What follows belongs to an exercise in optimizing a design on an open flow for small area, a short achievable clock period and few clock cycles per item; a production flow would make more cautious choices.
RTL that was checked went through simulation tests only; none was proved equivalent to the original.
Not every run is shown, and edits may drop behaviour that the tests do not exercise.
Function not checked in runs 1 and 14: the RTL went through the layout flow alone.

==> design.v <==
module mulb(input [7:0] one, input [7:0] two, input [7:0] neg, input one8,
  input [15:0] b, output [31:0] s0, output [31:0] s1);
  wire [17:0] bx = {1'b0, b, 1'b0};    
  wire [16:0] m0;
  assign m0[0] = ((one[0] & bx[1]) | (two[0] & bx[0])) ^ neg[0];
  assign m0[1] = ((one[0] & bx[2]) | (two[0] & bx[1])) ^ neg[0];
  assign m0[2] = ((one[0] & bx[3]) | (two[0] & bx[2])) ^ neg[0];
  assign m0[3] = ((one[0] & bx[4]) | (two[0] & bx[3])) ^ neg[0];
  assign m0[4] = ((one[0] & bx[5]) | (two[0] & bx[4])) ^ neg[0];
  assign m0[5] = ((one[0] & bx[6]) | (two[0] & bx[5])) ^ neg[0];
  assign m0[6] = ((one[0] & bx[7]) | (two[0] & bx[6])) ^ neg[0];
  assign m0[7] = ((one[0] & bx[8]) | (two[0] & bx[7])) ^ neg[0];
  assign m0[8] = ((one[0] & bx[9]) | (two[0] & bx[8])) ^ neg[0];
  assign m0[9] = ((one[0] & bx[10]) | (two[0] & bx[9])) ^ neg[0];
  assign m0[10] = ((one[0] & bx[11]) | (two[0] & bx[10])) ^ neg[0];
  assign m0[11] = ((one[0] & bx[12]) | (two[0] & bx[11])) ^ neg[0];
  assign m0[12] = ((one[0] & bx[13]) | (two[0] & bx[12])) ^ neg[0];
  assign m0[13] = ((one[0] & bx[14]) | (two[0] & bx[13])) ^ neg[0];
  assign m0[14] = ((one[0] & bx[15]) | (two[0] & bx[14])) ^ neg[0];
  assign m0[15] = ((one[0] & bx[16]) | (two[0] & bx[15])) ^ neg[0];
  assign m0[16] = ((one[0] & bx[17]) | (two[0] & bx[16])) ^ neg[0];
  wire [16:0] m1;
  assign m1[0] = ((one[1] & bx[1]) | (two[1] & bx[0])) ^ neg[1];
  assign m1[1] = ((one[1] & bx[2]) | (two[1] & bx[1])) ^ neg[1];
  assign m1[2] = ((one[1] & bx[3]) | (two[1] & bx[2])) ^ neg[1];
  assign m1[3] = ((one[1] & bx[4]) | (two[1] & bx[3])) ^ neg[1];
  assign m1[4] = ((one[1] & bx[5]) | (two[1] & bx[4])) ^ neg[1];
  assign m1[5] = ((one[1] & bx[6]) | (two[1] & bx[5])) ^ neg[1];
  assign m1[6] = ((one[1] & bx[7]) | (two[1] & bx[6])) ^ neg[1];
  assign m1[7] = ((one[1] & bx[8]) | (two[1] & bx[7])) ^ neg[1];
  assign m1[8] = ((one[1] & bx[9]) | (two[1] & bx[8])) ^ neg[1];
  assign m1[9] = ((one[1] & bx[10]) | (two[1] & bx[9])) ^ neg[1];
  assign m1[10] = ((one[1] & bx[11]) | (two[1] & bx[10])) ^ neg[1];
  assign m1[11] = ((one[1] & bx[12]) | (two[1] & bx[11])) ^ neg[1];
  assign m1[12] = ((one[1] & bx[13]) | (two[1] & bx[12])) ^ neg[1];
  assign m1[13] = ((one[1] & bx[14]) | (two[1] & bx[13])) ^ neg[1];
  assign m1[14] = ((one[1] & bx[15]) | (two[1] & bx[14])) ^ neg[1];
  assign m1[15] = ((one[1] & bx[16]) | (two[1] & bx[15])) ^ neg[1];
  assign m1[16] = ((one[1] & bx[17]) | (two[1] & bx[16])) ^ neg[1];
  wire [16:0] m2;
  assign m2[0] = ((one[2] & bx[1]) | (two[2] & bx[0])) ^ neg[2];
  assign m2[1] = ((one[2] & bx[2]) | (two[2] & bx[1])) ^ neg[2];
  assign m2[2] = ((one[2] & bx[3]) | (two[2] & bx[2])) ^ neg[2];
  assign m2[3] = ((one[2] & bx[4]) | (two[2] & bx[3])) ^ neg[2];
  assign m2[4] = ((one[2] & bx[5]) | (two[2] & bx[4])) ^ neg[2];
  assign m2[5] = ((one[2] & bx[6]) | (two[2] & bx[5])) ^ neg[2];
  assign m2[6] = ((one[2] & bx[7]) | (two[2] & bx[6])) ^ neg[2];
  assign m2[7] = ((one[2] & bx[8]) | (two[2] & bx[7])) ^ neg[2];
  assign m2[8] = ((one[2] & bx[9]) | (two[2] & bx[8])) ^ neg[2];
  assign m2[9] = ((one[2] & bx[10]) | (two[2] & bx[9])) ^ neg[2];
  assign m2[10] = ((one[2] & bx[11]) | (two[2] & bx[10])) ^ neg[2];
  assign m2[11] = ((one[2] & bx[12]) | (two[2] & bx[11])) ^ neg[2];
  assign m2[12] = ((one[2] & bx[13]) | (two[2] & bx[12])) ^ neg[2];
  assign m2[13] = ((one[2] & bx[14]) | (two[2] & bx[13])) ^ neg[2];
  assign m2[14] = ((one[2] & bx[15]) | (two[2] & bx[14])) ^ neg[2];
  assign m2[15] = ((one[2] & bx[16]) | (two[2] & bx[15])) ^ neg[2];
  assign m2[16] = ((one[2] & bx[17]) | (two[2] & bx[16])) ^ neg[2];
  wire [16:0] m3;
  assign m3[0] = ((one[3] & bx[1]) | (two[3] & bx[0])) ^ neg[3];
  assign m3[1] = ((one[3] & bx[2]) | (two[3] & bx[1])) ^ neg[3];
  assign m3[2] = ((one[3] & bx[3]) | (two[3] & bx[2])) ^ neg[3];
  assign m3[3] = ((one[3] & bx[4]) | (two[3] & bx[3])) ^ neg[3];
  assign m3[4] = ((one[3] & bx[5]) | (two[3] & bx[4])) ^ neg[3];
  assign m3[5] = ((one[3] & bx[6]) | (two[3] & bx[5])) ^ neg[3];
  assign m3[6] = ((one[3] & bx[7]) | (two[3] & bx[6])) ^ neg[3];
  assign m3[7] = ((one[3] & bx[8]) | (two[3] & bx[7])) ^ neg[3];
  assign m3[8] = ((one[3] & bx[9]) | (two[3] & bx[8])) ^ neg[3];
  assign m3[9] = ((one[3] & bx[10]) | (two[3] & bx[9])) ^ neg[3];
  assign m3[10] = ((one[3] & bx[11]) | (two[3] & bx[10])) ^ neg[3];
  assign m3[11] = ((one[3] & bx[12]) | (two[3] & bx[11])) ^ neg[3];
  assign m3[12] = ((one[3] & bx[13]) | (two[3] & bx[12])) ^ neg[3];
  assign m3[13] = ((one[3] & bx[14]) | (two[3] & bx[13])) ^ neg[3];
  assign m3[14] = ((one[3] & bx[15]) | (two[3] & bx[14])) ^ neg[3];
  assign m3[15] = ((one[3] & bx[16]) | (two[3] & bx[15])) ^ neg[3];
  assign m3[16] = ((one[3] & bx[17]) | (two[3] & bx[16])) ^ neg[3];
  wire [16:0] m4;
  assign m4[0] = ((one[4] & bx[1]) | (two[4] & bx[0])) ^ neg[4];
  assign m4[1] = ((one[4] & bx[2]) | (two[4] & bx[1])) ^ neg[4];
  assign m4[2] = ((one[4] & bx[3]) | (two[4] & bx[2])) ^ neg[4];
  assign m4[3] = ((one[4] & bx[4]) | (two[4] & bx[3])) ^ neg[4];
  assign m4[4] = ((one[4] & bx[5]) | (two[4] & bx[4])) ^ neg[4];
  assign m4[5] = ((one[4] & bx[6]) | (two[4] & bx[5])) ^ neg[4];
  assign m4[6] = ((one[4] & bx[7]) | (two[4] & bx[6])) ^ neg[4];
  assign m4[7] = ((one[4] & bx[8]) | (two[4] & bx[7])) ^ neg[4];
  assign m4[8] = ((one[4] & bx[9]) | (two[4] & bx[8])) ^ neg[4];
  assign m4[9] = ((one[4] & bx[10]) | (two[4] & bx[9])) ^ neg[4];
  assign m4[10] = ((one[4] & bx[11]) | (two[4] & bx[10])) ^ neg[4];
  assign m4[11] = ((one[4] & bx[12]) | (two[4] & bx[11])) ^ neg[4];
  assign m4[12] = ((one[4] & bx[13]) | (two[4] & bx[12])) ^ neg[4];
  assign m4[13] = ((one[4] & bx[14]) | (two[4] & bx[13])) ^ neg[4];
  assign m4[14] = ((one[4] & bx[15]) | (two[4] & bx[14])) ^ neg[4];
  assign m4[15] = ((one[4] & bx[16]) | (two[4] & bx[15])) ^ neg[4];
  assign m4[16] = ((one[4] & bx[17]) | (two[4] & bx[16])) ^ neg[4];
  wire [16:0] m5;
  assign m5[0] = ((one[5] & bx[1]) | (two[5] & bx[0])) ^ neg[5];
  assign m5[1] = ((one[5] & bx[2]) | (two[5] & bx[1])) ^ neg[5];
  assign m5[2] = ((one[5] & bx[3]) | (two[5] & bx[2])) ^ neg[5];
  assign m5[3] = ((one[5] & bx[4]) | (two[5] & bx[3])) ^ neg[5];
  assign m5[4] = ((one[5] & bx[5]) | (two[5] & bx[4])) ^ neg[5];
  assign m5[5] = ((one[5] & bx[6]) | (two[5] & bx[5])) ^ neg[5];
  assign m5[6] = ((one[5] & bx[7]) | (two[5] & bx[6])) ^ neg[5];
  assign m5[7] = ((one[5] & bx[8]) | (two[5] & bx[7])) ^ neg[5];
  assign m5[8] = ((one[5] & bx[9]) | (two[5] & bx[8])) ^ neg[5];
  assign m5[9] = ((one[5] & bx[10]) | (two[5] & bx[9])) ^ neg[5];
  assign m5[10] = ((one[5] & bx[11]) | (two[5] & bx[10])) ^ neg[5];
  assign m5[11] = ((one[5] & bx[12]) | (two[5] & bx[11])) ^ neg[5];
  assign m5[12] = ((one[5] & bx[13]) | (two[5] & bx[12])) ^ neg[5];
  assign m5[13] = ((one[5] & bx[14]) | (two[5] & bx[13])) ^ neg[5];
  assign m5[14] = ((one[5] & bx[15]) | (two[5] & bx[14])) ^ neg[5];
  assign m5[15] = ((one[5] & bx[16]) | (two[5] & bx[15])) ^ neg[5];
  assign m5[16] = ((one[5] & bx[17]) | (two[5] & bx[16])) ^ neg[5];
  wire [16:0] m6;
  assign m6[0] = ((one[6] & bx[1]) | (two[6] & bx[0])) ^ neg[6];
  assign m6[1] = ((one[6] & bx[2]) | (two[6] & bx[1])) ^ neg[6];
  assign m6[2] = ((one[6] & bx[3]) | (two[6] & bx[2])) ^ neg[6];
  assign m6[3] = ((one[6] & bx[4]) | (two[6] & bx[3])) ^ neg[6];
  assign m6[4] = ((one[6] & bx[5]) | (two[6] & bx[4])) ^ neg[6];
  assign m6[5] = ((one[6] & bx[6]) | (two[6] & bx[5])) ^ neg[6];
  assign m6[6] = ((one[6] & bx[7]) | (two[6] & bx[6])) ^ neg[6];
  assign m6[7] = ((one[6] & bx[8]) | (two[6] & bx[7])) ^ neg[6];
  assign m6[8] = ((one[6] & bx[9]) | (two[6] & bx[8])) ^ neg[6];
  assign m6[9] = ((one[6] & bx[10]) | (two[6] & bx[9])) ^ neg[6];
  assign m6[10] = ((one[6] & bx[11]) | (two[6] & bx[10])) ^ neg[6];
  assign m6[11] = ((one[6] & bx[12]) | (two[6] & bx[11])) ^ neg[6];
  assign m6[12] = ((one[6] & bx[13]) | (two[6] & bx[12])) ^ neg[6];
  assign m6[13] = ((one[6] & bx[14]) | (two[6] & bx[13])) ^ neg[6];
  assign m6[14] = ((one[6] & bx[15]) | (two[6] & bx[14])) ^ neg[6];
  assign m6[15] = ((one[6] & bx[16]) | (two[6] & bx[15])) ^ neg[6];
  assign m6[16] = ((one[6] & bx[17]) | (two[6] & bx[16])) ^ neg[6];
  wire [16:0] m7;
  assign m7[0] = ((one[7] & bx[1]) | (two[7] & bx[0])) ^ neg[7];
  assign m7[1] = ((one[7] & bx[2]) | (two[7] & bx[1])) ^ neg[7];
  assign m7[2] = ((one[7] & bx[3]) | (two[7] & bx[2])) ^ neg[7];
  assign m7[3] = ((one[7] & bx[4]) | (two[7] & bx[3])) ^ neg[7];
  assign m7[4] = ((one[7] & bx[5]) | (two[7] & bx[4])) ^ neg[7];
  assign m7[5] = ((one[7] & bx[6]) | (two[7] & bx[5])) ^ neg[7];
  assign m7[6] = ((one[7] & bx[7]) | (two[7] & bx[6])) ^ neg[7];
  assign m7[7] = ((one[7] & bx[8]) | (two[7] & bx[7])) ^ neg[7];
  assign m7[8] = ((one[7] & bx[9]) | (two[7] & bx[8])) ^ neg[7];
  assign m7[9] = ((one[7] & bx[10]) | (two[7] & bx[9])) ^ neg[7];
  assign m7[10] = ((one[7] & bx[11]) | (two[7] & bx[10])) ^ neg[7];
  assign m7[11] = ((one[7] & bx[12]) | (two[7] & bx[11])) ^ neg[7];
  assign m7[12] = ((one[7] & bx[13]) | (two[7] & bx[12])) ^ neg[7];
  assign m7[13] = ((one[7] & bx[14]) | (two[7] & bx[13])) ^ neg[7];
  assign m7[14] = ((one[7] & bx[15]) | (two[7] & bx[14])) ^ neg[7];
  assign m7[15] = ((one[7] & bx[16]) | (two[7] & bx[15])) ^ neg[7];
  assign m7[16] = ((one[7] & bx[17]) | (two[7] & bx[16])) ^ neg[7];
  wire w1;
  wire w2;
  wire w3;
  wire w4;
  wire w5;
  wire w6;
  wire w7;
  wire w8;
  wire w9;
  wire w10;
  wire w11;
  wire w12;
  wire w13;
  wire w14;
  wire w15;
  wire w16;
  wire w17;
  wire w18;
  wire w19;
  wire w20;
  wire w21;
  wire w22;
  wire w23;
  wire w24;
  wire w25;
  wire w26;
  wire w27;
  wire w28;
  wire w29;
  wire w30;
  wire w31;
  wire w32;
  wire w33;
  wire w34;
  wire w35;
  wire w36;
  wire w37;
  wire w38;
  wire w39;
  wire w40;
  wire w41;
  wire w42;
  wire w43;
  wire w44;
  wire w45;
  wire w46;
  wire w47;
  wire w48;
  wire w49;
  wire w50;
  wire w51;
  wire w52;
  wire w53;
  wire w54;
  wire w55;
  wire w56;
  wire w57;
  wire w58;
  wire w59;
  wire w60;
  wire w61;
  wire w62;
  wire w63;
  wire w64;
  wire w65;
  wire w66;
  wire w67;
  wire w68;
  wire w69;
  wire w70;
  wire w71;
  wire w72;
  wire w73;
  wire w74;
  wire w75;
  wire w76;
  wire w77;
  wire w78;
  wire w79;
  wire w80;
  wire w81;
  wire w82;
  wire w83;
  wire w84;
  wire w85;
  wire w86;
  wire w87;
  wire w88;
  wire w89;
  wire w90;
  wire w91;
  wire w92;
  wire w93;
  wire w94;
  wire w95;
  wire w96;
  wire w97;
  wire w98;
  wire w99;
  wire w100;
  wire w101;
  wire w102;
  wire w103;
  wire w104;
  wire w105;
  wire w106;
  wire w107;
  wire w108;
  wire w109;
  wire w110;
  wire w111;
  wire w112;
  wire w113;
  wire w114;
  wire w115;
  wire w116;
  wire w117;
  wire w118;
  wire w119;
  wire w120;
  wire w121;
  wire w122;
  wire w123;
  wire w124;
  wire w125;
  wire w126;
  wire w127;
  wire w128;
  wire w129;
  wire w130;
  wire w131;
  wire w132;
  wire w133;
  wire w134;
  wire w135;
  wire w136;
  wire w137;
  wire w138;
  wire w139;
  wire w140;
  wire w141;
  wire w142;
  wire w143;
  wire w144;
  wire w145;
  wire w146;
  wire w147;
  wire w148;
  wire w149;
  wire w150;
  wire w151;
  wire w152;
  wire w153;
  wire w154;
  wire w155;
  wire w156;
  wire w157;
  wire w158;
  wire w159;
  wire w160;
  wire w161;
  wire w162;
  wire w163;
  wire w164;
  wire w165;
  wire w166;
  wire w167;
  wire w168;
  wire w169;
  wire w170;
  wire w171;
  wire w172;
  wire w173;
  wire w174;
  wire w175;
  wire w176;
  wire w177;
  wire w178;
  wire w179;
  wire w180;
  wire w181;
  wire w182;
  wire w183;
  wire w184;
  wire w185;
  wire w186;
  wire w187;
  wire w188;
  wire w189;
  wire w190;
  wire w191;
  wire w192;
  wire w193;
  wire w194;
  wire w195;
  wire w196;
  wire w197;
  wire w198;
  wire w199;
  wire w200;
  wire w201;
  wire w202;
  wire w203;
  wire w204;
  wire w205;
  wire w206;
  wire w207;
  wire w208;
  wire w209;
  wire w210;
  wire w211;
  wire w212;
  wire w213;
  wire w214;
  wire w215;
  wire w216;
  wire w217;
  wire w218;
  wire w219;
  wire w220;
  wire w221;
  wire w222;
  wire w223;
  wire w224;
  wire w225;
  wire w226;
  wire w227;
  wire w228;
  wire w229;
  wire w230;
  wire w231;
  wire w232;
  wire w233;
  wire w234;
  wire w235;
  wire w236;
  wire w237;
  wire w238;
  wire w239;
  wire w240;
  wire w241;
  wire w242;
  wire w243;
  wire w244;
  wire w245;
  wire w246;
  wire w247;
  wire w248;
  wire w249;
  wire w250;
  wire w251;
  wire w252;
  wire w253;
  wire w254;
  wire w255;
  wire w256;
  wire w257;
  wire w258;
  wire w259;
  wire w260;
  wire w261;
  wire w262;
  wire w263;
  wire w264;
  assign w1 = m0[10] ^ m1[8];
  assign w2 = m0[10] & m1[8];
  assign w3 = m0[11] ^ m1[9];
  assign w4 = m0[11] & m1[9];
  assign w5 = m0[12] ^ m1[10] ^ m2[8];
  assign w6 = (m0[12] & m1[10]) | (m0[12] & m2[8]) | (m1[10] & m2[8]);
  assign w7 = m3[6] ^ m4[4];
  assign w8 = m3[6] & m4[4];
  assign w9 = m0[13] ^ m1[11] ^ m2[9];
  assign w10 = (m0[13] & m1[11]) | (m0[13] & m2[9]) | (m1[11] & m2[9]);
  assign w11 = m3[7] ^ m4[5];
  assign w12 = m3[7] & m4[5];
  assign w13 = m0[14] ^ m1[12] ^ m2[10];
  assign w14 = (m0[14] & m1[12]) | (m0[14] & m2[10]) | (m1[12] & m2[10]);
  assign w15 = m3[8] ^ m4[6] ^ m5[4];
  assign w16 = (m3[8] & m4[6]) | (m3[8] & m5[4]) | (m4[6] & m5[4]);
  assign w17 = m6[2] ^ m7[0];
  assign w18 = m6[2] & m7[0];
  assign w19 = m0[15] ^ m1[13] ^ m2[11];
  assign w20 = (m0[15] & m1[13]) | (m0[15] & m2[11]) | (m1[13] & m2[11]);
  assign w21 = m3[9] ^ m4[7] ^ m5[5];
  assign w22 = (m3[9] & m4[7]) | (m3[9] & m5[5]) | (m4[7] & m5[5]);
  assign w23 = m6[3] ^ m7[1];
  assign w24 = m6[3] & m7[1];
  assign w25 = m0[16] ^ m1[14] ^ m2[12];
  assign w26 = (m0[16] & m1[14]) | (m0[16] & m2[12]) | (m1[14] & m2[12]);
  assign w27 = m3[10] ^ m4[8] ^ m5[6];
  assign w28 = (m3[10] & m4[8]) | (m3[10] & m5[6]) | (m4[8] & m5[6]);
  assign w29 = m6[4] ^ m7[2] ^ (one8 & b[0]);
  assign w30 = (m6[4] & m7[2]) | (m6[4] & (one8 & b[0])) | (m7[2] & (one8 & b[0]));
  assign w31 = m1[15] ^ m2[13] ^ m3[11];
  assign w32 = (m1[15] & m2[13]) | (m1[15] & m3[11]) | (m2[13] & m3[11]);
  assign w33 = m4[9] ^ m5[7] ^ m6[5];
  assign w34 = (m4[9] & m5[7]) | (m4[9] & m6[5]) | (m5[7] & m6[5]);
  assign w35 = m7[3] ^ (one8 & b[1]) ^ neg[0];
  assign w36 = (m7[3] & (one8 & b[1])) | (m7[3] & neg[0]) | ((one8 & b[1]) & neg[0]);
  assign w37 = m1[16] ^ m2[14] ^ m3[12];
  assign w38 = (m1[16] & m2[14]) | (m1[16] & m3[12]) | (m2[14] & m3[12]);
  assign w39 = m4[10] ^ m5[8] ^ m6[6];
  assign w40 = (m4[10] & m5[8]) | (m4[10] & m6[6]) | (m5[8] & m6[6]);
  assign w41 = m7[4] ^ (one8 & b[2]) ^ neg[0];
  assign w42 = (m7[4] & (one8 & b[2])) | (m7[4] & neg[0]) | ((one8 & b[2]) & neg[0]);
  assign w43 = ~neg[1] ^ m2[15] ^ m3[13];
  assign w44 = (~neg[1] & m2[15]) | (~neg[1] & m3[13]) | (m2[15] & m3[13]);
  assign w45 = m4[11] ^ m5[9] ^ m6[7];
  assign w46 = (m4[11] & m5[9]) | (m4[11] & m6[7]) | (m5[9] & m6[7]);
  assign w47 = m7[5] ^ (one8 & b[3]) ^ ~neg[0];
  assign w48 = (m7[5] & (one8 & b[3])) | (m7[5] & ~neg[0]) | ((one8 & b[3]) & ~neg[0]);
  assign w49 = m2[16] ^ m3[14] ^ m4[12];
  assign w50 = (m2[16] & m3[14]) | (m2[16] & m4[12]) | (m3[14] & m4[12]);
  assign w51 = m5[10] ^ m6[8] ^ m7[6];
  assign w52 = (m5[10] & m6[8]) | (m5[10] & m7[6]) | (m6[8] & m7[6]);
  assign w53 = (one8 & b[4]) ^ 1'b1;
  assign w54 = (one8 & b[4]) & 1'b1;
  assign w55 = ~neg[2] ^ m3[15] ^ m4[13];
  assign w56 = (~neg[2] & m3[15]) | (~neg[2] & m4[13]) | (m3[15] & m4[13]);
  assign w57 = m5[11] ^ m6[9] ^ m7[7];
  assign w58 = (m5[11] & m6[9]) | (m5[11] & m7[7]) | (m6[9] & m7[7]);
  assign w59 = m3[16] ^ m4[14] ^ m5[12];
  assign w60 = (m3[16] & m4[14]) | (m3[16] & m5[12]) | (m4[14] & m5[12]);
  assign w61 = m6[10] ^ m7[8];
  assign w62 = m6[10] & m7[8];
  assign w63 = ~neg[3] ^ m4[15] ^ m5[13];
  assign w64 = (~neg[3] & m4[15]) | (~neg[3] & m5[13]) | (m4[15] & m5[13]);
  assign w65 = m4[16] ^ m5[14];
  assign w66 = m4[16] & m5[14];
  assign w67 = m0[6] ^ m1[4];
  assign w68 = m0[6] & m1[4];
  assign w69 = m0[7] ^ m1[5];
  assign w70 = m0[7] & m1[5];
  assign w71 = m0[8] ^ m1[6] ^ m2[4];
  assign w72 = (m0[8] & m1[6]) | (m0[8] & m2[4]) | (m1[6] & m2[4]);
  assign w73 = m3[2] ^ m4[0];
  assign w74 = m3[2] & m4[0];
  assign w75 = m0[9] ^ m1[7] ^ m2[5];
  assign w76 = (m0[9] & m1[7]) | (m0[9] & m2[5]) | (m1[7] & m2[5]);
  assign w77 = m3[3] ^ m4[1];
  assign w78 = m3[3] & m4[1];
  assign w79 = w1 ^ m2[6] ^ m3[4];
  assign w80 = (w1 & m2[6]) | (w1 & m3[4]) | (m2[6] & m3[4]);
  assign w81 = m4[2] ^ m5[0] ^ neg[5];
  assign w82 = (m4[2] & m5[0]) | (m4[2] & neg[5]) | (m5[0] & neg[5]);
  assign w83 = w2 ^ w3 ^ m2[7];
  assign w84 = (w2 & w3) | (w2 & m2[7]) | (w3 & m2[7]);
  assign w85 = m3[5] ^ m4[3] ^ m5[1];
  assign w86 = (m3[5] & m4[3]) | (m3[5] & m5[1]) | (m4[3] & m5[1]);
  assign w87 = w4 ^ w5 ^ w7;
  assign w88 = (w4 & w5) | (w4 & w7) | (w5 & w7);
  assign w89 = m5[2] ^ m6[0] ^ neg[6];
  assign w90 = (m5[2] & m6[0]) | (m5[2] & neg[6]) | (m6[0] & neg[6]);
  assign w91 = w6 ^ w8 ^ w9;
  assign w92 = (w6 & w8) | (w6 & w9) | (w8 & w9);
  assign w93 = w11 ^ m5[3] ^ m6[1];
  assign w94 = (w11 & m5[3]) | (w11 & m6[1]) | (m5[3] & m6[1]);
  assign w95 = w10 ^ w12 ^ w13;
  assign w96 = (w10 & w12) | (w10 & w13) | (w12 & w13);
  assign w97 = w15 ^ w17 ^ neg[7];
  assign w98 = (w15 & w17) | (w15 & neg[7]) | (w17 & neg[7]);
  assign w99 = w14 ^ w16 ^ w18;
  assign w100 = (w14 & w16) | (w14 & w18) | (w16 & w18);
  assign w101 = w19 ^ w21 ^ w23;
  assign w102 = (w19 & w21) | (w19 & w23) | (w21 & w23);
  assign w103 = w20 ^ w22 ^ w24;
  assign w104 = (w20 & w22) | (w20 & w24) | (w22 & w24);
  assign w105 = w25 ^ w27 ^ w29;
  assign w106 = (w25 & w27) | (w25 & w29) | (w27 & w29);
  assign w107 = w26 ^ w28 ^ w30;
  assign w108 = (w26 & w28) | (w26 & w30) | (w28 & w30);
  assign w109 = w31 ^ w33 ^ w35;
  assign w110 = (w31 & w33) | (w31 & w35) | (w33 & w35);
  assign w111 = w32 ^ w34 ^ w36;
  assign w112 = (w32 & w34) | (w32 & w36) | (w34 & w36);
  assign w113 = w37 ^ w39 ^ w41;
  assign w114 = (w37 & w39) | (w37 & w41) | (w39 & w41);
  assign w115 = w38 ^ w40 ^ w42;
  assign w116 = (w38 & w40) | (w38 & w42) | (w40 & w42);
  assign w117 = w43 ^ w45 ^ w47;
  assign w118 = (w43 & w45) | (w43 & w47) | (w45 & w47);
  assign w119 = w44 ^ w46 ^ w48;
  assign w120 = (w44 & w46) | (w44 & w48) | (w46 & w48);
  assign w121 = w49 ^ w51 ^ w53;
  assign w122 = (w49 & w51) | (w49 & w53) | (w51 & w53);
  assign w123 = w50 ^ w52 ^ w54;
  assign w124 = (w50 & w52) | (w50 & w54) | (w52 & w54);
  assign w125 = w55 ^ w57 ^ (one8 & b[5]);
  assign w126 = (w55 & w57) | (w55 & (one8 & b[5])) | (w57 & (one8 & b[5]));
  assign w127 = w56 ^ w58 ^ w59;
  assign w128 = (w56 & w58) | (w56 & w59) | (w58 & w59);
  assign w129 = w61 ^ (one8 & b[6]) ^ 1'b1;
  assign w130 = (w61 & (one8 & b[6])) | (w61 & 1'b1) | ((one8 & b[6]) & 1'b1);
  assign w131 = w60 ^ w62 ^ w63;
  assign w132 = (w60 & w62) | (w60 & w63) | (w62 & w63);
  assign w133 = m6[11] ^ m7[9] ^ (one8 & b[7]);
  assign w134 = (m6[11] & m7[9]) | (m6[11] & (one8 & b[7])) | (m7[9] & (one8 & b[7]));
  assign w135 = w64 ^ w65 ^ m6[12];
  assign w136 = (w64 & w65) | (w64 & m6[12]) | (w65 & m6[12]);
  assign w137 = m7[10] ^ (one8 & b[8]) ^ 1'b1;
  assign w138 = (m7[10] & (one8 & b[8])) | (m7[10] & 1'b1) | ((one8 & b[8]) & 1'b1);
  assign w139 = w66 ^ ~neg[4] ^ m5[15];
  assign w140 = (w66 & ~neg[4]) | (w66 & m5[15]) | (~neg[4] & m5[15]);
  assign w141 = m6[13] ^ m7[11] ^ (one8 & b[9]);
  assign w142 = (m6[13] & m7[11]) | (m6[13] & (one8 & b[9])) | (m7[11] & (one8 & b[9]));
  assign w143 = m5[16] ^ m6[14] ^ m7[12];
  assign w144 = (m5[16] & m6[14]) | (m5[16] & m7[12]) | (m6[14] & m7[12]);
  assign w145 = (one8 & b[10]) ^ 1'b1;
  assign w146 = (one8 & b[10]) & 1'b1;
  assign w147 = ~neg[5] ^ m6[15] ^ m7[13];
  assign w148 = (~neg[5] & m6[15]) | (~neg[5] & m7[13]) | (m6[15] & m7[13]);
  assign w149 = m6[16] ^ m7[14];
  assign w150 = m6[16] & m7[14];
  assign w151 = m0[4] ^ m1[2];
  assign w152 = m0[4] & m1[2];
  assign w153 = m0[5] ^ m1[3];
  assign w154 = m0[5] & m1[3];
  assign w155 = w67 ^ m2[2] ^ m3[0];
  assign w156 = (w67 & m2[2]) | (w67 & m3[0]) | (m2[2] & m3[0]);
  assign w157 = w68 ^ w69 ^ m2[3];
  assign w158 = (w68 & w69) | (w68 & m2[3]) | (w69 & m2[3]);
  assign w159 = w70 ^ w71 ^ w73;
  assign w160 = (w70 & w71) | (w70 & w73) | (w71 & w73);
  assign w161 = w72 ^ w74 ^ w75;
  assign w162 = (w72 & w74) | (w72 & w75) | (w74 & w75);
  assign w163 = w76 ^ w78 ^ w79;
  assign w164 = (w76 & w78) | (w76 & w79) | (w78 & w79);
  assign w165 = w80 ^ w82 ^ w83;
  assign w166 = (w80 & w82) | (w80 & w83) | (w82 & w83);
  assign w167 = w84 ^ w86 ^ w87;
  assign w168 = (w84 & w86) | (w84 & w87) | (w86 & w87);
  assign w169 = w88 ^ w90 ^ w91;
  assign w170 = (w88 & w90) | (w88 & w91) | (w90 & w91);
  assign w171 = w92 ^ w94 ^ w95;
  assign w172 = (w92 & w94) | (w92 & w95) | (w94 & w95);
  assign w173 = w96 ^ w98 ^ w99;
  assign w174 = (w96 & w98) | (w96 & w99) | (w98 & w99);
  assign w175 = w100 ^ w102 ^ w103;
  assign w176 = (w100 & w102) | (w100 & w103) | (w102 & w103);
  assign w177 = w104 ^ w106 ^ w107;
  assign w178 = (w104 & w106) | (w104 & w107) | (w106 & w107);
  assign w179 = w108 ^ w110 ^ w111;
  assign w180 = (w108 & w110) | (w108 & w111) | (w110 & w111);
  assign w181 = w112 ^ w114 ^ w115;
  assign w182 = (w112 & w114) | (w112 & w115) | (w114 & w115);
  assign w183 = w116 ^ w118 ^ w119;
  assign w184 = (w116 & w118) | (w116 & w119) | (w118 & w119);
  assign w185 = w120 ^ w122 ^ w123;
  assign w186 = (w120 & w122) | (w120 & w123) | (w122 & w123);
  assign w187 = w124 ^ w126 ^ w127;
  assign w188 = (w124 & w126) | (w124 & w127) | (w126 & w127);
  assign w189 = w128 ^ w130 ^ w131;
  assign w190 = (w128 & w130) | (w128 & w131) | (w130 & w131);
  assign w191 = w132 ^ w134 ^ w135;
  assign w192 = (w132 & w134) | (w132 & w135) | (w134 & w135);
  assign w193 = w136 ^ w138 ^ w139;
  assign w194 = (w136 & w138) | (w136 & w139) | (w138 & w139);
  assign w195 = w140 ^ w142 ^ w143;
  assign w196 = (w140 & w142) | (w140 & w143) | (w142 & w143);
  assign w197 = w144 ^ w146 ^ w147;
  assign w198 = (w144 & w146) | (w144 & w147) | (w146 & w147);
  assign w199 = w148 ^ w149 ^ (one8 & b[12]);
  assign w200 = (w148 & w149) | (w148 & (one8 & b[12])) | (w149 & (one8 & b[12]));
  assign w201 = w150 ^ ~neg[6] ^ m7[15];
  assign w202 = (w150 & ~neg[6]) | (w150 & m7[15]) | (~neg[6] & m7[15]);
  assign w203 = m7[16] ^ (one8 & b[14]);
  assign w204 = m7[16] & (one8 & b[14]);
  assign w205 = m0[2] ^ m1[0];
  assign w206 = m0[2] & m1[0];
  assign w207 = m0[3] ^ m1[1];
  assign w208 = m0[3] & m1[1];
  assign w209 = w151 ^ m2[0] ^ neg[2];
  assign w210 = (w151 & m2[0]) | (w151 & neg[2]) | (m2[0] & neg[2]);
  assign w211 = w152 ^ w153 ^ m2[1];
  assign w212 = (w152 & w153) | (w152 & m2[1]) | (w153 & m2[1]);
  assign w213 = w154 ^ w155 ^ neg[3];
  assign w214 = (w154 & w155) | (w154 & neg[3]) | (w155 & neg[3]);
  assign w215 = w156 ^ w157 ^ m3[1];
  assign w216 = (w156 & w157) | (w156 & m3[1]) | (w157 & m3[1]);
  assign w217 = w158 ^ w159 ^ neg[4];
  assign w218 = (w158 & w159) | (w158 & neg[4]) | (w159 & neg[4]);
  assign w219 = w160 ^ w161 ^ w77;
  assign w220 = (w160 & w161) | (w160 & w77) | (w161 & w77);
  assign w221 = w162 ^ w163 ^ w81;
  assign w222 = (w162 & w163) | (w162 & w81) | (w163 & w81);
  assign w223 = w164 ^ w165 ^ w85;
  assign w224 = (w164 & w165) | (w164 & w85) | (w165 & w85);
  assign w225 = w166 ^ w167 ^ w89;
  assign w226 = (w166 & w167) | (w166 & w89) | (w167 & w89);
  assign w227 = w168 ^ w169 ^ w93;
  assign w228 = (w168 & w169) | (w168 & w93) | (w169 & w93);
  assign w229 = w170 ^ w171 ^ w97;
  assign w230 = (w170 & w171) | (w170 & w97) | (w171 & w97);
  assign w231 = w172 ^ w173 ^ w101;
  assign w232 = (w172 & w173) | (w172 & w101) | (w173 & w101);
  assign w233 = w174 ^ w175 ^ w105;
  assign w234 = (w174 & w175) | (w174 & w105) | (w175 & w105);
  assign w235 = w176 ^ w177 ^ w109;
  assign w236 = (w176 & w177) | (w176 & w109) | (w177 & w109);
  assign w237 = w178 ^ w179 ^ w113;
  assign w238 = (w178 & w179) | (w178 & w113) | (w179 & w113);
  assign w239 = w180 ^ w181 ^ w117;
  assign w240 = (w180 & w181) | (w180 & w117) | (w181 & w117);
  assign w241 = w182 ^ w183 ^ w121;
  assign w242 = (w182 & w183) | (w182 & w121) | (w183 & w121);
  assign w243 = w184 ^ w185 ^ w125;
  assign w244 = (w184 & w185) | (w184 & w125) | (w185 & w125);
  assign w245 = w186 ^ w187 ^ w129;
  assign w246 = (w186 & w187) | (w186 & w129) | (w187 & w129);
  assign w247 = w188 ^ w189 ^ w133;
  assign w248 = (w188 & w189) | (w188 & w133) | (w189 & w133);
  assign w249 = w190 ^ w191 ^ w137;
  assign w250 = (w190 & w191) | (w190 & w137) | (w191 & w137);
  assign w251 = w192 ^ w193 ^ w141;
  assign w252 = (w192 & w193) | (w192 & w141) | (w193 & w141);
  assign w253 = w194 ^ w195 ^ w145;
  assign w254 = (w194 & w195) | (w194 & w145) | (w195 & w145);
  assign w255 = w196 ^ w197 ^ (one8 & b[11]);
  assign w256 = (w196 & w197) | (w196 & (one8 & b[11])) | (w197 & (one8 & b[11]));
  assign w257 = w198 ^ w199 ^ 1'b1;
  assign w258 = (w198 & w199) | (w198 & 1'b1) | (w199 & 1'b1);
  assign w259 = w200 ^ w201 ^ (one8 & b[13]);
  assign w260 = (w200 & w201) | (w200 & (one8 & b[13])) | (w201 & (one8 & b[13]));
  assign w261 = w202 ^ w203 ^ 1'b1;
  assign w262 = (w202 & w203) | (w202 & 1'b1) | (w203 & 1'b1);
  assign w263 = w204 ^ ~neg[7] ^ (one8 & b[15]);
  assign w264 = (w204 & ~neg[7]) | (w204 & (one8 & b[15])) | (~neg[7] & (one8 & b[15]));
  assign s0[0] = m0[0];
  assign s1[0] = neg[0];
  assign s0[1] = m0[1];
  assign s1[1] = 1'b0;
  assign s0[2] = w205;
  assign s1[2] = neg[1];
  assign s0[3] = w206;
  assign s1[3] = w207;
  assign s0[4] = w208;
  assign s1[4] = w209;
  assign s0[5] = w210;
  assign s1[5] = w211;
  assign s0[6] = w212;
  assign s1[6] = w213;
  assign s0[7] = w214;
  assign s1[7] = w215;
  assign s0[8] = w216;
  assign s1[8] = w217;
  assign s0[9] = w218;
  assign s1[9] = w219;
  assign s0[10] = w220;
  assign s1[10] = w221;
  assign s0[11] = w222;
  assign s1[11] = w223;
  assign s0[12] = w224;
  assign s1[12] = w225;
  assign s0[13] = w226;
  assign s1[13] = w227;
  assign s0[14] = w228;
  assign s1[14] = w229;
  assign s0[15] = w230;
  assign s1[15] = w231;
  assign s0[16] = w232;
  assign s1[16] = w233;
  assign s0[17] = w234;
  assign s1[17] = w235;
  assign s0[18] = w236;
  assign s1[18] = w237;
  assign s0[19] = w238;
  assign s1[19] = w239;
  assign s0[20] = w240;
  assign s1[20] = w241;
  assign s0[21] = w242;
  assign s1[21] = w243;
  assign s0[22] = w244;
  assign s1[22] = w245;
  assign s0[23] = w246;
  assign s1[23] = w247;
  assign s0[24] = w248;
  assign s1[24] = w249;
  assign s0[25] = w250;
  assign s1[25] = w251;
  assign s0[26] = w252;
  assign s1[26] = w253;
  assign s0[27] = w254;
  assign s1[27] = w255;
  assign s0[28] = w256;
  assign s1[28] = w257;
  assign s0[29] = w258;
  assign s1[29] = w259;
  assign s0[30] = w260;
  assign s1[30] = w261;
  assign s0[31] = w262;
  assign s1[31] = w263;
endmodule
module cpa32h(input [31:0] a, input [31:0] b, output [15:0] s,
  output c16, output c17, output c18, output c19);
  wire [31:0] g = a & b;
  wire [31:0] p = a ^ b;
  wire G1 = g[1] | (p[1] & g[0]);
  wire G2 = g[3] | (p[3] & g[2]);
  wire P2 = p[3] & p[2];
  wire G3 = g[5] | (p[5] & g[4]);
  wire P3 = p[5] & p[4];
  wire G4 = g[7] | (p[7] & g[6]);
  wire P4 = p[7] & p[6];
  wire G5 = g[9] | (p[9] & g[8]);
  wire P5 = p[9] & p[8];
  wire G6 = g[11] | (p[11] & g[10]);
  wire P6 = p[11] & p[10];
  wire G7 = g[13] | (p[13] & g[12]);
  wire P7 = p[13] & p[12];
  wire G8 = g[15] | (p[15] & g[14]);
  wire P8 = p[15] & p[14];
  wire G9 = G2 | (P2 & G1);
  wire G10 = G4 | (P4 & G3);
  wire P10 = P4 & P3;
  wire G11 = G6 | (P6 & G5);
  wire P11 = P6 & P5;
  wire G12 = G8 | (P8 & G7);
  wire P12 = P8 & P7;
  wire G13 = G10 | (P10 & G9);
  wire G14 = G12 | (P12 & G11);
  wire P14 = P12 & P11;
  wire G15 = G14 | (P14 & G13);
  assign c16 = G15;
  wire G16 = g[17] | (p[17] & g[16]);
  wire P16 = p[17] & p[16];
  wire G17 = g[19] | (p[19] & g[18]);
  wire P17 = p[19] & p[18];
  wire G18 = g[21] | (p[21] & g[20]);
  wire P18 = p[21] & p[20];
  wire G19 = g[23] | (p[23] & g[22]);
  wire P19 = p[23] & p[22];
  wire G20 = g[25] | (p[25] & g[24]);
  wire P20 = p[25] & p[24];
  wire G21 = g[27] | (p[27] & g[26]);
  wire P21 = p[27] & p[26];
  wire G22 = g[29] | (p[29] & g[28]);
  wire P22 = p[29] & p[28];
  wire G23 = g[31] | (p[31] & g[30]);
  wire P23 = p[31] & p[30];
  wire G24 = g[18] | (p[18] & G16);
  wire P24 = p[18] & P16;
  wire G25 = G17 | (P17 & G16);
  wire P25 = P17 & P16;
  wire G26 = g[22] | (p[22] & G18);
  wire P26 = p[22] & P18;
  wire G27 = G19 | (P19 & G18);
  wire P27 = P19 & P18;
  wire G28 = g[26] | (p[26] & G20);
  wire P28 = p[26] & P20;
  wire G29 = G21 | (P21 & G20);
  wire P29 = P21 & P20;
  wire G30 = g[30] | (p[30] & G22);
  wire P30 = p[30] & P22;
  wire G31 = G23 | (P23 & G22);
  wire P31 = P23 & P22;
  wire G32 = g[20] | (p[20] & G25);
  wire P32 = p[20] & P25;
  wire G33 = G18 | (P18 & G25);
  wire P33 = P18 & P25;
  wire G34 = G26 | (P26 & G25);
  wire P34 = P26 & P25;
  wire G35 = G27 | (P27 & G25);
  wire P35 = P27 & P25;
  wire G36 = g[28] | (p[28] & G29);
  wire P36 = p[28] & P29;
  wire G37 = G22 | (P22 & G29);
  wire P37 = P22 & P29;
  wire G38 = G30 | (P30 & G29);
  wire P38 = P30 & P29;
  wire G39 = G31 | (P31 & G29);
  wire P39 = P31 & P29;
  wire G40 = g[24] | (p[24] & G35);
  wire P40 = p[24] & P35;
  wire G41 = G20 | (P20 & G35);
  wire P41 = P20 & P35;
  wire G42 = G28 | (P28 & G35);
  wire P42 = P28 & P35;
  wire G43 = G29 | (P29 & G35);
  wire P43 = P29 & P35;
  wire G44 = G36 | (P36 & G35);
  wire P44 = P36 & P35;
  wire G45 = G37 | (P37 & G35);
  wire P45 = P37 & P35;
  wire G46 = G38 | (P38 & G35);
  wire P46 = P38 & P35;
  wire G47 = G39 | (P39 & G35);
  wire P47 = P39 & P35;
  assign c17 = g[16] | (p[16] & c16);
  assign c18 = G16 | (P16 & c16);
  assign c19 = G24 | (P24 & c16);
  wire c20 = G25 | (P25 & c16);
  wire c21 = G32 | (P32 & c16);
  wire c22 = G33 | (P33 & c16);
  wire c23 = G34 | (P34 & c16);
  wire c24 = G35 | (P35 & c16);
  wire c25 = G40 | (P40 & c16);
  wire c26 = G41 | (P41 & c16);
  wire c27 = G42 | (P42 & c16);
  wire c28 = G43 | (P43 & c16);
  wire c29 = G44 | (P44 & c16);
  wire c30 = G45 | (P45 & c16);
  wire c31 = G46 | (P46 & c16);
  wire c32 = G47 | (P47 & c16);
  assign s[0] = p[16] ^ c16;
  assign s[1] = p[17] ^ c17;
  assign s[2] = p[18] ^ c18;
  assign s[3] = p[19] ^ c19;
  assign s[4] = p[20] ^ c20;
  assign s[5] = p[21] ^ c21;
  assign s[6] = p[22] ^ c22;
  assign s[7] = p[23] ^ c23;
  assign s[8] = p[24] ^ c24;
  assign s[9] = p[25] ^ c25;
  assign s[10] = p[26] ^ c26;
  assign s[11] = p[27] ^ c27;
  assign s[12] = p[28] ^ c28;
  assign s[13] = p[29] ^ c29;
  assign s[14] = p[30] ^ c30;
  assign s[15] = p[31] ^ c31;
endmodule
module Exponential(input clk, rst, start, input [15:0] x,
                   output done, output [1:0] intpart, output [15:0] fracpart);
  reg        busy;
  reg [3:0]  step;
  reg [7:0]  one, two, neg;    
  reg        one8;             
  reg [15:0] t;       
  reg [17:0] r;       
  reg        acc;     
  wire [31:0] p0, p1;
  mulb mul(.one(one), .two(two), .neg(neg), .one8(one8), .b(t), .s0(p0), .s1(p1));
  wire [15:0] p;
  wire        c16, c17, c18, c19;
  cpa32h cpa(.a(p0), .b(p1), .s(p), .c16(c16), .c17(c17), .c18(c18), .c19(c19));
  wire [31:0] hs = p0 ^ p1;
  wire [31:0] ho = p0 | p1;
  wire [31:17] ez = ~(hs[31:17] ^ ho[30:16]);
  wire        ez_hi = &ez[31:20];
  reg zero;
  always @(*) begin
    case (step)
      4'd0:    zero = ez_hi & (&ez[19:18]) & ~(hs[17] ^ c17);
      4'd3:    zero = ez_hi & ez[19] & ~(hs[18] ^ c18);
      4'd10:   zero = ez_hi & ~(hs[19] ^ c19);
      default: zero = ez_hi & (&ez[19:17]) & ~(hs[16] ^ c16);
    endcase
  end
  reg [15:0] q;
  always @(*) begin
    case (step)
      4'd0:    q = {1'b0, p[15:1]};
      4'd3:    q = {2'b0, p[15:2]};
      4'd10:   q = {3'b0, p[15:3]};
      default: q = p;
    endcase
  end
  wire q_term = (step == 4'd0) | (step == 4'd2) | (step == 4'd3) | (step == 4'd5) |
                (step == 4'd7) | (step == 4'd9) | (step == 4'd10);
  wire last   = (step == 4'd11) | zero;
  reg [15:0] y_next;
  always @(*) begin
    case (step)
      4'd1:    y_next = 16'h5555;
      4'd4:    y_next = 16'h3333;
      4'd6:    y_next = 16'h2AAA;
      4'd8:    y_next = 16'h2492;
      default: y_next = x;
    endcase
  end
  wire [15:0] y = (start & ~busy) ? x : y_next;
  wire [16:0] ym = {y, 1'b0};    
  reg  [7:0]  one_n, two_n, neg_n;
  integer j;
  always @(*) begin
    for (j = 0; j < 8; j = j + 1) begin
      one_n[j] = ym[2*j+1] ^ ym[2*j];
      two_n[j] = (ym[2*j+2] & ~ym[2*j+1] & ~ym[2*j]) | (~ym[2*j+2] & ym[2*j+1] & ym[2*j]);
      neg_n[j] = ym[2*j+2];
    end
  end
  assign {intpart, fracpart} = r;
  assign done = ~busy;
  wire go = start & ~busy;
  reg [15:0] t0;
  reg        bw;
  integer    i;
  always @(*) begin
    bw = 1'b1;
    t0[0] = x[0];
    for (i = 1; i < 16; i = i + 1) begin
      t0[i] = x[i] ^ bw;
      bw = bw & ~x[i];
    end
    if (bw)
      t0 = 16'd0;
  end
  always @(posedge clk or posedge rst) begin
    if (rst)
      busy <= 1'b0;
    else if (go)
      busy <= 1'b1;
    else if (last)
      busy <= 1'b0;
  end
  always @(posedge clk) begin
    step <= go ? 4'd0 : step + 4'd1;
    one  <= one_n;
    two  <= two_n;
    neg  <= neg_n;
    one8 <= y[15];
    t    <= go ? t0 : q;
    acc  <= go | q_term;
    if (go)
      r <= 18'h0FFFF;
    else if (busy)
      r <= r + (acc ? {2'b00, t} : 18'd0);
  end
endmodule
==> run.sh <==
#!/bin/bash
# synth_recipe.tcl (not shown) runs the flow's synth.tcl, then flattens the netlist and writes it again
# the make line also repeats each setting of config.mk as NAME=value (left out here)
make -C /OpenROAD-flow-scripts/flow DESIGN_CONFIG=/design/flow/config.mk WORK_HOME=/design/flow/orfs CLKGATE_MAP_FILE= SYNTH_SCRIPT=/design/flow/synth_recipe.tcl finish
==> config.mk <==
export PLATFORM = sky130hd
export DESIGN_NAME = Exponential
export DESIGN_NICKNAME = Exponential
export VERILOG_FILES = /design/flow/design.v
export SDC_FILE = /design/flow/constraint.sdc
export NUM_CORES = 4
export LEC_CHECK = 0
export CAP_MARGIN = 20
export CORE_MARGIN = 2
export CORE_UTILIZATION = 60
export SETUP_SLACK_MARGIN = 4.5
export SLEW_MARGIN = 20
==> constraint.sdc <==
create_clock -name core_clock -period 9.0 [get_ports {clk}]
set_input_delay 1.8000 -clock core_clock [delete_from_list [all_inputs] [get_ports {clk}]]
set_output_delay 1.8000 -clock core_clock [all_outputs]
set_load 0.01 [all_outputs]
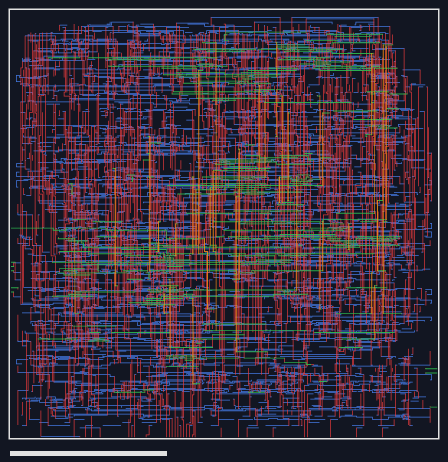
Figure 1: run 1, routed metal, one colour a layer.
Scale bar: 50 um.
[red] M2 | wire length: 15400 um
[orange] M4 | wire length: 1070 um
[blue] M1 | wire length: 12500 um
[green] M3 | wire length: 2630 um

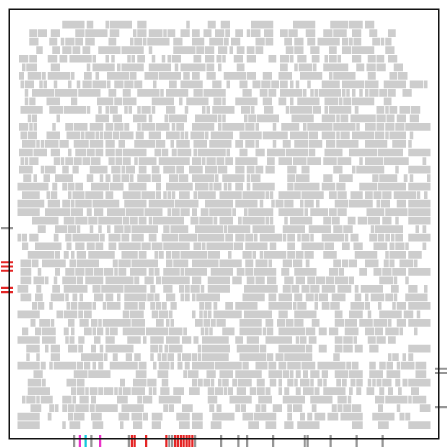
Figure 2: run 1, I/O pins on the die edge.
Pins as bars across the die edge, other pins in grey.
[magenta] intpart | pins: 2 | direction: output | edge: bottom
[red] x | pins: 16 | direction: input | edge: 11 bottom, 5 left
[cyan] rst | pins: 1 | direction: input | edge: bottom
all pins by edge: 29 bottom, 6 left, 3 right

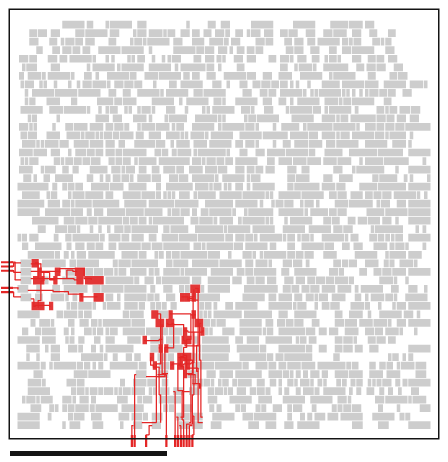
Figure 3: run 1, wires at chosen ports, followed through buffers.
Scale bar: 50 um.
[red] x | bits: 16 | direction: input | edge: 11 bottom, 5 left | end cells: 38 | wire: 640 um

==> flow_summary_export.csv, run 1 <==
group,metric,value,unit
status,outcome,"complete, no violations",
cells_and_area,sh_seq_area,10.8,%
route,route.met2.wl,15.4,mm
cells_and_area,num_antenna_cells,0,
floorplanning,initial_utilization,61.2,%
critical_path,crit_required,9220,ps
cells_and_area,multiInputGateArea,0.00882,mm^2
route,drt_iter0_drc,835,
synthesis,synth_area,0.0106,mm^2
cells_and_area,seq_cell_count,64,
grt,antenna_found_initial,0,
worst_hold_path,hp-class,"register to register",
critical_path,crit_type,"register to register",
critical_path,cp_max_fo,4,
route,route.met3.wl,2.63,mm
floorplanning,nWellTaps,225,
cts,ctsResizeCount,165,
critical_path,startpoint_type,"register",
floorplanning,die_height,137,um
cells_and_area,clk_share,2.41,%
cells_and_area,final_cell_mix,"inv_1, xnor2_1, a22oi_1",
cells_and_area,area_delta_synth_final,20.4,%
sta,fmax,0.187,GHz
cells_and_area,buf_share,9.44,%
cells_and_area,fin_cells,1529,
grt,grt.overflow.total,0,
route,first_pass_iters,8,
cells_and_area,inv_count,191,
placed_design,dp_hpwl,21.3,mm
cells_and_area,drive_gt1_share,18.8,%
cells_and_area,postLayoutCoreUtil,73.7,%
placed_design,numPortBuffers,37,
[run 1: cell families after synthesis]
| family | after synthesis | synth area share [%] |
|---|---|---|
| XOR/XNOR | 186 | 15.5 |
| adder cells (fa/ha/maj) | 201 | 31.2 |
| multiplexers | 11 | 1.06 |
| flip-flops | 64 | 12.2 |
| AO/OA/AOI/OAI | 287 | 19.1 |
| buffers and inverters | 289 | 10.3 |
| AND/OR/NAND/NOR | 226 | 10.6 |
[run 1: critical path, stage by stage (launching register included)]
cell,delay [ps]
dfxtp_4,360
buf_12,130
a22oi_2,240
xnor2_2,160
fa_2,470
fa_1,480
inv_1,50
fa_1,450
fa_1,510
inv_2,50
ha_4,280
a21oi_4,60
o21ai_4,190
buf_6,130
a21oi_4,40
nor4b_4,400
o31ai_4,120
buf_4,160
a21oi_4,150
mux2i_2,270
and3_4,240
o221ai_1,110
o22a_1,180
[run 1: synth_stat cells, types with 10 or more instances]
cell type	instances	area share (%)
dfxtp_1	63	12
a21oi_1	51	2.4
nand3_1	16	0.76
and2_1	29	1.7
o22ai_1	13	0.77
o21ai_0	31	1.5
fa_1	104	20
ha_1	97	12
nor2_1	44	1.6
xor2_1	39	3.2
mux2i_1	10	0.95
xnor2_1	146	12
a22oi_1	120	8.5
buf_1	15	0.53
a21o_1	10	0.71
inv_1	188	6.7
nand2_1	65	2.3
clkbuf_1	80	2.8
nor3_1	24	1.1
[run 1: metrics by stage]
stage                     instance area, um^2  setup WS [ps]  hold slack, ps
after floorplan                         10800           3980             445
after global routing                    12700           3500             505
after detailed placement                11100           2900             479
after global placement                  11100           3020             459
after CTS                               12500           3720             493
final                                   12700           3650             493
[run 1: final timing paths]
path / cells after the start / end / start / slack (ps)
setup / recovery: 22 / t[9] / t[12] / 3650
hold / removal: 1 / step[0] / step[0] / 490
setup reg to reg: 22 / t[9] / t[12] / 3650
hold reg to reg: 1 / step[0] / step[0] / 490
max in group asynchronous: 2 / busy / rst / 7280
min in group asynchronous: 2 / busy / rst / 1620
[run 1: sequential cells by signal, indices dropped and copies added, names as in the netlist]
register / cells
step: 4
r: 18
neg: 8
t: 16
acc: 1
busy: 1
two: 8
one: 8
==> run 2, diff against run 1 <==
--- a/design.v
+++ b/design.v
@@ -1 +1,24 @@
+module radd(input [17:0] r, input [15:0] t, output [17:0] s);
+  wire [8:0] cl;
+  wire [10:0] c0, c1;
+  wire [9:0] s0, s1;
+  wire [9:0] th = {2'b00, t[15:8]};
+  assign cl[0] = 1'b0;
+  genvar i;
+  generate
+    for (i = 0; i < 8; i = i + 1) begin : lo
+      assign s[i]    = r[i] ^ t[i] ^ cl[i];
+      assign cl[i+1] = (r[i] & t[i]) | (r[i] & cl[i]) | (t[i] & cl[i]);
+    end
+    assign c0[0] = 1'b0;
+    assign c1[0] = 1'b1;
+    for (i = 0; i < 10; i = i + 1) begin : hi
+      assign s0[i]   = r[8+i] ^ th[i] ^ c0[i];
+      assign c0[i+1] = (r[8+i] & th[i]) | (r[8+i] & c0[i]) | (th[i] & c0[i]);
+      assign s1[i]   = r[8+i] ^ th[i] ^ c1[i];
+      assign c1[i+1] = (r[8+i] & th[i]) | (r[8+i] & c1[i]) | (th[i] & c1[i]);
+    end
+  endgenerate
+  assign s[17:8] = cl[8] ? s1 : s0;
+endmodule
 module mulb(input [7:0] one, input [7:0] two, input [7:0] neg, input one8,
@@ -929,2 +952,4 @@
   assign {intpart, fracpart} = r;
+  wire [17:0] rsum;
+  radd ra(.r(r), .t(acc ? t : 16'd0), .s(rsum));
   assign done = ~busy;
@@ -963,3 +988,3 @@
     else if (busy)
-      r <= r + (acc ? {2'b00, t} : 18'd0);
+      r <= rsum;
   end
--- a/config.mk
+++ b/config.mk
@@ -10,3 +10,3 @@
 export CORE_UTILIZATION = 60
-export SETUP_SLACK_MARGIN = 4.5
+export SETUP_SLACK_MARGIN = 3
 export SLEW_MARGIN = 20
==> flow_summary_export.csv, run 2 <==
group,metric,value,unit
status,outcome,"complete, no violations",
placed_design,place_area,0.0111,mm^2
grt,antenna_found_initial,0,
synthesis,netlist.area_leader.share,20.6,%
cells_and_area,largest_reg_flops,18,
floorplanning,initial_utilization,61.6,%
placed_design,dp_slack,2760,ps
cells_and_area,final_cell_mix,"inv_1, xnor2_1, a22oi_1",
critical_path,crit_type,"register to register",
placed_design,dp_hpwl,22.4,mm
synthesis,synth.largest_area_cell,"fa_1",
critical_path,cp_max_fo,18,
critical_path,startpoint_type,"register",
route,drt_iter0_drc,807,
worst_hold_path,hp-class,"register to register",
critical_path,crit_path_max_incr_delay,670,ps
sta,layout_setup_ws,3250,ps
synthesis,synth.most_common_cell,"inv_1",
sta,fmax,0.174,GHz
run,cap_viol_max_count,0,
cells_and_area,area_delta_synth_final,7.33,%
grt,grt.overflow.total,0,
critical_path,crit_required,9210,ps
critical_path,crit_chain,"a22oi_1 -> xnor2_1 -> fa_1 -> inv_1 -> fa_1 -> fa_1 -> inv_1 -> fa_1 -> ha_1 -> a21o_1 -> or4_4 -> a311oi_2 -> xor2_1 -> a2bb2o_4 -> a211oi_1 -> o22ai_1",
critical_path,worst-path-buf-inv,2,
cells_and_area,final_cell_area,0.0115,mm^2
cells_and_area,top_regs,"r: 18 flops, t: 16 flops",
route,via_per_inst,6.12,
cells_and_area,max_flop_register,"r",
floorplanning,die_height,138,um
cells_and_area,num_antenna_cells,0,
Testbench counts for the RTL of run 2, summed over its fixed seeds: cycles 3,484, items 384.
-- run 2: cell types whose count changed in the layout (fill, tap and decap cells not counted), sizes merged, moves of 5 or more --
cell / before / now
nand2: 65 / 74
inv: 192 / 187
fa: 104 / 110
buf: 85 / 19
o22ai: 13 / 6
nand4: 4 / 9
ha: 97 / 92
nand3: 16 / 21
xnor2: 146 / 122
xor2: 40 / 50
nor2: 44 / 62
-- run 2: final timing paths --
check                           startpoint       to  slack [ps]  cells after the start
worst max-delay path                 t[12]     t[3]        3250                     16
worst min-delay path               step[0]  step[0]         490                      1
worst max register to register       t[12]     t[3]        3250                     16
worst min register to register     step[0]  step[0]         490                      1
max in group asynchronous              rst     busy        7210                      2
min in group asynchronous              rst     busy        1690                      2
-- run 2: metal layers --
metal	part of all wire (%)	track usage [%]	vias to the layer above
met5	0	0	-
met4	3.3	11.7	0
met3	8.4	5.89	71
met2	48	55.8	401
met1	40	44.9	4415
li1	-	-	4208
-- run 2: cell type report --
cell class                      count  area [um^2]
Timing Repair Buffer               56          513
Tap cell                          225          282
Sequential cell                    64         1320
Clock inverter                      7          103
Inverter                          185          694
Clock buffer                        9          225
Multi-Input combinational cell    939         8340
Fill cell                        1494         5880
-- run 2: timing repair --
item,in CTS,in global routing
pin swaps,0,0
setup endpoints to repair,17,19
gates resized for setup,9,26
gates cloned,0,0
-- run 2: cell families after synthesis --
| group | after synthesis | share of synthesized area (%) |
|---|---|---|
| compound gates | 287 | 19.0 |
| buf+inv | 290 | 10.2 |
| simple gates | 266 | 12.2 |
| flops | 64 | 12.0 |
| fa+ha+maj | 202 | 31.3 |
| xor+xnor | 172 | 14.1 |
| mux | 12 | 1.13 |
-- run 2: stage by stage --
stage          std cells  utilization (%)  hold slack, ps
2_1_floorplan       1293                -             445
3_3_place_gp        1469             63.9             461
3_5_place_dp        1469             63.9             472
4_1_cts             1485             65.9             486
5_1_grt             1485             66.1             498
6_report            1485             66.1             489
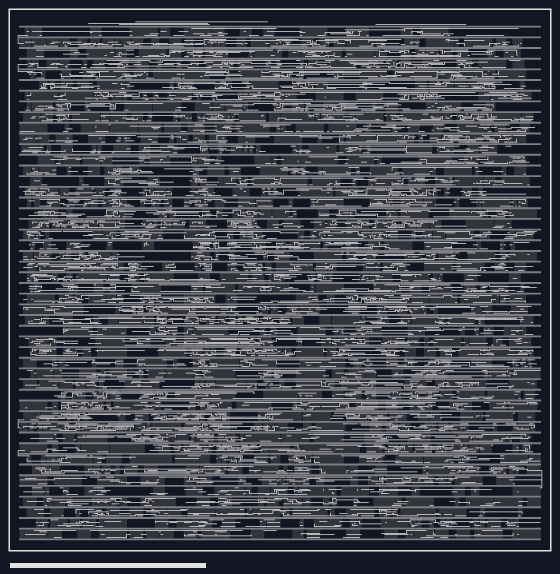
Figure 4: run 2, met1 routing.
Scale bar: 50 um. Supply wires on this layer in grey.
main direction: horizontal
longest straight run: 35.0 um
routed vias: 9095
M1 GR Usage: 44.9%

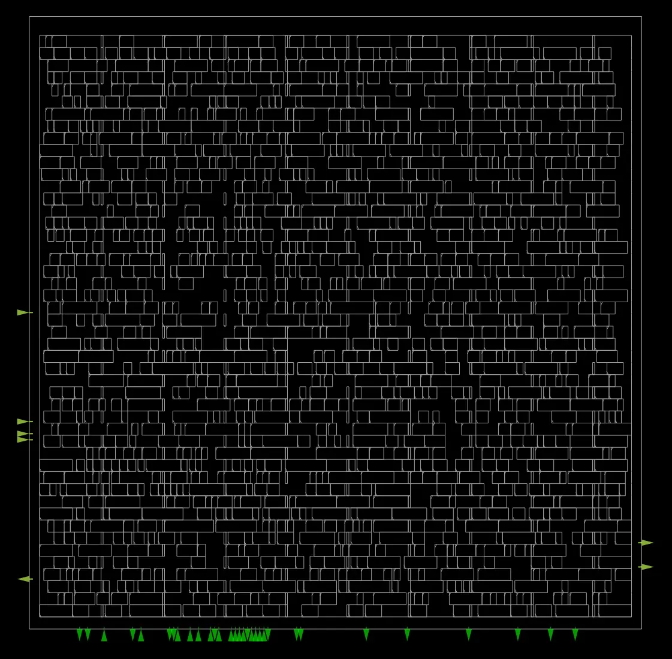
Figure 5: run 2, placement view.
Seq/total area: 11.5%
sequential cells: 64

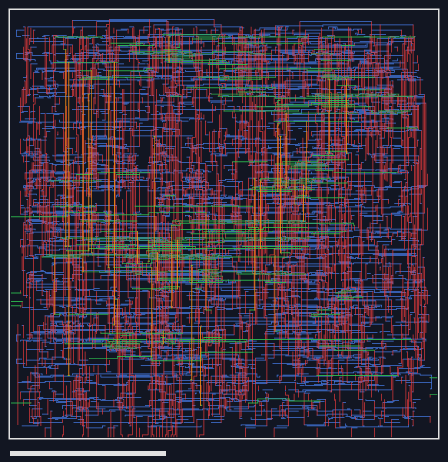
Figure 6: run 2, routed metal, one colour a layer.
Scale bar: 50 um.
[orange] M4 | wire length: 1010 um
[green] M3 | wire length: 2580 um
[blue] M1 | wire length: 12400 um
[red] M2 | wire length: 14800 um

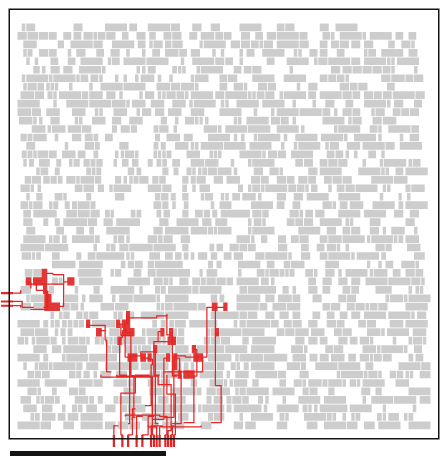
Figure 7: run 2, wires at chosen ports, followed through buffers.
Scale bar: 50 um.
[red] x | bits: 16 | direction: input | edge: 13 bottom, 3 left | end cells: 36 | wire: 732 um
Port Buffers: 37
I/O pins: 38

==> run 3: a larger rewrite; changed files in full <==
==> design.v <==
module radd(input [17:0] r, input [15:0] t, output reg [17:0] s);
  reg [9:0] th, s0, s1;
  reg       c, c0, c1;
  integer   i;
  always @(*) begin
    c = 1'b0;
    for (i = 0; i < 8; i = i + 1) begin
      s[i] = r[i] ^ t[i] ^ c;
      c    = (r[i] & t[i]) | (r[i] & c) | (t[i] & c);
    end
    th = {2'b00, t[15:8]};
    c0 = 1'b0;
    c1 = 1'b1;
    for (i = 0; i < 10; i = i + 1) begin
      s0[i] = r[8+i] ^ th[i] ^ c0;
      c0    = (r[8+i] & th[i]) | (r[8+i] & c0) | (th[i] & c0);
      s1[i] = r[8+i] ^ th[i] ^ c1;
      c1    = (r[8+i] & th[i]) | (r[8+i] & c1) | (th[i] & c1);
    end
    s[17:8] = c ? s1 : s0;
  end
endmodule
module mulb(input [7:0] one, input [7:0] two, input [7:0] neg, input one8,
  input [15:0] b, output reg [31:0] s0, output reg [31:0] s1);
  wire [17:0] bx = {1'b0, b, 1'b0};    
  reg m0_0, m0_1, m0_2, m0_3, m0_4, m0_5, m0_6, m0_7, m0_8, m0_9, m0_10, m0_11, m0_12, m0_13, m0_14, m0_15;
  reg m0_16, m1_0, m1_1, m1_2, m1_3, m1_4, m1_5, m1_6, m1_7, m1_8, m1_9, m1_10, m1_11, m1_12, m1_13, m1_14;
  reg m1_15, m1_16, m2_0, m2_1, m2_2, m2_3, m2_4, m2_5, m2_6, m2_7, m2_8, m2_9, m2_10, m2_11, m2_12, m2_13;
  reg m2_14, m2_15, m2_16, m3_0, m3_1, m3_2, m3_3, m3_4, m3_5, m3_6, m3_7, m3_8, m3_9, m3_10, m3_11, m3_12;
  reg m3_13, m3_14, m3_15, m3_16, m4_0, m4_1, m4_2, m4_3, m4_4, m4_5, m4_6, m4_7, m4_8, m4_9, m4_10, m4_11;
  reg m4_12, m4_13, m4_14, m4_15, m4_16, m5_0, m5_1, m5_2, m5_3, m5_4, m5_5, m5_6, m5_7, m5_8, m5_9, m5_10;
  reg m5_11, m5_12, m5_13, m5_14, m5_15, m5_16, m6_0, m6_1, m6_2, m6_3, m6_4, m6_5, m6_6, m6_7, m6_8, m6_9;
  reg m6_10, m6_11, m6_12, m6_13, m6_14, m6_15, m6_16, m7_0, m7_1, m7_2, m7_3, m7_4, m7_5, m7_6, m7_7, m7_8;
  reg m7_9, m7_10, m7_11, m7_12, m7_13, m7_14, m7_15, m7_16, w1, w2, w3, w4, w5, w6, w7, w8;
  reg w9, w10, w11, w12, w13, w14, w15, w16, w17, w18, w19, w20, w21, w22, w23, w24;
  reg w25, w26, w27, w28, w29, w30, w31, w32, w33, w34, w35, w36, w37, w38, w39, w40;
  reg w41, w42, w43, w44, w45, w46, w47, w48, w49, w50, w51, w52, w53, w54, w55, w56;
  reg w57, w58, w59, w60, w61, w62, w63, w64, w65, w66, w67, w68, w69, w70, w71, w72;
  reg w73, w74, w75, w76, w77, w78, w79, w80, w81, w82, w83, w84, w85, w86, w87, w88;
  reg w89, w90, w91, w92, w93, w94, w95, w96, w97, w98, w99, w100, w101, w102, w103, w104;
  reg w105, w106, w107, w108, w109, w110, w111, w112, w113, w114, w115, w116, w117, w118, w119, w120;
  reg w121, w122, w123, w124, w125, w126, w127, w128, w129, w130, w131, w132, w133, w134, w135, w136;
  reg w137, w138, w139, w140, w141, w142, w143, w144, w145, w146, w147, w148, w149, w150, w151, w152;
  reg w153, w154, w155, w156, w157, w158, w159, w160, w161, w162, w163, w164, w165, w166, w167, w168;
  reg w169, w170, w171, w172, w173, w174, w175, w176, w177, w178, w179, w180, w181, w182, w183, w184;
  reg w185, w186, w187, w188, w189, w190, w191, w192, w193, w194, w195, w196, w197, w198, w199, w200;
  reg w201, w202, w203, w204, w205, w206, w207, w208, w209, w210, w211, w212, w213, w214, w215, w216;
  reg w217, w218, w219, w220, w221, w222, w223, w224, w225, w226, w227, w228, w229, w230, w231, w232;
  reg w233, w234, w235, w236, w237, w238, w239, w240, w241, w242, w243, w244, w245, w246, w247, w248;
  reg w249, w250, w251, w252, w253, w254, w255, w256, w257, w258, w259, w260, w261, w262, w263, w264;
  always @(*) begin
    m0_0 = ((one[0] & bx[1]) | (two[0] & bx[0])) ^ neg[0];
    m0_1 = ((one[0] & bx[2]) | (two[0] & bx[1])) ^ neg[0];
    m0_2 = ((one[0] & bx[3]) | (two[0] & bx[2])) ^ neg[0];
    m0_3 = ((one[0] & bx[4]) | (two[0] & bx[3])) ^ neg[0];
    m0_4 = ((one[0] & bx[5]) | (two[0] & bx[4])) ^ neg[0];
    m0_5 = ((one[0] & bx[6]) | (two[0] & bx[5])) ^ neg[0];
    m0_6 = ((one[0] & bx[7]) | (two[0] & bx[6])) ^ neg[0];
    m0_7 = ((one[0] & bx[8]) | (two[0] & bx[7])) ^ neg[0];
    m0_8 = ((one[0] & bx[9]) | (two[0] & bx[8])) ^ neg[0];
    m0_9 = ((one[0] & bx[10]) | (two[0] & bx[9])) ^ neg[0];
    m0_10 = ((one[0] & bx[11]) | (two[0] & bx[10])) ^ neg[0];
    m0_11 = ((one[0] & bx[12]) | (two[0] & bx[11])) ^ neg[0];
    m0_12 = ((one[0] & bx[13]) | (two[0] & bx[12])) ^ neg[0];
    m0_13 = ((one[0] & bx[14]) | (two[0] & bx[13])) ^ neg[0];
    m0_14 = ((one[0] & bx[15]) | (two[0] & bx[14])) ^ neg[0];
    m0_15 = ((one[0] & bx[16]) | (two[0] & bx[15])) ^ neg[0];
    m0_16 = ((one[0] & bx[17]) | (two[0] & bx[16])) ^ neg[0];
    m1_0 = ((one[1] & bx[1]) | (two[1] & bx[0])) ^ neg[1];
    m1_1 = ((one[1] & bx[2]) | (two[1] & bx[1])) ^ neg[1];
    m1_2 = ((one[1] & bx[3]) | (two[1] & bx[2])) ^ neg[1];
    m1_3 = ((one[1] & bx[4]) | (two[1] & bx[3])) ^ neg[1];
    m1_4 = ((one[1] & bx[5]) | (two[1] & bx[4])) ^ neg[1];
    m1_5 = ((one[1] & bx[6]) | (two[1] & bx[5])) ^ neg[1];
    m1_6 = ((one[1] & bx[7]) | (two[1] & bx[6])) ^ neg[1];
    m1_7 = ((one[1] & bx[8]) | (two[1] & bx[7])) ^ neg[1];
    m1_8 = ((one[1] & bx[9]) | (two[1] & bx[8])) ^ neg[1];
    m1_9 = ((one[1] & bx[10]) | (two[1] & bx[9])) ^ neg[1];
    m1_10 = ((one[1] & bx[11]) | (two[1] & bx[10])) ^ neg[1];
    m1_11 = ((one[1] & bx[12]) | (two[1] & bx[11])) ^ neg[1];
    m1_12 = ((one[1] & bx[13]) | (two[1] & bx[12])) ^ neg[1];
    m1_13 = ((one[1] & bx[14]) | (two[1] & bx[13])) ^ neg[1];
    m1_14 = ((one[1] & bx[15]) | (two[1] & bx[14])) ^ neg[1];
    m1_15 = ((one[1] & bx[16]) | (two[1] & bx[15])) ^ neg[1];
    m1_16 = ((one[1] & bx[17]) | (two[1] & bx[16])) ^ neg[1];
    m2_0 = ((one[2] & bx[1]) | (two[2] & bx[0])) ^ neg[2];
    m2_1 = ((one[2] & bx[2]) | (two[2] & bx[1])) ^ neg[2];
    m2_2 = ((one[2] & bx[3]) | (two[2] & bx[2])) ^ neg[2];
    m2_3 = ((one[2] & bx[4]) | (two[2] & bx[3])) ^ neg[2];
    m2_4 = ((one[2] & bx[5]) | (two[2] & bx[4])) ^ neg[2];
    m2_5 = ((one[2] & bx[6]) | (two[2] & bx[5])) ^ neg[2];
    m2_6 = ((one[2] & bx[7]) | (two[2] & bx[6])) ^ neg[2];
    m2_7 = ((one[2] & bx[8]) | (two[2] & bx[7])) ^ neg[2];
    m2_8 = ((one[2] & bx[9]) | (two[2] & bx[8])) ^ neg[2];
    m2_9 = ((one[2] & bx[10]) | (two[2] & bx[9])) ^ neg[2];
    m2_10 = ((one[2] & bx[11]) | (two[2] & bx[10])) ^ neg[2];
    m2_11 = ((one[2] & bx[12]) | (two[2] & bx[11])) ^ neg[2];
    m2_12 = ((one[2] & bx[13]) | (two[2] & bx[12])) ^ neg[2];
    m2_13 = ((one[2] & bx[14]) | (two[2] & bx[13])) ^ neg[2];
    m2_14 = ((one[2] & bx[15]) | (two[2] & bx[14])) ^ neg[2];
    m2_15 = ((one[2] & bx[16]) | (two[2] & bx[15])) ^ neg[2];
    m2_16 = ((one[2] & bx[17]) | (two[2] & bx[16])) ^ neg[2];
    m3_0 = ((one[3] & bx[1]) | (two[3] & bx[0])) ^ neg[3];
    m3_1 = ((one[3] & bx[2]) | (two[3] & bx[1])) ^ neg[3];
    m3_2 = ((one[3] & bx[3]) | (two[3] & bx[2])) ^ neg[3];
    m3_3 = ((one[3] & bx[4]) | (two[3] & bx[3])) ^ neg[3];
    m3_4 = ((one[3] & bx[5]) | (two[3] & bx[4])) ^ neg[3];
    m3_5 = ((one[3] & bx[6]) | (two[3] & bx[5])) ^ neg[3];
    m3_6 = ((one[3] & bx[7]) | (two[3] & bx[6])) ^ neg[3];
    m3_7 = ((one[3] & bx[8]) | (two[3] & bx[7])) ^ neg[3];
    m3_8 = ((one[3] & bx[9]) | (two[3] & bx[8])) ^ neg[3];
    m3_9 = ((one[3] & bx[10]) | (two[3] & bx[9])) ^ neg[3];
    m3_10 = ((one[3] & bx[11]) | (two[3] & bx[10])) ^ neg[3];
    m3_11 = ((one[3] & bx[12]) | (two[3] & bx[11])) ^ neg[3];
    m3_12 = ((one[3] & bx[13]) | (two[3] & bx[12])) ^ neg[3];
    m3_13 = ((one[3] & bx[14]) | (two[3] & bx[13])) ^ neg[3];
    m3_14 = ((one[3] & bx[15]) | (two[3] & bx[14])) ^ neg[3];
    m3_15 = ((one[3] & bx[16]) | (two[3] & bx[15])) ^ neg[3];
    m3_16 = ((one[3] & bx[17]) | (two[3] & bx[16])) ^ neg[3];
    m4_0 = ((one[4] & bx[1]) | (two[4] & bx[0])) ^ neg[4];
    m4_1 = ((one[4] & bx[2]) | (two[4] & bx[1])) ^ neg[4];
    m4_2 = ((one[4] & bx[3]) | (two[4] & bx[2])) ^ neg[4];
    m4_3 = ((one[4] & bx[4]) | (two[4] & bx[3])) ^ neg[4];
    m4_4 = ((one[4] & bx[5]) | (two[4] & bx[4])) ^ neg[4];
    m4_5 = ((one[4] & bx[6]) | (two[4] & bx[5])) ^ neg[4];
    m4_6 = ((one[4] & bx[7]) | (two[4] & bx[6])) ^ neg[4];
    m4_7 = ((one[4] & bx[8]) | (two[4] & bx[7])) ^ neg[4];
    m4_8 = ((one[4] & bx[9]) | (two[4] & bx[8])) ^ neg[4];
    m4_9 = ((one[4] & bx[10]) | (two[4] & bx[9])) ^ neg[4];
    m4_10 = ((one[4] & bx[11]) | (two[4] & bx[10])) ^ neg[4];
    m4_11 = ((one[4] & bx[12]) | (two[4] & bx[11])) ^ neg[4];
    m4_12 = ((one[4] & bx[13]) | (two[4] & bx[12])) ^ neg[4];
    m4_13 = ((one[4] & bx[14]) | (two[4] & bx[13])) ^ neg[4];
    m4_14 = ((one[4] & bx[15]) | (two[4] & bx[14])) ^ neg[4];
    m4_15 = ((one[4] & bx[16]) | (two[4] & bx[15])) ^ neg[4];
    m4_16 = ((one[4] & bx[17]) | (two[4] & bx[16])) ^ neg[4];
    m5_0 = ((one[5] & bx[1]) | (two[5] & bx[0])) ^ neg[5];
    m5_1 = ((one[5] & bx[2]) | (two[5] & bx[1])) ^ neg[5];
    m5_2 = ((one[5] & bx[3]) | (two[5] & bx[2])) ^ neg[5];
    m5_3 = ((one[5] & bx[4]) | (two[5] & bx[3])) ^ neg[5];
    m5_4 = ((one[5] & bx[5]) | (two[5] & bx[4])) ^ neg[5];
    m5_5 = ((one[5] & bx[6]) | (two[5] & bx[5])) ^ neg[5];
    m5_6 = ((one[5] & bx[7]) | (two[5] & bx[6])) ^ neg[5];
    m5_7 = ((one[5] & bx[8]) | (two[5] & bx[7])) ^ neg[5];
    m5_8 = ((one[5] & bx[9]) | (two[5] & bx[8])) ^ neg[5];
    m5_9 = ((one[5] & bx[10]) | (two[5] & bx[9])) ^ neg[5];
    m5_10 = ((one[5] & bx[11]) | (two[5] & bx[10])) ^ neg[5];
    m5_11 = ((one[5] & bx[12]) | (two[5] & bx[11])) ^ neg[5];
    m5_12 = ((one[5] & bx[13]) | (two[5] & bx[12])) ^ neg[5];
    m5_13 = ((one[5] & bx[14]) | (two[5] & bx[13])) ^ neg[5];
    m5_14 = ((one[5] & bx[15]) | (two[5] & bx[14])) ^ neg[5];
    m5_15 = ((one[5] & bx[16]) | (two[5] & bx[15])) ^ neg[5];
    m5_16 = ((one[5] & bx[17]) | (two[5] & bx[16])) ^ neg[5];
    m6_0 = ((one[6] & bx[1]) | (two[6] & bx[0])) ^ neg[6];
    m6_1 = ((one[6] & bx[2]) | (two[6] & bx[1])) ^ neg[6];
    m6_2 = ((one[6] & bx[3]) | (two[6] & bx[2])) ^ neg[6];
    m6_3 = ((one[6] & bx[4]) | (two[6] & bx[3])) ^ neg[6];
    m6_4 = ((one[6] & bx[5]) | (two[6] & bx[4])) ^ neg[6];
    m6_5 = ((one[6] & bx[6]) | (two[6] & bx[5])) ^ neg[6];
    m6_6 = ((one[6] & bx[7]) | (two[6] & bx[6])) ^ neg[6];
    m6_7 = ((one[6] & bx[8]) | (two[6] & bx[7])) ^ neg[6];
    m6_8 = ((one[6] & bx[9]) | (two[6] & bx[8])) ^ neg[6];
    m6_9 = ((one[6] & bx[10]) | (two[6] & bx[9])) ^ neg[6];
    m6_10 = ((one[6] & bx[11]) | (two[6] & bx[10])) ^ neg[6];
    m6_11 = ((one[6] & bx[12]) | (two[6] & bx[11])) ^ neg[6];
    m6_12 = ((one[6] & bx[13]) | (two[6] & bx[12])) ^ neg[6];
    m6_13 = ((one[6] & bx[14]) | (two[6] & bx[13])) ^ neg[6];
    m6_14 = ((one[6] & bx[15]) | (two[6] & bx[14])) ^ neg[6];
    m6_15 = ((one[6] & bx[16]) | (two[6] & bx[15])) ^ neg[6];
    m6_16 = ((one[6] & bx[17]) | (two[6] & bx[16])) ^ neg[6];
    m7_0 = ((one[7] & bx[1]) | (two[7] & bx[0])) ^ neg[7];
    m7_1 = ((one[7] & bx[2]) | (two[7] & bx[1])) ^ neg[7];
    m7_2 = ((one[7] & bx[3]) | (two[7] & bx[2])) ^ neg[7];
    m7_3 = ((one[7] & bx[4]) | (two[7] & bx[3])) ^ neg[7];
    m7_4 = ((one[7] & bx[5]) | (two[7] & bx[4])) ^ neg[7];
    m7_5 = ((one[7] & bx[6]) | (two[7] & bx[5])) ^ neg[7];
    m7_6 = ((one[7] & bx[7]) | (two[7] & bx[6])) ^ neg[7];
    m7_7 = ((one[7] & bx[8]) | (two[7] & bx[7])) ^ neg[7];
    m7_8 = ((one[7] & bx[9]) | (two[7] & bx[8])) ^ neg[7];
    m7_9 = ((one[7] & bx[10]) | (two[7] & bx[9])) ^ neg[7];
    m7_10 = ((one[7] & bx[11]) | (two[7] & bx[10])) ^ neg[7];
    m7_11 = ((one[7] & bx[12]) | (two[7] & bx[11])) ^ neg[7];
    m7_12 = ((one[7] & bx[13]) | (two[7] & bx[12])) ^ neg[7];
    m7_13 = ((one[7] & bx[14]) | (two[7] & bx[13])) ^ neg[7];
    m7_14 = ((one[7] & bx[15]) | (two[7] & bx[14])) ^ neg[7];
    m7_15 = ((one[7] & bx[16]) | (two[7] & bx[15])) ^ neg[7];
    m7_16 = ((one[7] & bx[17]) | (two[7] & bx[16])) ^ neg[7];
    w1 = m0_10 ^ m1_8;
    w2 = m0_10 & m1_8;
    w3 = m0_11 ^ m1_9;
    w4 = m0_11 & m1_9;
    w5 = m0_12 ^ m1_10 ^ m2_8;
    w6 = (m0_12 & m1_10) | (m0_12 & m2_8) | (m1_10 & m2_8);
    w7 = m3_6 ^ m4_4;
    w8 = m3_6 & m4_4;
    w9 = m0_13 ^ m1_11 ^ m2_9;
    w10 = (m0_13 & m1_11) | (m0_13 & m2_9) | (m1_11 & m2_9);
    w11 = m3_7 ^ m4_5;
    w12 = m3_7 & m4_5;
    w13 = m0_14 ^ m1_12 ^ m2_10;
    w14 = (m0_14 & m1_12) | (m0_14 & m2_10) | (m1_12 & m2_10);
    w15 = m3_8 ^ m4_6 ^ m5_4;
    w16 = (m3_8 & m4_6) | (m3_8 & m5_4) | (m4_6 & m5_4);
    w17 = m6_2 ^ m7_0;
    w18 = m6_2 & m7_0;
    w19 = m0_15 ^ m1_13 ^ m2_11;
    w20 = (m0_15 & m1_13) | (m0_15 & m2_11) | (m1_13 & m2_11);
    w21 = m3_9 ^ m4_7 ^ m5_5;
    w22 = (m3_9 & m4_7) | (m3_9 & m5_5) | (m4_7 & m5_5);
    w23 = m6_3 ^ m7_1;
    w24 = m6_3 & m7_1;
    w25 = m0_16 ^ m1_14 ^ m2_12;
    w26 = (m0_16 & m1_14) | (m0_16 & m2_12) | (m1_14 & m2_12);
    w27 = m3_10 ^ m4_8 ^ m5_6;
    w28 = (m3_10 & m4_8) | (m3_10 & m5_6) | (m4_8 & m5_6);
    w29 = m6_4 ^ m7_2 ^ (one8 & b[0]);
    w30 = (m6_4 & m7_2) | (m6_4 & (one8 & b[0])) | (m7_2 & (one8 & b[0]));
    w31 = m1_15 ^ m2_13 ^ m3_11;
    w32 = (m1_15 & m2_13) | (m1_15 & m3_11) | (m2_13 & m3_11);
    w33 = m4_9 ^ m5_7 ^ m6_5;
    w34 = (m4_9 & m5_7) | (m4_9 & m6_5) | (m5_7 & m6_5);
    w35 = m7_3 ^ (one8 & b[1]) ^ neg[0];
    w36 = (m7_3 & (one8 & b[1])) | (m7_3 & neg[0]) | ((one8 & b[1]) & neg[0]);
    w37 = m1_16 ^ m2_14 ^ m3_12;
    w38 = (m1_16 & m2_14) | (m1_16 & m3_12) | (m2_14 & m3_12);
    w39 = m4_10 ^ m5_8 ^ m6_6;
    w40 = (m4_10 & m5_8) | (m4_10 & m6_6) | (m5_8 & m6_6);
    w41 = m7_4 ^ (one8 & b[2]) ^ neg[0];
    w42 = (m7_4 & (one8 & b[2])) | (m7_4 & neg[0]) | ((one8 & b[2]) & neg[0]);
    w43 = ~neg[1] ^ m2_15 ^ m3_13;
    w44 = (~neg[1] & m2_15) | (~neg[1] & m3_13) | (m2_15 & m3_13);
    w45 = m4_11 ^ m5_9 ^ m6_7;
    w46 = (m4_11 & m5_9) | (m4_11 & m6_7) | (m5_9 & m6_7);
    w47 = m7_5 ^ (one8 & b[3]) ^ ~neg[0];
    w48 = (m7_5 & (one8 & b[3])) | (m7_5 & ~neg[0]) | ((one8 & b[3]) & ~neg[0]);
    w49 = m2_16 ^ m3_14 ^ m4_12;
    w50 = (m2_16 & m3_14) | (m2_16 & m4_12) | (m3_14 & m4_12);
    w51 = m5_10 ^ m6_8 ^ m7_6;
    w52 = (m5_10 & m6_8) | (m5_10 & m7_6) | (m6_8 & m7_6);
    w53 = (one8 & b[4]) ^ 1'b1;
    w54 = (one8 & b[4]) & 1'b1;
    w55 = ~neg[2] ^ m3_15 ^ m4_13;
    w56 = (~neg[2] & m3_15) | (~neg[2] & m4_13) | (m3_15 & m4_13);
    w57 = m5_11 ^ m6_9 ^ m7_7;
    w58 = (m5_11 & m6_9) | (m5_11 & m7_7) | (m6_9 & m7_7);
    w59 = m3_16 ^ m4_14 ^ m5_12;
    w60 = (m3_16 & m4_14) | (m3_16 & m5_12) | (m4_14 & m5_12);
    w61 = m6_10 ^ m7_8;
    w62 = m6_10 & m7_8;
    w63 = ~neg[3] ^ m4_15 ^ m5_13;
    w64 = (~neg[3] & m4_15) | (~neg[3] & m5_13) | (m4_15 & m5_13);
    w65 = m4_16 ^ m5_14;
    w66 = m4_16 & m5_14;
    w67 = m0_6 ^ m1_4;
    w68 = m0_6 & m1_4;
    w69 = m0_7 ^ m1_5;
    w70 = m0_7 & m1_5;
    w71 = m0_8 ^ m1_6 ^ m2_4;
    w72 = (m0_8 & m1_6) | (m0_8 & m2_4) | (m1_6 & m2_4);
    w73 = m3_2 ^ m4_0;
    w74 = m3_2 & m4_0;
    w75 = m0_9 ^ m1_7 ^ m2_5;
    w76 = (m0_9 & m1_7) | (m0_9 & m2_5) | (m1_7 & m2_5);
    w77 = m3_3 ^ m4_1;
    w78 = m3_3 & m4_1;
    w79 = w1 ^ m2_6 ^ m3_4;
    w80 = (w1 & m2_6) | (w1 & m3_4) | (m2_6 & m3_4);
    w81 = m4_2 ^ m5_0 ^ neg[5];
    w82 = (m4_2 & m5_0) | (m4_2 & neg[5]) | (m5_0 & neg[5]);
    w83 = w2 ^ w3 ^ m2_7;
    w84 = (w2 & w3) | (w2 & m2_7) | (w3 & m2_7);
    w85 = m3_5 ^ m4_3 ^ m5_1;
    w86 = (m3_5 & m4_3) | (m3_5 & m5_1) | (m4_3 & m5_1);
    w87 = w4 ^ w5 ^ w7;
    w88 = (w4 & w5) | (w4 & w7) | (w5 & w7);
    w89 = m5_2 ^ m6_0 ^ neg[6];
    w90 = (m5_2 & m6_0) | (m5_2 & neg[6]) | (m6_0 & neg[6]);
    w91 = w6 ^ w8 ^ w9;
    w92 = (w6 & w8) | (w6 & w9) | (w8 & w9);
    w93 = w11 ^ m5_3 ^ m6_1;
    w94 = (w11 & m5_3) | (w11 & m6_1) | (m5_3 & m6_1);
    w95 = w10 ^ w12 ^ w13;
    w96 = (w10 & w12) | (w10 & w13) | (w12 & w13);
    w97 = w15 ^ w17 ^ neg[7];
    w98 = (w15 & w17) | (w15 & neg[7]) | (w17 & neg[7]);
    w99 = w14 ^ w16 ^ w18;
    w100 = (w14 & w16) | (w14 & w18) | (w16 & w18);
    w101 = w19 ^ w21 ^ w23;
    w102 = (w19 & w21) | (w19 & w23) | (w21 & w23);
    w103 = w20 ^ w22 ^ w24;
    w104 = (w20 & w22) | (w20 & w24) | (w22 & w24);
    w105 = w25 ^ w27 ^ w29;
    w106 = (w25 & w27) | (w25 & w29) | (w27 & w29);
    w107 = w26 ^ w28 ^ w30;
    w108 = (w26 & w28) | (w26 & w30) | (w28 & w30);
    w109 = w31 ^ w33 ^ w35;
    w110 = (w31 & w33) | (w31 & w35) | (w33 & w35);
    w111 = w32 ^ w34 ^ w36;
    w112 = (w32 & w34) | (w32 & w36) | (w34 & w36);
    w113 = w37 ^ w39 ^ w41;
    w114 = (w37 & w39) | (w37 & w41) | (w39 & w41);
    w115 = w38 ^ w40 ^ w42;
    w116 = (w38 & w40) | (w38 & w42) | (w40 & w42);
    w117 = w43 ^ w45 ^ w47;
    w118 = (w43 & w45) | (w43 & w47) | (w45 & w47);
    w119 = w44 ^ w46 ^ w48;
    w120 = (w44 & w46) | (w44 & w48) | (w46 & w48);
    w121 = w49 ^ w51 ^ w53;
    w122 = (w49 & w51) | (w49 & w53) | (w51 & w53);
    w123 = w50 ^ w52 ^ w54;
    w124 = (w50 & w52) | (w50 & w54) | (w52 & w54);
    w125 = w55 ^ w57 ^ (one8 & b[5]);
    w126 = (w55 & w57) | (w55 & (one8 & b[5])) | (w57 & (one8 & b[5]));
    w127 = w56 ^ w58 ^ w59;
    w128 = (w56 & w58) | (w56 & w59) | (w58 & w59);
    w129 = w61 ^ (one8 & b[6]) ^ 1'b1;
    w130 = (w61 & (one8 & b[6])) | (w61 & 1'b1) | ((one8 & b[6]) & 1'b1);
    w131 = w60 ^ w62 ^ w63;
    w132 = (w60 & w62) | (w60 & w63) | (w62 & w63);
    w133 = m6_11 ^ m7_9 ^ (one8 & b[7]);
    w134 = (m6_11 & m7_9) | (m6_11 & (one8 & b[7])) | (m7_9 & (one8 & b[7]));
    w135 = w64 ^ w65 ^ m6_12;
    w136 = (w64 & w65) | (w64 & m6_12) | (w65 & m6_12);
    w137 = m7_10 ^ (one8 & b[8]) ^ 1'b1;
    w138 = (m7_10 & (one8 & b[8])) | (m7_10 & 1'b1) | ((one8 & b[8]) & 1'b1);
    w139 = w66 ^ ~neg[4] ^ m5_15;
    w140 = (w66 & ~neg[4]) | (w66 & m5_15) | (~neg[4] & m5_15);
    w141 = m6_13 ^ m7_11 ^ (one8 & b[9]);
    w142 = (m6_13 & m7_11) | (m6_13 & (one8 & b[9])) | (m7_11 & (one8 & b[9]));
    w143 = m5_16 ^ m6_14 ^ m7_12;
    w144 = (m5_16 & m6_14) | (m5_16 & m7_12) | (m6_14 & m7_12);
    w145 = (one8 & b[10]) ^ 1'b1;
    w146 = (one8 & b[10]) & 1'b1;
    w147 = ~neg[5] ^ m6_15 ^ m7_13;
    w148 = (~neg[5] & m6_15) | (~neg[5] & m7_13) | (m6_15 & m7_13);
    w149 = m6_16 ^ m7_14;
    w150 = m6_16 & m7_14;
    w151 = m0_4 ^ m1_2;
    w152 = m0_4 & m1_2;
    w153 = m0_5 ^ m1_3;
    w154 = m0_5 & m1_3;
    w155 = w67 ^ m2_2 ^ m3_0;
    w156 = (w67 & m2_2) | (w67 & m3_0) | (m2_2 & m3_0);
    w157 = w68 ^ w69 ^ m2_3;
    w158 = (w68 & w69) | (w68 & m2_3) | (w69 & m2_3);
    w159 = w70 ^ w71 ^ w73;
    w160 = (w70 & w71) | (w70 & w73) | (w71 & w73);
    w161 = w72 ^ w74 ^ w75;
    w162 = (w72 & w74) | (w72 & w75) | (w74 & w75);
    w163 = w76 ^ w78 ^ w79;
    w164 = (w76 & w78) | (w76 & w79) | (w78 & w79);
    w165 = w80 ^ w82 ^ w83;
    w166 = (w80 & w82) | (w80 & w83) | (w82 & w83);
    w167 = w84 ^ w86 ^ w87;
    w168 = (w84 & w86) | (w84 & w87) | (w86 & w87);
    w169 = w88 ^ w90 ^ w91;
    w170 = (w88 & w90) | (w88 & w91) | (w90 & w91);
    w171 = w92 ^ w94 ^ w95;
    w172 = (w92 & w94) | (w92 & w95) | (w94 & w95);
    w173 = w96 ^ w98 ^ w99;
    w174 = (w96 & w98) | (w96 & w99) | (w98 & w99);
    w175 = w100 ^ w102 ^ w103;
    w176 = (w100 & w102) | (w100 & w103) | (w102 & w103);
    w177 = w104 ^ w106 ^ w107;
    w178 = (w104 & w106) | (w104 & w107) | (w106 & w107);
    w179 = w108 ^ w110 ^ w111;
    w180 = (w108 & w110) | (w108 & w111) | (w110 & w111);
    w181 = w112 ^ w114 ^ w115;
    w182 = (w112 & w114) | (w112 & w115) | (w114 & w115);
    w183 = w116 ^ w118 ^ w119;
    w184 = (w116 & w118) | (w116 & w119) | (w118 & w119);
    w185 = w120 ^ w122 ^ w123;
    w186 = (w120 & w122) | (w120 & w123) | (w122 & w123);
    w187 = w124 ^ w126 ^ w127;
    w188 = (w124 & w126) | (w124 & w127) | (w126 & w127);
    w189 = w128 ^ w130 ^ w131;
    w190 = (w128 & w130) | (w128 & w131) | (w130 & w131);
    w191 = w132 ^ w134 ^ w135;
    w192 = (w132 & w134) | (w132 & w135) | (w134 & w135);
    w193 = w136 ^ w138 ^ w139;
    w194 = (w136 & w138) | (w136 & w139) | (w138 & w139);
    w195 = w140 ^ w142 ^ w143;
    w196 = (w140 & w142) | (w140 & w143) | (w142 & w143);
    w197 = w144 ^ w146 ^ w147;
    w198 = (w144 & w146) | (w144 & w147) | (w146 & w147);
    w199 = w148 ^ w149 ^ (one8 & b[12]);
    w200 = (w148 & w149) | (w148 & (one8 & b[12])) | (w149 & (one8 & b[12]));
    w201 = w150 ^ ~neg[6] ^ m7_15;
    w202 = (w150 & ~neg[6]) | (w150 & m7_15) | (~neg[6] & m7_15);
    w203 = m7_16 ^ (one8 & b[14]);
    w204 = m7_16 & (one8 & b[14]);
    w205 = m0_2 ^ m1_0;
    w206 = m0_2 & m1_0;
    w207 = m0_3 ^ m1_1;
    w208 = m0_3 & m1_1;
    w209 = w151 ^ m2_0 ^ neg[2];
    w210 = (w151 & m2_0) | (w151 & neg[2]) | (m2_0 & neg[2]);
    w211 = w152 ^ w153 ^ m2_1;
    w212 = (w152 & w153) | (w152 & m2_1) | (w153 & m2_1);
    w213 = w154 ^ w155 ^ neg[3];
    w214 = (w154 & w155) | (w154 & neg[3]) | (w155 & neg[3]);
    w215 = w156 ^ w157 ^ m3_1;
    w216 = (w156 & w157) | (w156 & m3_1) | (w157 & m3_1);
    w217 = w158 ^ w159 ^ neg[4];
    w218 = (w158 & w159) | (w158 & neg[4]) | (w159 & neg[4]);
    w219 = w160 ^ w161 ^ w77;
    w220 = (w160 & w161) | (w160 & w77) | (w161 & w77);
    w221 = w162 ^ w163 ^ w81;
    w222 = (w162 & w163) | (w162 & w81) | (w163 & w81);
    w223 = w164 ^ w165 ^ w85;
    w224 = (w164 & w165) | (w164 & w85) | (w165 & w85);
    w225 = w166 ^ w167 ^ w89;
    w226 = (w166 & w167) | (w166 & w89) | (w167 & w89);
    w227 = w168 ^ w169 ^ w93;
    w228 = (w168 & w169) | (w168 & w93) | (w169 & w93);
    w229 = w170 ^ w171 ^ w97;
    w230 = (w170 & w171) | (w170 & w97) | (w171 & w97);
    w231 = w172 ^ w173 ^ w101;
    w232 = (w172 & w173) | (w172 & w101) | (w173 & w101);
    w233 = w174 ^ w175 ^ w105;
    w234 = (w174 & w175) | (w174 & w105) | (w175 & w105);
    w235 = w176 ^ w177 ^ w109;
    w236 = (w176 & w177) | (w176 & w109) | (w177 & w109);
    w237 = w178 ^ w179 ^ w113;
    w238 = (w178 & w179) | (w178 & w113) | (w179 & w113);
    w239 = w180 ^ w181 ^ w117;
    w240 = (w180 & w181) | (w180 & w117) | (w181 & w117);
    w241 = w182 ^ w183 ^ w121;
    w242 = (w182 & w183) | (w182 & w121) | (w183 & w121);
    w243 = w184 ^ w185 ^ w125;
    w244 = (w184 & w185) | (w184 & w125) | (w185 & w125);
    w245 = w186 ^ w187 ^ w129;
    w246 = (w186 & w187) | (w186 & w129) | (w187 & w129);
    w247 = w188 ^ w189 ^ w133;
    w248 = (w188 & w189) | (w188 & w133) | (w189 & w133);
    w249 = w190 ^ w191 ^ w137;
    w250 = (w190 & w191) | (w190 & w137) | (w191 & w137);
    w251 = w192 ^ w193 ^ w141;
    w252 = (w192 & w193) | (w192 & w141) | (w193 & w141);
    w253 = w194 ^ w195 ^ w145;
    w254 = (w194 & w195) | (w194 & w145) | (w195 & w145);
    w255 = w196 ^ w197 ^ (one8 & b[11]);
    w256 = (w196 & w197) | (w196 & (one8 & b[11])) | (w197 & (one8 & b[11]));
    w257 = w198 ^ w199 ^ 1'b1;
    w258 = (w198 & w199) | (w198 & 1'b1) | (w199 & 1'b1);
    w259 = w200 ^ w201 ^ (one8 & b[13]);
    w260 = (w200 & w201) | (w200 & (one8 & b[13])) | (w201 & (one8 & b[13]));
    w261 = w202 ^ w203 ^ 1'b1;
    w262 = (w202 & w203) | (w202 & 1'b1) | (w203 & 1'b1);
    w263 = w204 ^ ~neg[7] ^ (one8 & b[15]);
    w264 = (w204 & ~neg[7]) | (w204 & (one8 & b[15])) | (~neg[7] & (one8 & b[15]));
    s0[0] = m0_0;
    s1[0] = neg[0];
    s0[1] = m0_1;
    s1[1] = 1'b0;
    s0[2] = w205;
    s1[2] = neg[1];
    s0[3] = w206;
    s1[3] = w207;
    s0[4] = w208;
    s1[4] = w209;
    s0[5] = w210;
    s1[5] = w211;
    s0[6] = w212;
    s1[6] = w213;
    s0[7] = w214;
    s1[7] = w215;
    s0[8] = w216;
    s1[8] = w217;
    s0[9] = w218;
    s1[9] = w219;
    s0[10] = w220;
    s1[10] = w221;
    s0[11] = w222;
    s1[11] = w223;
    s0[12] = w224;
    s1[12] = w225;
    s0[13] = w226;
    s1[13] = w227;
    s0[14] = w228;
    s1[14] = w229;
    s0[15] = w230;
    s1[15] = w231;
    s0[16] = w232;
    s1[16] = w233;
    s0[17] = w234;
    s1[17] = w235;
    s0[18] = w236;
    s1[18] = w237;
    s0[19] = w238;
    s1[19] = w239;
    s0[20] = w240;
    s1[20] = w241;
    s0[21] = w242;
    s1[21] = w243;
    s0[22] = w244;
    s1[22] = w245;
    s0[23] = w246;
    s1[23] = w247;
    s0[24] = w248;
    s1[24] = w249;
    s0[25] = w250;
    s1[25] = w251;
    s0[26] = w252;
    s1[26] = w253;
    s0[27] = w254;
    s1[27] = w255;
    s0[28] = w256;
    s1[28] = w257;
    s0[29] = w258;
    s1[29] = w259;
    s0[30] = w260;
    s1[30] = w261;
    s0[31] = w262;
    s1[31] = w263;
  end
endmodule
module cpa32h(input [31:0] a, input [31:0] b, output reg [15:0] s,
  output reg c16, output reg c17, output reg c18, output reg c19);
  reg g0, p0, g1, p1, g2, p2, g3, p3, g4, p4, g5, p5, g6, p6, g7, p7;
  reg g8, p8, g9, p9, g10, p10, g11, p11, g12, p12, g13, p13, g14, p14, g15, p15;
  reg g16, p16, g17, p17, g18, p18, g19, p19, g20, p20, g21, p21, g22, p22, g23, p23;
  reg g24, p24, g25, p25, g26, p26, g27, p27, g28, p28, g29, p29, g30, p30, g31, p31;
  reg G1, G2, P2, G3, P3, G4, P4, G5, P5, G6, P6, G7, P7, G8, P8, G9;
  reg G10, P10, G11, P11, G12, P12, G13, G14, P14, G15, G16, P16, G17, P17, G18, P18;
  reg G19, P19, G20, P20, G21, P21, G22, P22, G23, P23, G24, P24, G25, P25, G26, P26;
  reg G27, P27, G28, P28, G29, P29, G30, P30, G31, P31, G32, P32, G33, P33, G34, P34;
  reg G35, P35, G36, P36, G37, P37, G38, P38, G39, P39, G40, P40, G41, P41, G42, P42;
  reg G43, P43, G44, P44, G45, P45, G46, P46, G47, P47, c20, c21, c22, c23, c24, c25;
  reg c26, c27, c28, c29, c30, c31, c32;
  always @(*) begin
    g0 = a[0] & b[0];
    p0 = a[0] ^ b[0];
    g1 = a[1] & b[1];
    p1 = a[1] ^ b[1];
    g2 = a[2] & b[2];
    p2 = a[2] ^ b[2];
    g3 = a[3] & b[3];
    p3 = a[3] ^ b[3];
    g4 = a[4] & b[4];
    p4 = a[4] ^ b[4];
    g5 = a[5] & b[5];
    p5 = a[5] ^ b[5];
    g6 = a[6] & b[6];
    p6 = a[6] ^ b[6];
    g7 = a[7] & b[7];
    p7 = a[7] ^ b[7];
    g8 = a[8] & b[8];
    p8 = a[8] ^ b[8];
    g9 = a[9] & b[9];
    p9 = a[9] ^ b[9];
    g10 = a[10] & b[10];
    p10 = a[10] ^ b[10];
    g11 = a[11] & b[11];
    p11 = a[11] ^ b[11];
    g12 = a[12] & b[12];
    p12 = a[12] ^ b[12];
    g13 = a[13] & b[13];
    p13 = a[13] ^ b[13];
    g14 = a[14] & b[14];
    p14 = a[14] ^ b[14];
    g15 = a[15] & b[15];
    p15 = a[15] ^ b[15];
    g16 = a[16] & b[16];
    p16 = a[16] ^ b[16];
    g17 = a[17] & b[17];
    p17 = a[17] ^ b[17];
    g18 = a[18] & b[18];
    p18 = a[18] ^ b[18];
    g19 = a[19] & b[19];
    p19 = a[19] ^ b[19];
    g20 = a[20] & b[20];
    p20 = a[20] ^ b[20];
    g21 = a[21] & b[21];
    p21 = a[21] ^ b[21];
    g22 = a[22] & b[22];
    p22 = a[22] ^ b[22];
    g23 = a[23] & b[23];
    p23 = a[23] ^ b[23];
    g24 = a[24] & b[24];
    p24 = a[24] ^ b[24];
    g25 = a[25] & b[25];
    p25 = a[25] ^ b[25];
    g26 = a[26] & b[26];
    p26 = a[26] ^ b[26];
    g27 = a[27] & b[27];
    p27 = a[27] ^ b[27];
    g28 = a[28] & b[28];
    p28 = a[28] ^ b[28];
    g29 = a[29] & b[29];
    p29 = a[29] ^ b[29];
    g30 = a[30] & b[30];
    p30 = a[30] ^ b[30];
    g31 = a[31] & b[31];
    p31 = a[31] ^ b[31];
    G1 = g1 | (p1 & g0);
    G2 = g3 | (p3 & g2);
    P2 = p3 & p2;
    G3 = g5 | (p5 & g4);
    P3 = p5 & p4;
    G4 = g7 | (p7 & g6);
    P4 = p7 & p6;
    G5 = g9 | (p9 & g8);
    P5 = p9 & p8;
    G6 = g11 | (p11 & g10);
    P6 = p11 & p10;
    G7 = g13 | (p13 & g12);
    P7 = p13 & p12;
    G8 = g15 | (p15 & g14);
    P8 = p15 & p14;
    G9 = G2 | (P2 & G1);
    G10 = G4 | (P4 & G3);
    P10 = P4 & P3;
    G11 = G6 | (P6 & G5);
    P11 = P6 & P5;
    G12 = G8 | (P8 & G7);
    P12 = P8 & P7;
    G13 = G10 | (P10 & G9);
    G14 = G12 | (P12 & G11);
    P14 = P12 & P11;
    G15 = G14 | (P14 & G13);
    c16 = G15;
    G16 = g17 | (p17 & g16);
    P16 = p17 & p16;
    G17 = g19 | (p19 & g18);
    P17 = p19 & p18;
    G18 = g21 | (p21 & g20);
    P18 = p21 & p20;
    G19 = g23 | (p23 & g22);
    P19 = p23 & p22;
    G20 = g25 | (p25 & g24);
    P20 = p25 & p24;
    G21 = g27 | (p27 & g26);
    P21 = p27 & p26;
    G22 = g29 | (p29 & g28);
    P22 = p29 & p28;
    G23 = g31 | (p31 & g30);
    P23 = p31 & p30;
    G24 = g18 | (p18 & G16);
    P24 = p18 & P16;
    G25 = G17 | (P17 & G16);
    P25 = P17 & P16;
    G26 = g22 | (p22 & G18);
    P26 = p22 & P18;
    G27 = G19 | (P19 & G18);
    P27 = P19 & P18;
    G28 = g26 | (p26 & G20);
    P28 = p26 & P20;
    G29 = G21 | (P21 & G20);
    P29 = P21 & P20;
    G30 = g30 | (p30 & G22);
    P30 = p30 & P22;
    G31 = G23 | (P23 & G22);
    P31 = P23 & P22;
    G32 = g20 | (p20 & G25);
    P32 = p20 & P25;
    G33 = G18 | (P18 & G25);
    P33 = P18 & P25;
    G34 = G26 | (P26 & G25);
    P34 = P26 & P25;
    G35 = G27 | (P27 & G25);
    P35 = P27 & P25;
    G36 = g28 | (p28 & G29);
    P36 = p28 & P29;
    G37 = G22 | (P22 & G29);
    P37 = P22 & P29;
    G38 = G30 | (P30 & G29);
    P38 = P30 & P29;
    G39 = G31 | (P31 & G29);
    P39 = P31 & P29;
    G40 = g24 | (p24 & G35);
    P40 = p24 & P35;
    G41 = G20 | (P20 & G35);
    P41 = P20 & P35;
    G42 = G28 | (P28 & G35);
    P42 = P28 & P35;
    G43 = G29 | (P29 & G35);
    P43 = P29 & P35;
    G44 = G36 | (P36 & G35);
    P44 = P36 & P35;
    G45 = G37 | (P37 & G35);
    P45 = P37 & P35;
    G46 = G38 | (P38 & G35);
    P46 = P38 & P35;
    G47 = G39 | (P39 & G35);
    P47 = P39 & P35;
    c17 = g16 | (p16 & c16);
    c18 = G16 | (P16 & c16);
    c19 = G24 | (P24 & c16);
    c20 = G25 | (P25 & c16);
    c21 = G32 | (P32 & c16);
    c22 = G33 | (P33 & c16);
    c23 = G34 | (P34 & c16);
    c24 = G35 | (P35 & c16);
    c25 = G40 | (P40 & c16);
    c26 = G41 | (P41 & c16);
    c27 = G42 | (P42 & c16);
    c28 = G43 | (P43 & c16);
    c29 = G44 | (P44 & c16);
    c30 = G45 | (P45 & c16);
    c31 = G46 | (P46 & c16);
    c32 = G47 | (P47 & c16);
    s[0] = p16 ^ c16;
    s[1] = p17 ^ c17;
    s[2] = p18 ^ c18;
    s[3] = p19 ^ c19;
    s[4] = p20 ^ c20;
    s[5] = p21 ^ c21;
    s[6] = p22 ^ c22;
    s[7] = p23 ^ c23;
    s[8] = p24 ^ c24;
    s[9] = p25 ^ c25;
    s[10] = p26 ^ c26;
    s[11] = p27 ^ c27;
    s[12] = p28 ^ c28;
    s[13] = p29 ^ c29;
    s[14] = p30 ^ c30;
    s[15] = p31 ^ c31;
  end
endmodule
module Exponential(input clk, rst, start, input [15:0] x,
                   output done, output [1:0] intpart, output [15:0] fracpart);
  reg        busy;
  reg [3:0]  step;
  reg [7:0]  one, two, neg;    
  reg        one8;             
  reg [15:0] t;       
  reg [17:0] r;       
  reg        acc;     
  wire [31:0] p0, p1;
  mulb mul(.one(one), .two(two), .neg(neg), .one8(one8), .b(t), .s0(p0), .s1(p1));
  wire [15:0] p;
  wire        c16, c17, c18, c19;
  cpa32h cpa(.a(p0), .b(p1), .s(p), .c16(c16), .c17(c17), .c18(c18), .c19(c19));
  reg [15:0] q;
  always @(*) begin
    case (step)
      4'd0:    q = {1'b0, p[15:1]};
      4'd3:    q = {2'b0, p[15:2]};
      4'd10:   q = {3'b0, p[15:3]};
      default: q = p;
    endcase
  end
  wire q_term = (step == 4'd0) | (step == 4'd2) | (step == 4'd3) | (step == 4'd5) |
                (step == 4'd7) | (step == 4'd9) | (step == 4'd10);
  wire tz     = (t == 16'd0);    
  wire go     = start & done;
  reg [15:0] y_next;
  always @(*) begin
    case (step)
      4'd1:    y_next = 16'h5555;
      4'd4:    y_next = 16'h3333;
      4'd6:    y_next = 16'h2AAA;
      4'd8:    y_next = 16'h2492;
      default: y_next = x;
    endcase
  end
  wire [15:0] y = go ? x : y_next;
  wire [16:0] ym = {y, 1'b0};    
  wire [7:0]  one_n, two_n, neg_n;
  genvar j;
  generate
    for (j = 0; j < 8; j = j + 1) begin : enc
      assign one_n[j] = ym[2*j+1] ^ ym[2*j];
      assign two_n[j] = (ym[2*j+2] & ~ym[2*j+1] & ~ym[2*j]) | (~ym[2*j+2] & ym[2*j+1] & ym[2*j]);
      assign neg_n[j] = ym[2*j+2];
    end
  endgenerate
  assign {intpart, fracpart} = r;
  wire [17:0] rsum;
  radd ra(.r(r), .t(acc ? t : 16'd0), .s(rsum));
  assign done = ~busy | tz;
  wire [15:0] bw;       
  wire [15:0] xd;       
  assign bw[1] = 1'b1;
  assign xd[0] = x[0];
  generate
    for (j = 1; j < 16; j = j + 1) begin : dec
      assign xd[j] = x[j] ^ bw[j];
      if (j < 15) begin : b
        assign bw[j+1] = bw[j] & ~x[j];
      end
    end
  endgenerate
  assign bw[0] = 1'b0;
  wire [15:0] t0 = (bw[15] & ~x[15]) ? 16'd0 : xd;
  always @(posedge clk or posedge rst) begin
    if (rst)
      busy <= 1'b0;
    else if (go)
      busy <= 1'b1;
    else if (tz | (step == 4'd11))
      busy <= 1'b0;
  end
  always @(posedge clk) begin
    step <= go ? 4'd0 : step + 4'd1;
    one  <= one_n;
    two  <= two_n;
    neg  <= neg_n;
    one8 <= y[15];
    t    <= go ? t0 : q;
    acc  <= go | q_term;
    if (go)
      r <= 18'h0FFFF;
    else if (busy)
      r <= rsum;
  end
endmodule
==> config.mk <==
export PLATFORM = sky130hd
export DESIGN_NAME = Exponential
export DESIGN_NICKNAME = Exponential
export VERILOG_FILES = /design/flow/design.v
export SDC_FILE = /design/flow/constraint.sdc
export NUM_CORES = 4
export LEC_CHECK = 0
export CAP_MARGIN = 20
export CORE_MARGIN = 2
export CORE_UTILIZATION = 60
export CTS_BUF_LIST = sky130_fd_sc_hd__clkbuf_2 sky130_fd_sc_hd__clkbuf_4
export CTS_CLUSTER_SIZE = 60
export SETUP_SLACK_MARGIN = 3
export SLEW_MARGIN = 20
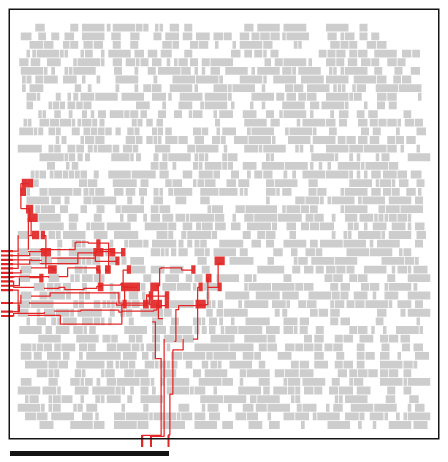
Figure 8: run 3, wires at chosen ports, followed through buffers.
Scale bar: 50 um.
[red] x | bits: 16 | direction: input | edge: 13 left, 3 bottom | end cells: 38 | wire: 703 um

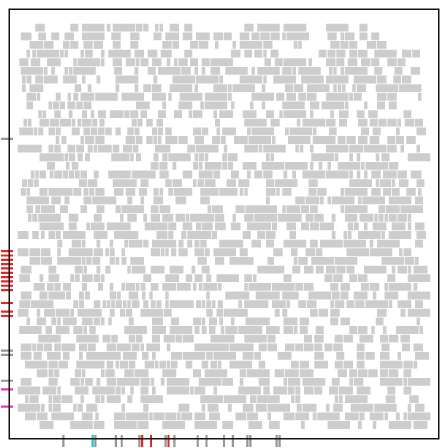
Figure 9: run 3, I/O pins on the die edge.
Pins as bars across the die edge, other pins in grey.
[magenta] intpart | pins: 2 | direction: output | edge: left
[cyan] rst | pins: 1 | direction: input | edge: bottom
[red] x | pins: 16 | direction: input | edge: 13 left, 3 bottom

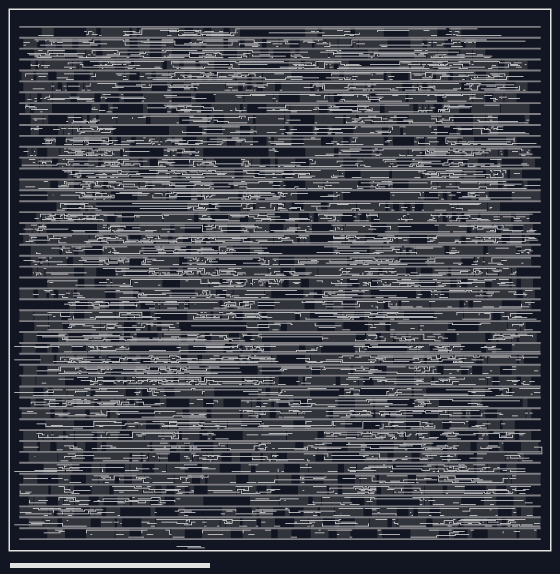
Figure 10: run 3, met1 routing.
Scale bar: 50 um. Supply wires on this layer in grey.
share of all routed wire: 42%
nets with wire on the layer: 1258
main direction: horizontal

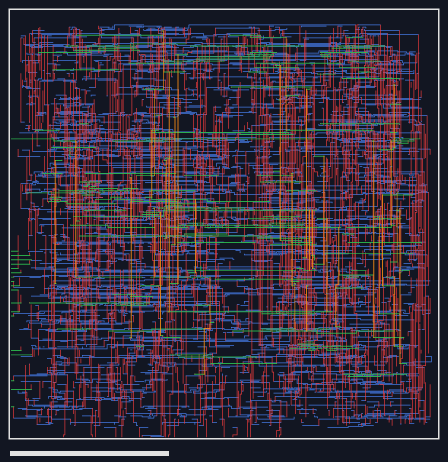
Figure 11: run 3, routed metal, one colour a layer.
Scale bar: 50 um.
[green] M3 | wire length: 2200 um
[blue] M1 | wire length: 11900 um
[red] M2 | wire length: 13100 um
[orange] M4 | wire length: 1120 um
Post-Route WL: 28.4 mm
routed vias: 8554

==> flow_summary_export.csv, run 3 <==
group,metric,value,unit
critical_path,crit_path_max_incr_delay,570,ps
sta,hold_slack,498,ps
status,outcome,"complete, no violations",
cells_and_area,max_flop_register,"r",
critical_path,crit_top_cell,"fa_1",
worst_hold_path,hp-class,"register to register",
run,cap_viol_max_count,0,
critical_path,ff2ff_setup_slack,3230,ps
critical_path,slowest_stage,"fa_1",
floorplanning,die_height,135,um
placed_design,place_area,0.0106,mm^2
floorplanning,initial_utilization,61.6,%
route,drt_iter0_drc,743,
cells_and_area,final_cell_area,0.0108,mm^2
grt,grt.overflow.total,0,
grt,antenna_found_initial,0,
placed_design,numPortBuffers,37,
synthesis,yosys-top-cells-area,"fa_1, dfxtp_1, xnor2_1",
cells_and_area,area_delta_synth_final,5.43,%
critical_path,crit_type,"register to register",
critical_path,startpoint_type,"register",
floorplanning,pin_count,38,
critical_path,crit_chain,"buf_4 -> a22oi_1 -> xnor2_1 -> fa_1 -> fa_1 -> fa_1 -> fa_1 -> inv_1 -> ha_1 -> nand4_1 -> nor2_1 -> or3_4 -> o311a_4 -> o21ai_2 -> mux2i_2 -> nand2_1 -> a222oi_1 -> o221ai_1",
cells_and_area,top_regs,"r: 18 flops, t: 16 flops",
cells_and_area,fillCellCount,1469,
synthesis,synth.largest_area_cell,"fa_1",
critical_path,critical_path.top_delay_family,"adder cells",
Testbench counts for the RTL of run 3, summed over its fixed seeds: cycles 3,484, items 384.
[run 3: cell types whose count changed in the layout (fill, tap and decap cells not counted), moves of 6 or more]
| cell | change |
|---|---|
| xor2_1 | -6 |
| clkbuf_4 | +9 |
| nor3_1 | -10 |
| inv_1 | -30 |
| a21oi_1 | -13 |
| o211ai_1 | +6 |
| nand4_1 | -6 |
| nor2_1 | -12 |
| clkbuf_16 | -9 |
| ha_1 | -15 |
[run 3: routing by layer]
| metal | up-vias | wire, um | GRT usage [%] | share of wire (%) |
|---|---|---|---|---|
| met1 | 4161 | 11900 | 43.9 | 42 |
| met5 | - | 0 | 0 | 0 |
| li1 | 3928 | - | - | - |
| met2 | 385 | 13100 | 53.2 | 46 |
| met4 | 0 | 1120 | 13.0 | 3.9 |
| met3 | 80 | 2200 | 5.11 | 7.8 |
[run 3: final cells by class]
class	count	area (um^2)	area share, %
clock buffers	9	67.6	0.625
clock inverters	7	95.1	0.879
inverters	156	586	5.41
multi-input cells	875	7940	73.4
flip-flops and latches	64	1320	12.2
well taps	220	275	2.54
repair buffers	58	528	4.88
[run 3: repair_timing]
| item | in CTS | in global routing |
|---|---|---|
| gates resized for setup | 3 | 31 |
| endpoints found under the hold margin | 0 | 0 |
| setup endpoints to repair | 13 | 18 |
[run 3: cell families after synthesis]
family | after synthesis | synth area share, %
buffers and inverters | 250 | 10.4
xor gates and xnor gates | 163 | 14.0
DFF | 64 | 12.5
AOI/OAI and AO/OA | 268 | 19.0
muxes | 19 | 1.89
and+or+nand+nor | 238 | 11.4
adders and majority gates | 187 | 30.9
[run 3: final timing paths]
path	end	startpoint	cells after the start
worst max-delay path	t[7]	t[11]	18
worst min-delay path	step[0]	step[0]	1
worst max register to register	t[7]	t[11]	18
worst min register to register	step[0]	step[0]	1
max in group asynchronous	busy	rst	2
min in group asynchronous	busy	rst	2
[run 3: metrics by stage]
step                setup slack (ps)  cells
finish                          3230   1389
global route                    2980   1389
CTS                             3030   1389
detailed placement              2810   1373
global placement                2880   1373
floorplan                       3320   1189
==> run 4, diff against run 3 <==
--- a/config.mk
+++ b/config.mk
@@ -10,4 +10,2 @@
 export CORE_UTILIZATION = 60
-export CTS_BUF_LIST = sky130_fd_sc_hd__clkbuf_2 sky130_fd_sc_hd__clkbuf_4
-export CTS_CLUSTER_SIZE = 60
 export SETUP_SLACK_MARGIN = 3
==> flow_summary_export.csv, run 4 <==
group,metric,value,unit
status,outcome,"complete, no violations",
sta,finalMaxSlewViolations,0,
critical_path,critical_path.top_delay_family,"adder cells",
grt,antenna_found_initial,0,
route,via_per_inst,6.17,
synthesis,synth.largest_area_cell,"fa_1",
synthesis,synth_common_cells,"inv_1, a22oi_1, xnor2_1",
route,drt_iter0_drc,745,
cts,insertion_delay,330,ps
critical_path,slowest_stage,"dfxtp_2",
placed_design,numPortBuffers,37,
critical_path,cp_max_fo,20,
synthesis,synth.most_common_cell,"inv_1",
synthesis,synth_area,0.0103,mm^2
synthesis,synth-seq-area-share,12.5,%
cells_and_area,area_delta_synth_final,7.11,%
critical_path,crit_required,9190,ps
cells_and_area,largest_reg_flops,18,
critical_path,crit_type,"register to register",
cts,tritoncts,"built",
grt,grt_use_met3,5.22,%
route,first_pass_iters,6,
grt,grt.overflow.total,0,
grt,grtUsageMet1,44.1,%
synthesis,postSynthCellCount,1189,
critical_path,crit_top_cell,"fa_1",
grt,grtUsageMet2,53.8,%
floorplanning,initial_utilization,61.6,%
critical_path,crit_path_max_incr_delay,700,ps
cells_and_area,fillCellCount,1448,
run,cap_viol_max_count,0,
critical_path,worst-path-buf-inv,1,
cells_and_area,top_regs,"r: 18 flops, t: 16 flops",
cts,path_clk_slew,60,ps
cells_and_area,final_cell_mix,"inv_1, a22oi_1, xnor2_1",
synthesis,yosys-top-cells-area,"fa_1, dfxtp_1, xnor2_1",
worst_hold_path,hp-class,"register to register",
synthesis,netlist.area_leader.share,21.5,%
cells_and_area,drive_gt1_share,9.07,%
grt,busiest_layer,"met2",
floorplanning,pin_count,38,
cells_and_area,num_antenna_cells,0,
placed_design,dp_hpwl,20.6,mm
sta,fmax,0.174,GHz
sta,hold_slack,493,ps
sta,rsz0062_at_grt,"no",
run 4: cell types whose count changed in the layout (fill, tap and decap cells not counted):
cell / before / now
clkinv_1: 2 / 0
clkinvlp_4: 0 / 1
dfxtp_1: 36 / 35
dfxtp_2: 26 / 27
clkbuf_8: 0 / 1
clkbuf_4: 9 / 0
clkbuf_16: 0 / 9
run 4: routing by layer:
layer / vias to the layer above / routed length [um]
met1: 4215 / 12200
met5: - / 0
met3: 72 / 2100
met4: 0 / 1020
li1: 3929 / -
met2: 359 / 13300
run 4: worst paths after layout:
path | start | end | slack, ps | depth (start not counted)
setup / recovery | t[9] | t[7] | 3240 | 17
hold / removal | step[0] | step[0] | 490 | 1
setup reg to reg | t[9] | t[7] | 3240 | 17
hold reg to reg | step[0] | step[0] | 490 | 1
max in group asynchronous | rst | busy | 7300 | 2
min in group asynchronous | rst | busy | 1610 | 2
run 4: cells by family (layout without fill, tap and decap cells):
family	count (synthesis)	after routing	share of synthesized area [%]
xor gates and xnor gates	163	163	14.0
AOI/OAI and AO/OA	268	268	19.0
DFF	64	64	12.5
buffers and inverters	250	230	10.4
and+or+nand+nor	238	238	11.4
adders and majority gates	187	187	30.9
muxes	19	19	1.89
run 4: per-stage QoR:
step                instance area (um^2)  setup WS [ps]  utilization [%]  std cells
floorplan                          10300           3320                -       1189
global placement                   10600           2880             63.6       1373
detailed placement                 10600           2810             63.6       1373
CTS                                10900           3000             65.6       1389
global route                       11000           3000             66.0       1389
finish                             11000           3240             66.0       1389
run 4: layout make-up:
| cell class | count | area (um^2) | area share [%] |
|---|---|---|---|
| repair buffers | 58 | 528 | 4.80 |
| clock inverters | 6 | 91.3 | 0.831 |
| inverters | 156 | 589 | 5.36 |
| clock buffers | 10 | 239 | 2.17 |
| multi-input cells | 875 | 7940 | 72.3 |
| well taps | 220 | 275 | 2.50 |
| flip-flops and latches | 64 | 1320 | 12.0 |
run 4: what timing repair did:
item | in CTS | in global routing
hold buffers | 0 | 0
setup endpoints to repair | 13 | 18
resized for setup | 2 | 34
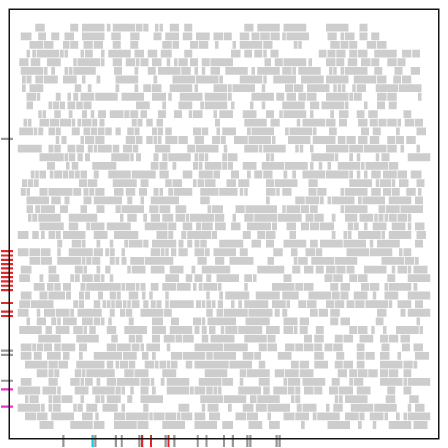
Figure 12: run 4, I/O pins on the die edge.
Pins as bars across the die edge, other pins in grey.
[cyan] rst | pins: 1 | direction: input | edge: bottom
[magenta] intpart | pins: 2 | direction: output | edge: left
[red] x | pins: 16 | direction: input | edge: 13 left, 3 bottom
all pins by edge: 19 left, 19 bottom
Die X: 135 um
Die Height: 135 um

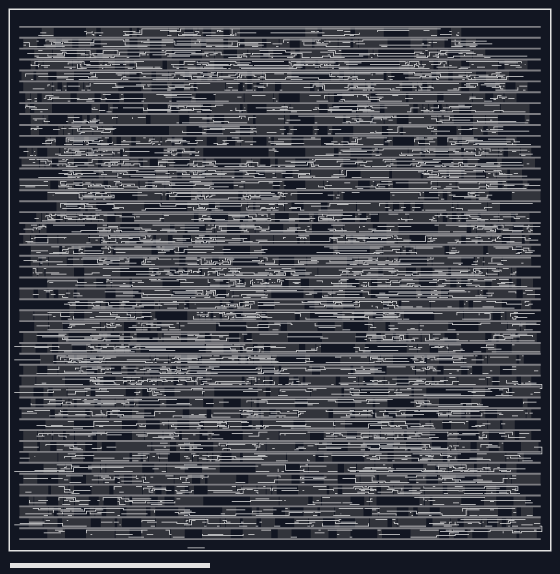
Figure 13: run 4, met1 routing.
Scale bar: 50 um. Supply wires on this layer in grey.
nets with wire on the layer: 1256
main direction: horizontal
longest straight run: 64.9 um

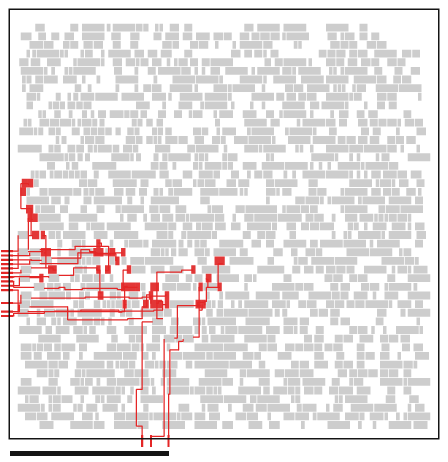
Figure 14: run 4, wires at chosen ports, followed through buffers.
Scale bar: 50 um.
[red] x | bits: 16 | direction: input | edge: 13 left, 3 bottom | end cells: 38 | wire: 698 um

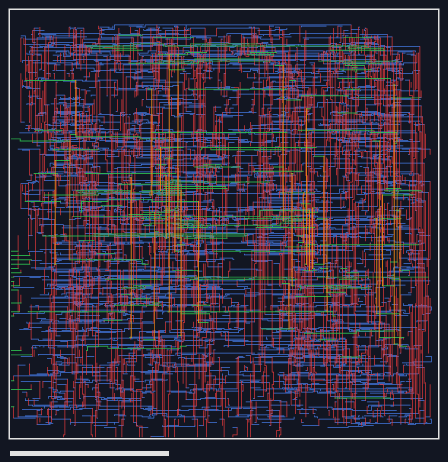
Figure 15: run 4, routed metal, one colour a layer.
Scale bar: 50 um.
[red] M2 | wire length: 13300 um
[orange] M4 | wire length: 1020 um
[blue] M1 | wire length: 12200 um
[green] M3 | wire length: 2100 um
Post-Route WL: 28.6 mm
routed vias: 8575
routed len/inst: 20.6 um
GRT Total Usage: 32.9%

==> run 5, diff against run 4 <==
--- a/config.mk
+++ b/config.mk
@@ -10,3 +10,5 @@
 export CORE_UTILIZATION = 60
-export SETUP_SLACK_MARGIN = 3
+export CTS_BUF_LIST = sky130_fd_sc_hd__clkbuf_4 sky130_fd_sc_hd__clkbuf_8
+export CTS_CLUSTER_SIZE = 40
+export SETUP_SLACK_MARGIN = 3.5
 export SLEW_MARGIN = 20
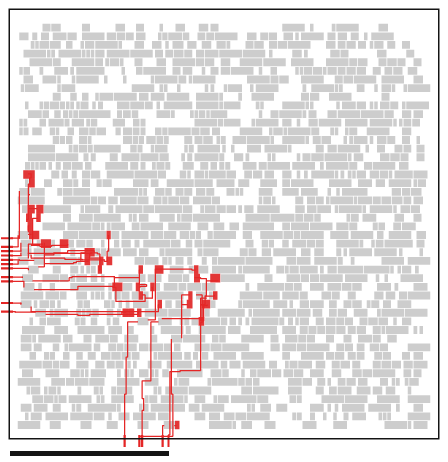
Figure 16: run 5, wires at chosen ports, followed through buffers.
Scale bar: 50 um.
[red] x | bits: 16 | direction: input | edge: 11 left, 5 bottom | end cells: 38 | wire: 700 um

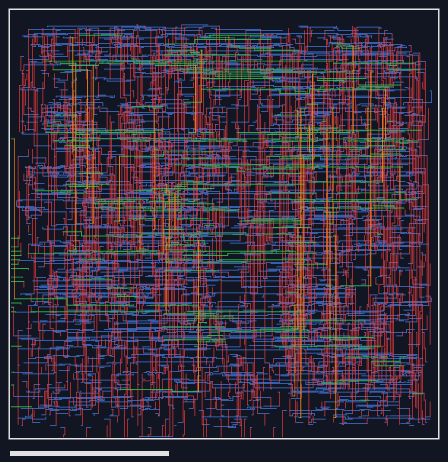
Figure 17: run 5, routed metal, one colour a layer.
Scale bar: 50 um.
[green] M3 | wire length: 2730 um
[red] M2 | wire length: 14100 um
[orange] M4 | wire length: 1050 um
[blue] M1 | wire length: 12500 um
GRT Total Usage: 33.6%
routed len/inst: 21.0 um
Post-Route WL: 30.4 mm
routed vias: 8993

==> flow_summary_export.csv, run 5 <==
group,metric,value,unit
critical_path,crit_chain,"a22oi_2 -> xnor2_2 -> fa_1 -> fa_1 -> inv_1 -> fa_1 -> inv_2 -> fa_1 -> ha_1 -> nand4_1 -> nor2_1 -> or3_4 -> o311a_4 -> o21ba_4 -> nor2_4 -> xnor2_4 -> a222oi_1 -> o221ai_1",
critical_path,rr_startpoint,"t[14]",
status,outcome,"complete, no violations",
critical_path,crit_end,"t[8]",
critical_path,cp-startpoint,"t[14]",
cells_and_area,fillCellCount,1338,
route,first_pass_iters,5,
cts,ctsHoldBuffers,0,
critical_path,worst-path-buf-inv,2,
cells_and_area,drive_gt1_share,17.5,%
floorplanning,initial_utilization,61.6,%
critical_path,ff2ff_path_depth,18,
synthesis,synth_common_cells,"inv_1, a22oi_1, xnor2_1",
floorplanning,fp.dieW,135,um
grt,antenna_found_initial,0,
grt,grt.overflow.total,0,
critical_path,crit_top_cell,"fa_1",
synthesis,synth.largest_area_cell,"fa_1",
critical_path,crit_type,"register to register",
run,cap_viol_max_count,0,
critical_path,r2r-end,"t[8]",
sta,fmax,0.186,GHz
floorplanning,die_height,135,um
cells_and_area,top_regs,"r: 18 flops, t: 16 flops",
synthesis,synth-seq-area-share,12.5,%
placed_design,dp_slack,2740,ps
critical_path,ff2ff_setup_slack,3620,ps
cells_and_area,largest_reg_flops,18,
cts,tritoncts,"built",
critical_path,startpoint_type,"register",
worst_hold_path,hp-class,"register to register",
critical_path,cp_max_fo,6,
placed_design,numPortBuffers,37,
cells_and_area,area_delta_synth_final,15.2,%
route,drt_iter0_drc,791,
sta,finalMaxSlewViolations,0,
cells_and_area,max_flop_register,"r",
critical_path,slowest_stage,"fa_1",
cts,insertion_delay,350,ps
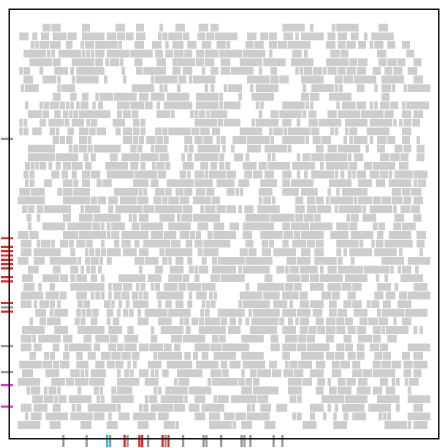
Figure 18: run 5, I/O pins on the die edge.
Pins as bars across the die edge, other pins in grey.
[red] x | pins: 16 | direction: input | edge: 11 left, 5 bottom
[cyan] rst | pins: 1 | direction: input | edge: bottom
[magenta] intpart | pins: 2 | direction: output | edge: left

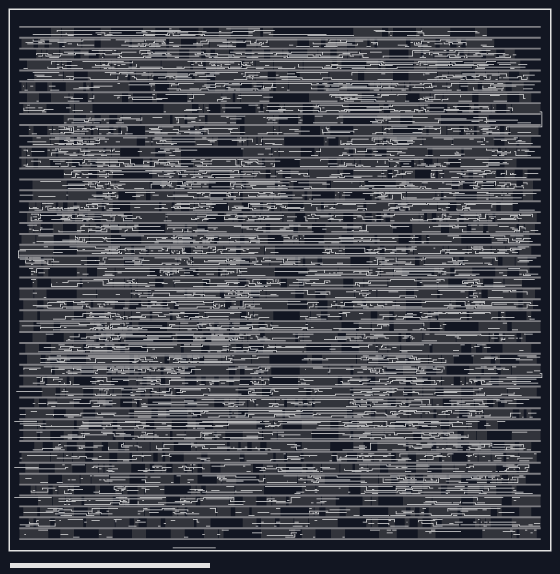
Figure 19: run 5, met1 routing.
Scale bar: 50 um. Supply wires on this layer in grey.
wire length on this layer: 12500 um
main direction: horizontal

-- run 5: logic make-up (layout without fill, tap and decap cells) --
family                   Yosys count  in the layout  share of synthesized area [%]
XOR/XNOR                         163            163                           14.0
adder cells (fa/ha/maj)          187            187                           30.9
buffers and inverters            250            287                           10.4
AND/OR/NAND/NOR                  238            238                           11.4
multiplexers                      19             19                           1.89
flip-flops                        64             64                           12.5
AO/OA/AOI/OAI                    268            268                           19.0
-- run 5: how the worst min path moves through the flow --
stage / from / endpoint / slack [ps] / cells past startpoint
global route: step[0] / step[0] / 550 / 1
global placement: step[0] / step[0] / 470 / 1
finish: step[0] / step[0] / 490 / 1
detailed placement: step[0] / step[0] / 480 / 1
floorplan: step[0] / step[0] / 440 / 1
CTS: step[0] / step[0] / 500 / 1
-- run 5: area by class of cell --
type	instances	area (um^2)	share of cell area, %
sequential	64	1410	12.0
multi-input combinational	875	8190	69.3
clock inverter	5	56.3	0.476
clock buffer	11	145	1.23
inverter	156	592	5.01
tap	220	275	2.33
timing repair buffer	115	1150	9.74
-- run 5: timing repair --
action | CTS | global route
gates cloned | 0 | 1
resized for setup | 73 | 82
setup buffers | 11 | 51
pin swaps | 4 | 23
setup endpoints to repair | 19 | 19
-- run 5: worst register-to-register path: stages, from the launching register on --
cell	delay, ps
dfxtp_4	410
a22oi_2	230
xnor2_2	100
fa_1	500
fa_1	500
inv_1	50
fa_1	490
inv_2	40
fa_1	460
ha_1	300
nand4_1	160
nor2_1	70
or3_4	440
o311a_4	370
o21ba_4	270
nor2_4	160
xnor2_4	110
a222oi_1	410
o221ai_1	170
-- run 5: metal layers --
metal,global-route usage (%),vias up,part of all wire (%)
met5,0,-,0
met4,12.6,0,3.5
met3,7.51,77,9.0
met2,54.0,454,47
met1,44.4,4417,41
li1,-,4045,-
-- run 5: metrics by stage --
step	util (%)	cells	instance area, um^2
after detailed placement	63.4	1367	10600
after global placement	63.4	1367	10600
after floorplan	-	1189	10300
after global routing	71.0	1446	11800
final	71.0	1446	11800
after CTS	66.2	1394	11000
==> run 6, diff against run 5 <==
--- a/config.mk
+++ b/config.mk
@@ -12,3 +12,3 @@
 export CTS_CLUSTER_SIZE = 40
-export SETUP_SLACK_MARGIN = 3.5
+export SETUP_SLACK_MARGIN = 2.5
 export SLEW_MARGIN = 20
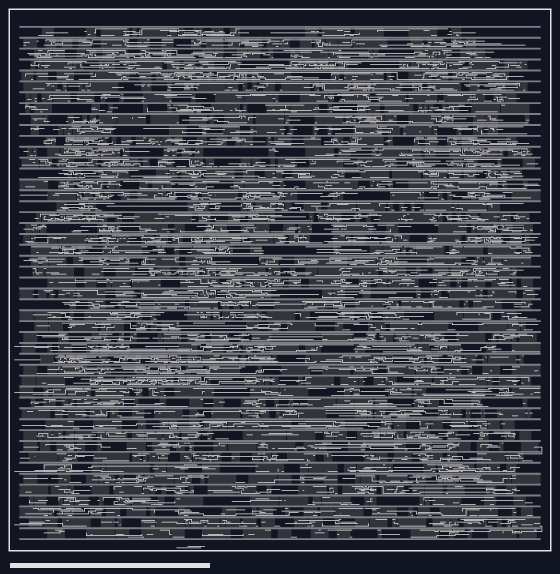
Figure 20: run 6, met1 routing.
Scale bar: 50 um. Supply wires on this layer in grey.
nets with wire on the layer: 1252
wire length on this layer: 12000 um
share of all routed wire: 42%
main direction: horizontal
longest straight run: 52.9 um
Post-Route WL: 28.5 mm
routed vias: 8543
M1 GR Usage: 43.9%

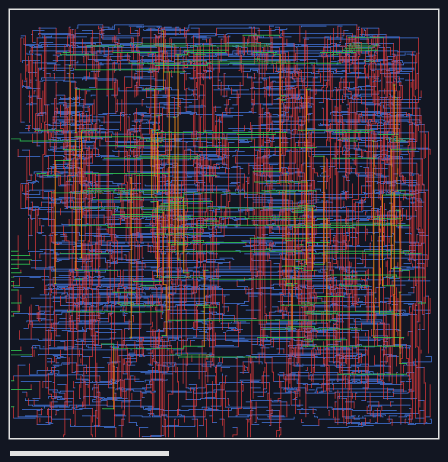
Figure 21: run 6, routed metal, one colour a layer.
Scale bar: 50 um.
[orange] M4 | wire length: 1160 um
[green] M3 | wire length: 2160 um
[red] M2 | wire length: 13200 um
[blue] M1 | wire length: 12000 um
GRT Total Usage: 32.8%
routed len/inst: 20.5 um

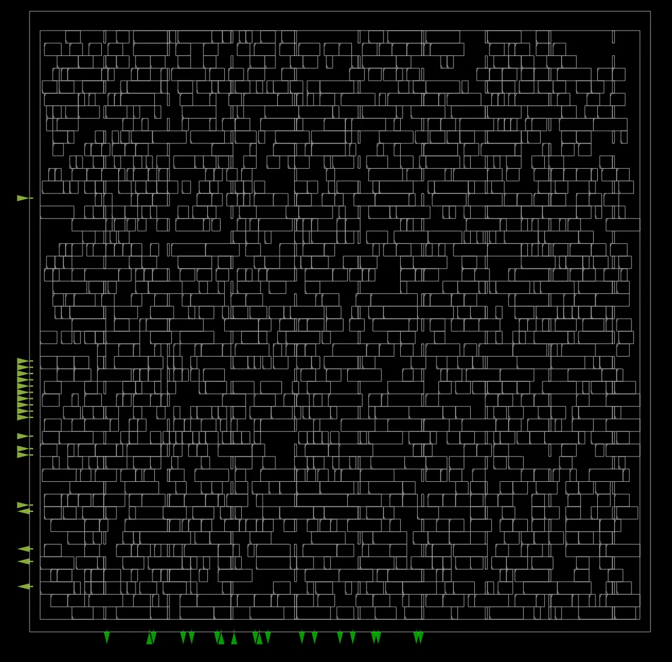
Figure 22: run 6, placement view.
row cnt: 47
Core ar.: 0.0166 mm^2

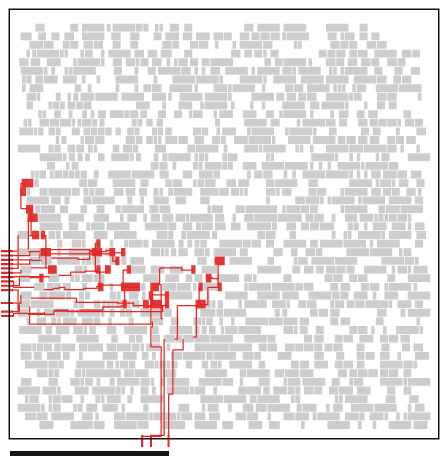
Figure 23: run 6, wires at chosen ports, followed through buffers.
Scale bar: 50 um.
[red] x | bits: 16 | direction: input | edge: 13 left, 3 bottom | end cells: 38 | wire: 701 um

==> flow_summary_export.csv, run 6 <==
group,metric,value,unit
route,route.met3.wl,2.16,mm
cells_and_area,num_antenna_cells,0,
floorplanning,initial_utilization,61.6,%
route,via_per_inst,6.15,
critical_path,cp_max_fo,20,
placed_design,place_area,0.0106,mm^2
synthesis,synth.largest_area_cell,"fa_1",
synthesis,netlist.area_leader.share,21.5,%
status,outcome,"complete, no violations",
sta,fmax,0.162,GHz
grt,antenna_found_initial,0,
synthesis,postSynthCellCount,1189,
cts,insertion_delay,350,ps
placed_design,numPortBuffers,37,
worst_hold_path,hp-class,"register to register",
synthesis,synth-seq-area-share,12.5,%
synthesis,synth.most_common_cell,"inv_1",
cells_and_area,final_cell_area,0.0108,mm^2
critical_path,rr_startpoint,"t[9]",
floorplanning,pin_count,38,
cts,ctsHoldBuffers,0,
run,cap_viol_max_count,0,
critical_path,startpoint_type,"register",
cells_and_area,drive_gt1_share,6.16,%
floorplanning,die_height,135,um
placed_design,dp_hpwl,20.6,mm
critical_path,crit_type,"register to register",
route,drt_iter0_drc,714,
critical_path,crit_top_cell,"fa_1",
cells_and_area,fin_cells,1389,
cts,path_clk_slew,80,ps
critical_path,slowest_stage,"dfxtp_1",
route,top_layer_used,"met4",
route,drt-met1-wl,12.0,mm
critical_path,crit_required,9240,ps
sta,rsz0062_at_grt,"no",
grt,grt.overflow.total,0,
placed_design,placed_cells,1373,
floorplanning,fp.dieW,135,um
sta,finalMaxSlewViolations,0,
==> run 6: repair_timing <==
item | CTS | global route
gates resized for setup | 0 | 1
setup endpoints to repair | 0 | 3
hold endpoints to repair | 0 | 0
==> run 6: final timing paths <==
check,end,slack [ps],depth (start not counted)
max in group asynchronous,busy,7320,2
min in group asynchronous,busy,1580,2
max,t[4],2840,17
max reg2reg,t[4],2840,17
min reg2reg,step[0],490,1
min,step[0],490,1
==> run 6: logic make-up (layout without fill, tap and decap cells) <==
group,Yosys count,count (layout),share of synthesized area [%]
AOI/OAI and AO/OA,268,268,19.0
xor gates and xnor gates,163,163,14.0
adders and majority gates,187,187,30.9
buffers and inverters,250,230,10.4
DFF,64,64,12.5
muxes,19,19,1.89
and+or+nand+nor,238,238,11.4
==> run 6: layout make-up <==
type                       instances  area [um^2]  area share, %
inverter                         156          586           5.41
sequential                        64         1290           11.9
multi-input combinational        875         7910           73.1
clock buffer                      10          138           1.27
timing repair buffer              58          528           4.88
clock inverter                     6         91.3          0.844
tap                              220          275           2.54
==> run 6: per-stage QoR <==
stage	hold slack (ps)	setup slack, ps
2_1_floorplan	445	3320
3_3_place_gp	468	2880
3_5_place_dp	476	2810
4_1_cts	494	2800
5_1_grt	543	2560
6_report	490	2840
==> run 6: layer usage <==
layer / vias to the layer above / GRT usage, %
met2: 361 / 53.6
met3: 82 / 4.99
met5: - / 0
li1: 3933 / -
met4: 0 / 13.1
met1: 4167 / 43.9
==> run 7, diff against run 6 <==
--- a/config.mk
+++ b/config.mk
@@ -12,3 +12,3 @@
 export CTS_CLUSTER_SIZE = 40
-export SETUP_SLACK_MARGIN = 2.5
+export SETUP_SLACK_MARGIN = 2.75
 export SLEW_MARGIN = 20
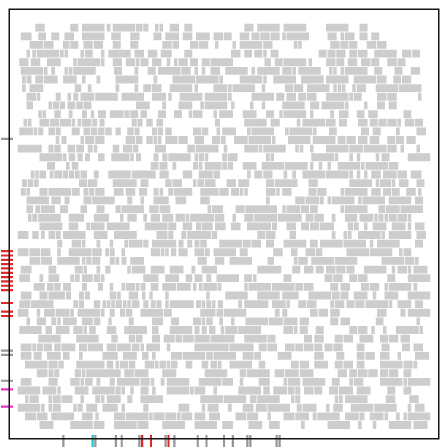
Figure 24: run 7, I/O pins on the die edge.
Pins as bars across the die edge, other pins in grey.
[red] x | pins: 16 | direction: input | edge: 13 left, 3 bottom
[magenta] intpart | pins: 2 | direction: output | edge: left
[cyan] rst | pins: 1 | direction: input | edge: bottom

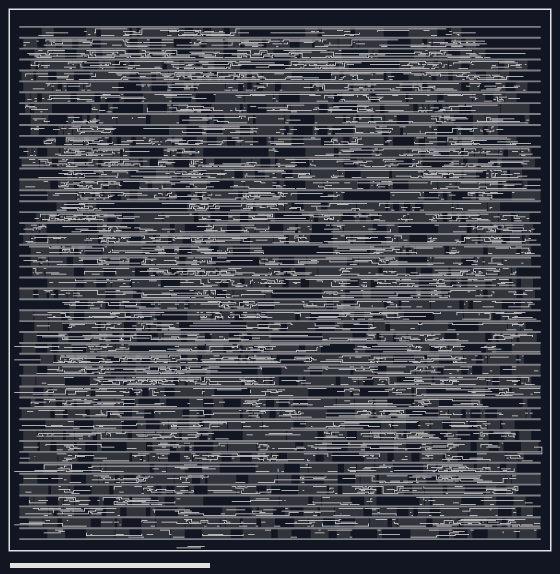
Figure 25: run 7, met1 routing.
Scale bar: 50 um. Supply wires on this layer in grey.
longest straight run: 53.8 um
main direction: horizontal

==> flow_summary_export.csv, run 7 <==
group,metric,value,unit
cells_and_area,area_delta_synth_final,5.55,%
cells_and_area,ff_latch_area,0.00130,mm^2
critical_path,slowest_stage,"dfxtp_1",
floorplanning,die_height,135,um
cells_and_area,fin_cells,1389,
cells_and_area,fillCellCount,1466,
synthesis,netlist.area_leader.share,21.5,%
critical_path,critical_path.top_delay_family,"adder cells",
worst_hold_path,hp-class,"register to register",
synthesis,postSynthCellCount,1189,
grt,grtUsageMet1,43.9,%
sta,rsz0062_at_grt,"no",
placed_design,numPortBuffers,37,
cts,insertion_delay,350,ps
floorplanning,core,0.0166,mm^2
grt,grt_use_met3,4.99,%
grt,busiest_layer,"met2",
synthesis,yosys-top-cells-area,"fa_1, dfxtp_1, xnor2_1",
grt,grt.overflow.total,0,
cts,tritoncts,"built",
cells_and_area,max_flop_register,"r",
critical_path,crit_path_max_incr_delay,820,ps
run,cap_viol_max_count,0,
grt,antenna_found_initial,0,
critical_path,crit_top_cell,"fa_1",
placed_design,dp_slack,2810,ps
critical_path,crit_chain,"a22oi_1 -> xnor2_1 -> fa_1 -> fa_1 -> inv_1 -> fa_1 -> inv_1 -> fa_1 -> ha_1 -> nand4_1 -> nor2_1 -> or3_4 -> o311a_4 -> o21ai_2 -> mux2i_1 -> nand2_1 -> a222oi_1 -> o221ai_1",
cells_and_area,drive_gt1_share,7.01,%
cells_and_area,multiInputGateArea,0.00791,mm^2
status,outcome,"complete, no violations",
placed_design,placed_cells,1373,
sta,finalMaxSlewViolations,0,
floorplanning,initial_utilization,61.6,%
placed_design,dp_hpwl,20.6,mm
route,drt_iter0_drc,692,
synthesis,synth_area,0.0103,mm^2
grt,grt_use_total,32.8,%
route,wirelength,28.5,mm
floorplanning,pin_count,38,
synthesis,synth.most_common_cell,"inv_1",
critical_path,crit_type,"register to register",
grt,grtUsageMet2,53.6,%
sta,layout_setup_ws,3120,ps
synthesis,synth.largest_area_cell,"fa_1",
cells_and_area,top_regs,"r: 18 flops, t: 16 flops",
critical_path,crit_required,9220,ps
synthesis,synth-seq-area-share,12.5,%
critical_path,cp_max_fo,16,
route,num_vias,8557,
floorplanning,rows,47,
synthesis,synth_common_cells,"inv_1, a22oi_1, xnor2_1",
cells_and_area,num_antenna_cells,0,
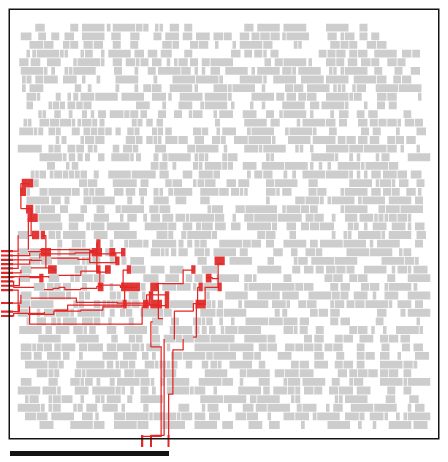
Figure 26: run 7, wires at chosen ports, followed through buffers.
Scale bar: 50 um.
[red] x | bits: 16 | direction: input | edge: 13 left, 3 bottom | end cells: 38 | wire: 697 um

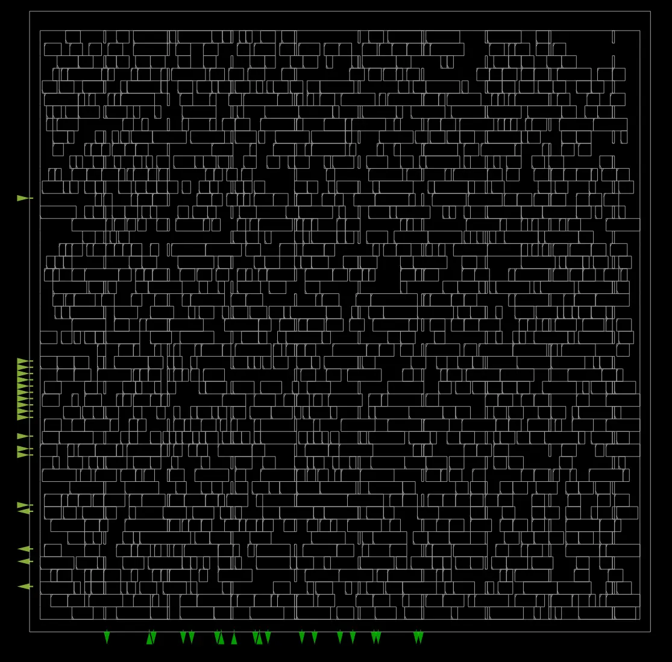
Figure 27: run 7, placement view.
Final Util: 65.1%
Tap Count: 220

==> run 7: cell count changes in the layout (fill, tap and decap cells not counted) <==
cell	delta
dfxtp_1	-10
dfxtp_2	+10
==> run 7: path summary, 6_finish.rpt <==
kind	slack [ps]	depth (start not counted)	from	endpoint
max	3120	18	one[2]	t[7]
min	490	1	step[0]	step[0]
max reg2reg	3120	18	one[2]	t[7]
min reg2reg	490	1	step[0]	step[0]
max in group asynchronous	7320	2	rst	busy
min in group asynchronous	1580	2	rst	busy
==> run 7: timing repair <==
action                     in CTS  in global routing
hold endpoints to repair        0                  0
setup endpoints to repair       0                 16
gates resized for setup         0                 11
==> run 7: metrics by stage <==
step / instance area [um^2]
after global placement: 10600
after floorplan: 10300
after detailed placement: 10600
after global routing: 10800
final: 10800
after CTS: 10800
==> run 7: kinds of logic (layout without fill, tap and decap cells) <==
family | count (synthesis) | after routing | share of synthesized area, %
buf+inv | 250 | 230 | 10.4
mux | 19 | 19 | 1.89
fa+ha+maj | 187 | 187 | 30.9
xor+xnor | 163 | 163 | 14.0
compound gates | 268 | 268 | 19.0
flops | 64 | 64 | 12.5
simple gates | 238 | 238 | 11.4
==> run 7: area by class of cell <==
class	instances	share of cell area, %
multi-input cells	875	73.1
clock inverters	6	0.843
repair buffers	58	4.88
flip-flops and latches	64	12.0
inverters	156	5.41
well taps	220	2.54
clock buffers	10	1.27
==> run 7: routing by layer <==
metal / vias to the layer above / part of all wire [%]
li1: 3932 / -
met1: 4163 / 41
met2: 371 / 46
met3: 91 / 7.9
met4: 0 / 4.4
met5: - / 0
==> run 8, diff against run 7 <==
--- a/config.mk
+++ b/config.mk
@@ -12,3 +12,3 @@
 export CTS_CLUSTER_SIZE = 40
-export SETUP_SLACK_MARGIN = 2.75
+export SETUP_SLACK_MARGIN = 3
 export SLEW_MARGIN = 20
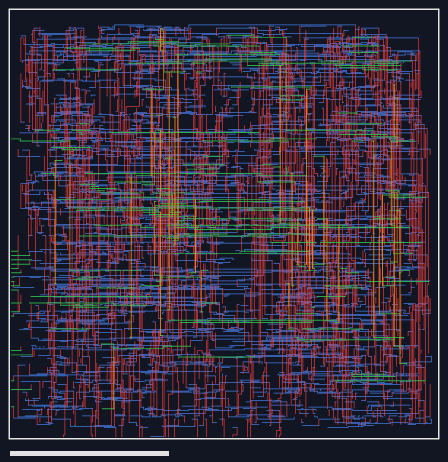
Figure 28: run 8, routed metal, one colour a layer.
Scale bar: 50 um.
[red] M2 | wire length: 13200 um
[green] M3 | wire length: 2240 um
[blue] M1 | wire length: 11900 um
[orange] M4 | wire length: 1150 um
routed len/inst: 20.5 um
GRT Total Usage: 32.8%
Post-Route WL: 28.5 mm

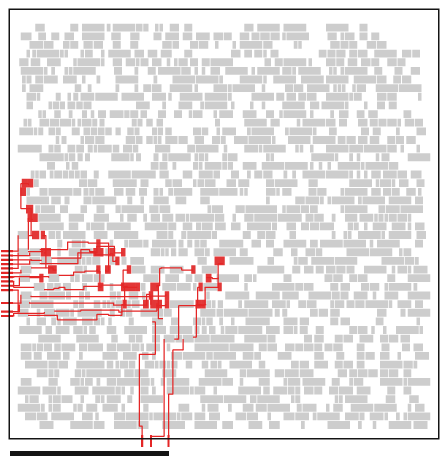
Figure 29: run 8, wires at chosen ports, followed through buffers.
Scale bar: 50 um.
[red] x | bits: 16 | direction: input | edge: 13 left, 3 bottom | end cells: 38 | wire: 693 um

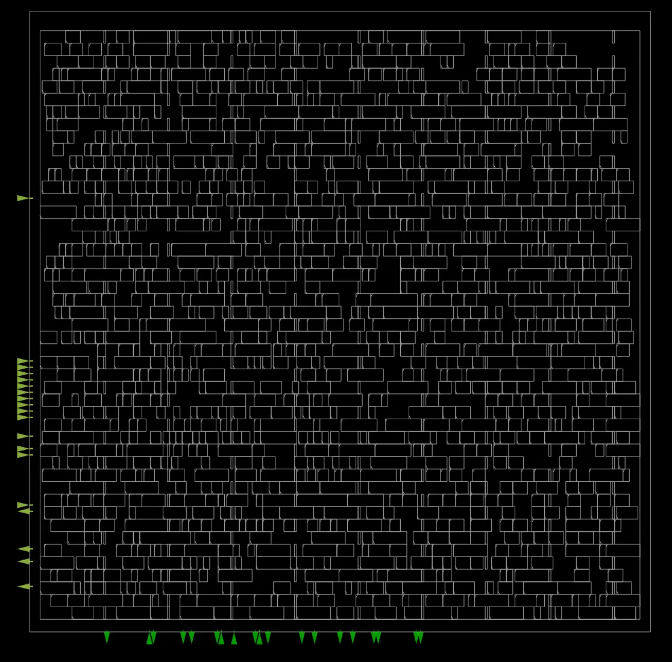
Figure 30: run 8, placement view.
non-filler instance count after layout: 1389
Seq/total area: 12.2%

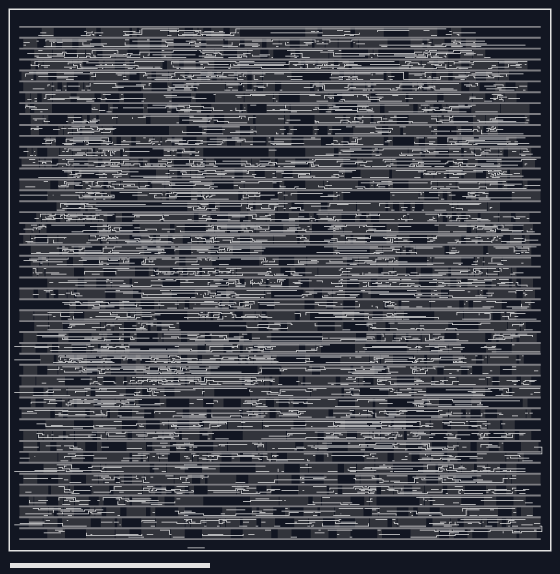
Figure 31: run 8, met1 routing.
Scale bar: 50 um. Supply wires on this layer in grey.
share of all routed wire: 42%
main direction: horizontal
wire length on this layer: 11900 um
nets with wire on the layer: 1255

==> flow_summary_export.csv, run 8 <==
group,metric,value,unit
synthesis,synth_area,0.0103,mm^2
cells_and_area,num_antenna_cells,0,
critical_path,crit_required,9220,ps
cells_and_area,area_delta_synth_final,6.09,%
route,drt_iter0_drc,777,
floorplanning,pin_count,38,
grt,antenna_found_initial,0,
critical_path,r2r-end,"t[7]",
cells_and_area,postLayoutCoreUtil,65.4,%
status,outcome,"complete, no violations",
cts,insertion_delay,350,ps
critical_path,startpoint_type,"register",
cells_and_area,largest_reg_flops,18,
critical_path,ff2ff_path_depth,17,
synthesis,postSynthCellCount,1189,
critical_path,crit_type,"register to register",
cts,cts_setup_buffers,0,
floorplanning,core,0.0166,mm^2
cells_and_area,fillCellCount,1465,
floorplanning,die_height,135,um
run,cap_viol_max_count,0,
route,num_vias,8577,
critical_path,ff2ff_setup_slack,3260,ps
synthesis,synth_common_cells,"inv_1, a22oi_1, xnor2_1",
critical_path,cp_max_fo,20,
sta,finalMaxSlewViolations,0,
synthesis,yosys-top-cells-area,"fa_1, dfxtp_1, xnor2_1",
cells_and_area,top_regs,"r: 18 flops, t: 16 flops",
critical_path,crit_end,"t[7]",
grt,grt.overflow.total,0,
floorplanning,initial_utilization,61.6,%
run 8: cell counts after synthesis:
Identical to the previous run, type by type.
run 8: worst max-delay path: stages, from the launching register on:
cell	delay [ps]
dfxtp_2	710
a22oi_1	200
xor2_1	190
fa_1	430
fa_1	570
fa_1	430
fa_1	520
inv_1	40
ha_1	290
nand4_1	150
nor2_1	70
or3_4	420
o311a_4	410
o21ai_2	230
mux2i_2	300
nand2_1	130
a222oi_1	350
o221ai_1	160
run 8: through the flow:
| step | instances | setup slack (ps) | instance area [um^2] |
|---|---|---|---|
| after global routing | 1389 | 3000 | 10900 |
| after CTS | 1389 | 3000 | 10800 |
| after global placement | 1373 | 2880 | 10600 |
| final | 1389 | 3260 | 10900 |
| after floorplan | 1189 | 3320 | 10300 |
| after detailed placement | 1373 | 2810 | 10600 |
run 8: layout make-up:
type	count	area [um^2]	area share (%)
sequential	64	1320	12.2
tap	220	275	2.53
timing repair buffer	58	528	4.85
inverter	156	586	5.38
clock buffer	10	138	1.26
clock inverter	6	91.3	0.839
multi-input combinational	875	7940	73.0
run 8: what timing repair did:
action	CTS	global route
cloned	0	0
endpoints found under the setup margin	13	18
hold endpoints to repair	0	0
resized for setup	2	33
run 8: worst min-delay path by stage:
stage | slack, ps | to | from | cells after the start
3_5_place_dp | 480 | step[0] | step[0] | 1
6_report | 490 | step[0] | step[0] | 1
2_1_floorplan | 440 | step[0] | step[0] | 1
3_3_place_gp | 470 | step[0] | step[0] | 1
4_1_cts | 490 | step[0] | step[0] | 1
5_1_grt | 540 | step[0] | step[0] | 1
run 8: cell families after synthesis:
logic type / share of synthesized area [%]
multiplexers: 1.89
buffers and inverters: 10.4
AO/OA/AOI/OAI: 19.0
AND/OR/NAND/NOR: 11.4
flip-flops: 12.5
adder cells (fa/ha/maj): 30.9
XOR/XNOR: 14.0
run 8: per-layer routing:
| layer | track usage, % | vias up | part of all wire, % |
|---|---|---|---|
| met5 | 0 | - | 0 |
| met4 | 13.1 | 0 | 4.0 |
| met3 | 4.99 | 88 | 7.9 |
| met2 | 53.5 | 388 | 46 |
| met1 | 43.8 | 4174 | 42 |
| li1 | - | 3927 | - |
==> run 9, diff against run 8 <==
--- a/design.v
+++ b/design.v
@@ -746,2 +746,8 @@
   wire tz     = (t == 16'd0);    
+  wire small3 = (t[15:3] == 13'd0);
+  wire cz     = ((step == 4'd2) & small3 & (t[2:0] <= 3'd3)) |    
+                ((step == 4'd5) & small3 & (t[2:0] <= 3'd5)) |    
+                ((step == 4'd7) & small3 & (t[2:0] <= 3'd6)) |    
+                ((step == 4'd9) & small3);                        
+  wire fin    = tz | cz;         
   wire go     = start & done;
@@ -771,3 +777,3 @@
   radd ra(.r(r), .t(acc ? t : 16'd0), .s(rsum));
-  assign done = ~busy | tz;
+  assign done = ~busy | fin;
   wire [15:0] bw;       
@@ -791,3 +797,3 @@
       busy <= 1'b1;
-    else if (tz | (step == 4'd11))
+    else if (fin | (step == 4'd11))
       busy <= 1'b0;
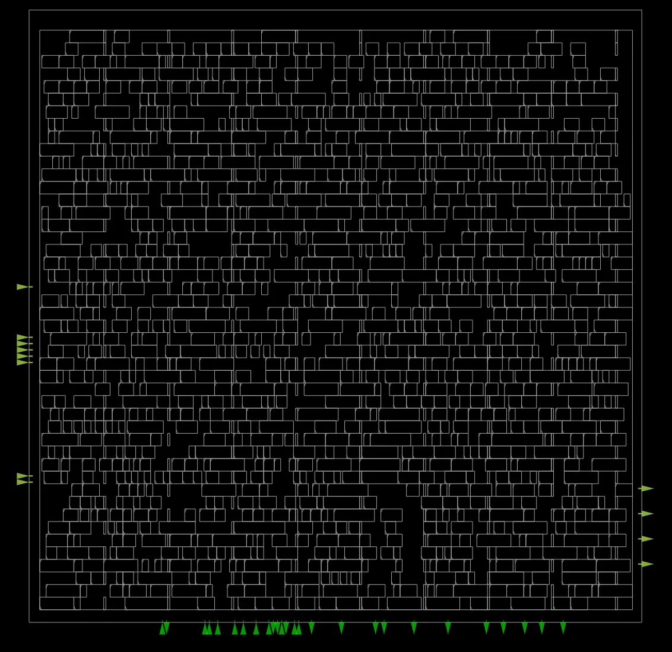
Figure 32: run 9, placement view.
Seq/total area: 12.4%
Core ar.: 0.0160 mm^2

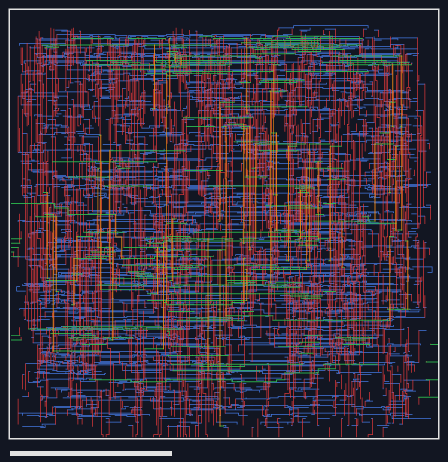
Figure 33: run 9, routed metal, one colour a layer.
Scale bar: 50 um.
[orange] M4 | wire length: 1330 um
[green] M3 | wire length: 2300 um
[red] M2 | wire length: 13500 um
[blue] M1 | wire length: 11200 um

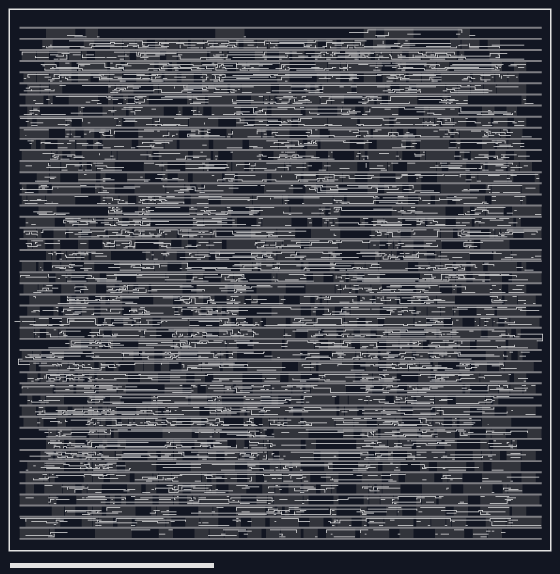
Figure 34: run 9, met1 routing.
Scale bar: 50 um. Supply wires on this layer in grey.
longest straight run: 92.7 um
wire length on this layer: 11200 um
share of all routed wire: 40%

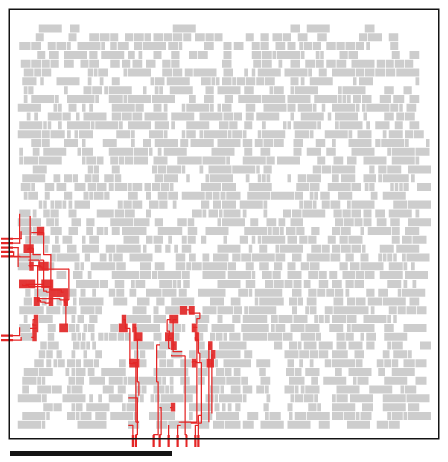
Figure 35: run 9, wires at chosen ports, followed through buffers.
Scale bar: 50 um.
[red] x | bits: 16 | direction: input | edge: 9 bottom, 7 left | end cells: 35 | wire: 515 um

==> flow_summary_export.csv, run 9 <==
group,metric,value,unit
synthesis,synth_area,0.00986,mm^2
grt,grt_use_total,32.8,%
critical_path,ff2ff_setup_slack,3190,ps
cells_and_area,fin_cells,1355,
critical_path,startpoint_type,"register",
cells_and_area,area_delta_synth_final,9.26,%
worst_hold_path,hp-class,"register to register",
critical_path,crit_required,9280,ps
cts,tritoncts,"built",
synthesis,netlist.area_leader.share,22.3,%
critical_path,r2r-end,"t[7]",
worst_hold_path,hold-path-cell-count,1,
cells_and_area,num_antenna_cells,0,
floorplanning,pin_count,38,
sta,rsz0062_at_grt,"yes",
sta,hold_slack,492,ps
cells_and_area,drive_gt1_share,8.69,%
placed_design,dp_slack,2470,ps
floorplanning,die_height,132,um
route,via_per_inst,6.20,
synthesis,synth.most_common_cell,"inv_1",
route,wirelength,28.3,mm
synthesis,synth.largest_area_cell,"fa_1",
status,outcome,"complete, no violations",
cells_and_area,final_cell_mix,"inv_1, xnor2_1, a22oi_1",
synthesis,synth_common_cells,"inv_1, xnor2_1, a22oi_1",
cts,path_clk_slew,80,ps
cts,ctsHoldBuffers,0,
grt,grt.overflow.total,0,
cts,insertion_delay,370,ps
synthesis,yosys-top-cells-area,"fa_1, dfxtp_1, xnor2_1",
route,drt_iter0_drc,750,
synthesis,postSynthCellCount,1142,
sta,fmax,0.172,GHz
route,first_pass_iters,5,
worst_hold_path,hp-start,"step[0]",
placed_design,numPortBuffers,37,
cells_and_area,top_regs,"r: 18 flops, t: 16 flops",
placed_design,dp_hpwl,20.7,mm
critical_path,rr_startpoint,"neg[2]",
sta,finalMaxSlewViolations,0,
worst_hold_path,hold_end,"step[0]",
floorplanning,rows,46,
run,cap_viol_max_count,0,
synthesis,synth-seq-area-share,13.0,%
route,detail_route.wl_per_cell,20.9,um
sta,layout_setup_ws,3190,ps
Testbench counts for the RTL of run 9, summed over its fixed seeds: cycles 3,338, items 384.
run 9: cell count changes in the layout (fill, tap and decap cells not counted), sizes merged, moves of 5 or more:
cell   previous run  this run
nand2            74        67
o22ai             1        10
a21oi            39        26
o21ai            38        22
nand3            21        16
a21o              9        16
nor3             13         7
buf              21        36
inv             156       147
run 9: worst max-delay path, cell delays in order (launching register included):
cell and delay (ps):
dfxtp_2 500, buf_6 230, xor2_1 240, fa_1 470, fa_1 520, fa_1 450, fa_1 510, inv_1 40
ha_1 290, nand4_1 140, nor3_1 70, or3_4 390, or4_4 480, a31o_4 270, a21o_1 190, a21o_1 190
xor2_1 360, a222oi_1 160, o221ai_1 210
run 9: timing repair:
item,in CTS,in global routing
setup buffers,0,5
pin swaps,0,8
endpoints found under the setup margin,16,16
gates resized for setup,16,34
run 9: per-stage QoR:
| stage | util [%] | area, um^2 |
|---|---|---|
| 2_1_floorplan | - | 9860 |
| 3_3_place_gp | 64.8 | 10400 |
| 3_5_place_dp | 64.8 | 10400 |
| 4_1_cts | 66.4 | 10600 |
| 5_1_grt | 67.3 | 10800 |
| 6_report | 67.3 | 10800 |
run 9: cells by family after synthesis:
| family | count (synthesis) | share of synthesized area, % |
|---|---|---|
| compound gates | 249 | 18.2 |
| buf+inv | 240 | 9.28 |
| simple gates | 214 | 10.4 |
| fa+ha+maj | 187 | 32.1 |
| xor+xnor | 167 | 14.8 |
| flops | 64 | 13.0 |
| mux | 21 | 2.14 |
run 9: worst max path at each step:
stage | from | depth (start not counted) | endpoint
after global routing | neg[2] | 18 | t[7]
after CTS | t[8] | 19 | t[6]
after floorplan | neg[1] | 20 | t[7]
final | neg[2] | 18 | t[7]
after global placement | neg[0] | 18 | t[9]
after detailed placement | neg[0] | 18 | t[9]
run 9: area by class of cell:
| type | count | area [um^2] |
|---|---|---|
| Sequential cell | 64 | 1340 |
| Multi-Input combinational cell | 838 | 7720 |
| Fill cell | 1396 | 5230 |
| Clock inverter | 5 | 80.1 |
| Tap cell | 216 | 270 |
| Timing Repair Buffer | 73 | 663 |
| Clock buffer | 11 | 145 |
| Inverter | 148 | 562 |
run 9: layer usage:
metal	share of wire, %	GRT usage [%]	routed length (um)
met1	40	42.2	11200
met2	48	54.0	13500
met3	8.1	5.92	2300
met4	4.7	14.6	1330
met5	0	0	0
==> run 10, diff against run 9 <==
--- a/design.v
+++ b/design.v
@@ -745,9 +745,20 @@
                 (step == 4'd7) | (step == 4'd9) | (step == 4'd10);
-  wire tz     = (t == 16'd0);    
-  wire small3 = (t[15:3] == 13'd0);
-  wire cz     = ((step == 4'd2) & small3 & (t[2:0] <= 3'd3)) |    
-                ((step == 4'd5) & small3 & (t[2:0] <= 3'd5)) |    
-                ((step == 4'd7) & small3 & (t[2:0] <= 3'd6)) |    
-                ((step == 4'd9) & small3);                        
-  wire fin    = tz | cz;         
+  reg [3:0] thr;
+  always @(*) begin
+    case (step)
+      4'd0:    thr = 4'd2;
+      4'd1:    thr = 4'd4;
+      4'd2:    thr = 4'd3;
+      4'd3:    thr = 4'd4;
+      4'd4:    thr = 4'd6;
+      4'd5:    thr = 4'd5;
+      4'd6:    thr = 4'd7;
+      4'd7:    thr = 4'd6;
+      4'd8:    thr = 4'd8;
+      4'd9:    thr = 4'd7;
+      4'd10:   thr = 4'd8;
+      default: thr = 4'd15;
+    endcase
+  end
+  wire fin = (step == 4'd11) | ((t[15:4] == 12'd0) & (t[3:0] <= thr));
   wire go     = start & done;
@@ -774,5 +785,6 @@
   endgenerate
-  assign {intpart, fracpart} = r;
   wire [17:0] rsum;
-  radd ra(.r(r), .t(acc ? t : 16'd0), .s(rsum));
+  radd ra(.r(r), .t((acc & busy) ? t : 16'd0), .s(rsum));
+  wire [3:0] tlo = (acc & busy) ? t[3:0] : 4'd0;
+  assign {intpart, fracpart} = r + {14'd0, tlo};
   assign done = ~busy | fin;
@@ -797,3 +809,3 @@
       busy <= 1'b1;
-    else if (fin | (step == 4'd11))
+    else if (fin)
       busy <= 1'b0;
@@ -808,6 +820,3 @@
     acc  <= go | q_term;
-    if (go)
-      r <= 18'h0FFFF;
-    else if (busy)
-      r <= rsum;
+    r    <= go ? 18'h0FFFF : rsum;
   end
--- a/config.mk
+++ b/config.mk
@@ -9,3 +9,3 @@
 export CORE_MARGIN = 2
-export CORE_UTILIZATION = 60
+export CORE_UTILIZATION = 50
 export CTS_BUF_LIST = sky130_fd_sc_hd__clkbuf_4 sky130_fd_sc_hd__clkbuf_8
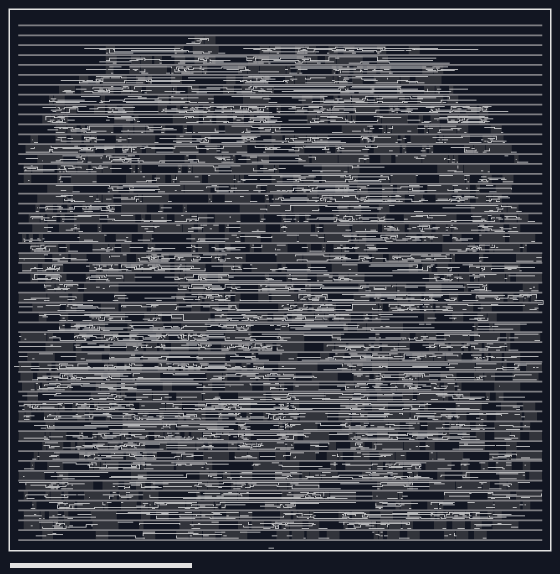
Figure 36: run 10, met1 routing.
Scale bar: 50 um. Supply wires on this layer in grey.
main direction: horizontal
longest straight run: 54.3 um
nets with wire on the layer: 1284
wire length on this layer: 12600 um
share of all routed wire: 43%

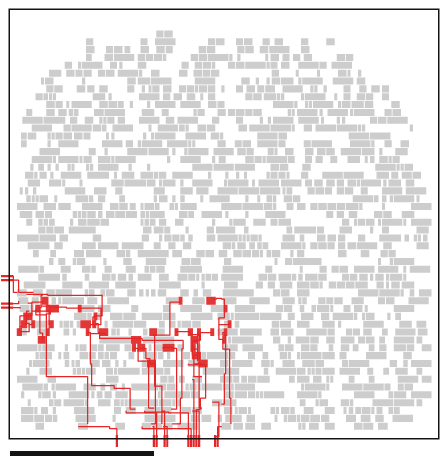
Figure 37: run 10, wires at chosen ports, followed through buffers.
Scale bar: 50 um.
[red] x | bits: 16 | direction: input | edge: 12 bottom, 4 left | end cells: 41 | wire: 837 um

==> flow_summary_export.csv, run 10 <==
group,metric,value,unit
status,outcome,"complete, no violations",
cells_and_area,top_regs,"r: 18 flops, t: 16 flops",
critical_path,ff2ff_path_depth,20,
worst_hold_path,hp-start,"step[0]",
critical_path,crit_chain,"and3_1 -> ha_1 -> fa_1 -> fa_1 -> fa_1 -> fa_1 -> fa_1 -> fa_1 -> fa_1 -> or2_2 -> a31oi_2 -> o21bai_1 -> a21oi_1 -> o21bai_1 -> a21oi_2 -> o21bai_1 -> a21o_1 -> ha_1 -> xnor2_1 -> nor2_1",
critical_path,ff2ff_setup_slack,3210,ps
cts,tritoncts,"built",
cells_and_area,max_flop_register,"r",
worst_hold_path,hold-path-cell-count,1,
cells_and_area,fillCellCount,1881,
critical_path,slowest_stage,"dfrtp_2",
cells_and_area,final_cell_mix,"inv_1, xnor2_1, a22oi_1",
worst_hold_path,hp-class,"register to register",
synthesis,postSynthCellCount,1201,
sta,rsz0062_at_grt,"yes",
route,via_per_inst,5.86,
sta,finalMaxSlewViolations,0,
route,detail_route.wl_per_cell,20.2,um
placed_design,numPortBuffers,37,
sta,fin_skew,20.0,ps
floorplanning,initial_utilization,51.2,%
critical_path,rr_startpoint,"busy",
grt,grt_use_total,27.6,%
synthesis,synth.most_common_cell,"inv_1",
run,cap_viol_max_count,0,
sta,fmax,0.173,GHz
cells_and_area,largest_reg_flops,18,
route,num_vias,8506,
cts,path_clk_slew,80,ps
synthesis,netlist.area_leader.share,21.1,%
cells_and_area,drive_gt1_share,8.29,%
synthesis,ys_warn_count,4,
critical_path,r2r-end,"r[17]",
cells_and_area,area_delta_synth_final,8.23,%
placed_design,dp_hpwl,21.3,mm
critical_path,crit_required,9240,ps
sta,hold_slack,524,ps
synthesis,yosys-top-cells-area,"fa_1, dfxtp_1, xnor2_1",
floorplanning,core,0.0204,mm^2
cells_and_area,num_antenna_cells,0,
critical_path,crit_type,"register to register",
route,drt_iter0_drc,736,
critical_path,cp_max_fo,15,
critical_path,crit_top_cell,"fa_1",
synthesis,synth_area,0.0104,mm^2
grt,grt.overflow.total,0,
floorplanning,pin_count,38,
cells_and_area,multiInputGateArea,0.00811,mm^2
worst_hold_path,hold_end,"step[0]",
synthesis,synth_common_cells,"inv_1, xnor2_1, a22oi_1",
route,wirelength,29.3,mm
synthesis,synth.largest_area_cell,"fa_1",
Testbench counts for the RTL of run 10, summed over its fixed seeds: cycles 3,058, items 384.
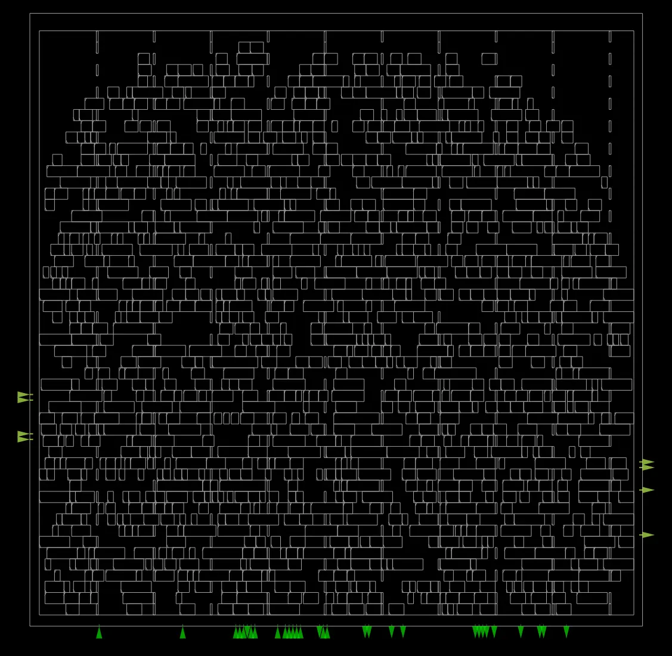
Figure 38: run 10, placement view.
Tap Count: 270
row cnt: 52
non-filler instance count after layout: 1452

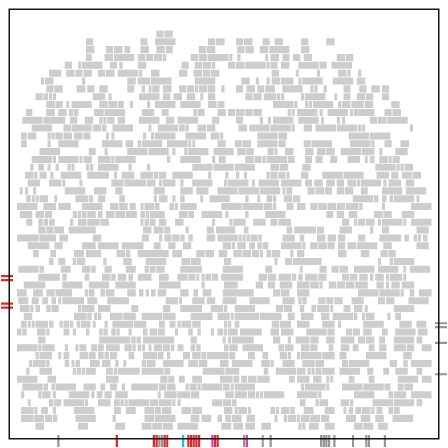
Figure 39: run 10, I/O pins on the die edge.
Pins as bars across the die edge, other pins in grey.
[magenta] intpart | pins: 2 | direction: output | edge: bottom
[red] x | pins: 16 | direction: input | edge: 12 bottom, 4 left
[cyan] rst | pins: 1 | direction: input | edge: bottom
all pins by edge: 30 bottom, 4 right, 4 left
Die X: 148 um
Die Height: 148 um

run 10: cell types whose count changed after synthesis, sizes merged, moves of 8 or more:
| cell | change |
|---|---|
| inv | +8 |
| a21oi | +10 |
| buf | +8 |
| and2 | -15 |
| and3 | +16 |
| mux2i | -8 |
| ha | +9 |
| a21o | -8 |
| xnor2 | +18 |
run 10: cell type report:
cell class / count / share of cell area, %
Clock inverter: 7 / 1.30
Timing Repair Buffer: 63 / 5.01
Multi-Input combinational cell: 878 / 71.9
Tap cell: 270 / 2.99
Clock buffer: 9 / 1.10
Sequential cell: 68 / 12.4
Inverter: 157 / 5.29
run 10: metal layers:
layer,global-route usage (%),up-vias,wire (um)
met3,4.48,49,1920
li1,-,3964,-
met4,7.76,0,750
met1,37.3,4197,12600
met2,46.1,296,14000
met5,0,-,0
run 10: per-stage QoR:
stage                     area (um^2)  utilization (%)  std cells  worst slack, ps
after floorplan                 10400                -       1201             3300
after detailed placement        10900             53.6       1432             2610
after global routing            11300             55.4       1452             2930
after global placement          10900             53.6       1432             2560
final                           11300             55.4       1452             3210
after CTS                       11200             55.0       1448             3010
run 10: what timing repair did:
action / 4_1_cts / 5_1_grt
setup endpoints to repair: 16 / 18
setup buffers: 0 / 4
pin swaps: 0 / 1
gates resized for setup: 10 / 23
run 10: cells by family (layout without fill, tap and decap cells):
| group | count (synthesis) | count (layout) | synth area share, % |
|---|---|---|---|
| buf+inv | 255 | 236 | 9.40 |
| mux | 13 | 13 | 1.26 |
| compound gates | 257 | 257 | 18.4 |
| simple gates | 229 | 229 | 10.9 |
| xor+xnor | 183 | 183 | 15.4 |
| flops | 68 | 68 | 13.1 |
| fa+ha+maj | 196 | 196 | 31.4 |
run 10: worst max path at each step:
stage / endpoint / slack, ps / depth (start not counted)
finish: r[17] / 3210 / 20
global route: r[17] / 2930 / 20
CTS: r[17] / 3010 / 20
detailed placement: t[7] / 2610 / 17
global placement: t[3] / 2560 / 16
floorplan: t[13] / 3300 / 21
run 10: worst max-delay path: cells and delay by family, from the launching register on:
kind                       cells  cell delay (ps)
DFF                            1              510
AOI/OAI and AO/OA              7             1220
and+or+nand+nor                3              550
adders and majority gates      9             3220
xor gates and xnor gates       1              170
Figure 40. Routed metal, one colour a layer (run 10).
Scale bar: 50 um.
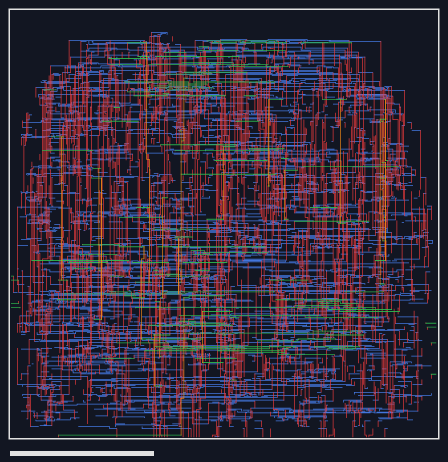

==> run 11, diff against run 10 <==
--- a/config.mk
+++ b/config.mk
@@ -9,3 +9,3 @@
 export CORE_MARGIN = 2
-export CORE_UTILIZATION = 50
+export CORE_UTILIZATION = 60
 export CTS_BUF_LIST = sky130_fd_sc_hd__clkbuf_4 sky130_fd_sc_hd__clkbuf_8
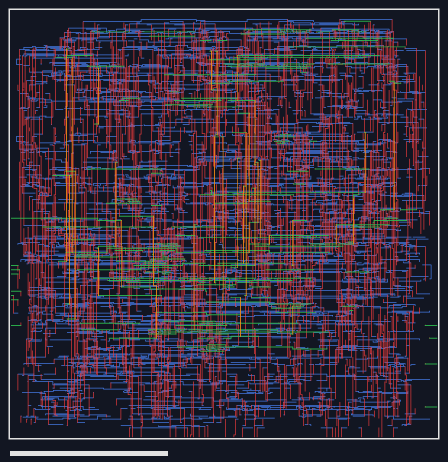
Figure 41: run 11, routed metal, one colour a layer.
Scale bar: 50 um.
[red] M2 | wire length: 13800 um
[green] M3 | wire length: 1990 um
[orange] M4 | wire length: 876 um
[blue] M1 | wire length: 11900 um
GRT Total Usage: 32.1%
routed len/inst: 20.4 um
routed vias: 8622
Post-Route WL: 28.6 mm

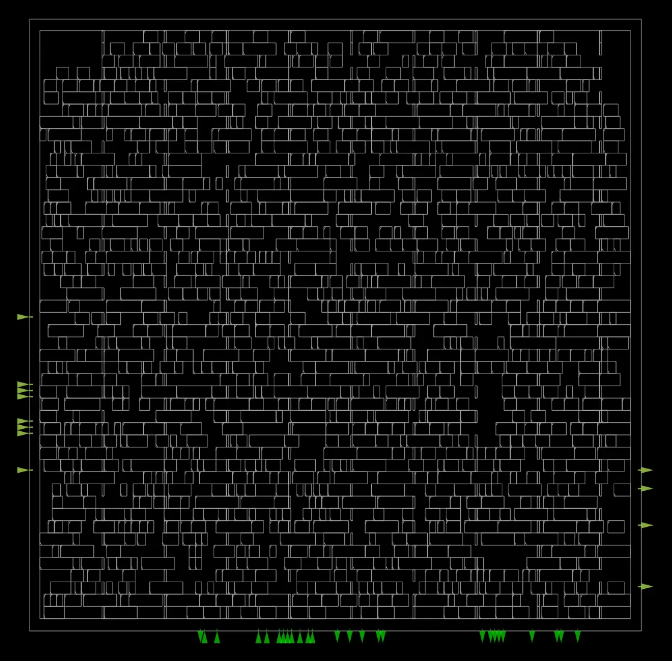
Figure 42: run 11, placement view.
Final Util: 64.9%
sequential cells: 68

==> flow_summary_export.csv, run 11 <==
group,metric,value,unit
status,outcome,"complete, no violations",
synthesis,synth.largest_area_cell,"fa_1",
cells_and_area,drive_gt1_share,8.24,%
cells_and_area,multiInputGateArea,0.00812,mm^2
sta,rsz0062_at_grt,"no",
sta,finalMaxSlewViolations,0,
run,cap_viol_max_count,0,
critical_path,worst-path-buf-inv,2,
cts,insertion_delay,360,ps
floorplanning,core,0.0171,mm^2
synthesis,synth_area,0.0104,mm^2
synthesis,synth-simple-area-share,10.9,%
synthesis,postSynthCellCount,1201,
synthesis,synth-compound-area-share,18.4,%
sta,hold_slack,529,ps
synthesis,ys_warn_count,4,
grt,antenna_found_initial,0,
critical_path,crit_top_cell,"fa_1",
critical_path,r2r-end,"t[1]",
critical_path,startpoint_type,"register",
placed_design,numPortBuffers,37,
cts,path_clk_slew,90,ps
placed_design,dp_hpwl,20.1,mm
critical_path,cp-startpoint,"one[0]",
route,via_per_inst,6.15,
critical_path,crit_chain,"a22oi_1 -> xnor2_1 -> fa_1 -> fa_1 -> inv_1 -> fa_1 -> inv_1 -> fa_1 -> ha_1 -> nand2_1 -> nor4_4 -> o31ai_4 -> a21boi_4 -> nor2_1 -> xnor2_1 -> a222oi_1 -> o21ai_0 -> o2bb2ai_1",
worst_hold_path,hp-class,"register to register",
route,drt_iter0_drc,730,
cells_and_area,max_flop_register,"r",
floorplanning,fp.dieW,136,um
critical_path,crit_end,"t[1]",
critical_path,ff2ff_setup_slack,3310,ps
floorplanning,rows,48,
synthesis,synth_top_family_by_area,"adder cells",
critical_path,slowest_stage,"dfxtp_1",
floorplanning,pin_count,38,
route,first_pass_iters,6,
cts,ctsHoldBuffers,0,
cells_and_area,area_delta_synth_final,6.49,%
synthesis,synth_fa_ha_area_share,31.4,%
cells_and_area,largest_reg_flops,18,
critical_path,cp_max_fo,16,
synthesis,yosys-top-cells-area,"fa_1, dfxtp_1, xnor2_1",
critical_path,ff2ff_path_depth,18,
critical_path,crit_required,9230,ps
critical_path,critical_path.top_delay_family,"adder cells",
critical_path,crit_type,"register to register",
cells_and_area,final_cell_mix,"inv_1, xnor2_1, a22oi_1",
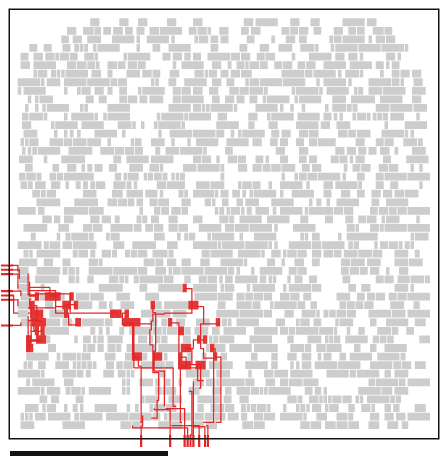
Figure 43: run 11, wires at chosen ports, followed through buffers.
Scale bar: 50 um.
[red] x | bits: 16 | direction: input | edge: 9 bottom, 7 left | end cells: 41 | wire: 661 um

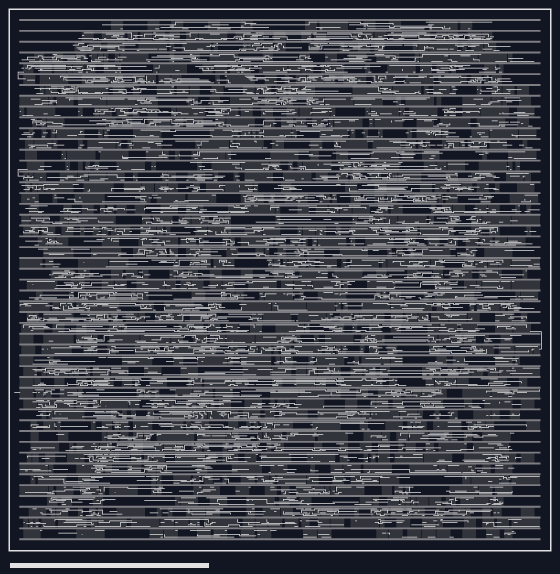
Figure 44: run 11, met1 routing.
Scale bar: 50 um. Supply wires on this layer in grey.
nets with wire on the layer: 1281
share of all routed wire: 42%
wire length on this layer: 11900 um

==> run 11: cell counts after synthesis <==
Identical to the previous run, type by type.
==> run 11: timing repair <==
item	in CTS	in global routing
gates resized for setup	17	20
endpoints found under the setup margin	16	18
buffers inserted	0	4
pin swaps	0	1
==> run 11: kinds of logic (layout without fill, tap and decap cells) <==
group / after synthesis / count (layout)
compound gates: 257 / 257
xor+xnor: 183 / 183
fa+ha+maj: 196 / 196
buf+inv: 255 / 231
flops: 68 / 68
mux: 13 / 13
simple gates: 229 / 229
==> run 11: worst register-to-register path, delay by kind of cell, from the launching register on <==
family	cells	cell delay (ps)
DFF	1	740
AOI/OAI and AO/OA	6	1360
xor gates and xnor gates	2	460
buffers and inverters	2	100
adders and majority gates	5	2180
and+or+nand+nor	3	730
==> run 11: routing by layer <==
metal	up-vias	part of all wire [%]	wire length (um)	GRT usage [%]
li1	3963	-	-	-
met1	4255	42	11900	41.9
met2	335	48	13800	53.5
met3	69	7.0	1990	5.39
met4	0	3.1	876	11.9
met5	-	0	0	0
==> run 11: per-stage QoR <==
step	cell area (um^2)	util (%)	cells	worst slack [ps]
6_report	11100	64.9	1402	3310
5_1_grt	11100	64.9	1402	3000
4_1_cts	11000	64.4	1398	3010
3_5_place_dp	10800	63.2	1382	2760
3_3_place_gp	10800	63.2	1382	2840
2_1_floorplan	10400	-	1201	3300
==> run 11: how the worst min path moves through the flow <==
stage | cells past startpoint | start | to | slack [ps]
after floorplan | 1 | step[0] | step[0] | 470
after global placement | 1 | step[0] | step[0] | 510
after detailed placement | 1 | step[0] | step[0] | 520
after CTS | 1 | step[0] | step[0] | 540
after global routing | 1 | step[0] | step[0] | 580
final | 1 | step[0] | step[0] | 530
==> run 11: area by class of cell <==
type / count / area share, %
Inverter: 157 / 5.34
Clock buffer: 10 / 1.18
Timing Repair Buffer: 58 / 4.73
Sequential cell: 68 / 12.6
Multi-Input combinational cell: 878 / 73.1
Tap cell: 225 / 2.54
Clock inverter: 6 / 0.440
==> run 12, diff against run 11 <==
--- a/config.mk
+++ b/config.mk
@@ -12,3 +12,3 @@
 export CTS_CLUSTER_SIZE = 40
-export SETUP_SLACK_MARGIN = 3
+export SETUP_SLACK_MARGIN = 3.5
 export SLEW_MARGIN = 20
==> flow_summary_export.csv, run 12 <==
group,metric,value,unit
status,outcome,"complete, no violations",
grt,busiest_layer,"met2",
critical_path,crit_type,"register to register",
sta,fin_skew,15.3,ps
critical_path,cp_max_fo,16,
placed_design,dp_hpwl,20.6,mm
worst_hold_path,hp-start,"step[0]",
cells_and_area,max_flop_register,"r",
route,detail_route.wl_per_cell,20.1,um
cells_and_area,final_cell_area,0.0117,mm^2
placed_design,numPortBuffers,37,
grt,antenna_found_initial,0,
cells_and_area,largest_reg_flops,18,
synthesis,synth_area,0.0104,mm^2
critical_path,rr_startpoint,"t[11]",
cells_and_area,area_delta_synth_final,12.5,%
cts,path_clk_slew,80,ps
route,wirelength,28.9,mm
grt,grt_use_met3,6.02,%
critical_path,startpoint_type,"register",
cts,ctsHoldBuffers,0,
synthesis,netlist.area_leader.share,21.1,%
cells_and_area,num_antenna_cells,0,
placed_design,placed_cells,1387,
cts,insertion_delay,360,ps
route,num_vias,8725,
route,drt_iter0_drc,749,
sta,rsz0062_at_grt,"no",
floorplanning,initial_utilization,60.9,%
route,first_pass_iters,7,
sta,finalMaxSlewViolations,0,
synthesis,synth.largest_area_cell,"fa_1",
floorplanning,die_height,136,um
grt,grt.overflow.total,0,
worst_hold_path,hp-class,"register to register",
synthesis,yosys-top-cells-area,"fa_1, dfxtp_1, xnor2_1",
sta,fmax,0.187,GHz
grt,grt_use_total,31.6,%
floorplanning,core,0.0171,mm^2
synthesis,synth_common_cells,"inv_1, xnor2_1, a22oi_1",
route,via_per_inst,6.05,
cts,tritoncts,"built",
cells_and_area,fin_cells,1442,
synthesis,postSynthCellCount,1201,
cells_and_area,final_cell_mix,"inv_1, xnor2_1, a22oi_1",
synthesis,synth.most_common_cell,"inv_1",
grt,grtUsageMet1,43.0,%
-- run 12: cell count changes in the layout (fill, tap and decap cells not counted), sizes merged --
cell	change
buf	+39
bufinv	+2
clkinv	+2
clkinvlp	-2
inv	-1
-- run 12: worst paths after layout --
path	cells past startpoint	endpoint	slack, ps
worst max-delay path	21	t[2]	3660
worst min-delay path	1	step[0]	530
worst max register to register	21	t[2]	3660
worst min register to register	1	step[0]	530
max in group asynchronous	2	busy	7320
min in group asynchronous	2	busy	1580
-- run 12: worst max-delay path: stages, from the launching register on --
cell	delay, ps
dfxtp_4	410
buf_8	180
a22oi_2	100
xnor2_1	170
fa_1	600
fa_2	460
fa_1	480
inv_1	50
fa_1	520
ha_4	290
nand2_2	80
nor4_4	250
buf_4	190
o31ai_4	100
a21boi_4	250
buf_4	160
buf_4	100
a211o_1	120
xor2_1	110
a22o_1	250
a211oi_1	210
o22ai_1	110
-- run 12: layer usage --
metal  vias to the layer above  share of wire, %
met5                         -                 0
met4                         0               4.0
met3                        73               7.1
met2                       329                47
met1                      4284                42
li1                       4039                 -
-- run 12: cells by family (layout without fill, tap and decap cells) --
family                   after synthesis  after routing  synth area share (%)
buffers and inverters                255            271                  9.40
AND/OR/NAND/NOR                      229            229                  10.9
flip-flops                            68             68                  13.1
adder cells (fa/ha/maj)              196            196                  31.4
XOR/XNOR                             183            183                  15.4
multiplexers                          13             13                  1.26
AO/OA/AOI/OAI                        257            257                  18.4
-- run 12: area by class of cell --
cell class                      count  area, um^2  area share, %
Timing Repair Buffer               98         891           7.60
Tap cell                          225         282           2.40
Inverter                          157         599           5.11
Clock buffer                        9         124           1.06
Clock inverter                      7        98.8          0.843
Multi-Input combinational cell    878        8270           70.5
Sequential cell                    68        1460           12.5
-- run 12: timing repair --
item                                    CTS  global route
endpoints found under the setup margin   18            24
pin swaps                                 1            21
buffers inserted                          2            37
gates resized for setup                  50            67
gates cloned                              0             0
-- run 12: stage by stage --
step	hold WS, ps	worst slack, ps	util [%]
after CTS	525	3500	65.5
final	525	3660	68.5
after detailed placement	506	2740	63.5
after floorplan	468	3550	-
after global placement	505	2730	63.5
after global routing	561	3480	68.5
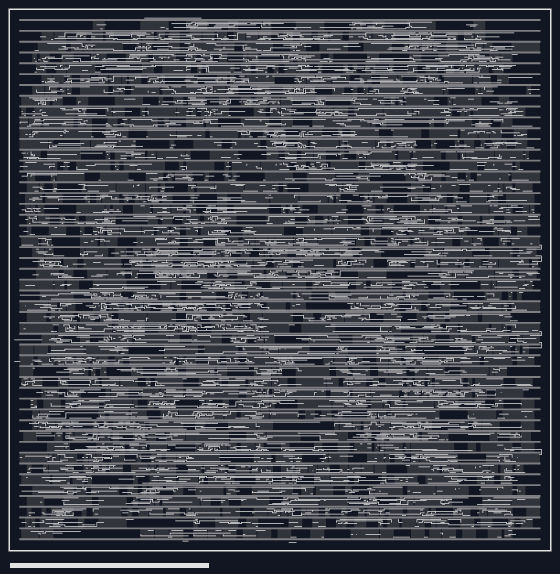
Figure 45: run 12, met1 routing.
Scale bar: 50 um. Supply wires on this layer in grey.
share of all routed wire: 42%
nets with wire on the layer: 1312

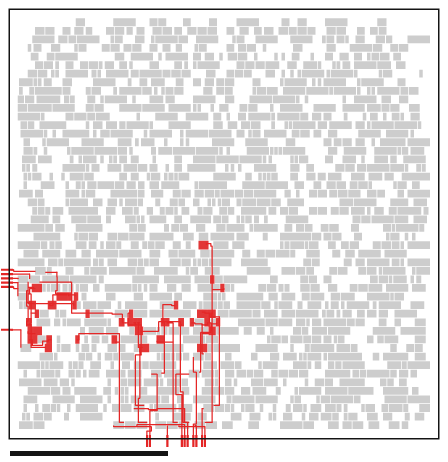
Figure 46: run 12, wires at chosen ports, followed through buffers.
Scale bar: 50 um.
[red] x | bits: 16 | direction: input | edge: 10 bottom, 6 left | end cells: 41 | wire: 742 um

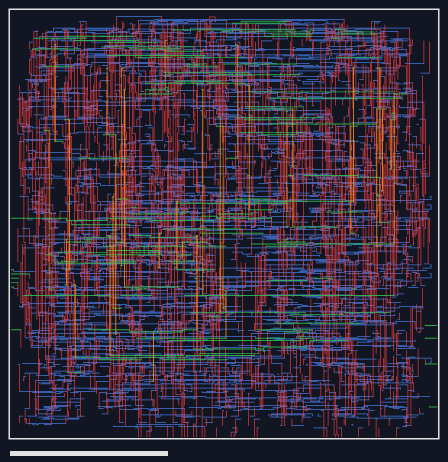
Figure 47: run 12, routed metal, one colour a layer.
Scale bar: 50 um.
[blue] M1 | wire length: 12100 um
[green] M3 | wire length: 2040 um
[orange] M4 | wire length: 1150 um
[red] M2 | wire length: 13700 um

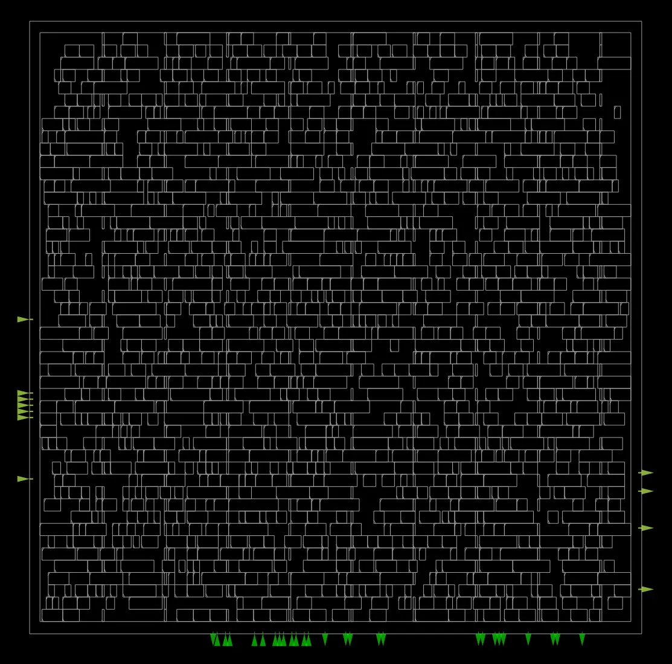
Figure 48: run 12, placement view.
row cnt: 48
Final Util: 68.5%
# fillers: 1458

==> run 13, diff against run 12 <==
--- a/config.mk
+++ b/config.mk
@@ -12,3 +12,3 @@
 export CTS_CLUSTER_SIZE = 40
-export SETUP_SLACK_MARGIN = 3.5
+export SETUP_SLACK_MARGIN = 3.25
 export SLEW_MARGIN = 20
==> flow_summary_export.csv, run 13 <==
group,metric,value,unit
status,outcome,"complete, no violations",
floorplanning,pin_count,38,
synthesis,synth_area,0.0104,mm^2
critical_path,ff2ff_path_depth,20,
synthesis,synth.most_common_cell,"inv_1",
critical_path,rr_startpoint,"neg[3]",
grt,grt.overflow.total,0,
sta,hold_slack,536,ps
critical_path,crit_required,9280,ps
cells_and_area,area_delta_synth_final,7.68,%
synthesis,synth_common_cells,"inv_1, xnor2_1, a22oi_1",
cells_and_area,largest_reg_flops,18,
critical_path,cp-startpoint,"neg[3]",
sta,fmax,0.182,GHz
route,drt_iter0_drc,593,
critical_path,crit_end,"t[10]",
route,num_vias,8640,
critical_path,crit_chain,"buf_6 -> inv_2 -> xnor2_1 -> fa_1 -> inv_1 -> fa_1 -> inv_1 -> fa_1 -> fa_1 -> inv_1 -> ha_1 -> and4_4 -> and3_4 -> nand3_1 -> o22a_1 -> a221oi_4 -> xor2_1 -> a22o_1 -> a21oi_1 -> o221ai_2",
grt,antenna_found_initial,1,
cells_and_area,drive_gt1_share,9.41,%
route,first_pass_iters,7,
critical_path,slowest_stage,"fa_1",
critical_path,r2r-end,"t[10]",
sta,rsz0062_at_grt,"no",
critical_path,worst-path-buf-inv,5,
placed_design,numPortBuffers,37,
synthesis,postSynthCellCount,1201,
cts,tritoncts,"built",
route,detail_route.wl_per_cell,20.5,um
run,cap_viol_max_count,0,
route,route.met2.wl,13.9,mm
floorplanning,core,0.0171,mm^2
route,route.met3.wl,2.02,mm
critical_path,cp.depth,20,
-- run 13: cell count changes in the layout (fill, tap and decap cells not counted), sizes merged --
cell      change
inv           +1
clkbuf        -1
clkinvlp      +3
bufinv        -2
clkinv        -3
buf          -35
-- run 13: per-stage QoR --
stage,util (%),instances
6_report,65.6,1405
5_1_grt,65.6,1405
4_1_cts,64.7,1401
3_5_place_dp,63.2,1382
3_3_place_gp,63.2,1382
2_1_floorplan,-,1201
-- run 13: worst min-delay path by stage --
stage	depth (start not counted)	slack, ps	from	to
finish	1	540	step[0]	step[0]
global route	1	580	step[0]	step[0]
CTS	1	540	step[0]	step[0]
detailed placement	1	520	step[0]	step[0]
global placement	1	510	step[0]	step[0]
floorplan	1	470	step[0]	step[0]
-- run 13: what timing repair did --
action	in CTS	in global routing
setup buffers	3	4
hold buffers	0	0
gates resized for setup	29	40
pin swaps	0	3
setup endpoints to repair	18	18
-- run 13: cells by family after synthesis --
family | count (synthesis) | synth area share [%]
muxes | 13 | 1.26
DFF | 68 | 13.1
AOI/OAI and AO/OA | 257 | 18.4
xor gates and xnor gates | 183 | 15.4
and+or+nand+nor | 229 | 10.9
buffers and inverters | 255 | 9.40
adders and majority gates | 196 | 31.4
-- run 13: layout make-up --
cell class	instances	area, um^2
Tap cell	225	282
Clock buffer	10	131
Clock inverter	6	48.8
Fill cell	1518	5890
Sequential cell	68	1450
Multi-Input combinational cell	878	8160
Timing Repair Buffer	61	558
Inverter	157	597
-- run 13: routing by layer --
metal / track usage [%] / vias up
met5: 0 / -
met4: 12.1 / 0
met3: 5.69 / 71
met2: 53.5 / 341
met1: 42.1 / 4259
li1: - / 3969
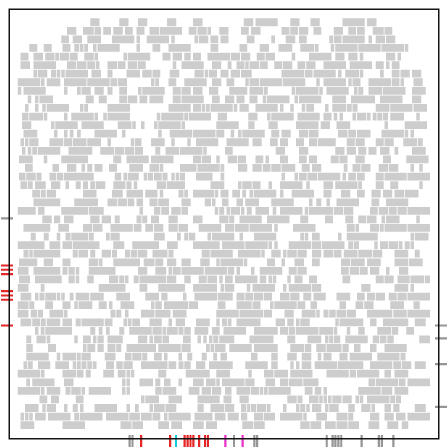
Figure 49: run 13, I/O pins on the die edge.
Pins as bars across the die edge, other pins in grey.
[magenta] intpart | pins: 2 | direction: output | edge: bottom
[red] x | pins: 16 | direction: input | edge: 9 bottom, 7 left
[cyan] rst | pins: 1 | direction: input | edge: bottom
all pins by edge: 26 bottom, 8 left, 4 right
Die Height: 136 um
Die X: 136 um

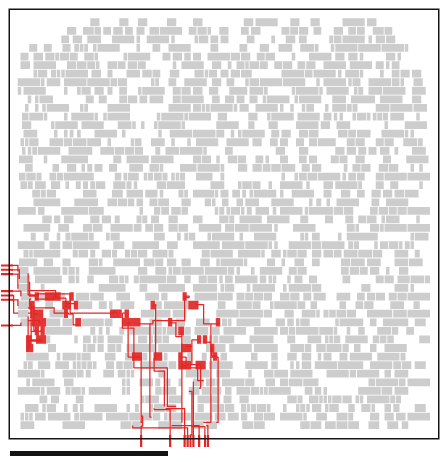
Figure 50: run 13, wires at chosen ports, followed through buffers.
Scale bar: 50 um.
[red] x | bits: 16 | direction: input | edge: 9 bottom, 7 left | end cells: 41 | wire: 644 um

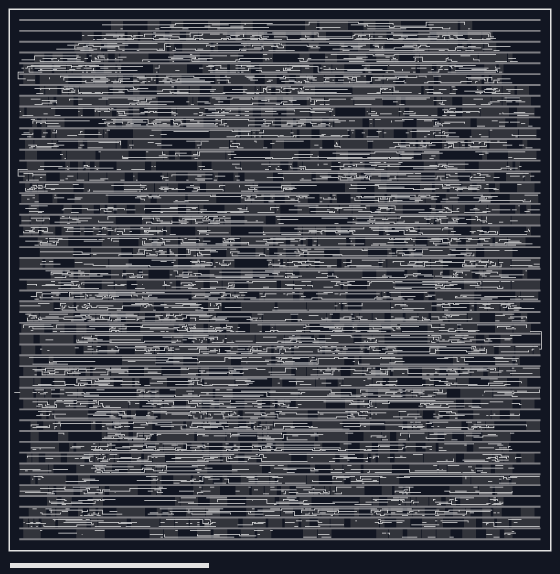
Figure 51: run 13, met1 routing.
Scale bar: 50 um. Supply wires on this layer in grey.
nets with wire on the layer: 1283
share of all routed wire: 41%
main direction: horizontal

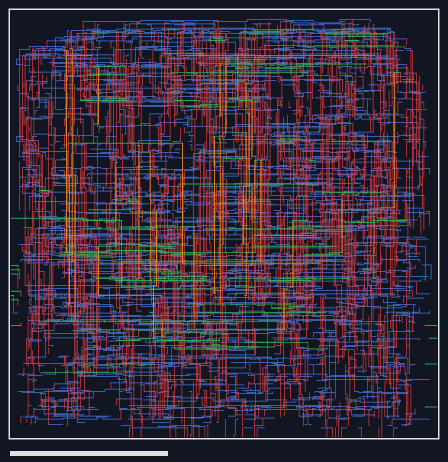
Figure 52: run 13, routed metal, one colour a layer.
Scale bar: 50 um.
[green] M3 | wire length: 2020 um
[orange] M4 | wire length: 1010 um
[red] M2 | wire length: 13900 um
[blue] M1 | wire length: 11800 um

==> run 14, diff against run 13 <==
--- a/design.v
+++ b/design.v
@@ -745,20 +745,22 @@
                 (step == 4'd7) | (step == 4'd9) | (step == 4'd10);
-  reg [3:0] thr;
+  wire x15 = ~one8;                        
+  wire x13 = ~one8 & ~one[7] & ~two[7];    
+  reg [6:0] thr;
   always @(*) begin
     case (step)
-      4'd0:    thr = 4'd2;
-      4'd1:    thr = 4'd4;
-      4'd2:    thr = 4'd3;
-      4'd3:    thr = 4'd4;
-      4'd4:    thr = 4'd6;
-      4'd5:    thr = 4'd5;
-      4'd6:    thr = 4'd7;
-      4'd7:    thr = 4'd6;
-      4'd8:    thr = 4'd8;
-      4'd9:    thr = 4'd7;
-      4'd10:   thr = 4'd8;
-      default: thr = 4'd15;
+      4'd0:    thr = x13 ? 7'd16 : x15 ? 7'd4  : 7'd2;
+      4'd1:    thr = x13 ? 7'd32 : x15 ? 7'd8  : 7'd4;
+      4'd2:    thr = 7'd3;
+      4'd3:    thr = x13 ? 7'd32 : x15 ? 7'd8  : 7'd4;
+      4'd4:    thr = x13 ? 7'd48 : x15 ? 7'd12 : 7'd6;
+      4'd5:    thr = 7'd5;
+      4'd6:    thr = x13 ? 7'd56 : x15 ? 7'd14 : 7'd7;
+      4'd7:    thr = 7'd6;
+      4'd8:    thr = x13 ? 7'd64 : x15 ? 7'd16 : 7'd8;
+      4'd9:    thr = 7'd7;
+      4'd10:   thr = x13 ? 7'd64 : x15 ? 7'd16 : 7'd8;
+      default: thr = 7'd127;
     endcase
   end
-  wire fin = (step == 4'd11) | ((t[15:4] == 12'd0) & (t[3:0] <= thr));
+  wire fin = (step == 4'd11) | ((t[15:7] == 9'd0) & (t[6:0] <= thr));
   wire go     = start & done;
@@ -787,4 +789,4 @@
   radd ra(.r(r), .t((acc & busy) ? t : 16'd0), .s(rsum));
-  wire [3:0] tlo = (acc & busy) ? t[3:0] : 4'd0;
-  assign {intpart, fracpart} = r + {14'd0, tlo};
+  wire [6:0] tlo = (acc & busy) ? t[6:0] : 7'd0;
+  assign {intpart, fracpart} = r + {11'd0, tlo};
   assign done = ~busy | fin;
==> flow_summary_export.csv, run 14 <==
group,metric,value,unit
sta,rsz0062_at_grt,"yes",
grt,grt_use_total,34.5,%
grt,grt.overflow.total,0,
critical_path,crit_chain,"a22oi_1 -> xnor2_1 -> fa_1 -> inv_1 -> fa_1 -> inv_1 -> fa_1 -> inv_1 -> fa_1 -> ha_1 -> nand2_1 -> nor4_4 -> o31ai_4 -> a211oi_4 -> buf_4 -> nor2_4 -> nand3b_2 -> o211ai_1 -> a221o_1 -> o31a_1",
placed_design,placed_cells,1469,
synthesis,synth-seq-area-share,11.9,%
route,drt_iter0_drc,653,
critical_path,slowest_stage,"dfxtp_2",
cells_and_area,fillCellCount,1452,
placed_design,place_area,0.0112,mm^2
route,via_per_inst,6.22,
cells_and_area,area_delta_synth_final,7.93,%
route,detail_route.wl_per_cell,21.2,um
critical_path,ff2ff_setup_slack,3480,ps
synthesis,synth.largest_area_cell,"fa_1",
critical_path,critical_path.top_delay_family,"adder cells",
sta,finalMaxSlewViolations,0,
cells_and_area,final_cell_area,0.0116,mm^2
synthesis,synth_area,0.0108,mm^2
run,cap_viol_max_count,0,
cells_and_area,drive_gt1_share,9.06,%
critical_path,startpoint_type,"register",
route,first_pass_iters,6,
route,wirelength,31.6,mm
critical_path,crit_type,"register to register",
floorplanning,die_height,138,um
status,outcome,"complete, no violations",
cells_and_area,postLayoutCoreUtil,66.7,%
sta,hold_slack,485,ps
synthesis,yosys-top-cells-area,"fa_1, xnor2_1, dfxtp_1",
critical_path,worst-path-buf-inv,4,
critical_path,crit_required,9250,ps
cts,tritoncts,"built",
synthesis,synth.most_common_cell,"xnor2_1",
synthesis,synth_common_cells,"xnor2_1, inv_1, a22oi_1",
cells_and_area,top_regs,"r: 18 flops, t: 16 flops",
floorplanning,initial_utilization,61.8,%
floorplanning,fp.dieW,138,um
cells_and_area,num_antenna_cells,0,
## run 14: changes by cell type after synthesis, sizes merged, moves of 7 or more
cell,before,now
a21oi,36,47
nand2,72,84
nand2b,11,18
nor2,47,75
o21ai,26,44
xnor2,138,152
xor2,45,29
## run 14: final cells by class
| type | instances | area [um^2] | area share (%) |
|---|---|---|---|
| Multi-Input combinational cell | 968 | 8570 | 73.7 |
| Sequential cell | 64 | 1350 | 11.6 |
| Timing Repair Buffer | 66 | 613 | 5.27 |
| Inverter | 155 | 592 | 5.09 |
| Tap cell | 225 | 282 | 2.42 |
| Clock buffer | 9 | 124 | 1.07 |
| Clock inverter | 7 | 95.1 | 0.818 |
## run 14: cell families (layout without fill, tap and decap cells)
| family | Yosys count | after routing | synth area share, % |
|---|---|---|---|
| xor gates and xnor gates | 181 | 181 | 14.7 |
| AOI/OAI and AO/OA | 302 | 302 | 19.9 |
| DFF | 64 | 64 | 11.9 |
| muxes | 15 | 15 | 1.41 |
| buffers and inverters | 260 | 237 | 9.19 |
| adders and majority gates | 200 | 200 | 30.9 |
| and+or+nand+nor | 270 | 270 | 11.9 |
## run 14: through the flow
step	setup WS (ps)
3_3_place_gp	2970
3_5_place_dp	2860
6_report	3480
4_1_cts	3260
5_1_grt	3210
2_1_floorplan	3360
## run 14: per-layer routing
metal	GRT usage, %	vias to the layer above	routed length (um)
met4	8.45	0	748
met3	7.35	73	2590
met2	57.7	414	14900
met1	45.8	4536	13300
met5	0	-	0
li1	-	4274	-
## run 14: worst paths after layout
| kind | to | startpoint | cells after the start |
|---|---|---|---|
| max in group asynchronous | busy | rst | 2 |
| worst max-delay path | t[4] | t[8] | 20 |
| worst max register to register | t[4] | t[8] | 20 |
| worst min register to register | step[0] | step[0] | 1 |
| worst min-delay path | step[0] | step[0] | 1 |
| min in group asynchronous | busy | rst | 2 |
## run 14: repair_timing
item	4_1_cts	5_1_grt
resized for setup	21	50
setup endpoints to repair	18	19
setup buffers	1	8
pin swaps	0	4
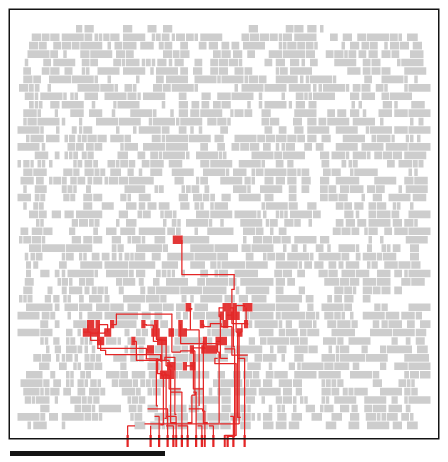
Figure 53: run 14, wires at chosen ports, followed through buffers.
Scale bar: 50 um.
[red] x | bits: 16 | direction: input | edge: bottom | end cells: 41 | wire: 896 um

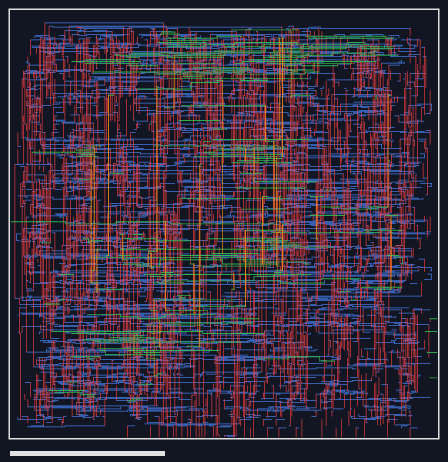
Figure 54: run 14, routed metal, one colour a layer.
Scale bar: 50 um.
[green] M3 | wire length: 2590 um
[red] M2 | wire length: 14900 um
[orange] M4 | wire length: 749 um
[blue] M1 | wire length: 13300 um

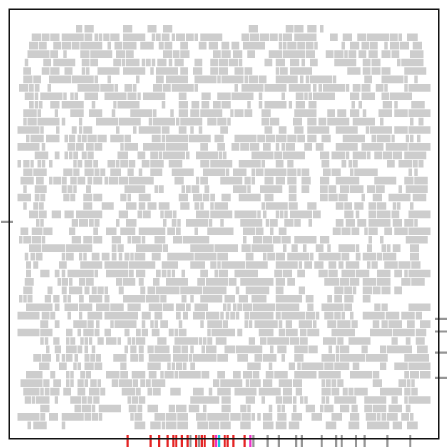
Figure 55: run 14, I/O pins on the die edge.
Pins as bars across the die edge, other pins in grey.
[magenta] intpart | pins: 2 | direction: output | edge: bottom
[red] x | pins: 16 | direction: input | edge: bottom
[cyan] rst | pins: 1 | direction: input | edge: bottom

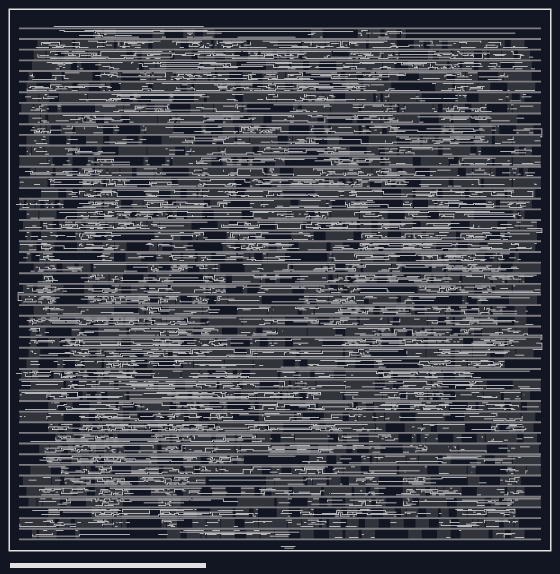
Figure 56: run 14, met1 routing.
Scale bar: 50 um. Supply wires on this layer in grey.
main direction: horizontal
longest straight run: 58.4 um
share of all routed wire: 42%
wire length on this layer: 13300 um
nets with wire on the layer: 1392

## Run 15: large edit since run 14, in outline
design.v: 825 -> 826 lines; modules unchanged: 2
  mulb: edited, 495 -> 495 lines
  Exponential: edited, 105 -> 106 lines
==> module Exponential as of run 15 <==
module Exponential(input clk, rst, start, input [15:0] x,
                   output done, output [1:0] intpart, output [15:0] fracpart);
  reg        busy;
  reg [3:0]  step;
  reg [7:0]  one, two, neg;    
  reg [7:0]  negn;             
  reg        one8;             
  reg [15:0] t;       
  reg [17:0] r;       
  reg        acc;     
  wire [31:0] p0, p1;
  mulb mul(.one(one), .two(two), .neg(neg), .negn(negn), .one8(one8), .b(t),
           .s0(p0), .s1(p1));
  wire [15:0] p;
  wire        c16, c17, c18, c19;
  cpa32h cpa(.a(p0), .b(p1), .s(p), .c16(c16), .c17(c17), .c18(c18), .c19(c19));
  reg [15:0] q;
  always @(*) begin
    case (step)
      4'd0:    q = {1'b0, p[15:1]};
      4'd3:    q = {2'b0, p[15:2]};
      4'd10:   q = {3'b0, p[15:3]};
      default: q = p;
    endcase
  end
  wire q_term = (step == 4'd0) | (step == 4'd2) | (step == 4'd3) | (step == 4'd5) |
                (step == 4'd7) | (step == 4'd9) | (step == 4'd10);
  reg [3:0] thr;
  always @(*) begin
    case (step)
      4'd0:    thr = 4'd2;
      4'd1:    thr = 4'd4;
      4'd2:    thr = 4'd3;
      4'd3:    thr = 4'd4;
      4'd4:    thr = 4'd6;
      4'd5:    thr = 4'd5;
      4'd6:    thr = 4'd7;
      4'd7:    thr = 4'd6;
      4'd8:    thr = 4'd8;
      4'd9:    thr = 4'd7;
      4'd10:   thr = 4'd8;
      default: thr = 4'd15;
    endcase
  end
  wire fin = (step == 4'd11) | ((t[15:4] == 12'd0) & (t[3:0] <= thr));
  wire go     = start & done;
  reg [15:0] y_next;
  always @(*) begin
    case (step)
      4'd1:    y_next = 16'h5555;
      4'd4:    y_next = 16'h3333;
      4'd6:    y_next = 16'h2AAA;
      4'd8:    y_next = 16'h2492;
      default: y_next = x;
    endcase
  end
  wire [15:0] y = go ? x : y_next;
  wire [16:0] ym = {y, 1'b0};    
  wire [7:0]  one_n, two_n, neg_n;
  genvar j;
  generate
    for (j = 0; j < 8; j = j + 1) begin : enc
      assign one_n[j] = ym[2*j+1] ^ ym[2*j];
      assign two_n[j] = (ym[2*j+2] & ~ym[2*j+1] & ~ym[2*j]) | (~ym[2*j+2] & ym[2*j+1] & ym[2*j]);
      assign neg_n[j] = ym[2*j+2];
    end
  endgenerate
  wire [17:0] rsum;
  radd ra(.r(r), .t((acc & busy) ? t : 16'd0), .s(rsum));
  wire [3:0] tlo = (acc & busy) ? t[3:0] : 4'd0;
  assign {intpart, fracpart} = r + {14'd0, tlo};
  assign done = ~busy | fin;
  wire [15:0] bw;       
  wire [15:0] xd;       
  assign bw[1] = 1'b1;
  assign xd[0] = x[0];
  generate
    for (j = 1; j < 16; j = j + 1) begin : dec
      assign xd[j] = x[j] ^ bw[j];
      if (j < 15) begin : b
        assign bw[j+1] = bw[j] & ~x[j];
      end
    end
  endgenerate
  assign bw[0] = 1'b0;
  wire [15:0] t0 = (bw[15] & ~x[15]) ? 16'd0 : xd;
  always @(posedge clk or posedge rst) begin
    if (rst)
      busy <= 1'b0;
    else if (go)
      busy <= 1'b1;
    else if (fin)
      busy <= 1'b0;
  end
  always @(posedge clk) begin
    step <= go ? 4'd0 : step + 4'd1;
    one  <= one_n;
    two  <= two_n;
    neg  <= neg_n;
    negn <= ~neg_n;
    one8 <= y[15];
    t    <= go ? t0 : q;
    acc  <= go | q_term;
    r    <= go ? 18'h0FFFF : rsum;
  end
endmodule
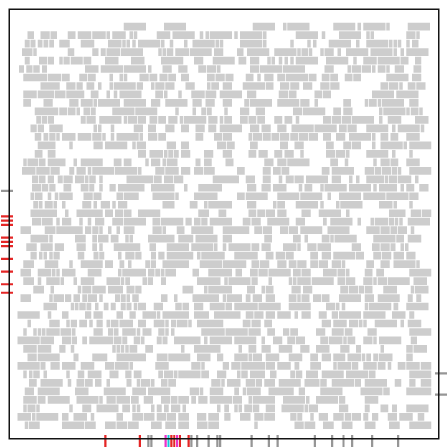
Figure 57: run 15, I/O pins on the die edge.
Pins as bars across the die edge, other pins in grey.
[cyan] rst | pins: 1 | direction: input | edge: bottom
[red] x | pins: 16 | direction: input | edge: 10 left, 6 bottom
[magenta] intpart | pins: 2 | direction: output | edge: bottom
all pins by edge: 25 bottom, 11 left, 2 right
Die Height: 137 um
Die X: 137 um

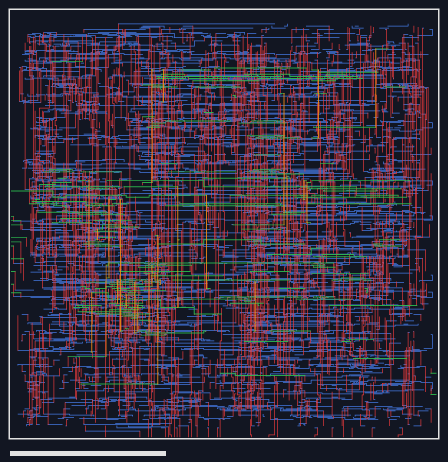
Figure 58: run 15, routed metal, one colour a layer.
Scale bar: 50 um.
[orange] M4 | wire length: 513 um
[green] M3 | wire length: 2120 um
[red] M2 | wire length: 13500 um
[blue] M1 | wire length: 13100 um
GRT Total Usage: 31.9%
routed len/inst: 20.5 um
Post-Route WL: 29.3 mm
routed vias: 8718

==> flow_summary_export.csv, run 15 <==
group,metric,value,unit
cells_and_area,postLayoutCoreUtil,65.9,%
synthesis,synth-simple-area-share,10.7,%
cells_and_area,top_regs,"r: 18 flops, t: 16 flops",
critical_path,cp_max_fo,9,
sta,fin_skew,21.5,ps
cts,path_clk_slew,100,ps
synthesis,synth_area,0.0107,mm^2
synthesis,synth_mux_area_share,1.14,%
worst_hold_path,hold_end,"step[0]",
placed_design,numPortBuffers,37,
critical_path,crit_path_max_incr_delay,800,ps
worst_hold_path,hp-class,"register to register",
critical_path,crit_top_cell,"fa_1",
cells_and_area,num_antenna_cells,0,
sta,rsz0062_at_grt,"no",
synthesis,synth_common_cells,"inv_1, a22oi_1, xnor2_1",
sta,hold_slack,512,ps
floorplanning,initial_utilization,61.4,%
floorplanning,core,0.0174,mm^2
grt,grt_use_met3,5.37,%
placed_design,dp_hpwl,21.7,mm
cells_and_area,max_flop_register,"r",
synthesis,synth.largest_area_cell,"fa_1",
grt,antenna_found_initial,0,
cells_and_area,fillCellCount,1523,
synthesis,synth-compound-area-share,18.7,%
status,outcome,"complete, no violations",
Testbench counts for the RTL of run 15, summed over its fixed seeds: cycles 3,058, items 384.
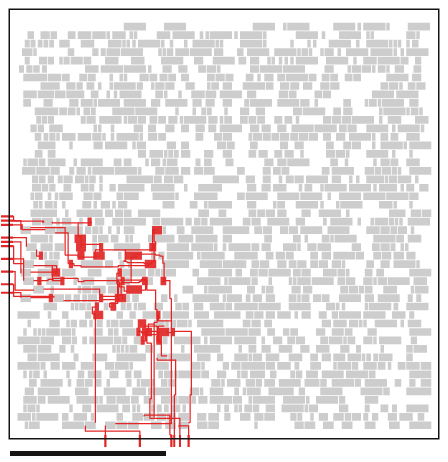
Figure 59: run 15, wires at chosen ports, followed through buffers.
Scale bar: 50 um.
[red] x | bits: 16 | direction: input | edge: 10 left, 6 bottom | end cells: 41 | wire: 834 um

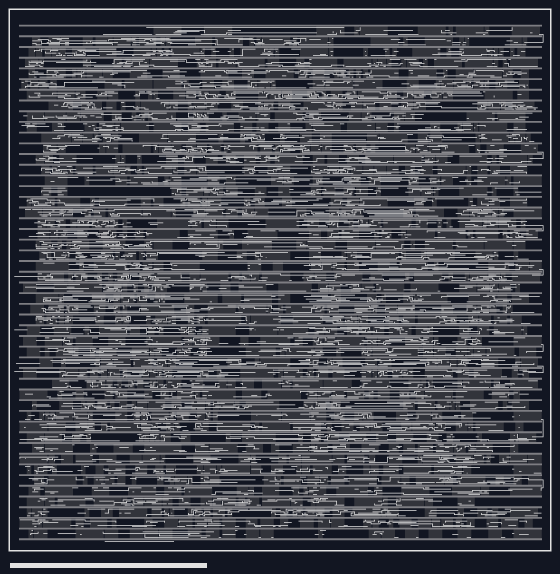
Figure 60: run 15, met1 routing.
Scale bar: 50 um. Supply wires on this layer in grey.
longest straight run: 53.8 um
wire length on this layer: 13100 um
main direction: horizontal
nets with wire on the layer: 1287

==> run 15: worst max-delay path by stage <==
stage,from,end,slack [ps],depth (start not counted)
floorplan,t[0],r[16],3410,21
global placement,t[10],t[7],2810,18
detailed placement,t[10],t[7],2800,18
CTS,neg[4],t[7],3250,17
global route,t[0],r[17],3230,21
finish,neg[6],t[12],3380,15
==> run 15: per-layer routing <==
metal	share of wire (%)	vias up
met4	1.8	0
met2	46	367
met1	45	4249
li1	-	4047
met3	7.2	55
met5	0	-
==> run 15: worst max-delay path: cells and delay by family (launching register included) <==
kind                     cells  cell delay [ps]
AO/OA/AOI/OAI                7             1840
XOR/XNOR                     1              190
adder cells (fa/ha/maj)      5             2240
buffers and inverters        1               50
flip-flops                   1              800
AND/OR/NAND/NOR              1              370
==> run 15: timing repair <==
item,CTS,global route
pin swaps,2,4
buffers inserted,3,5
setup endpoints to repair,18,16
resized for setup,38,29
==> run 15: cell type report <==
type | count | area (um^2) | share of cell area (%)
multi-input cells | 885 | 8190 | 71.6
flip-flops and latches | 76 | 1610 | 14.1
inverters | 170 | 641 | 5.60
repair buffers | 55 | 526 | 4.60
well taps | 225 | 282 | 2.46
clock buffers | 9 | 124 | 1.08
clock inverters | 7 | 65.1 | 0.569
==> run 15: metrics by stage <==
stage                     instances  area, um^2  setup WS [ps]
after global routing           1427       11400           3230
final                          1427       11400           3380
after floorplan                1229       10700           3410
after detailed placement       1403       11000           2800
after CTS                      1422       11300           3250
after global placement         1403       11000           2810
==> run 15: cells by family after synthesis <==
group                    after synthesis
buffers and inverters                268
AO/OA/AOI/OAI                        267
AND/OR/NAND/NOR                      231
adder cells (fa/ha/maj)              198
XOR/XNOR                             177
flip-flops                            76
multiplexers                          12

==> notes/layouts.md <==
Pictures saved along the way, in no particular order.

I/O pins on the die edge.
Pins as bars across the die edge, other pins in grey.
image #1
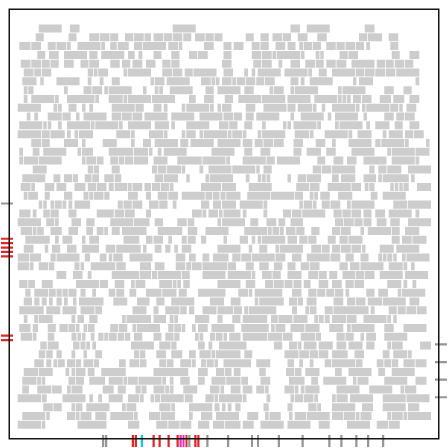
image #2
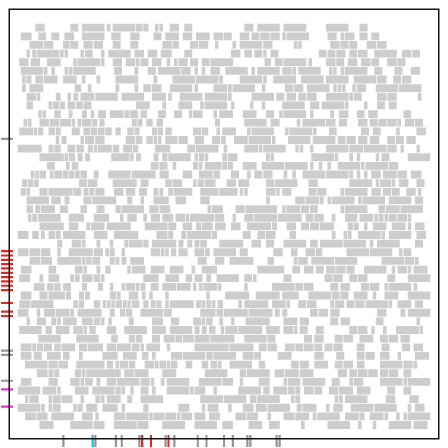
image #3
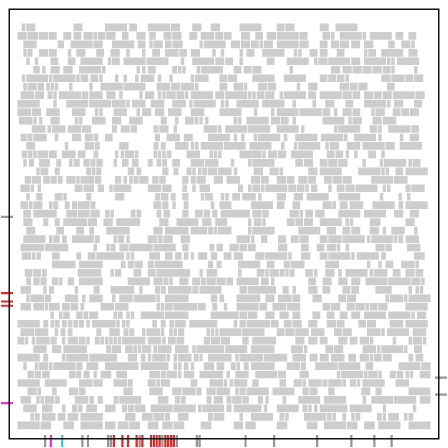
image #3: run 2
image #1: run 9
image #2: run 8

Key to image #3:
[magenta] intpart | pins: 2 | direction: output | edge: 1 bottom, 1 left
[red] x | pins: 16 | direction: input | edge: 13 bottom, 3 left
[cyan] rst | pins: 1 | direction: input | edge: bottom

## port drivers added, routing unchanged
The results above use ideal ports. As a check the final layouts listed here were re-extracted and re-timed, cells and wires unchanged.
Step 1, drivers: a clkbuf_16 drives clk and a buf_2 each remaining input, both assumed.
Step 2 times the ports against the registers' clock, not the clock port: input delays grow and output delays shrink by t, the midpoint of the rising clock arrivals with the driver on.
Slacks: ideal ports / drivers / drivers and shift; pairs: ideal ports / drivers.
| run | t (ns) | setup slack, ns | worst hold slack (ns) | worst setup path at the end | worst slew at a driven data input, ns |
|---|---|---|---|---|---|
| run 1 | 0.363 | 3.651 / 3.651 / 3.604 | 0.493 / 0.493 / 0.493 | input to register | 0.04 |
| run 2 | 0.373 | 3.253 / 3.253 / 3.159 | 0.489 / 0.489 / 0.489 | input to register | 0.05 |
| run 3 | 0.440 | 3.233 / 3.233 / 3.233 | 0.498 / 0.498 / 0.498 | register to register | 0.05 |
| run 4 | 0.365 | 3.242 / 3.242 / 3.242 | 0.493 / 0.493 / 0.493 | register to register | 0.05 |
| run 5 | 0.377 | 3.617 / 3.617 / 3.346 | 0.488 / 0.488 / 0.488 | input to register | 0.06 |
| run 6 | 0.378 | 2.845 / 2.845 / 2.845 | 0.490 / 0.490 / 0.490 | register to register | 0.06 |
| run 7 | 0.376 | 3.117 / 3.117 / 3.117 | 0.490 / 0.490 / 0.490 | register to register | 0.06 |
| run 8 | 0.377 | 3.264 / 3.264 / 3.264 | 0.493 / 0.493 / 0.493 | register to register | 0.05 |
| run 9 | 0.395 | 3.188 / 3.188 / 3.188 | 0.492 / 0.492 / 0.492 | register to register | 0.05 |
| run 10 | 0.397 | 3.211 / 3.211 / 3.211 | 0.524 / 0.524 / 0.524 | register to register | 0.04 |
| run 11 | 0.387 | 3.305 / 3.305 / 3.305 | 0.529 / 0.529 / 0.529 | register to register | 0.04 |
| run 12 | 0.388 | 3.655 / 3.655 / 3.551 | 0.525 / 0.525 / 0.525 | input to register | 0.04 |
| run 13 | 0.386 | 3.518 / 3.518 / 3.518 | 0.536 / 0.536 / 0.536 | register to register | 0.04 |
| run 14 | 0.392 | 3.483 / 3.483 / 3.284 | 0.485 / 0.485 / 0.485 | input to register | 0.05 |
| run 15 | 0.396 | 3.382 / 3.382 / 3.140 | 0.512 / 0.512 / 0.512 | input to register | 0.06 |
After both steps every run listed still meets setup and hold. The setup slack of run 5, which loses most, moves by 0.000 ns with the drivers and by -0.271 ns with both steps.
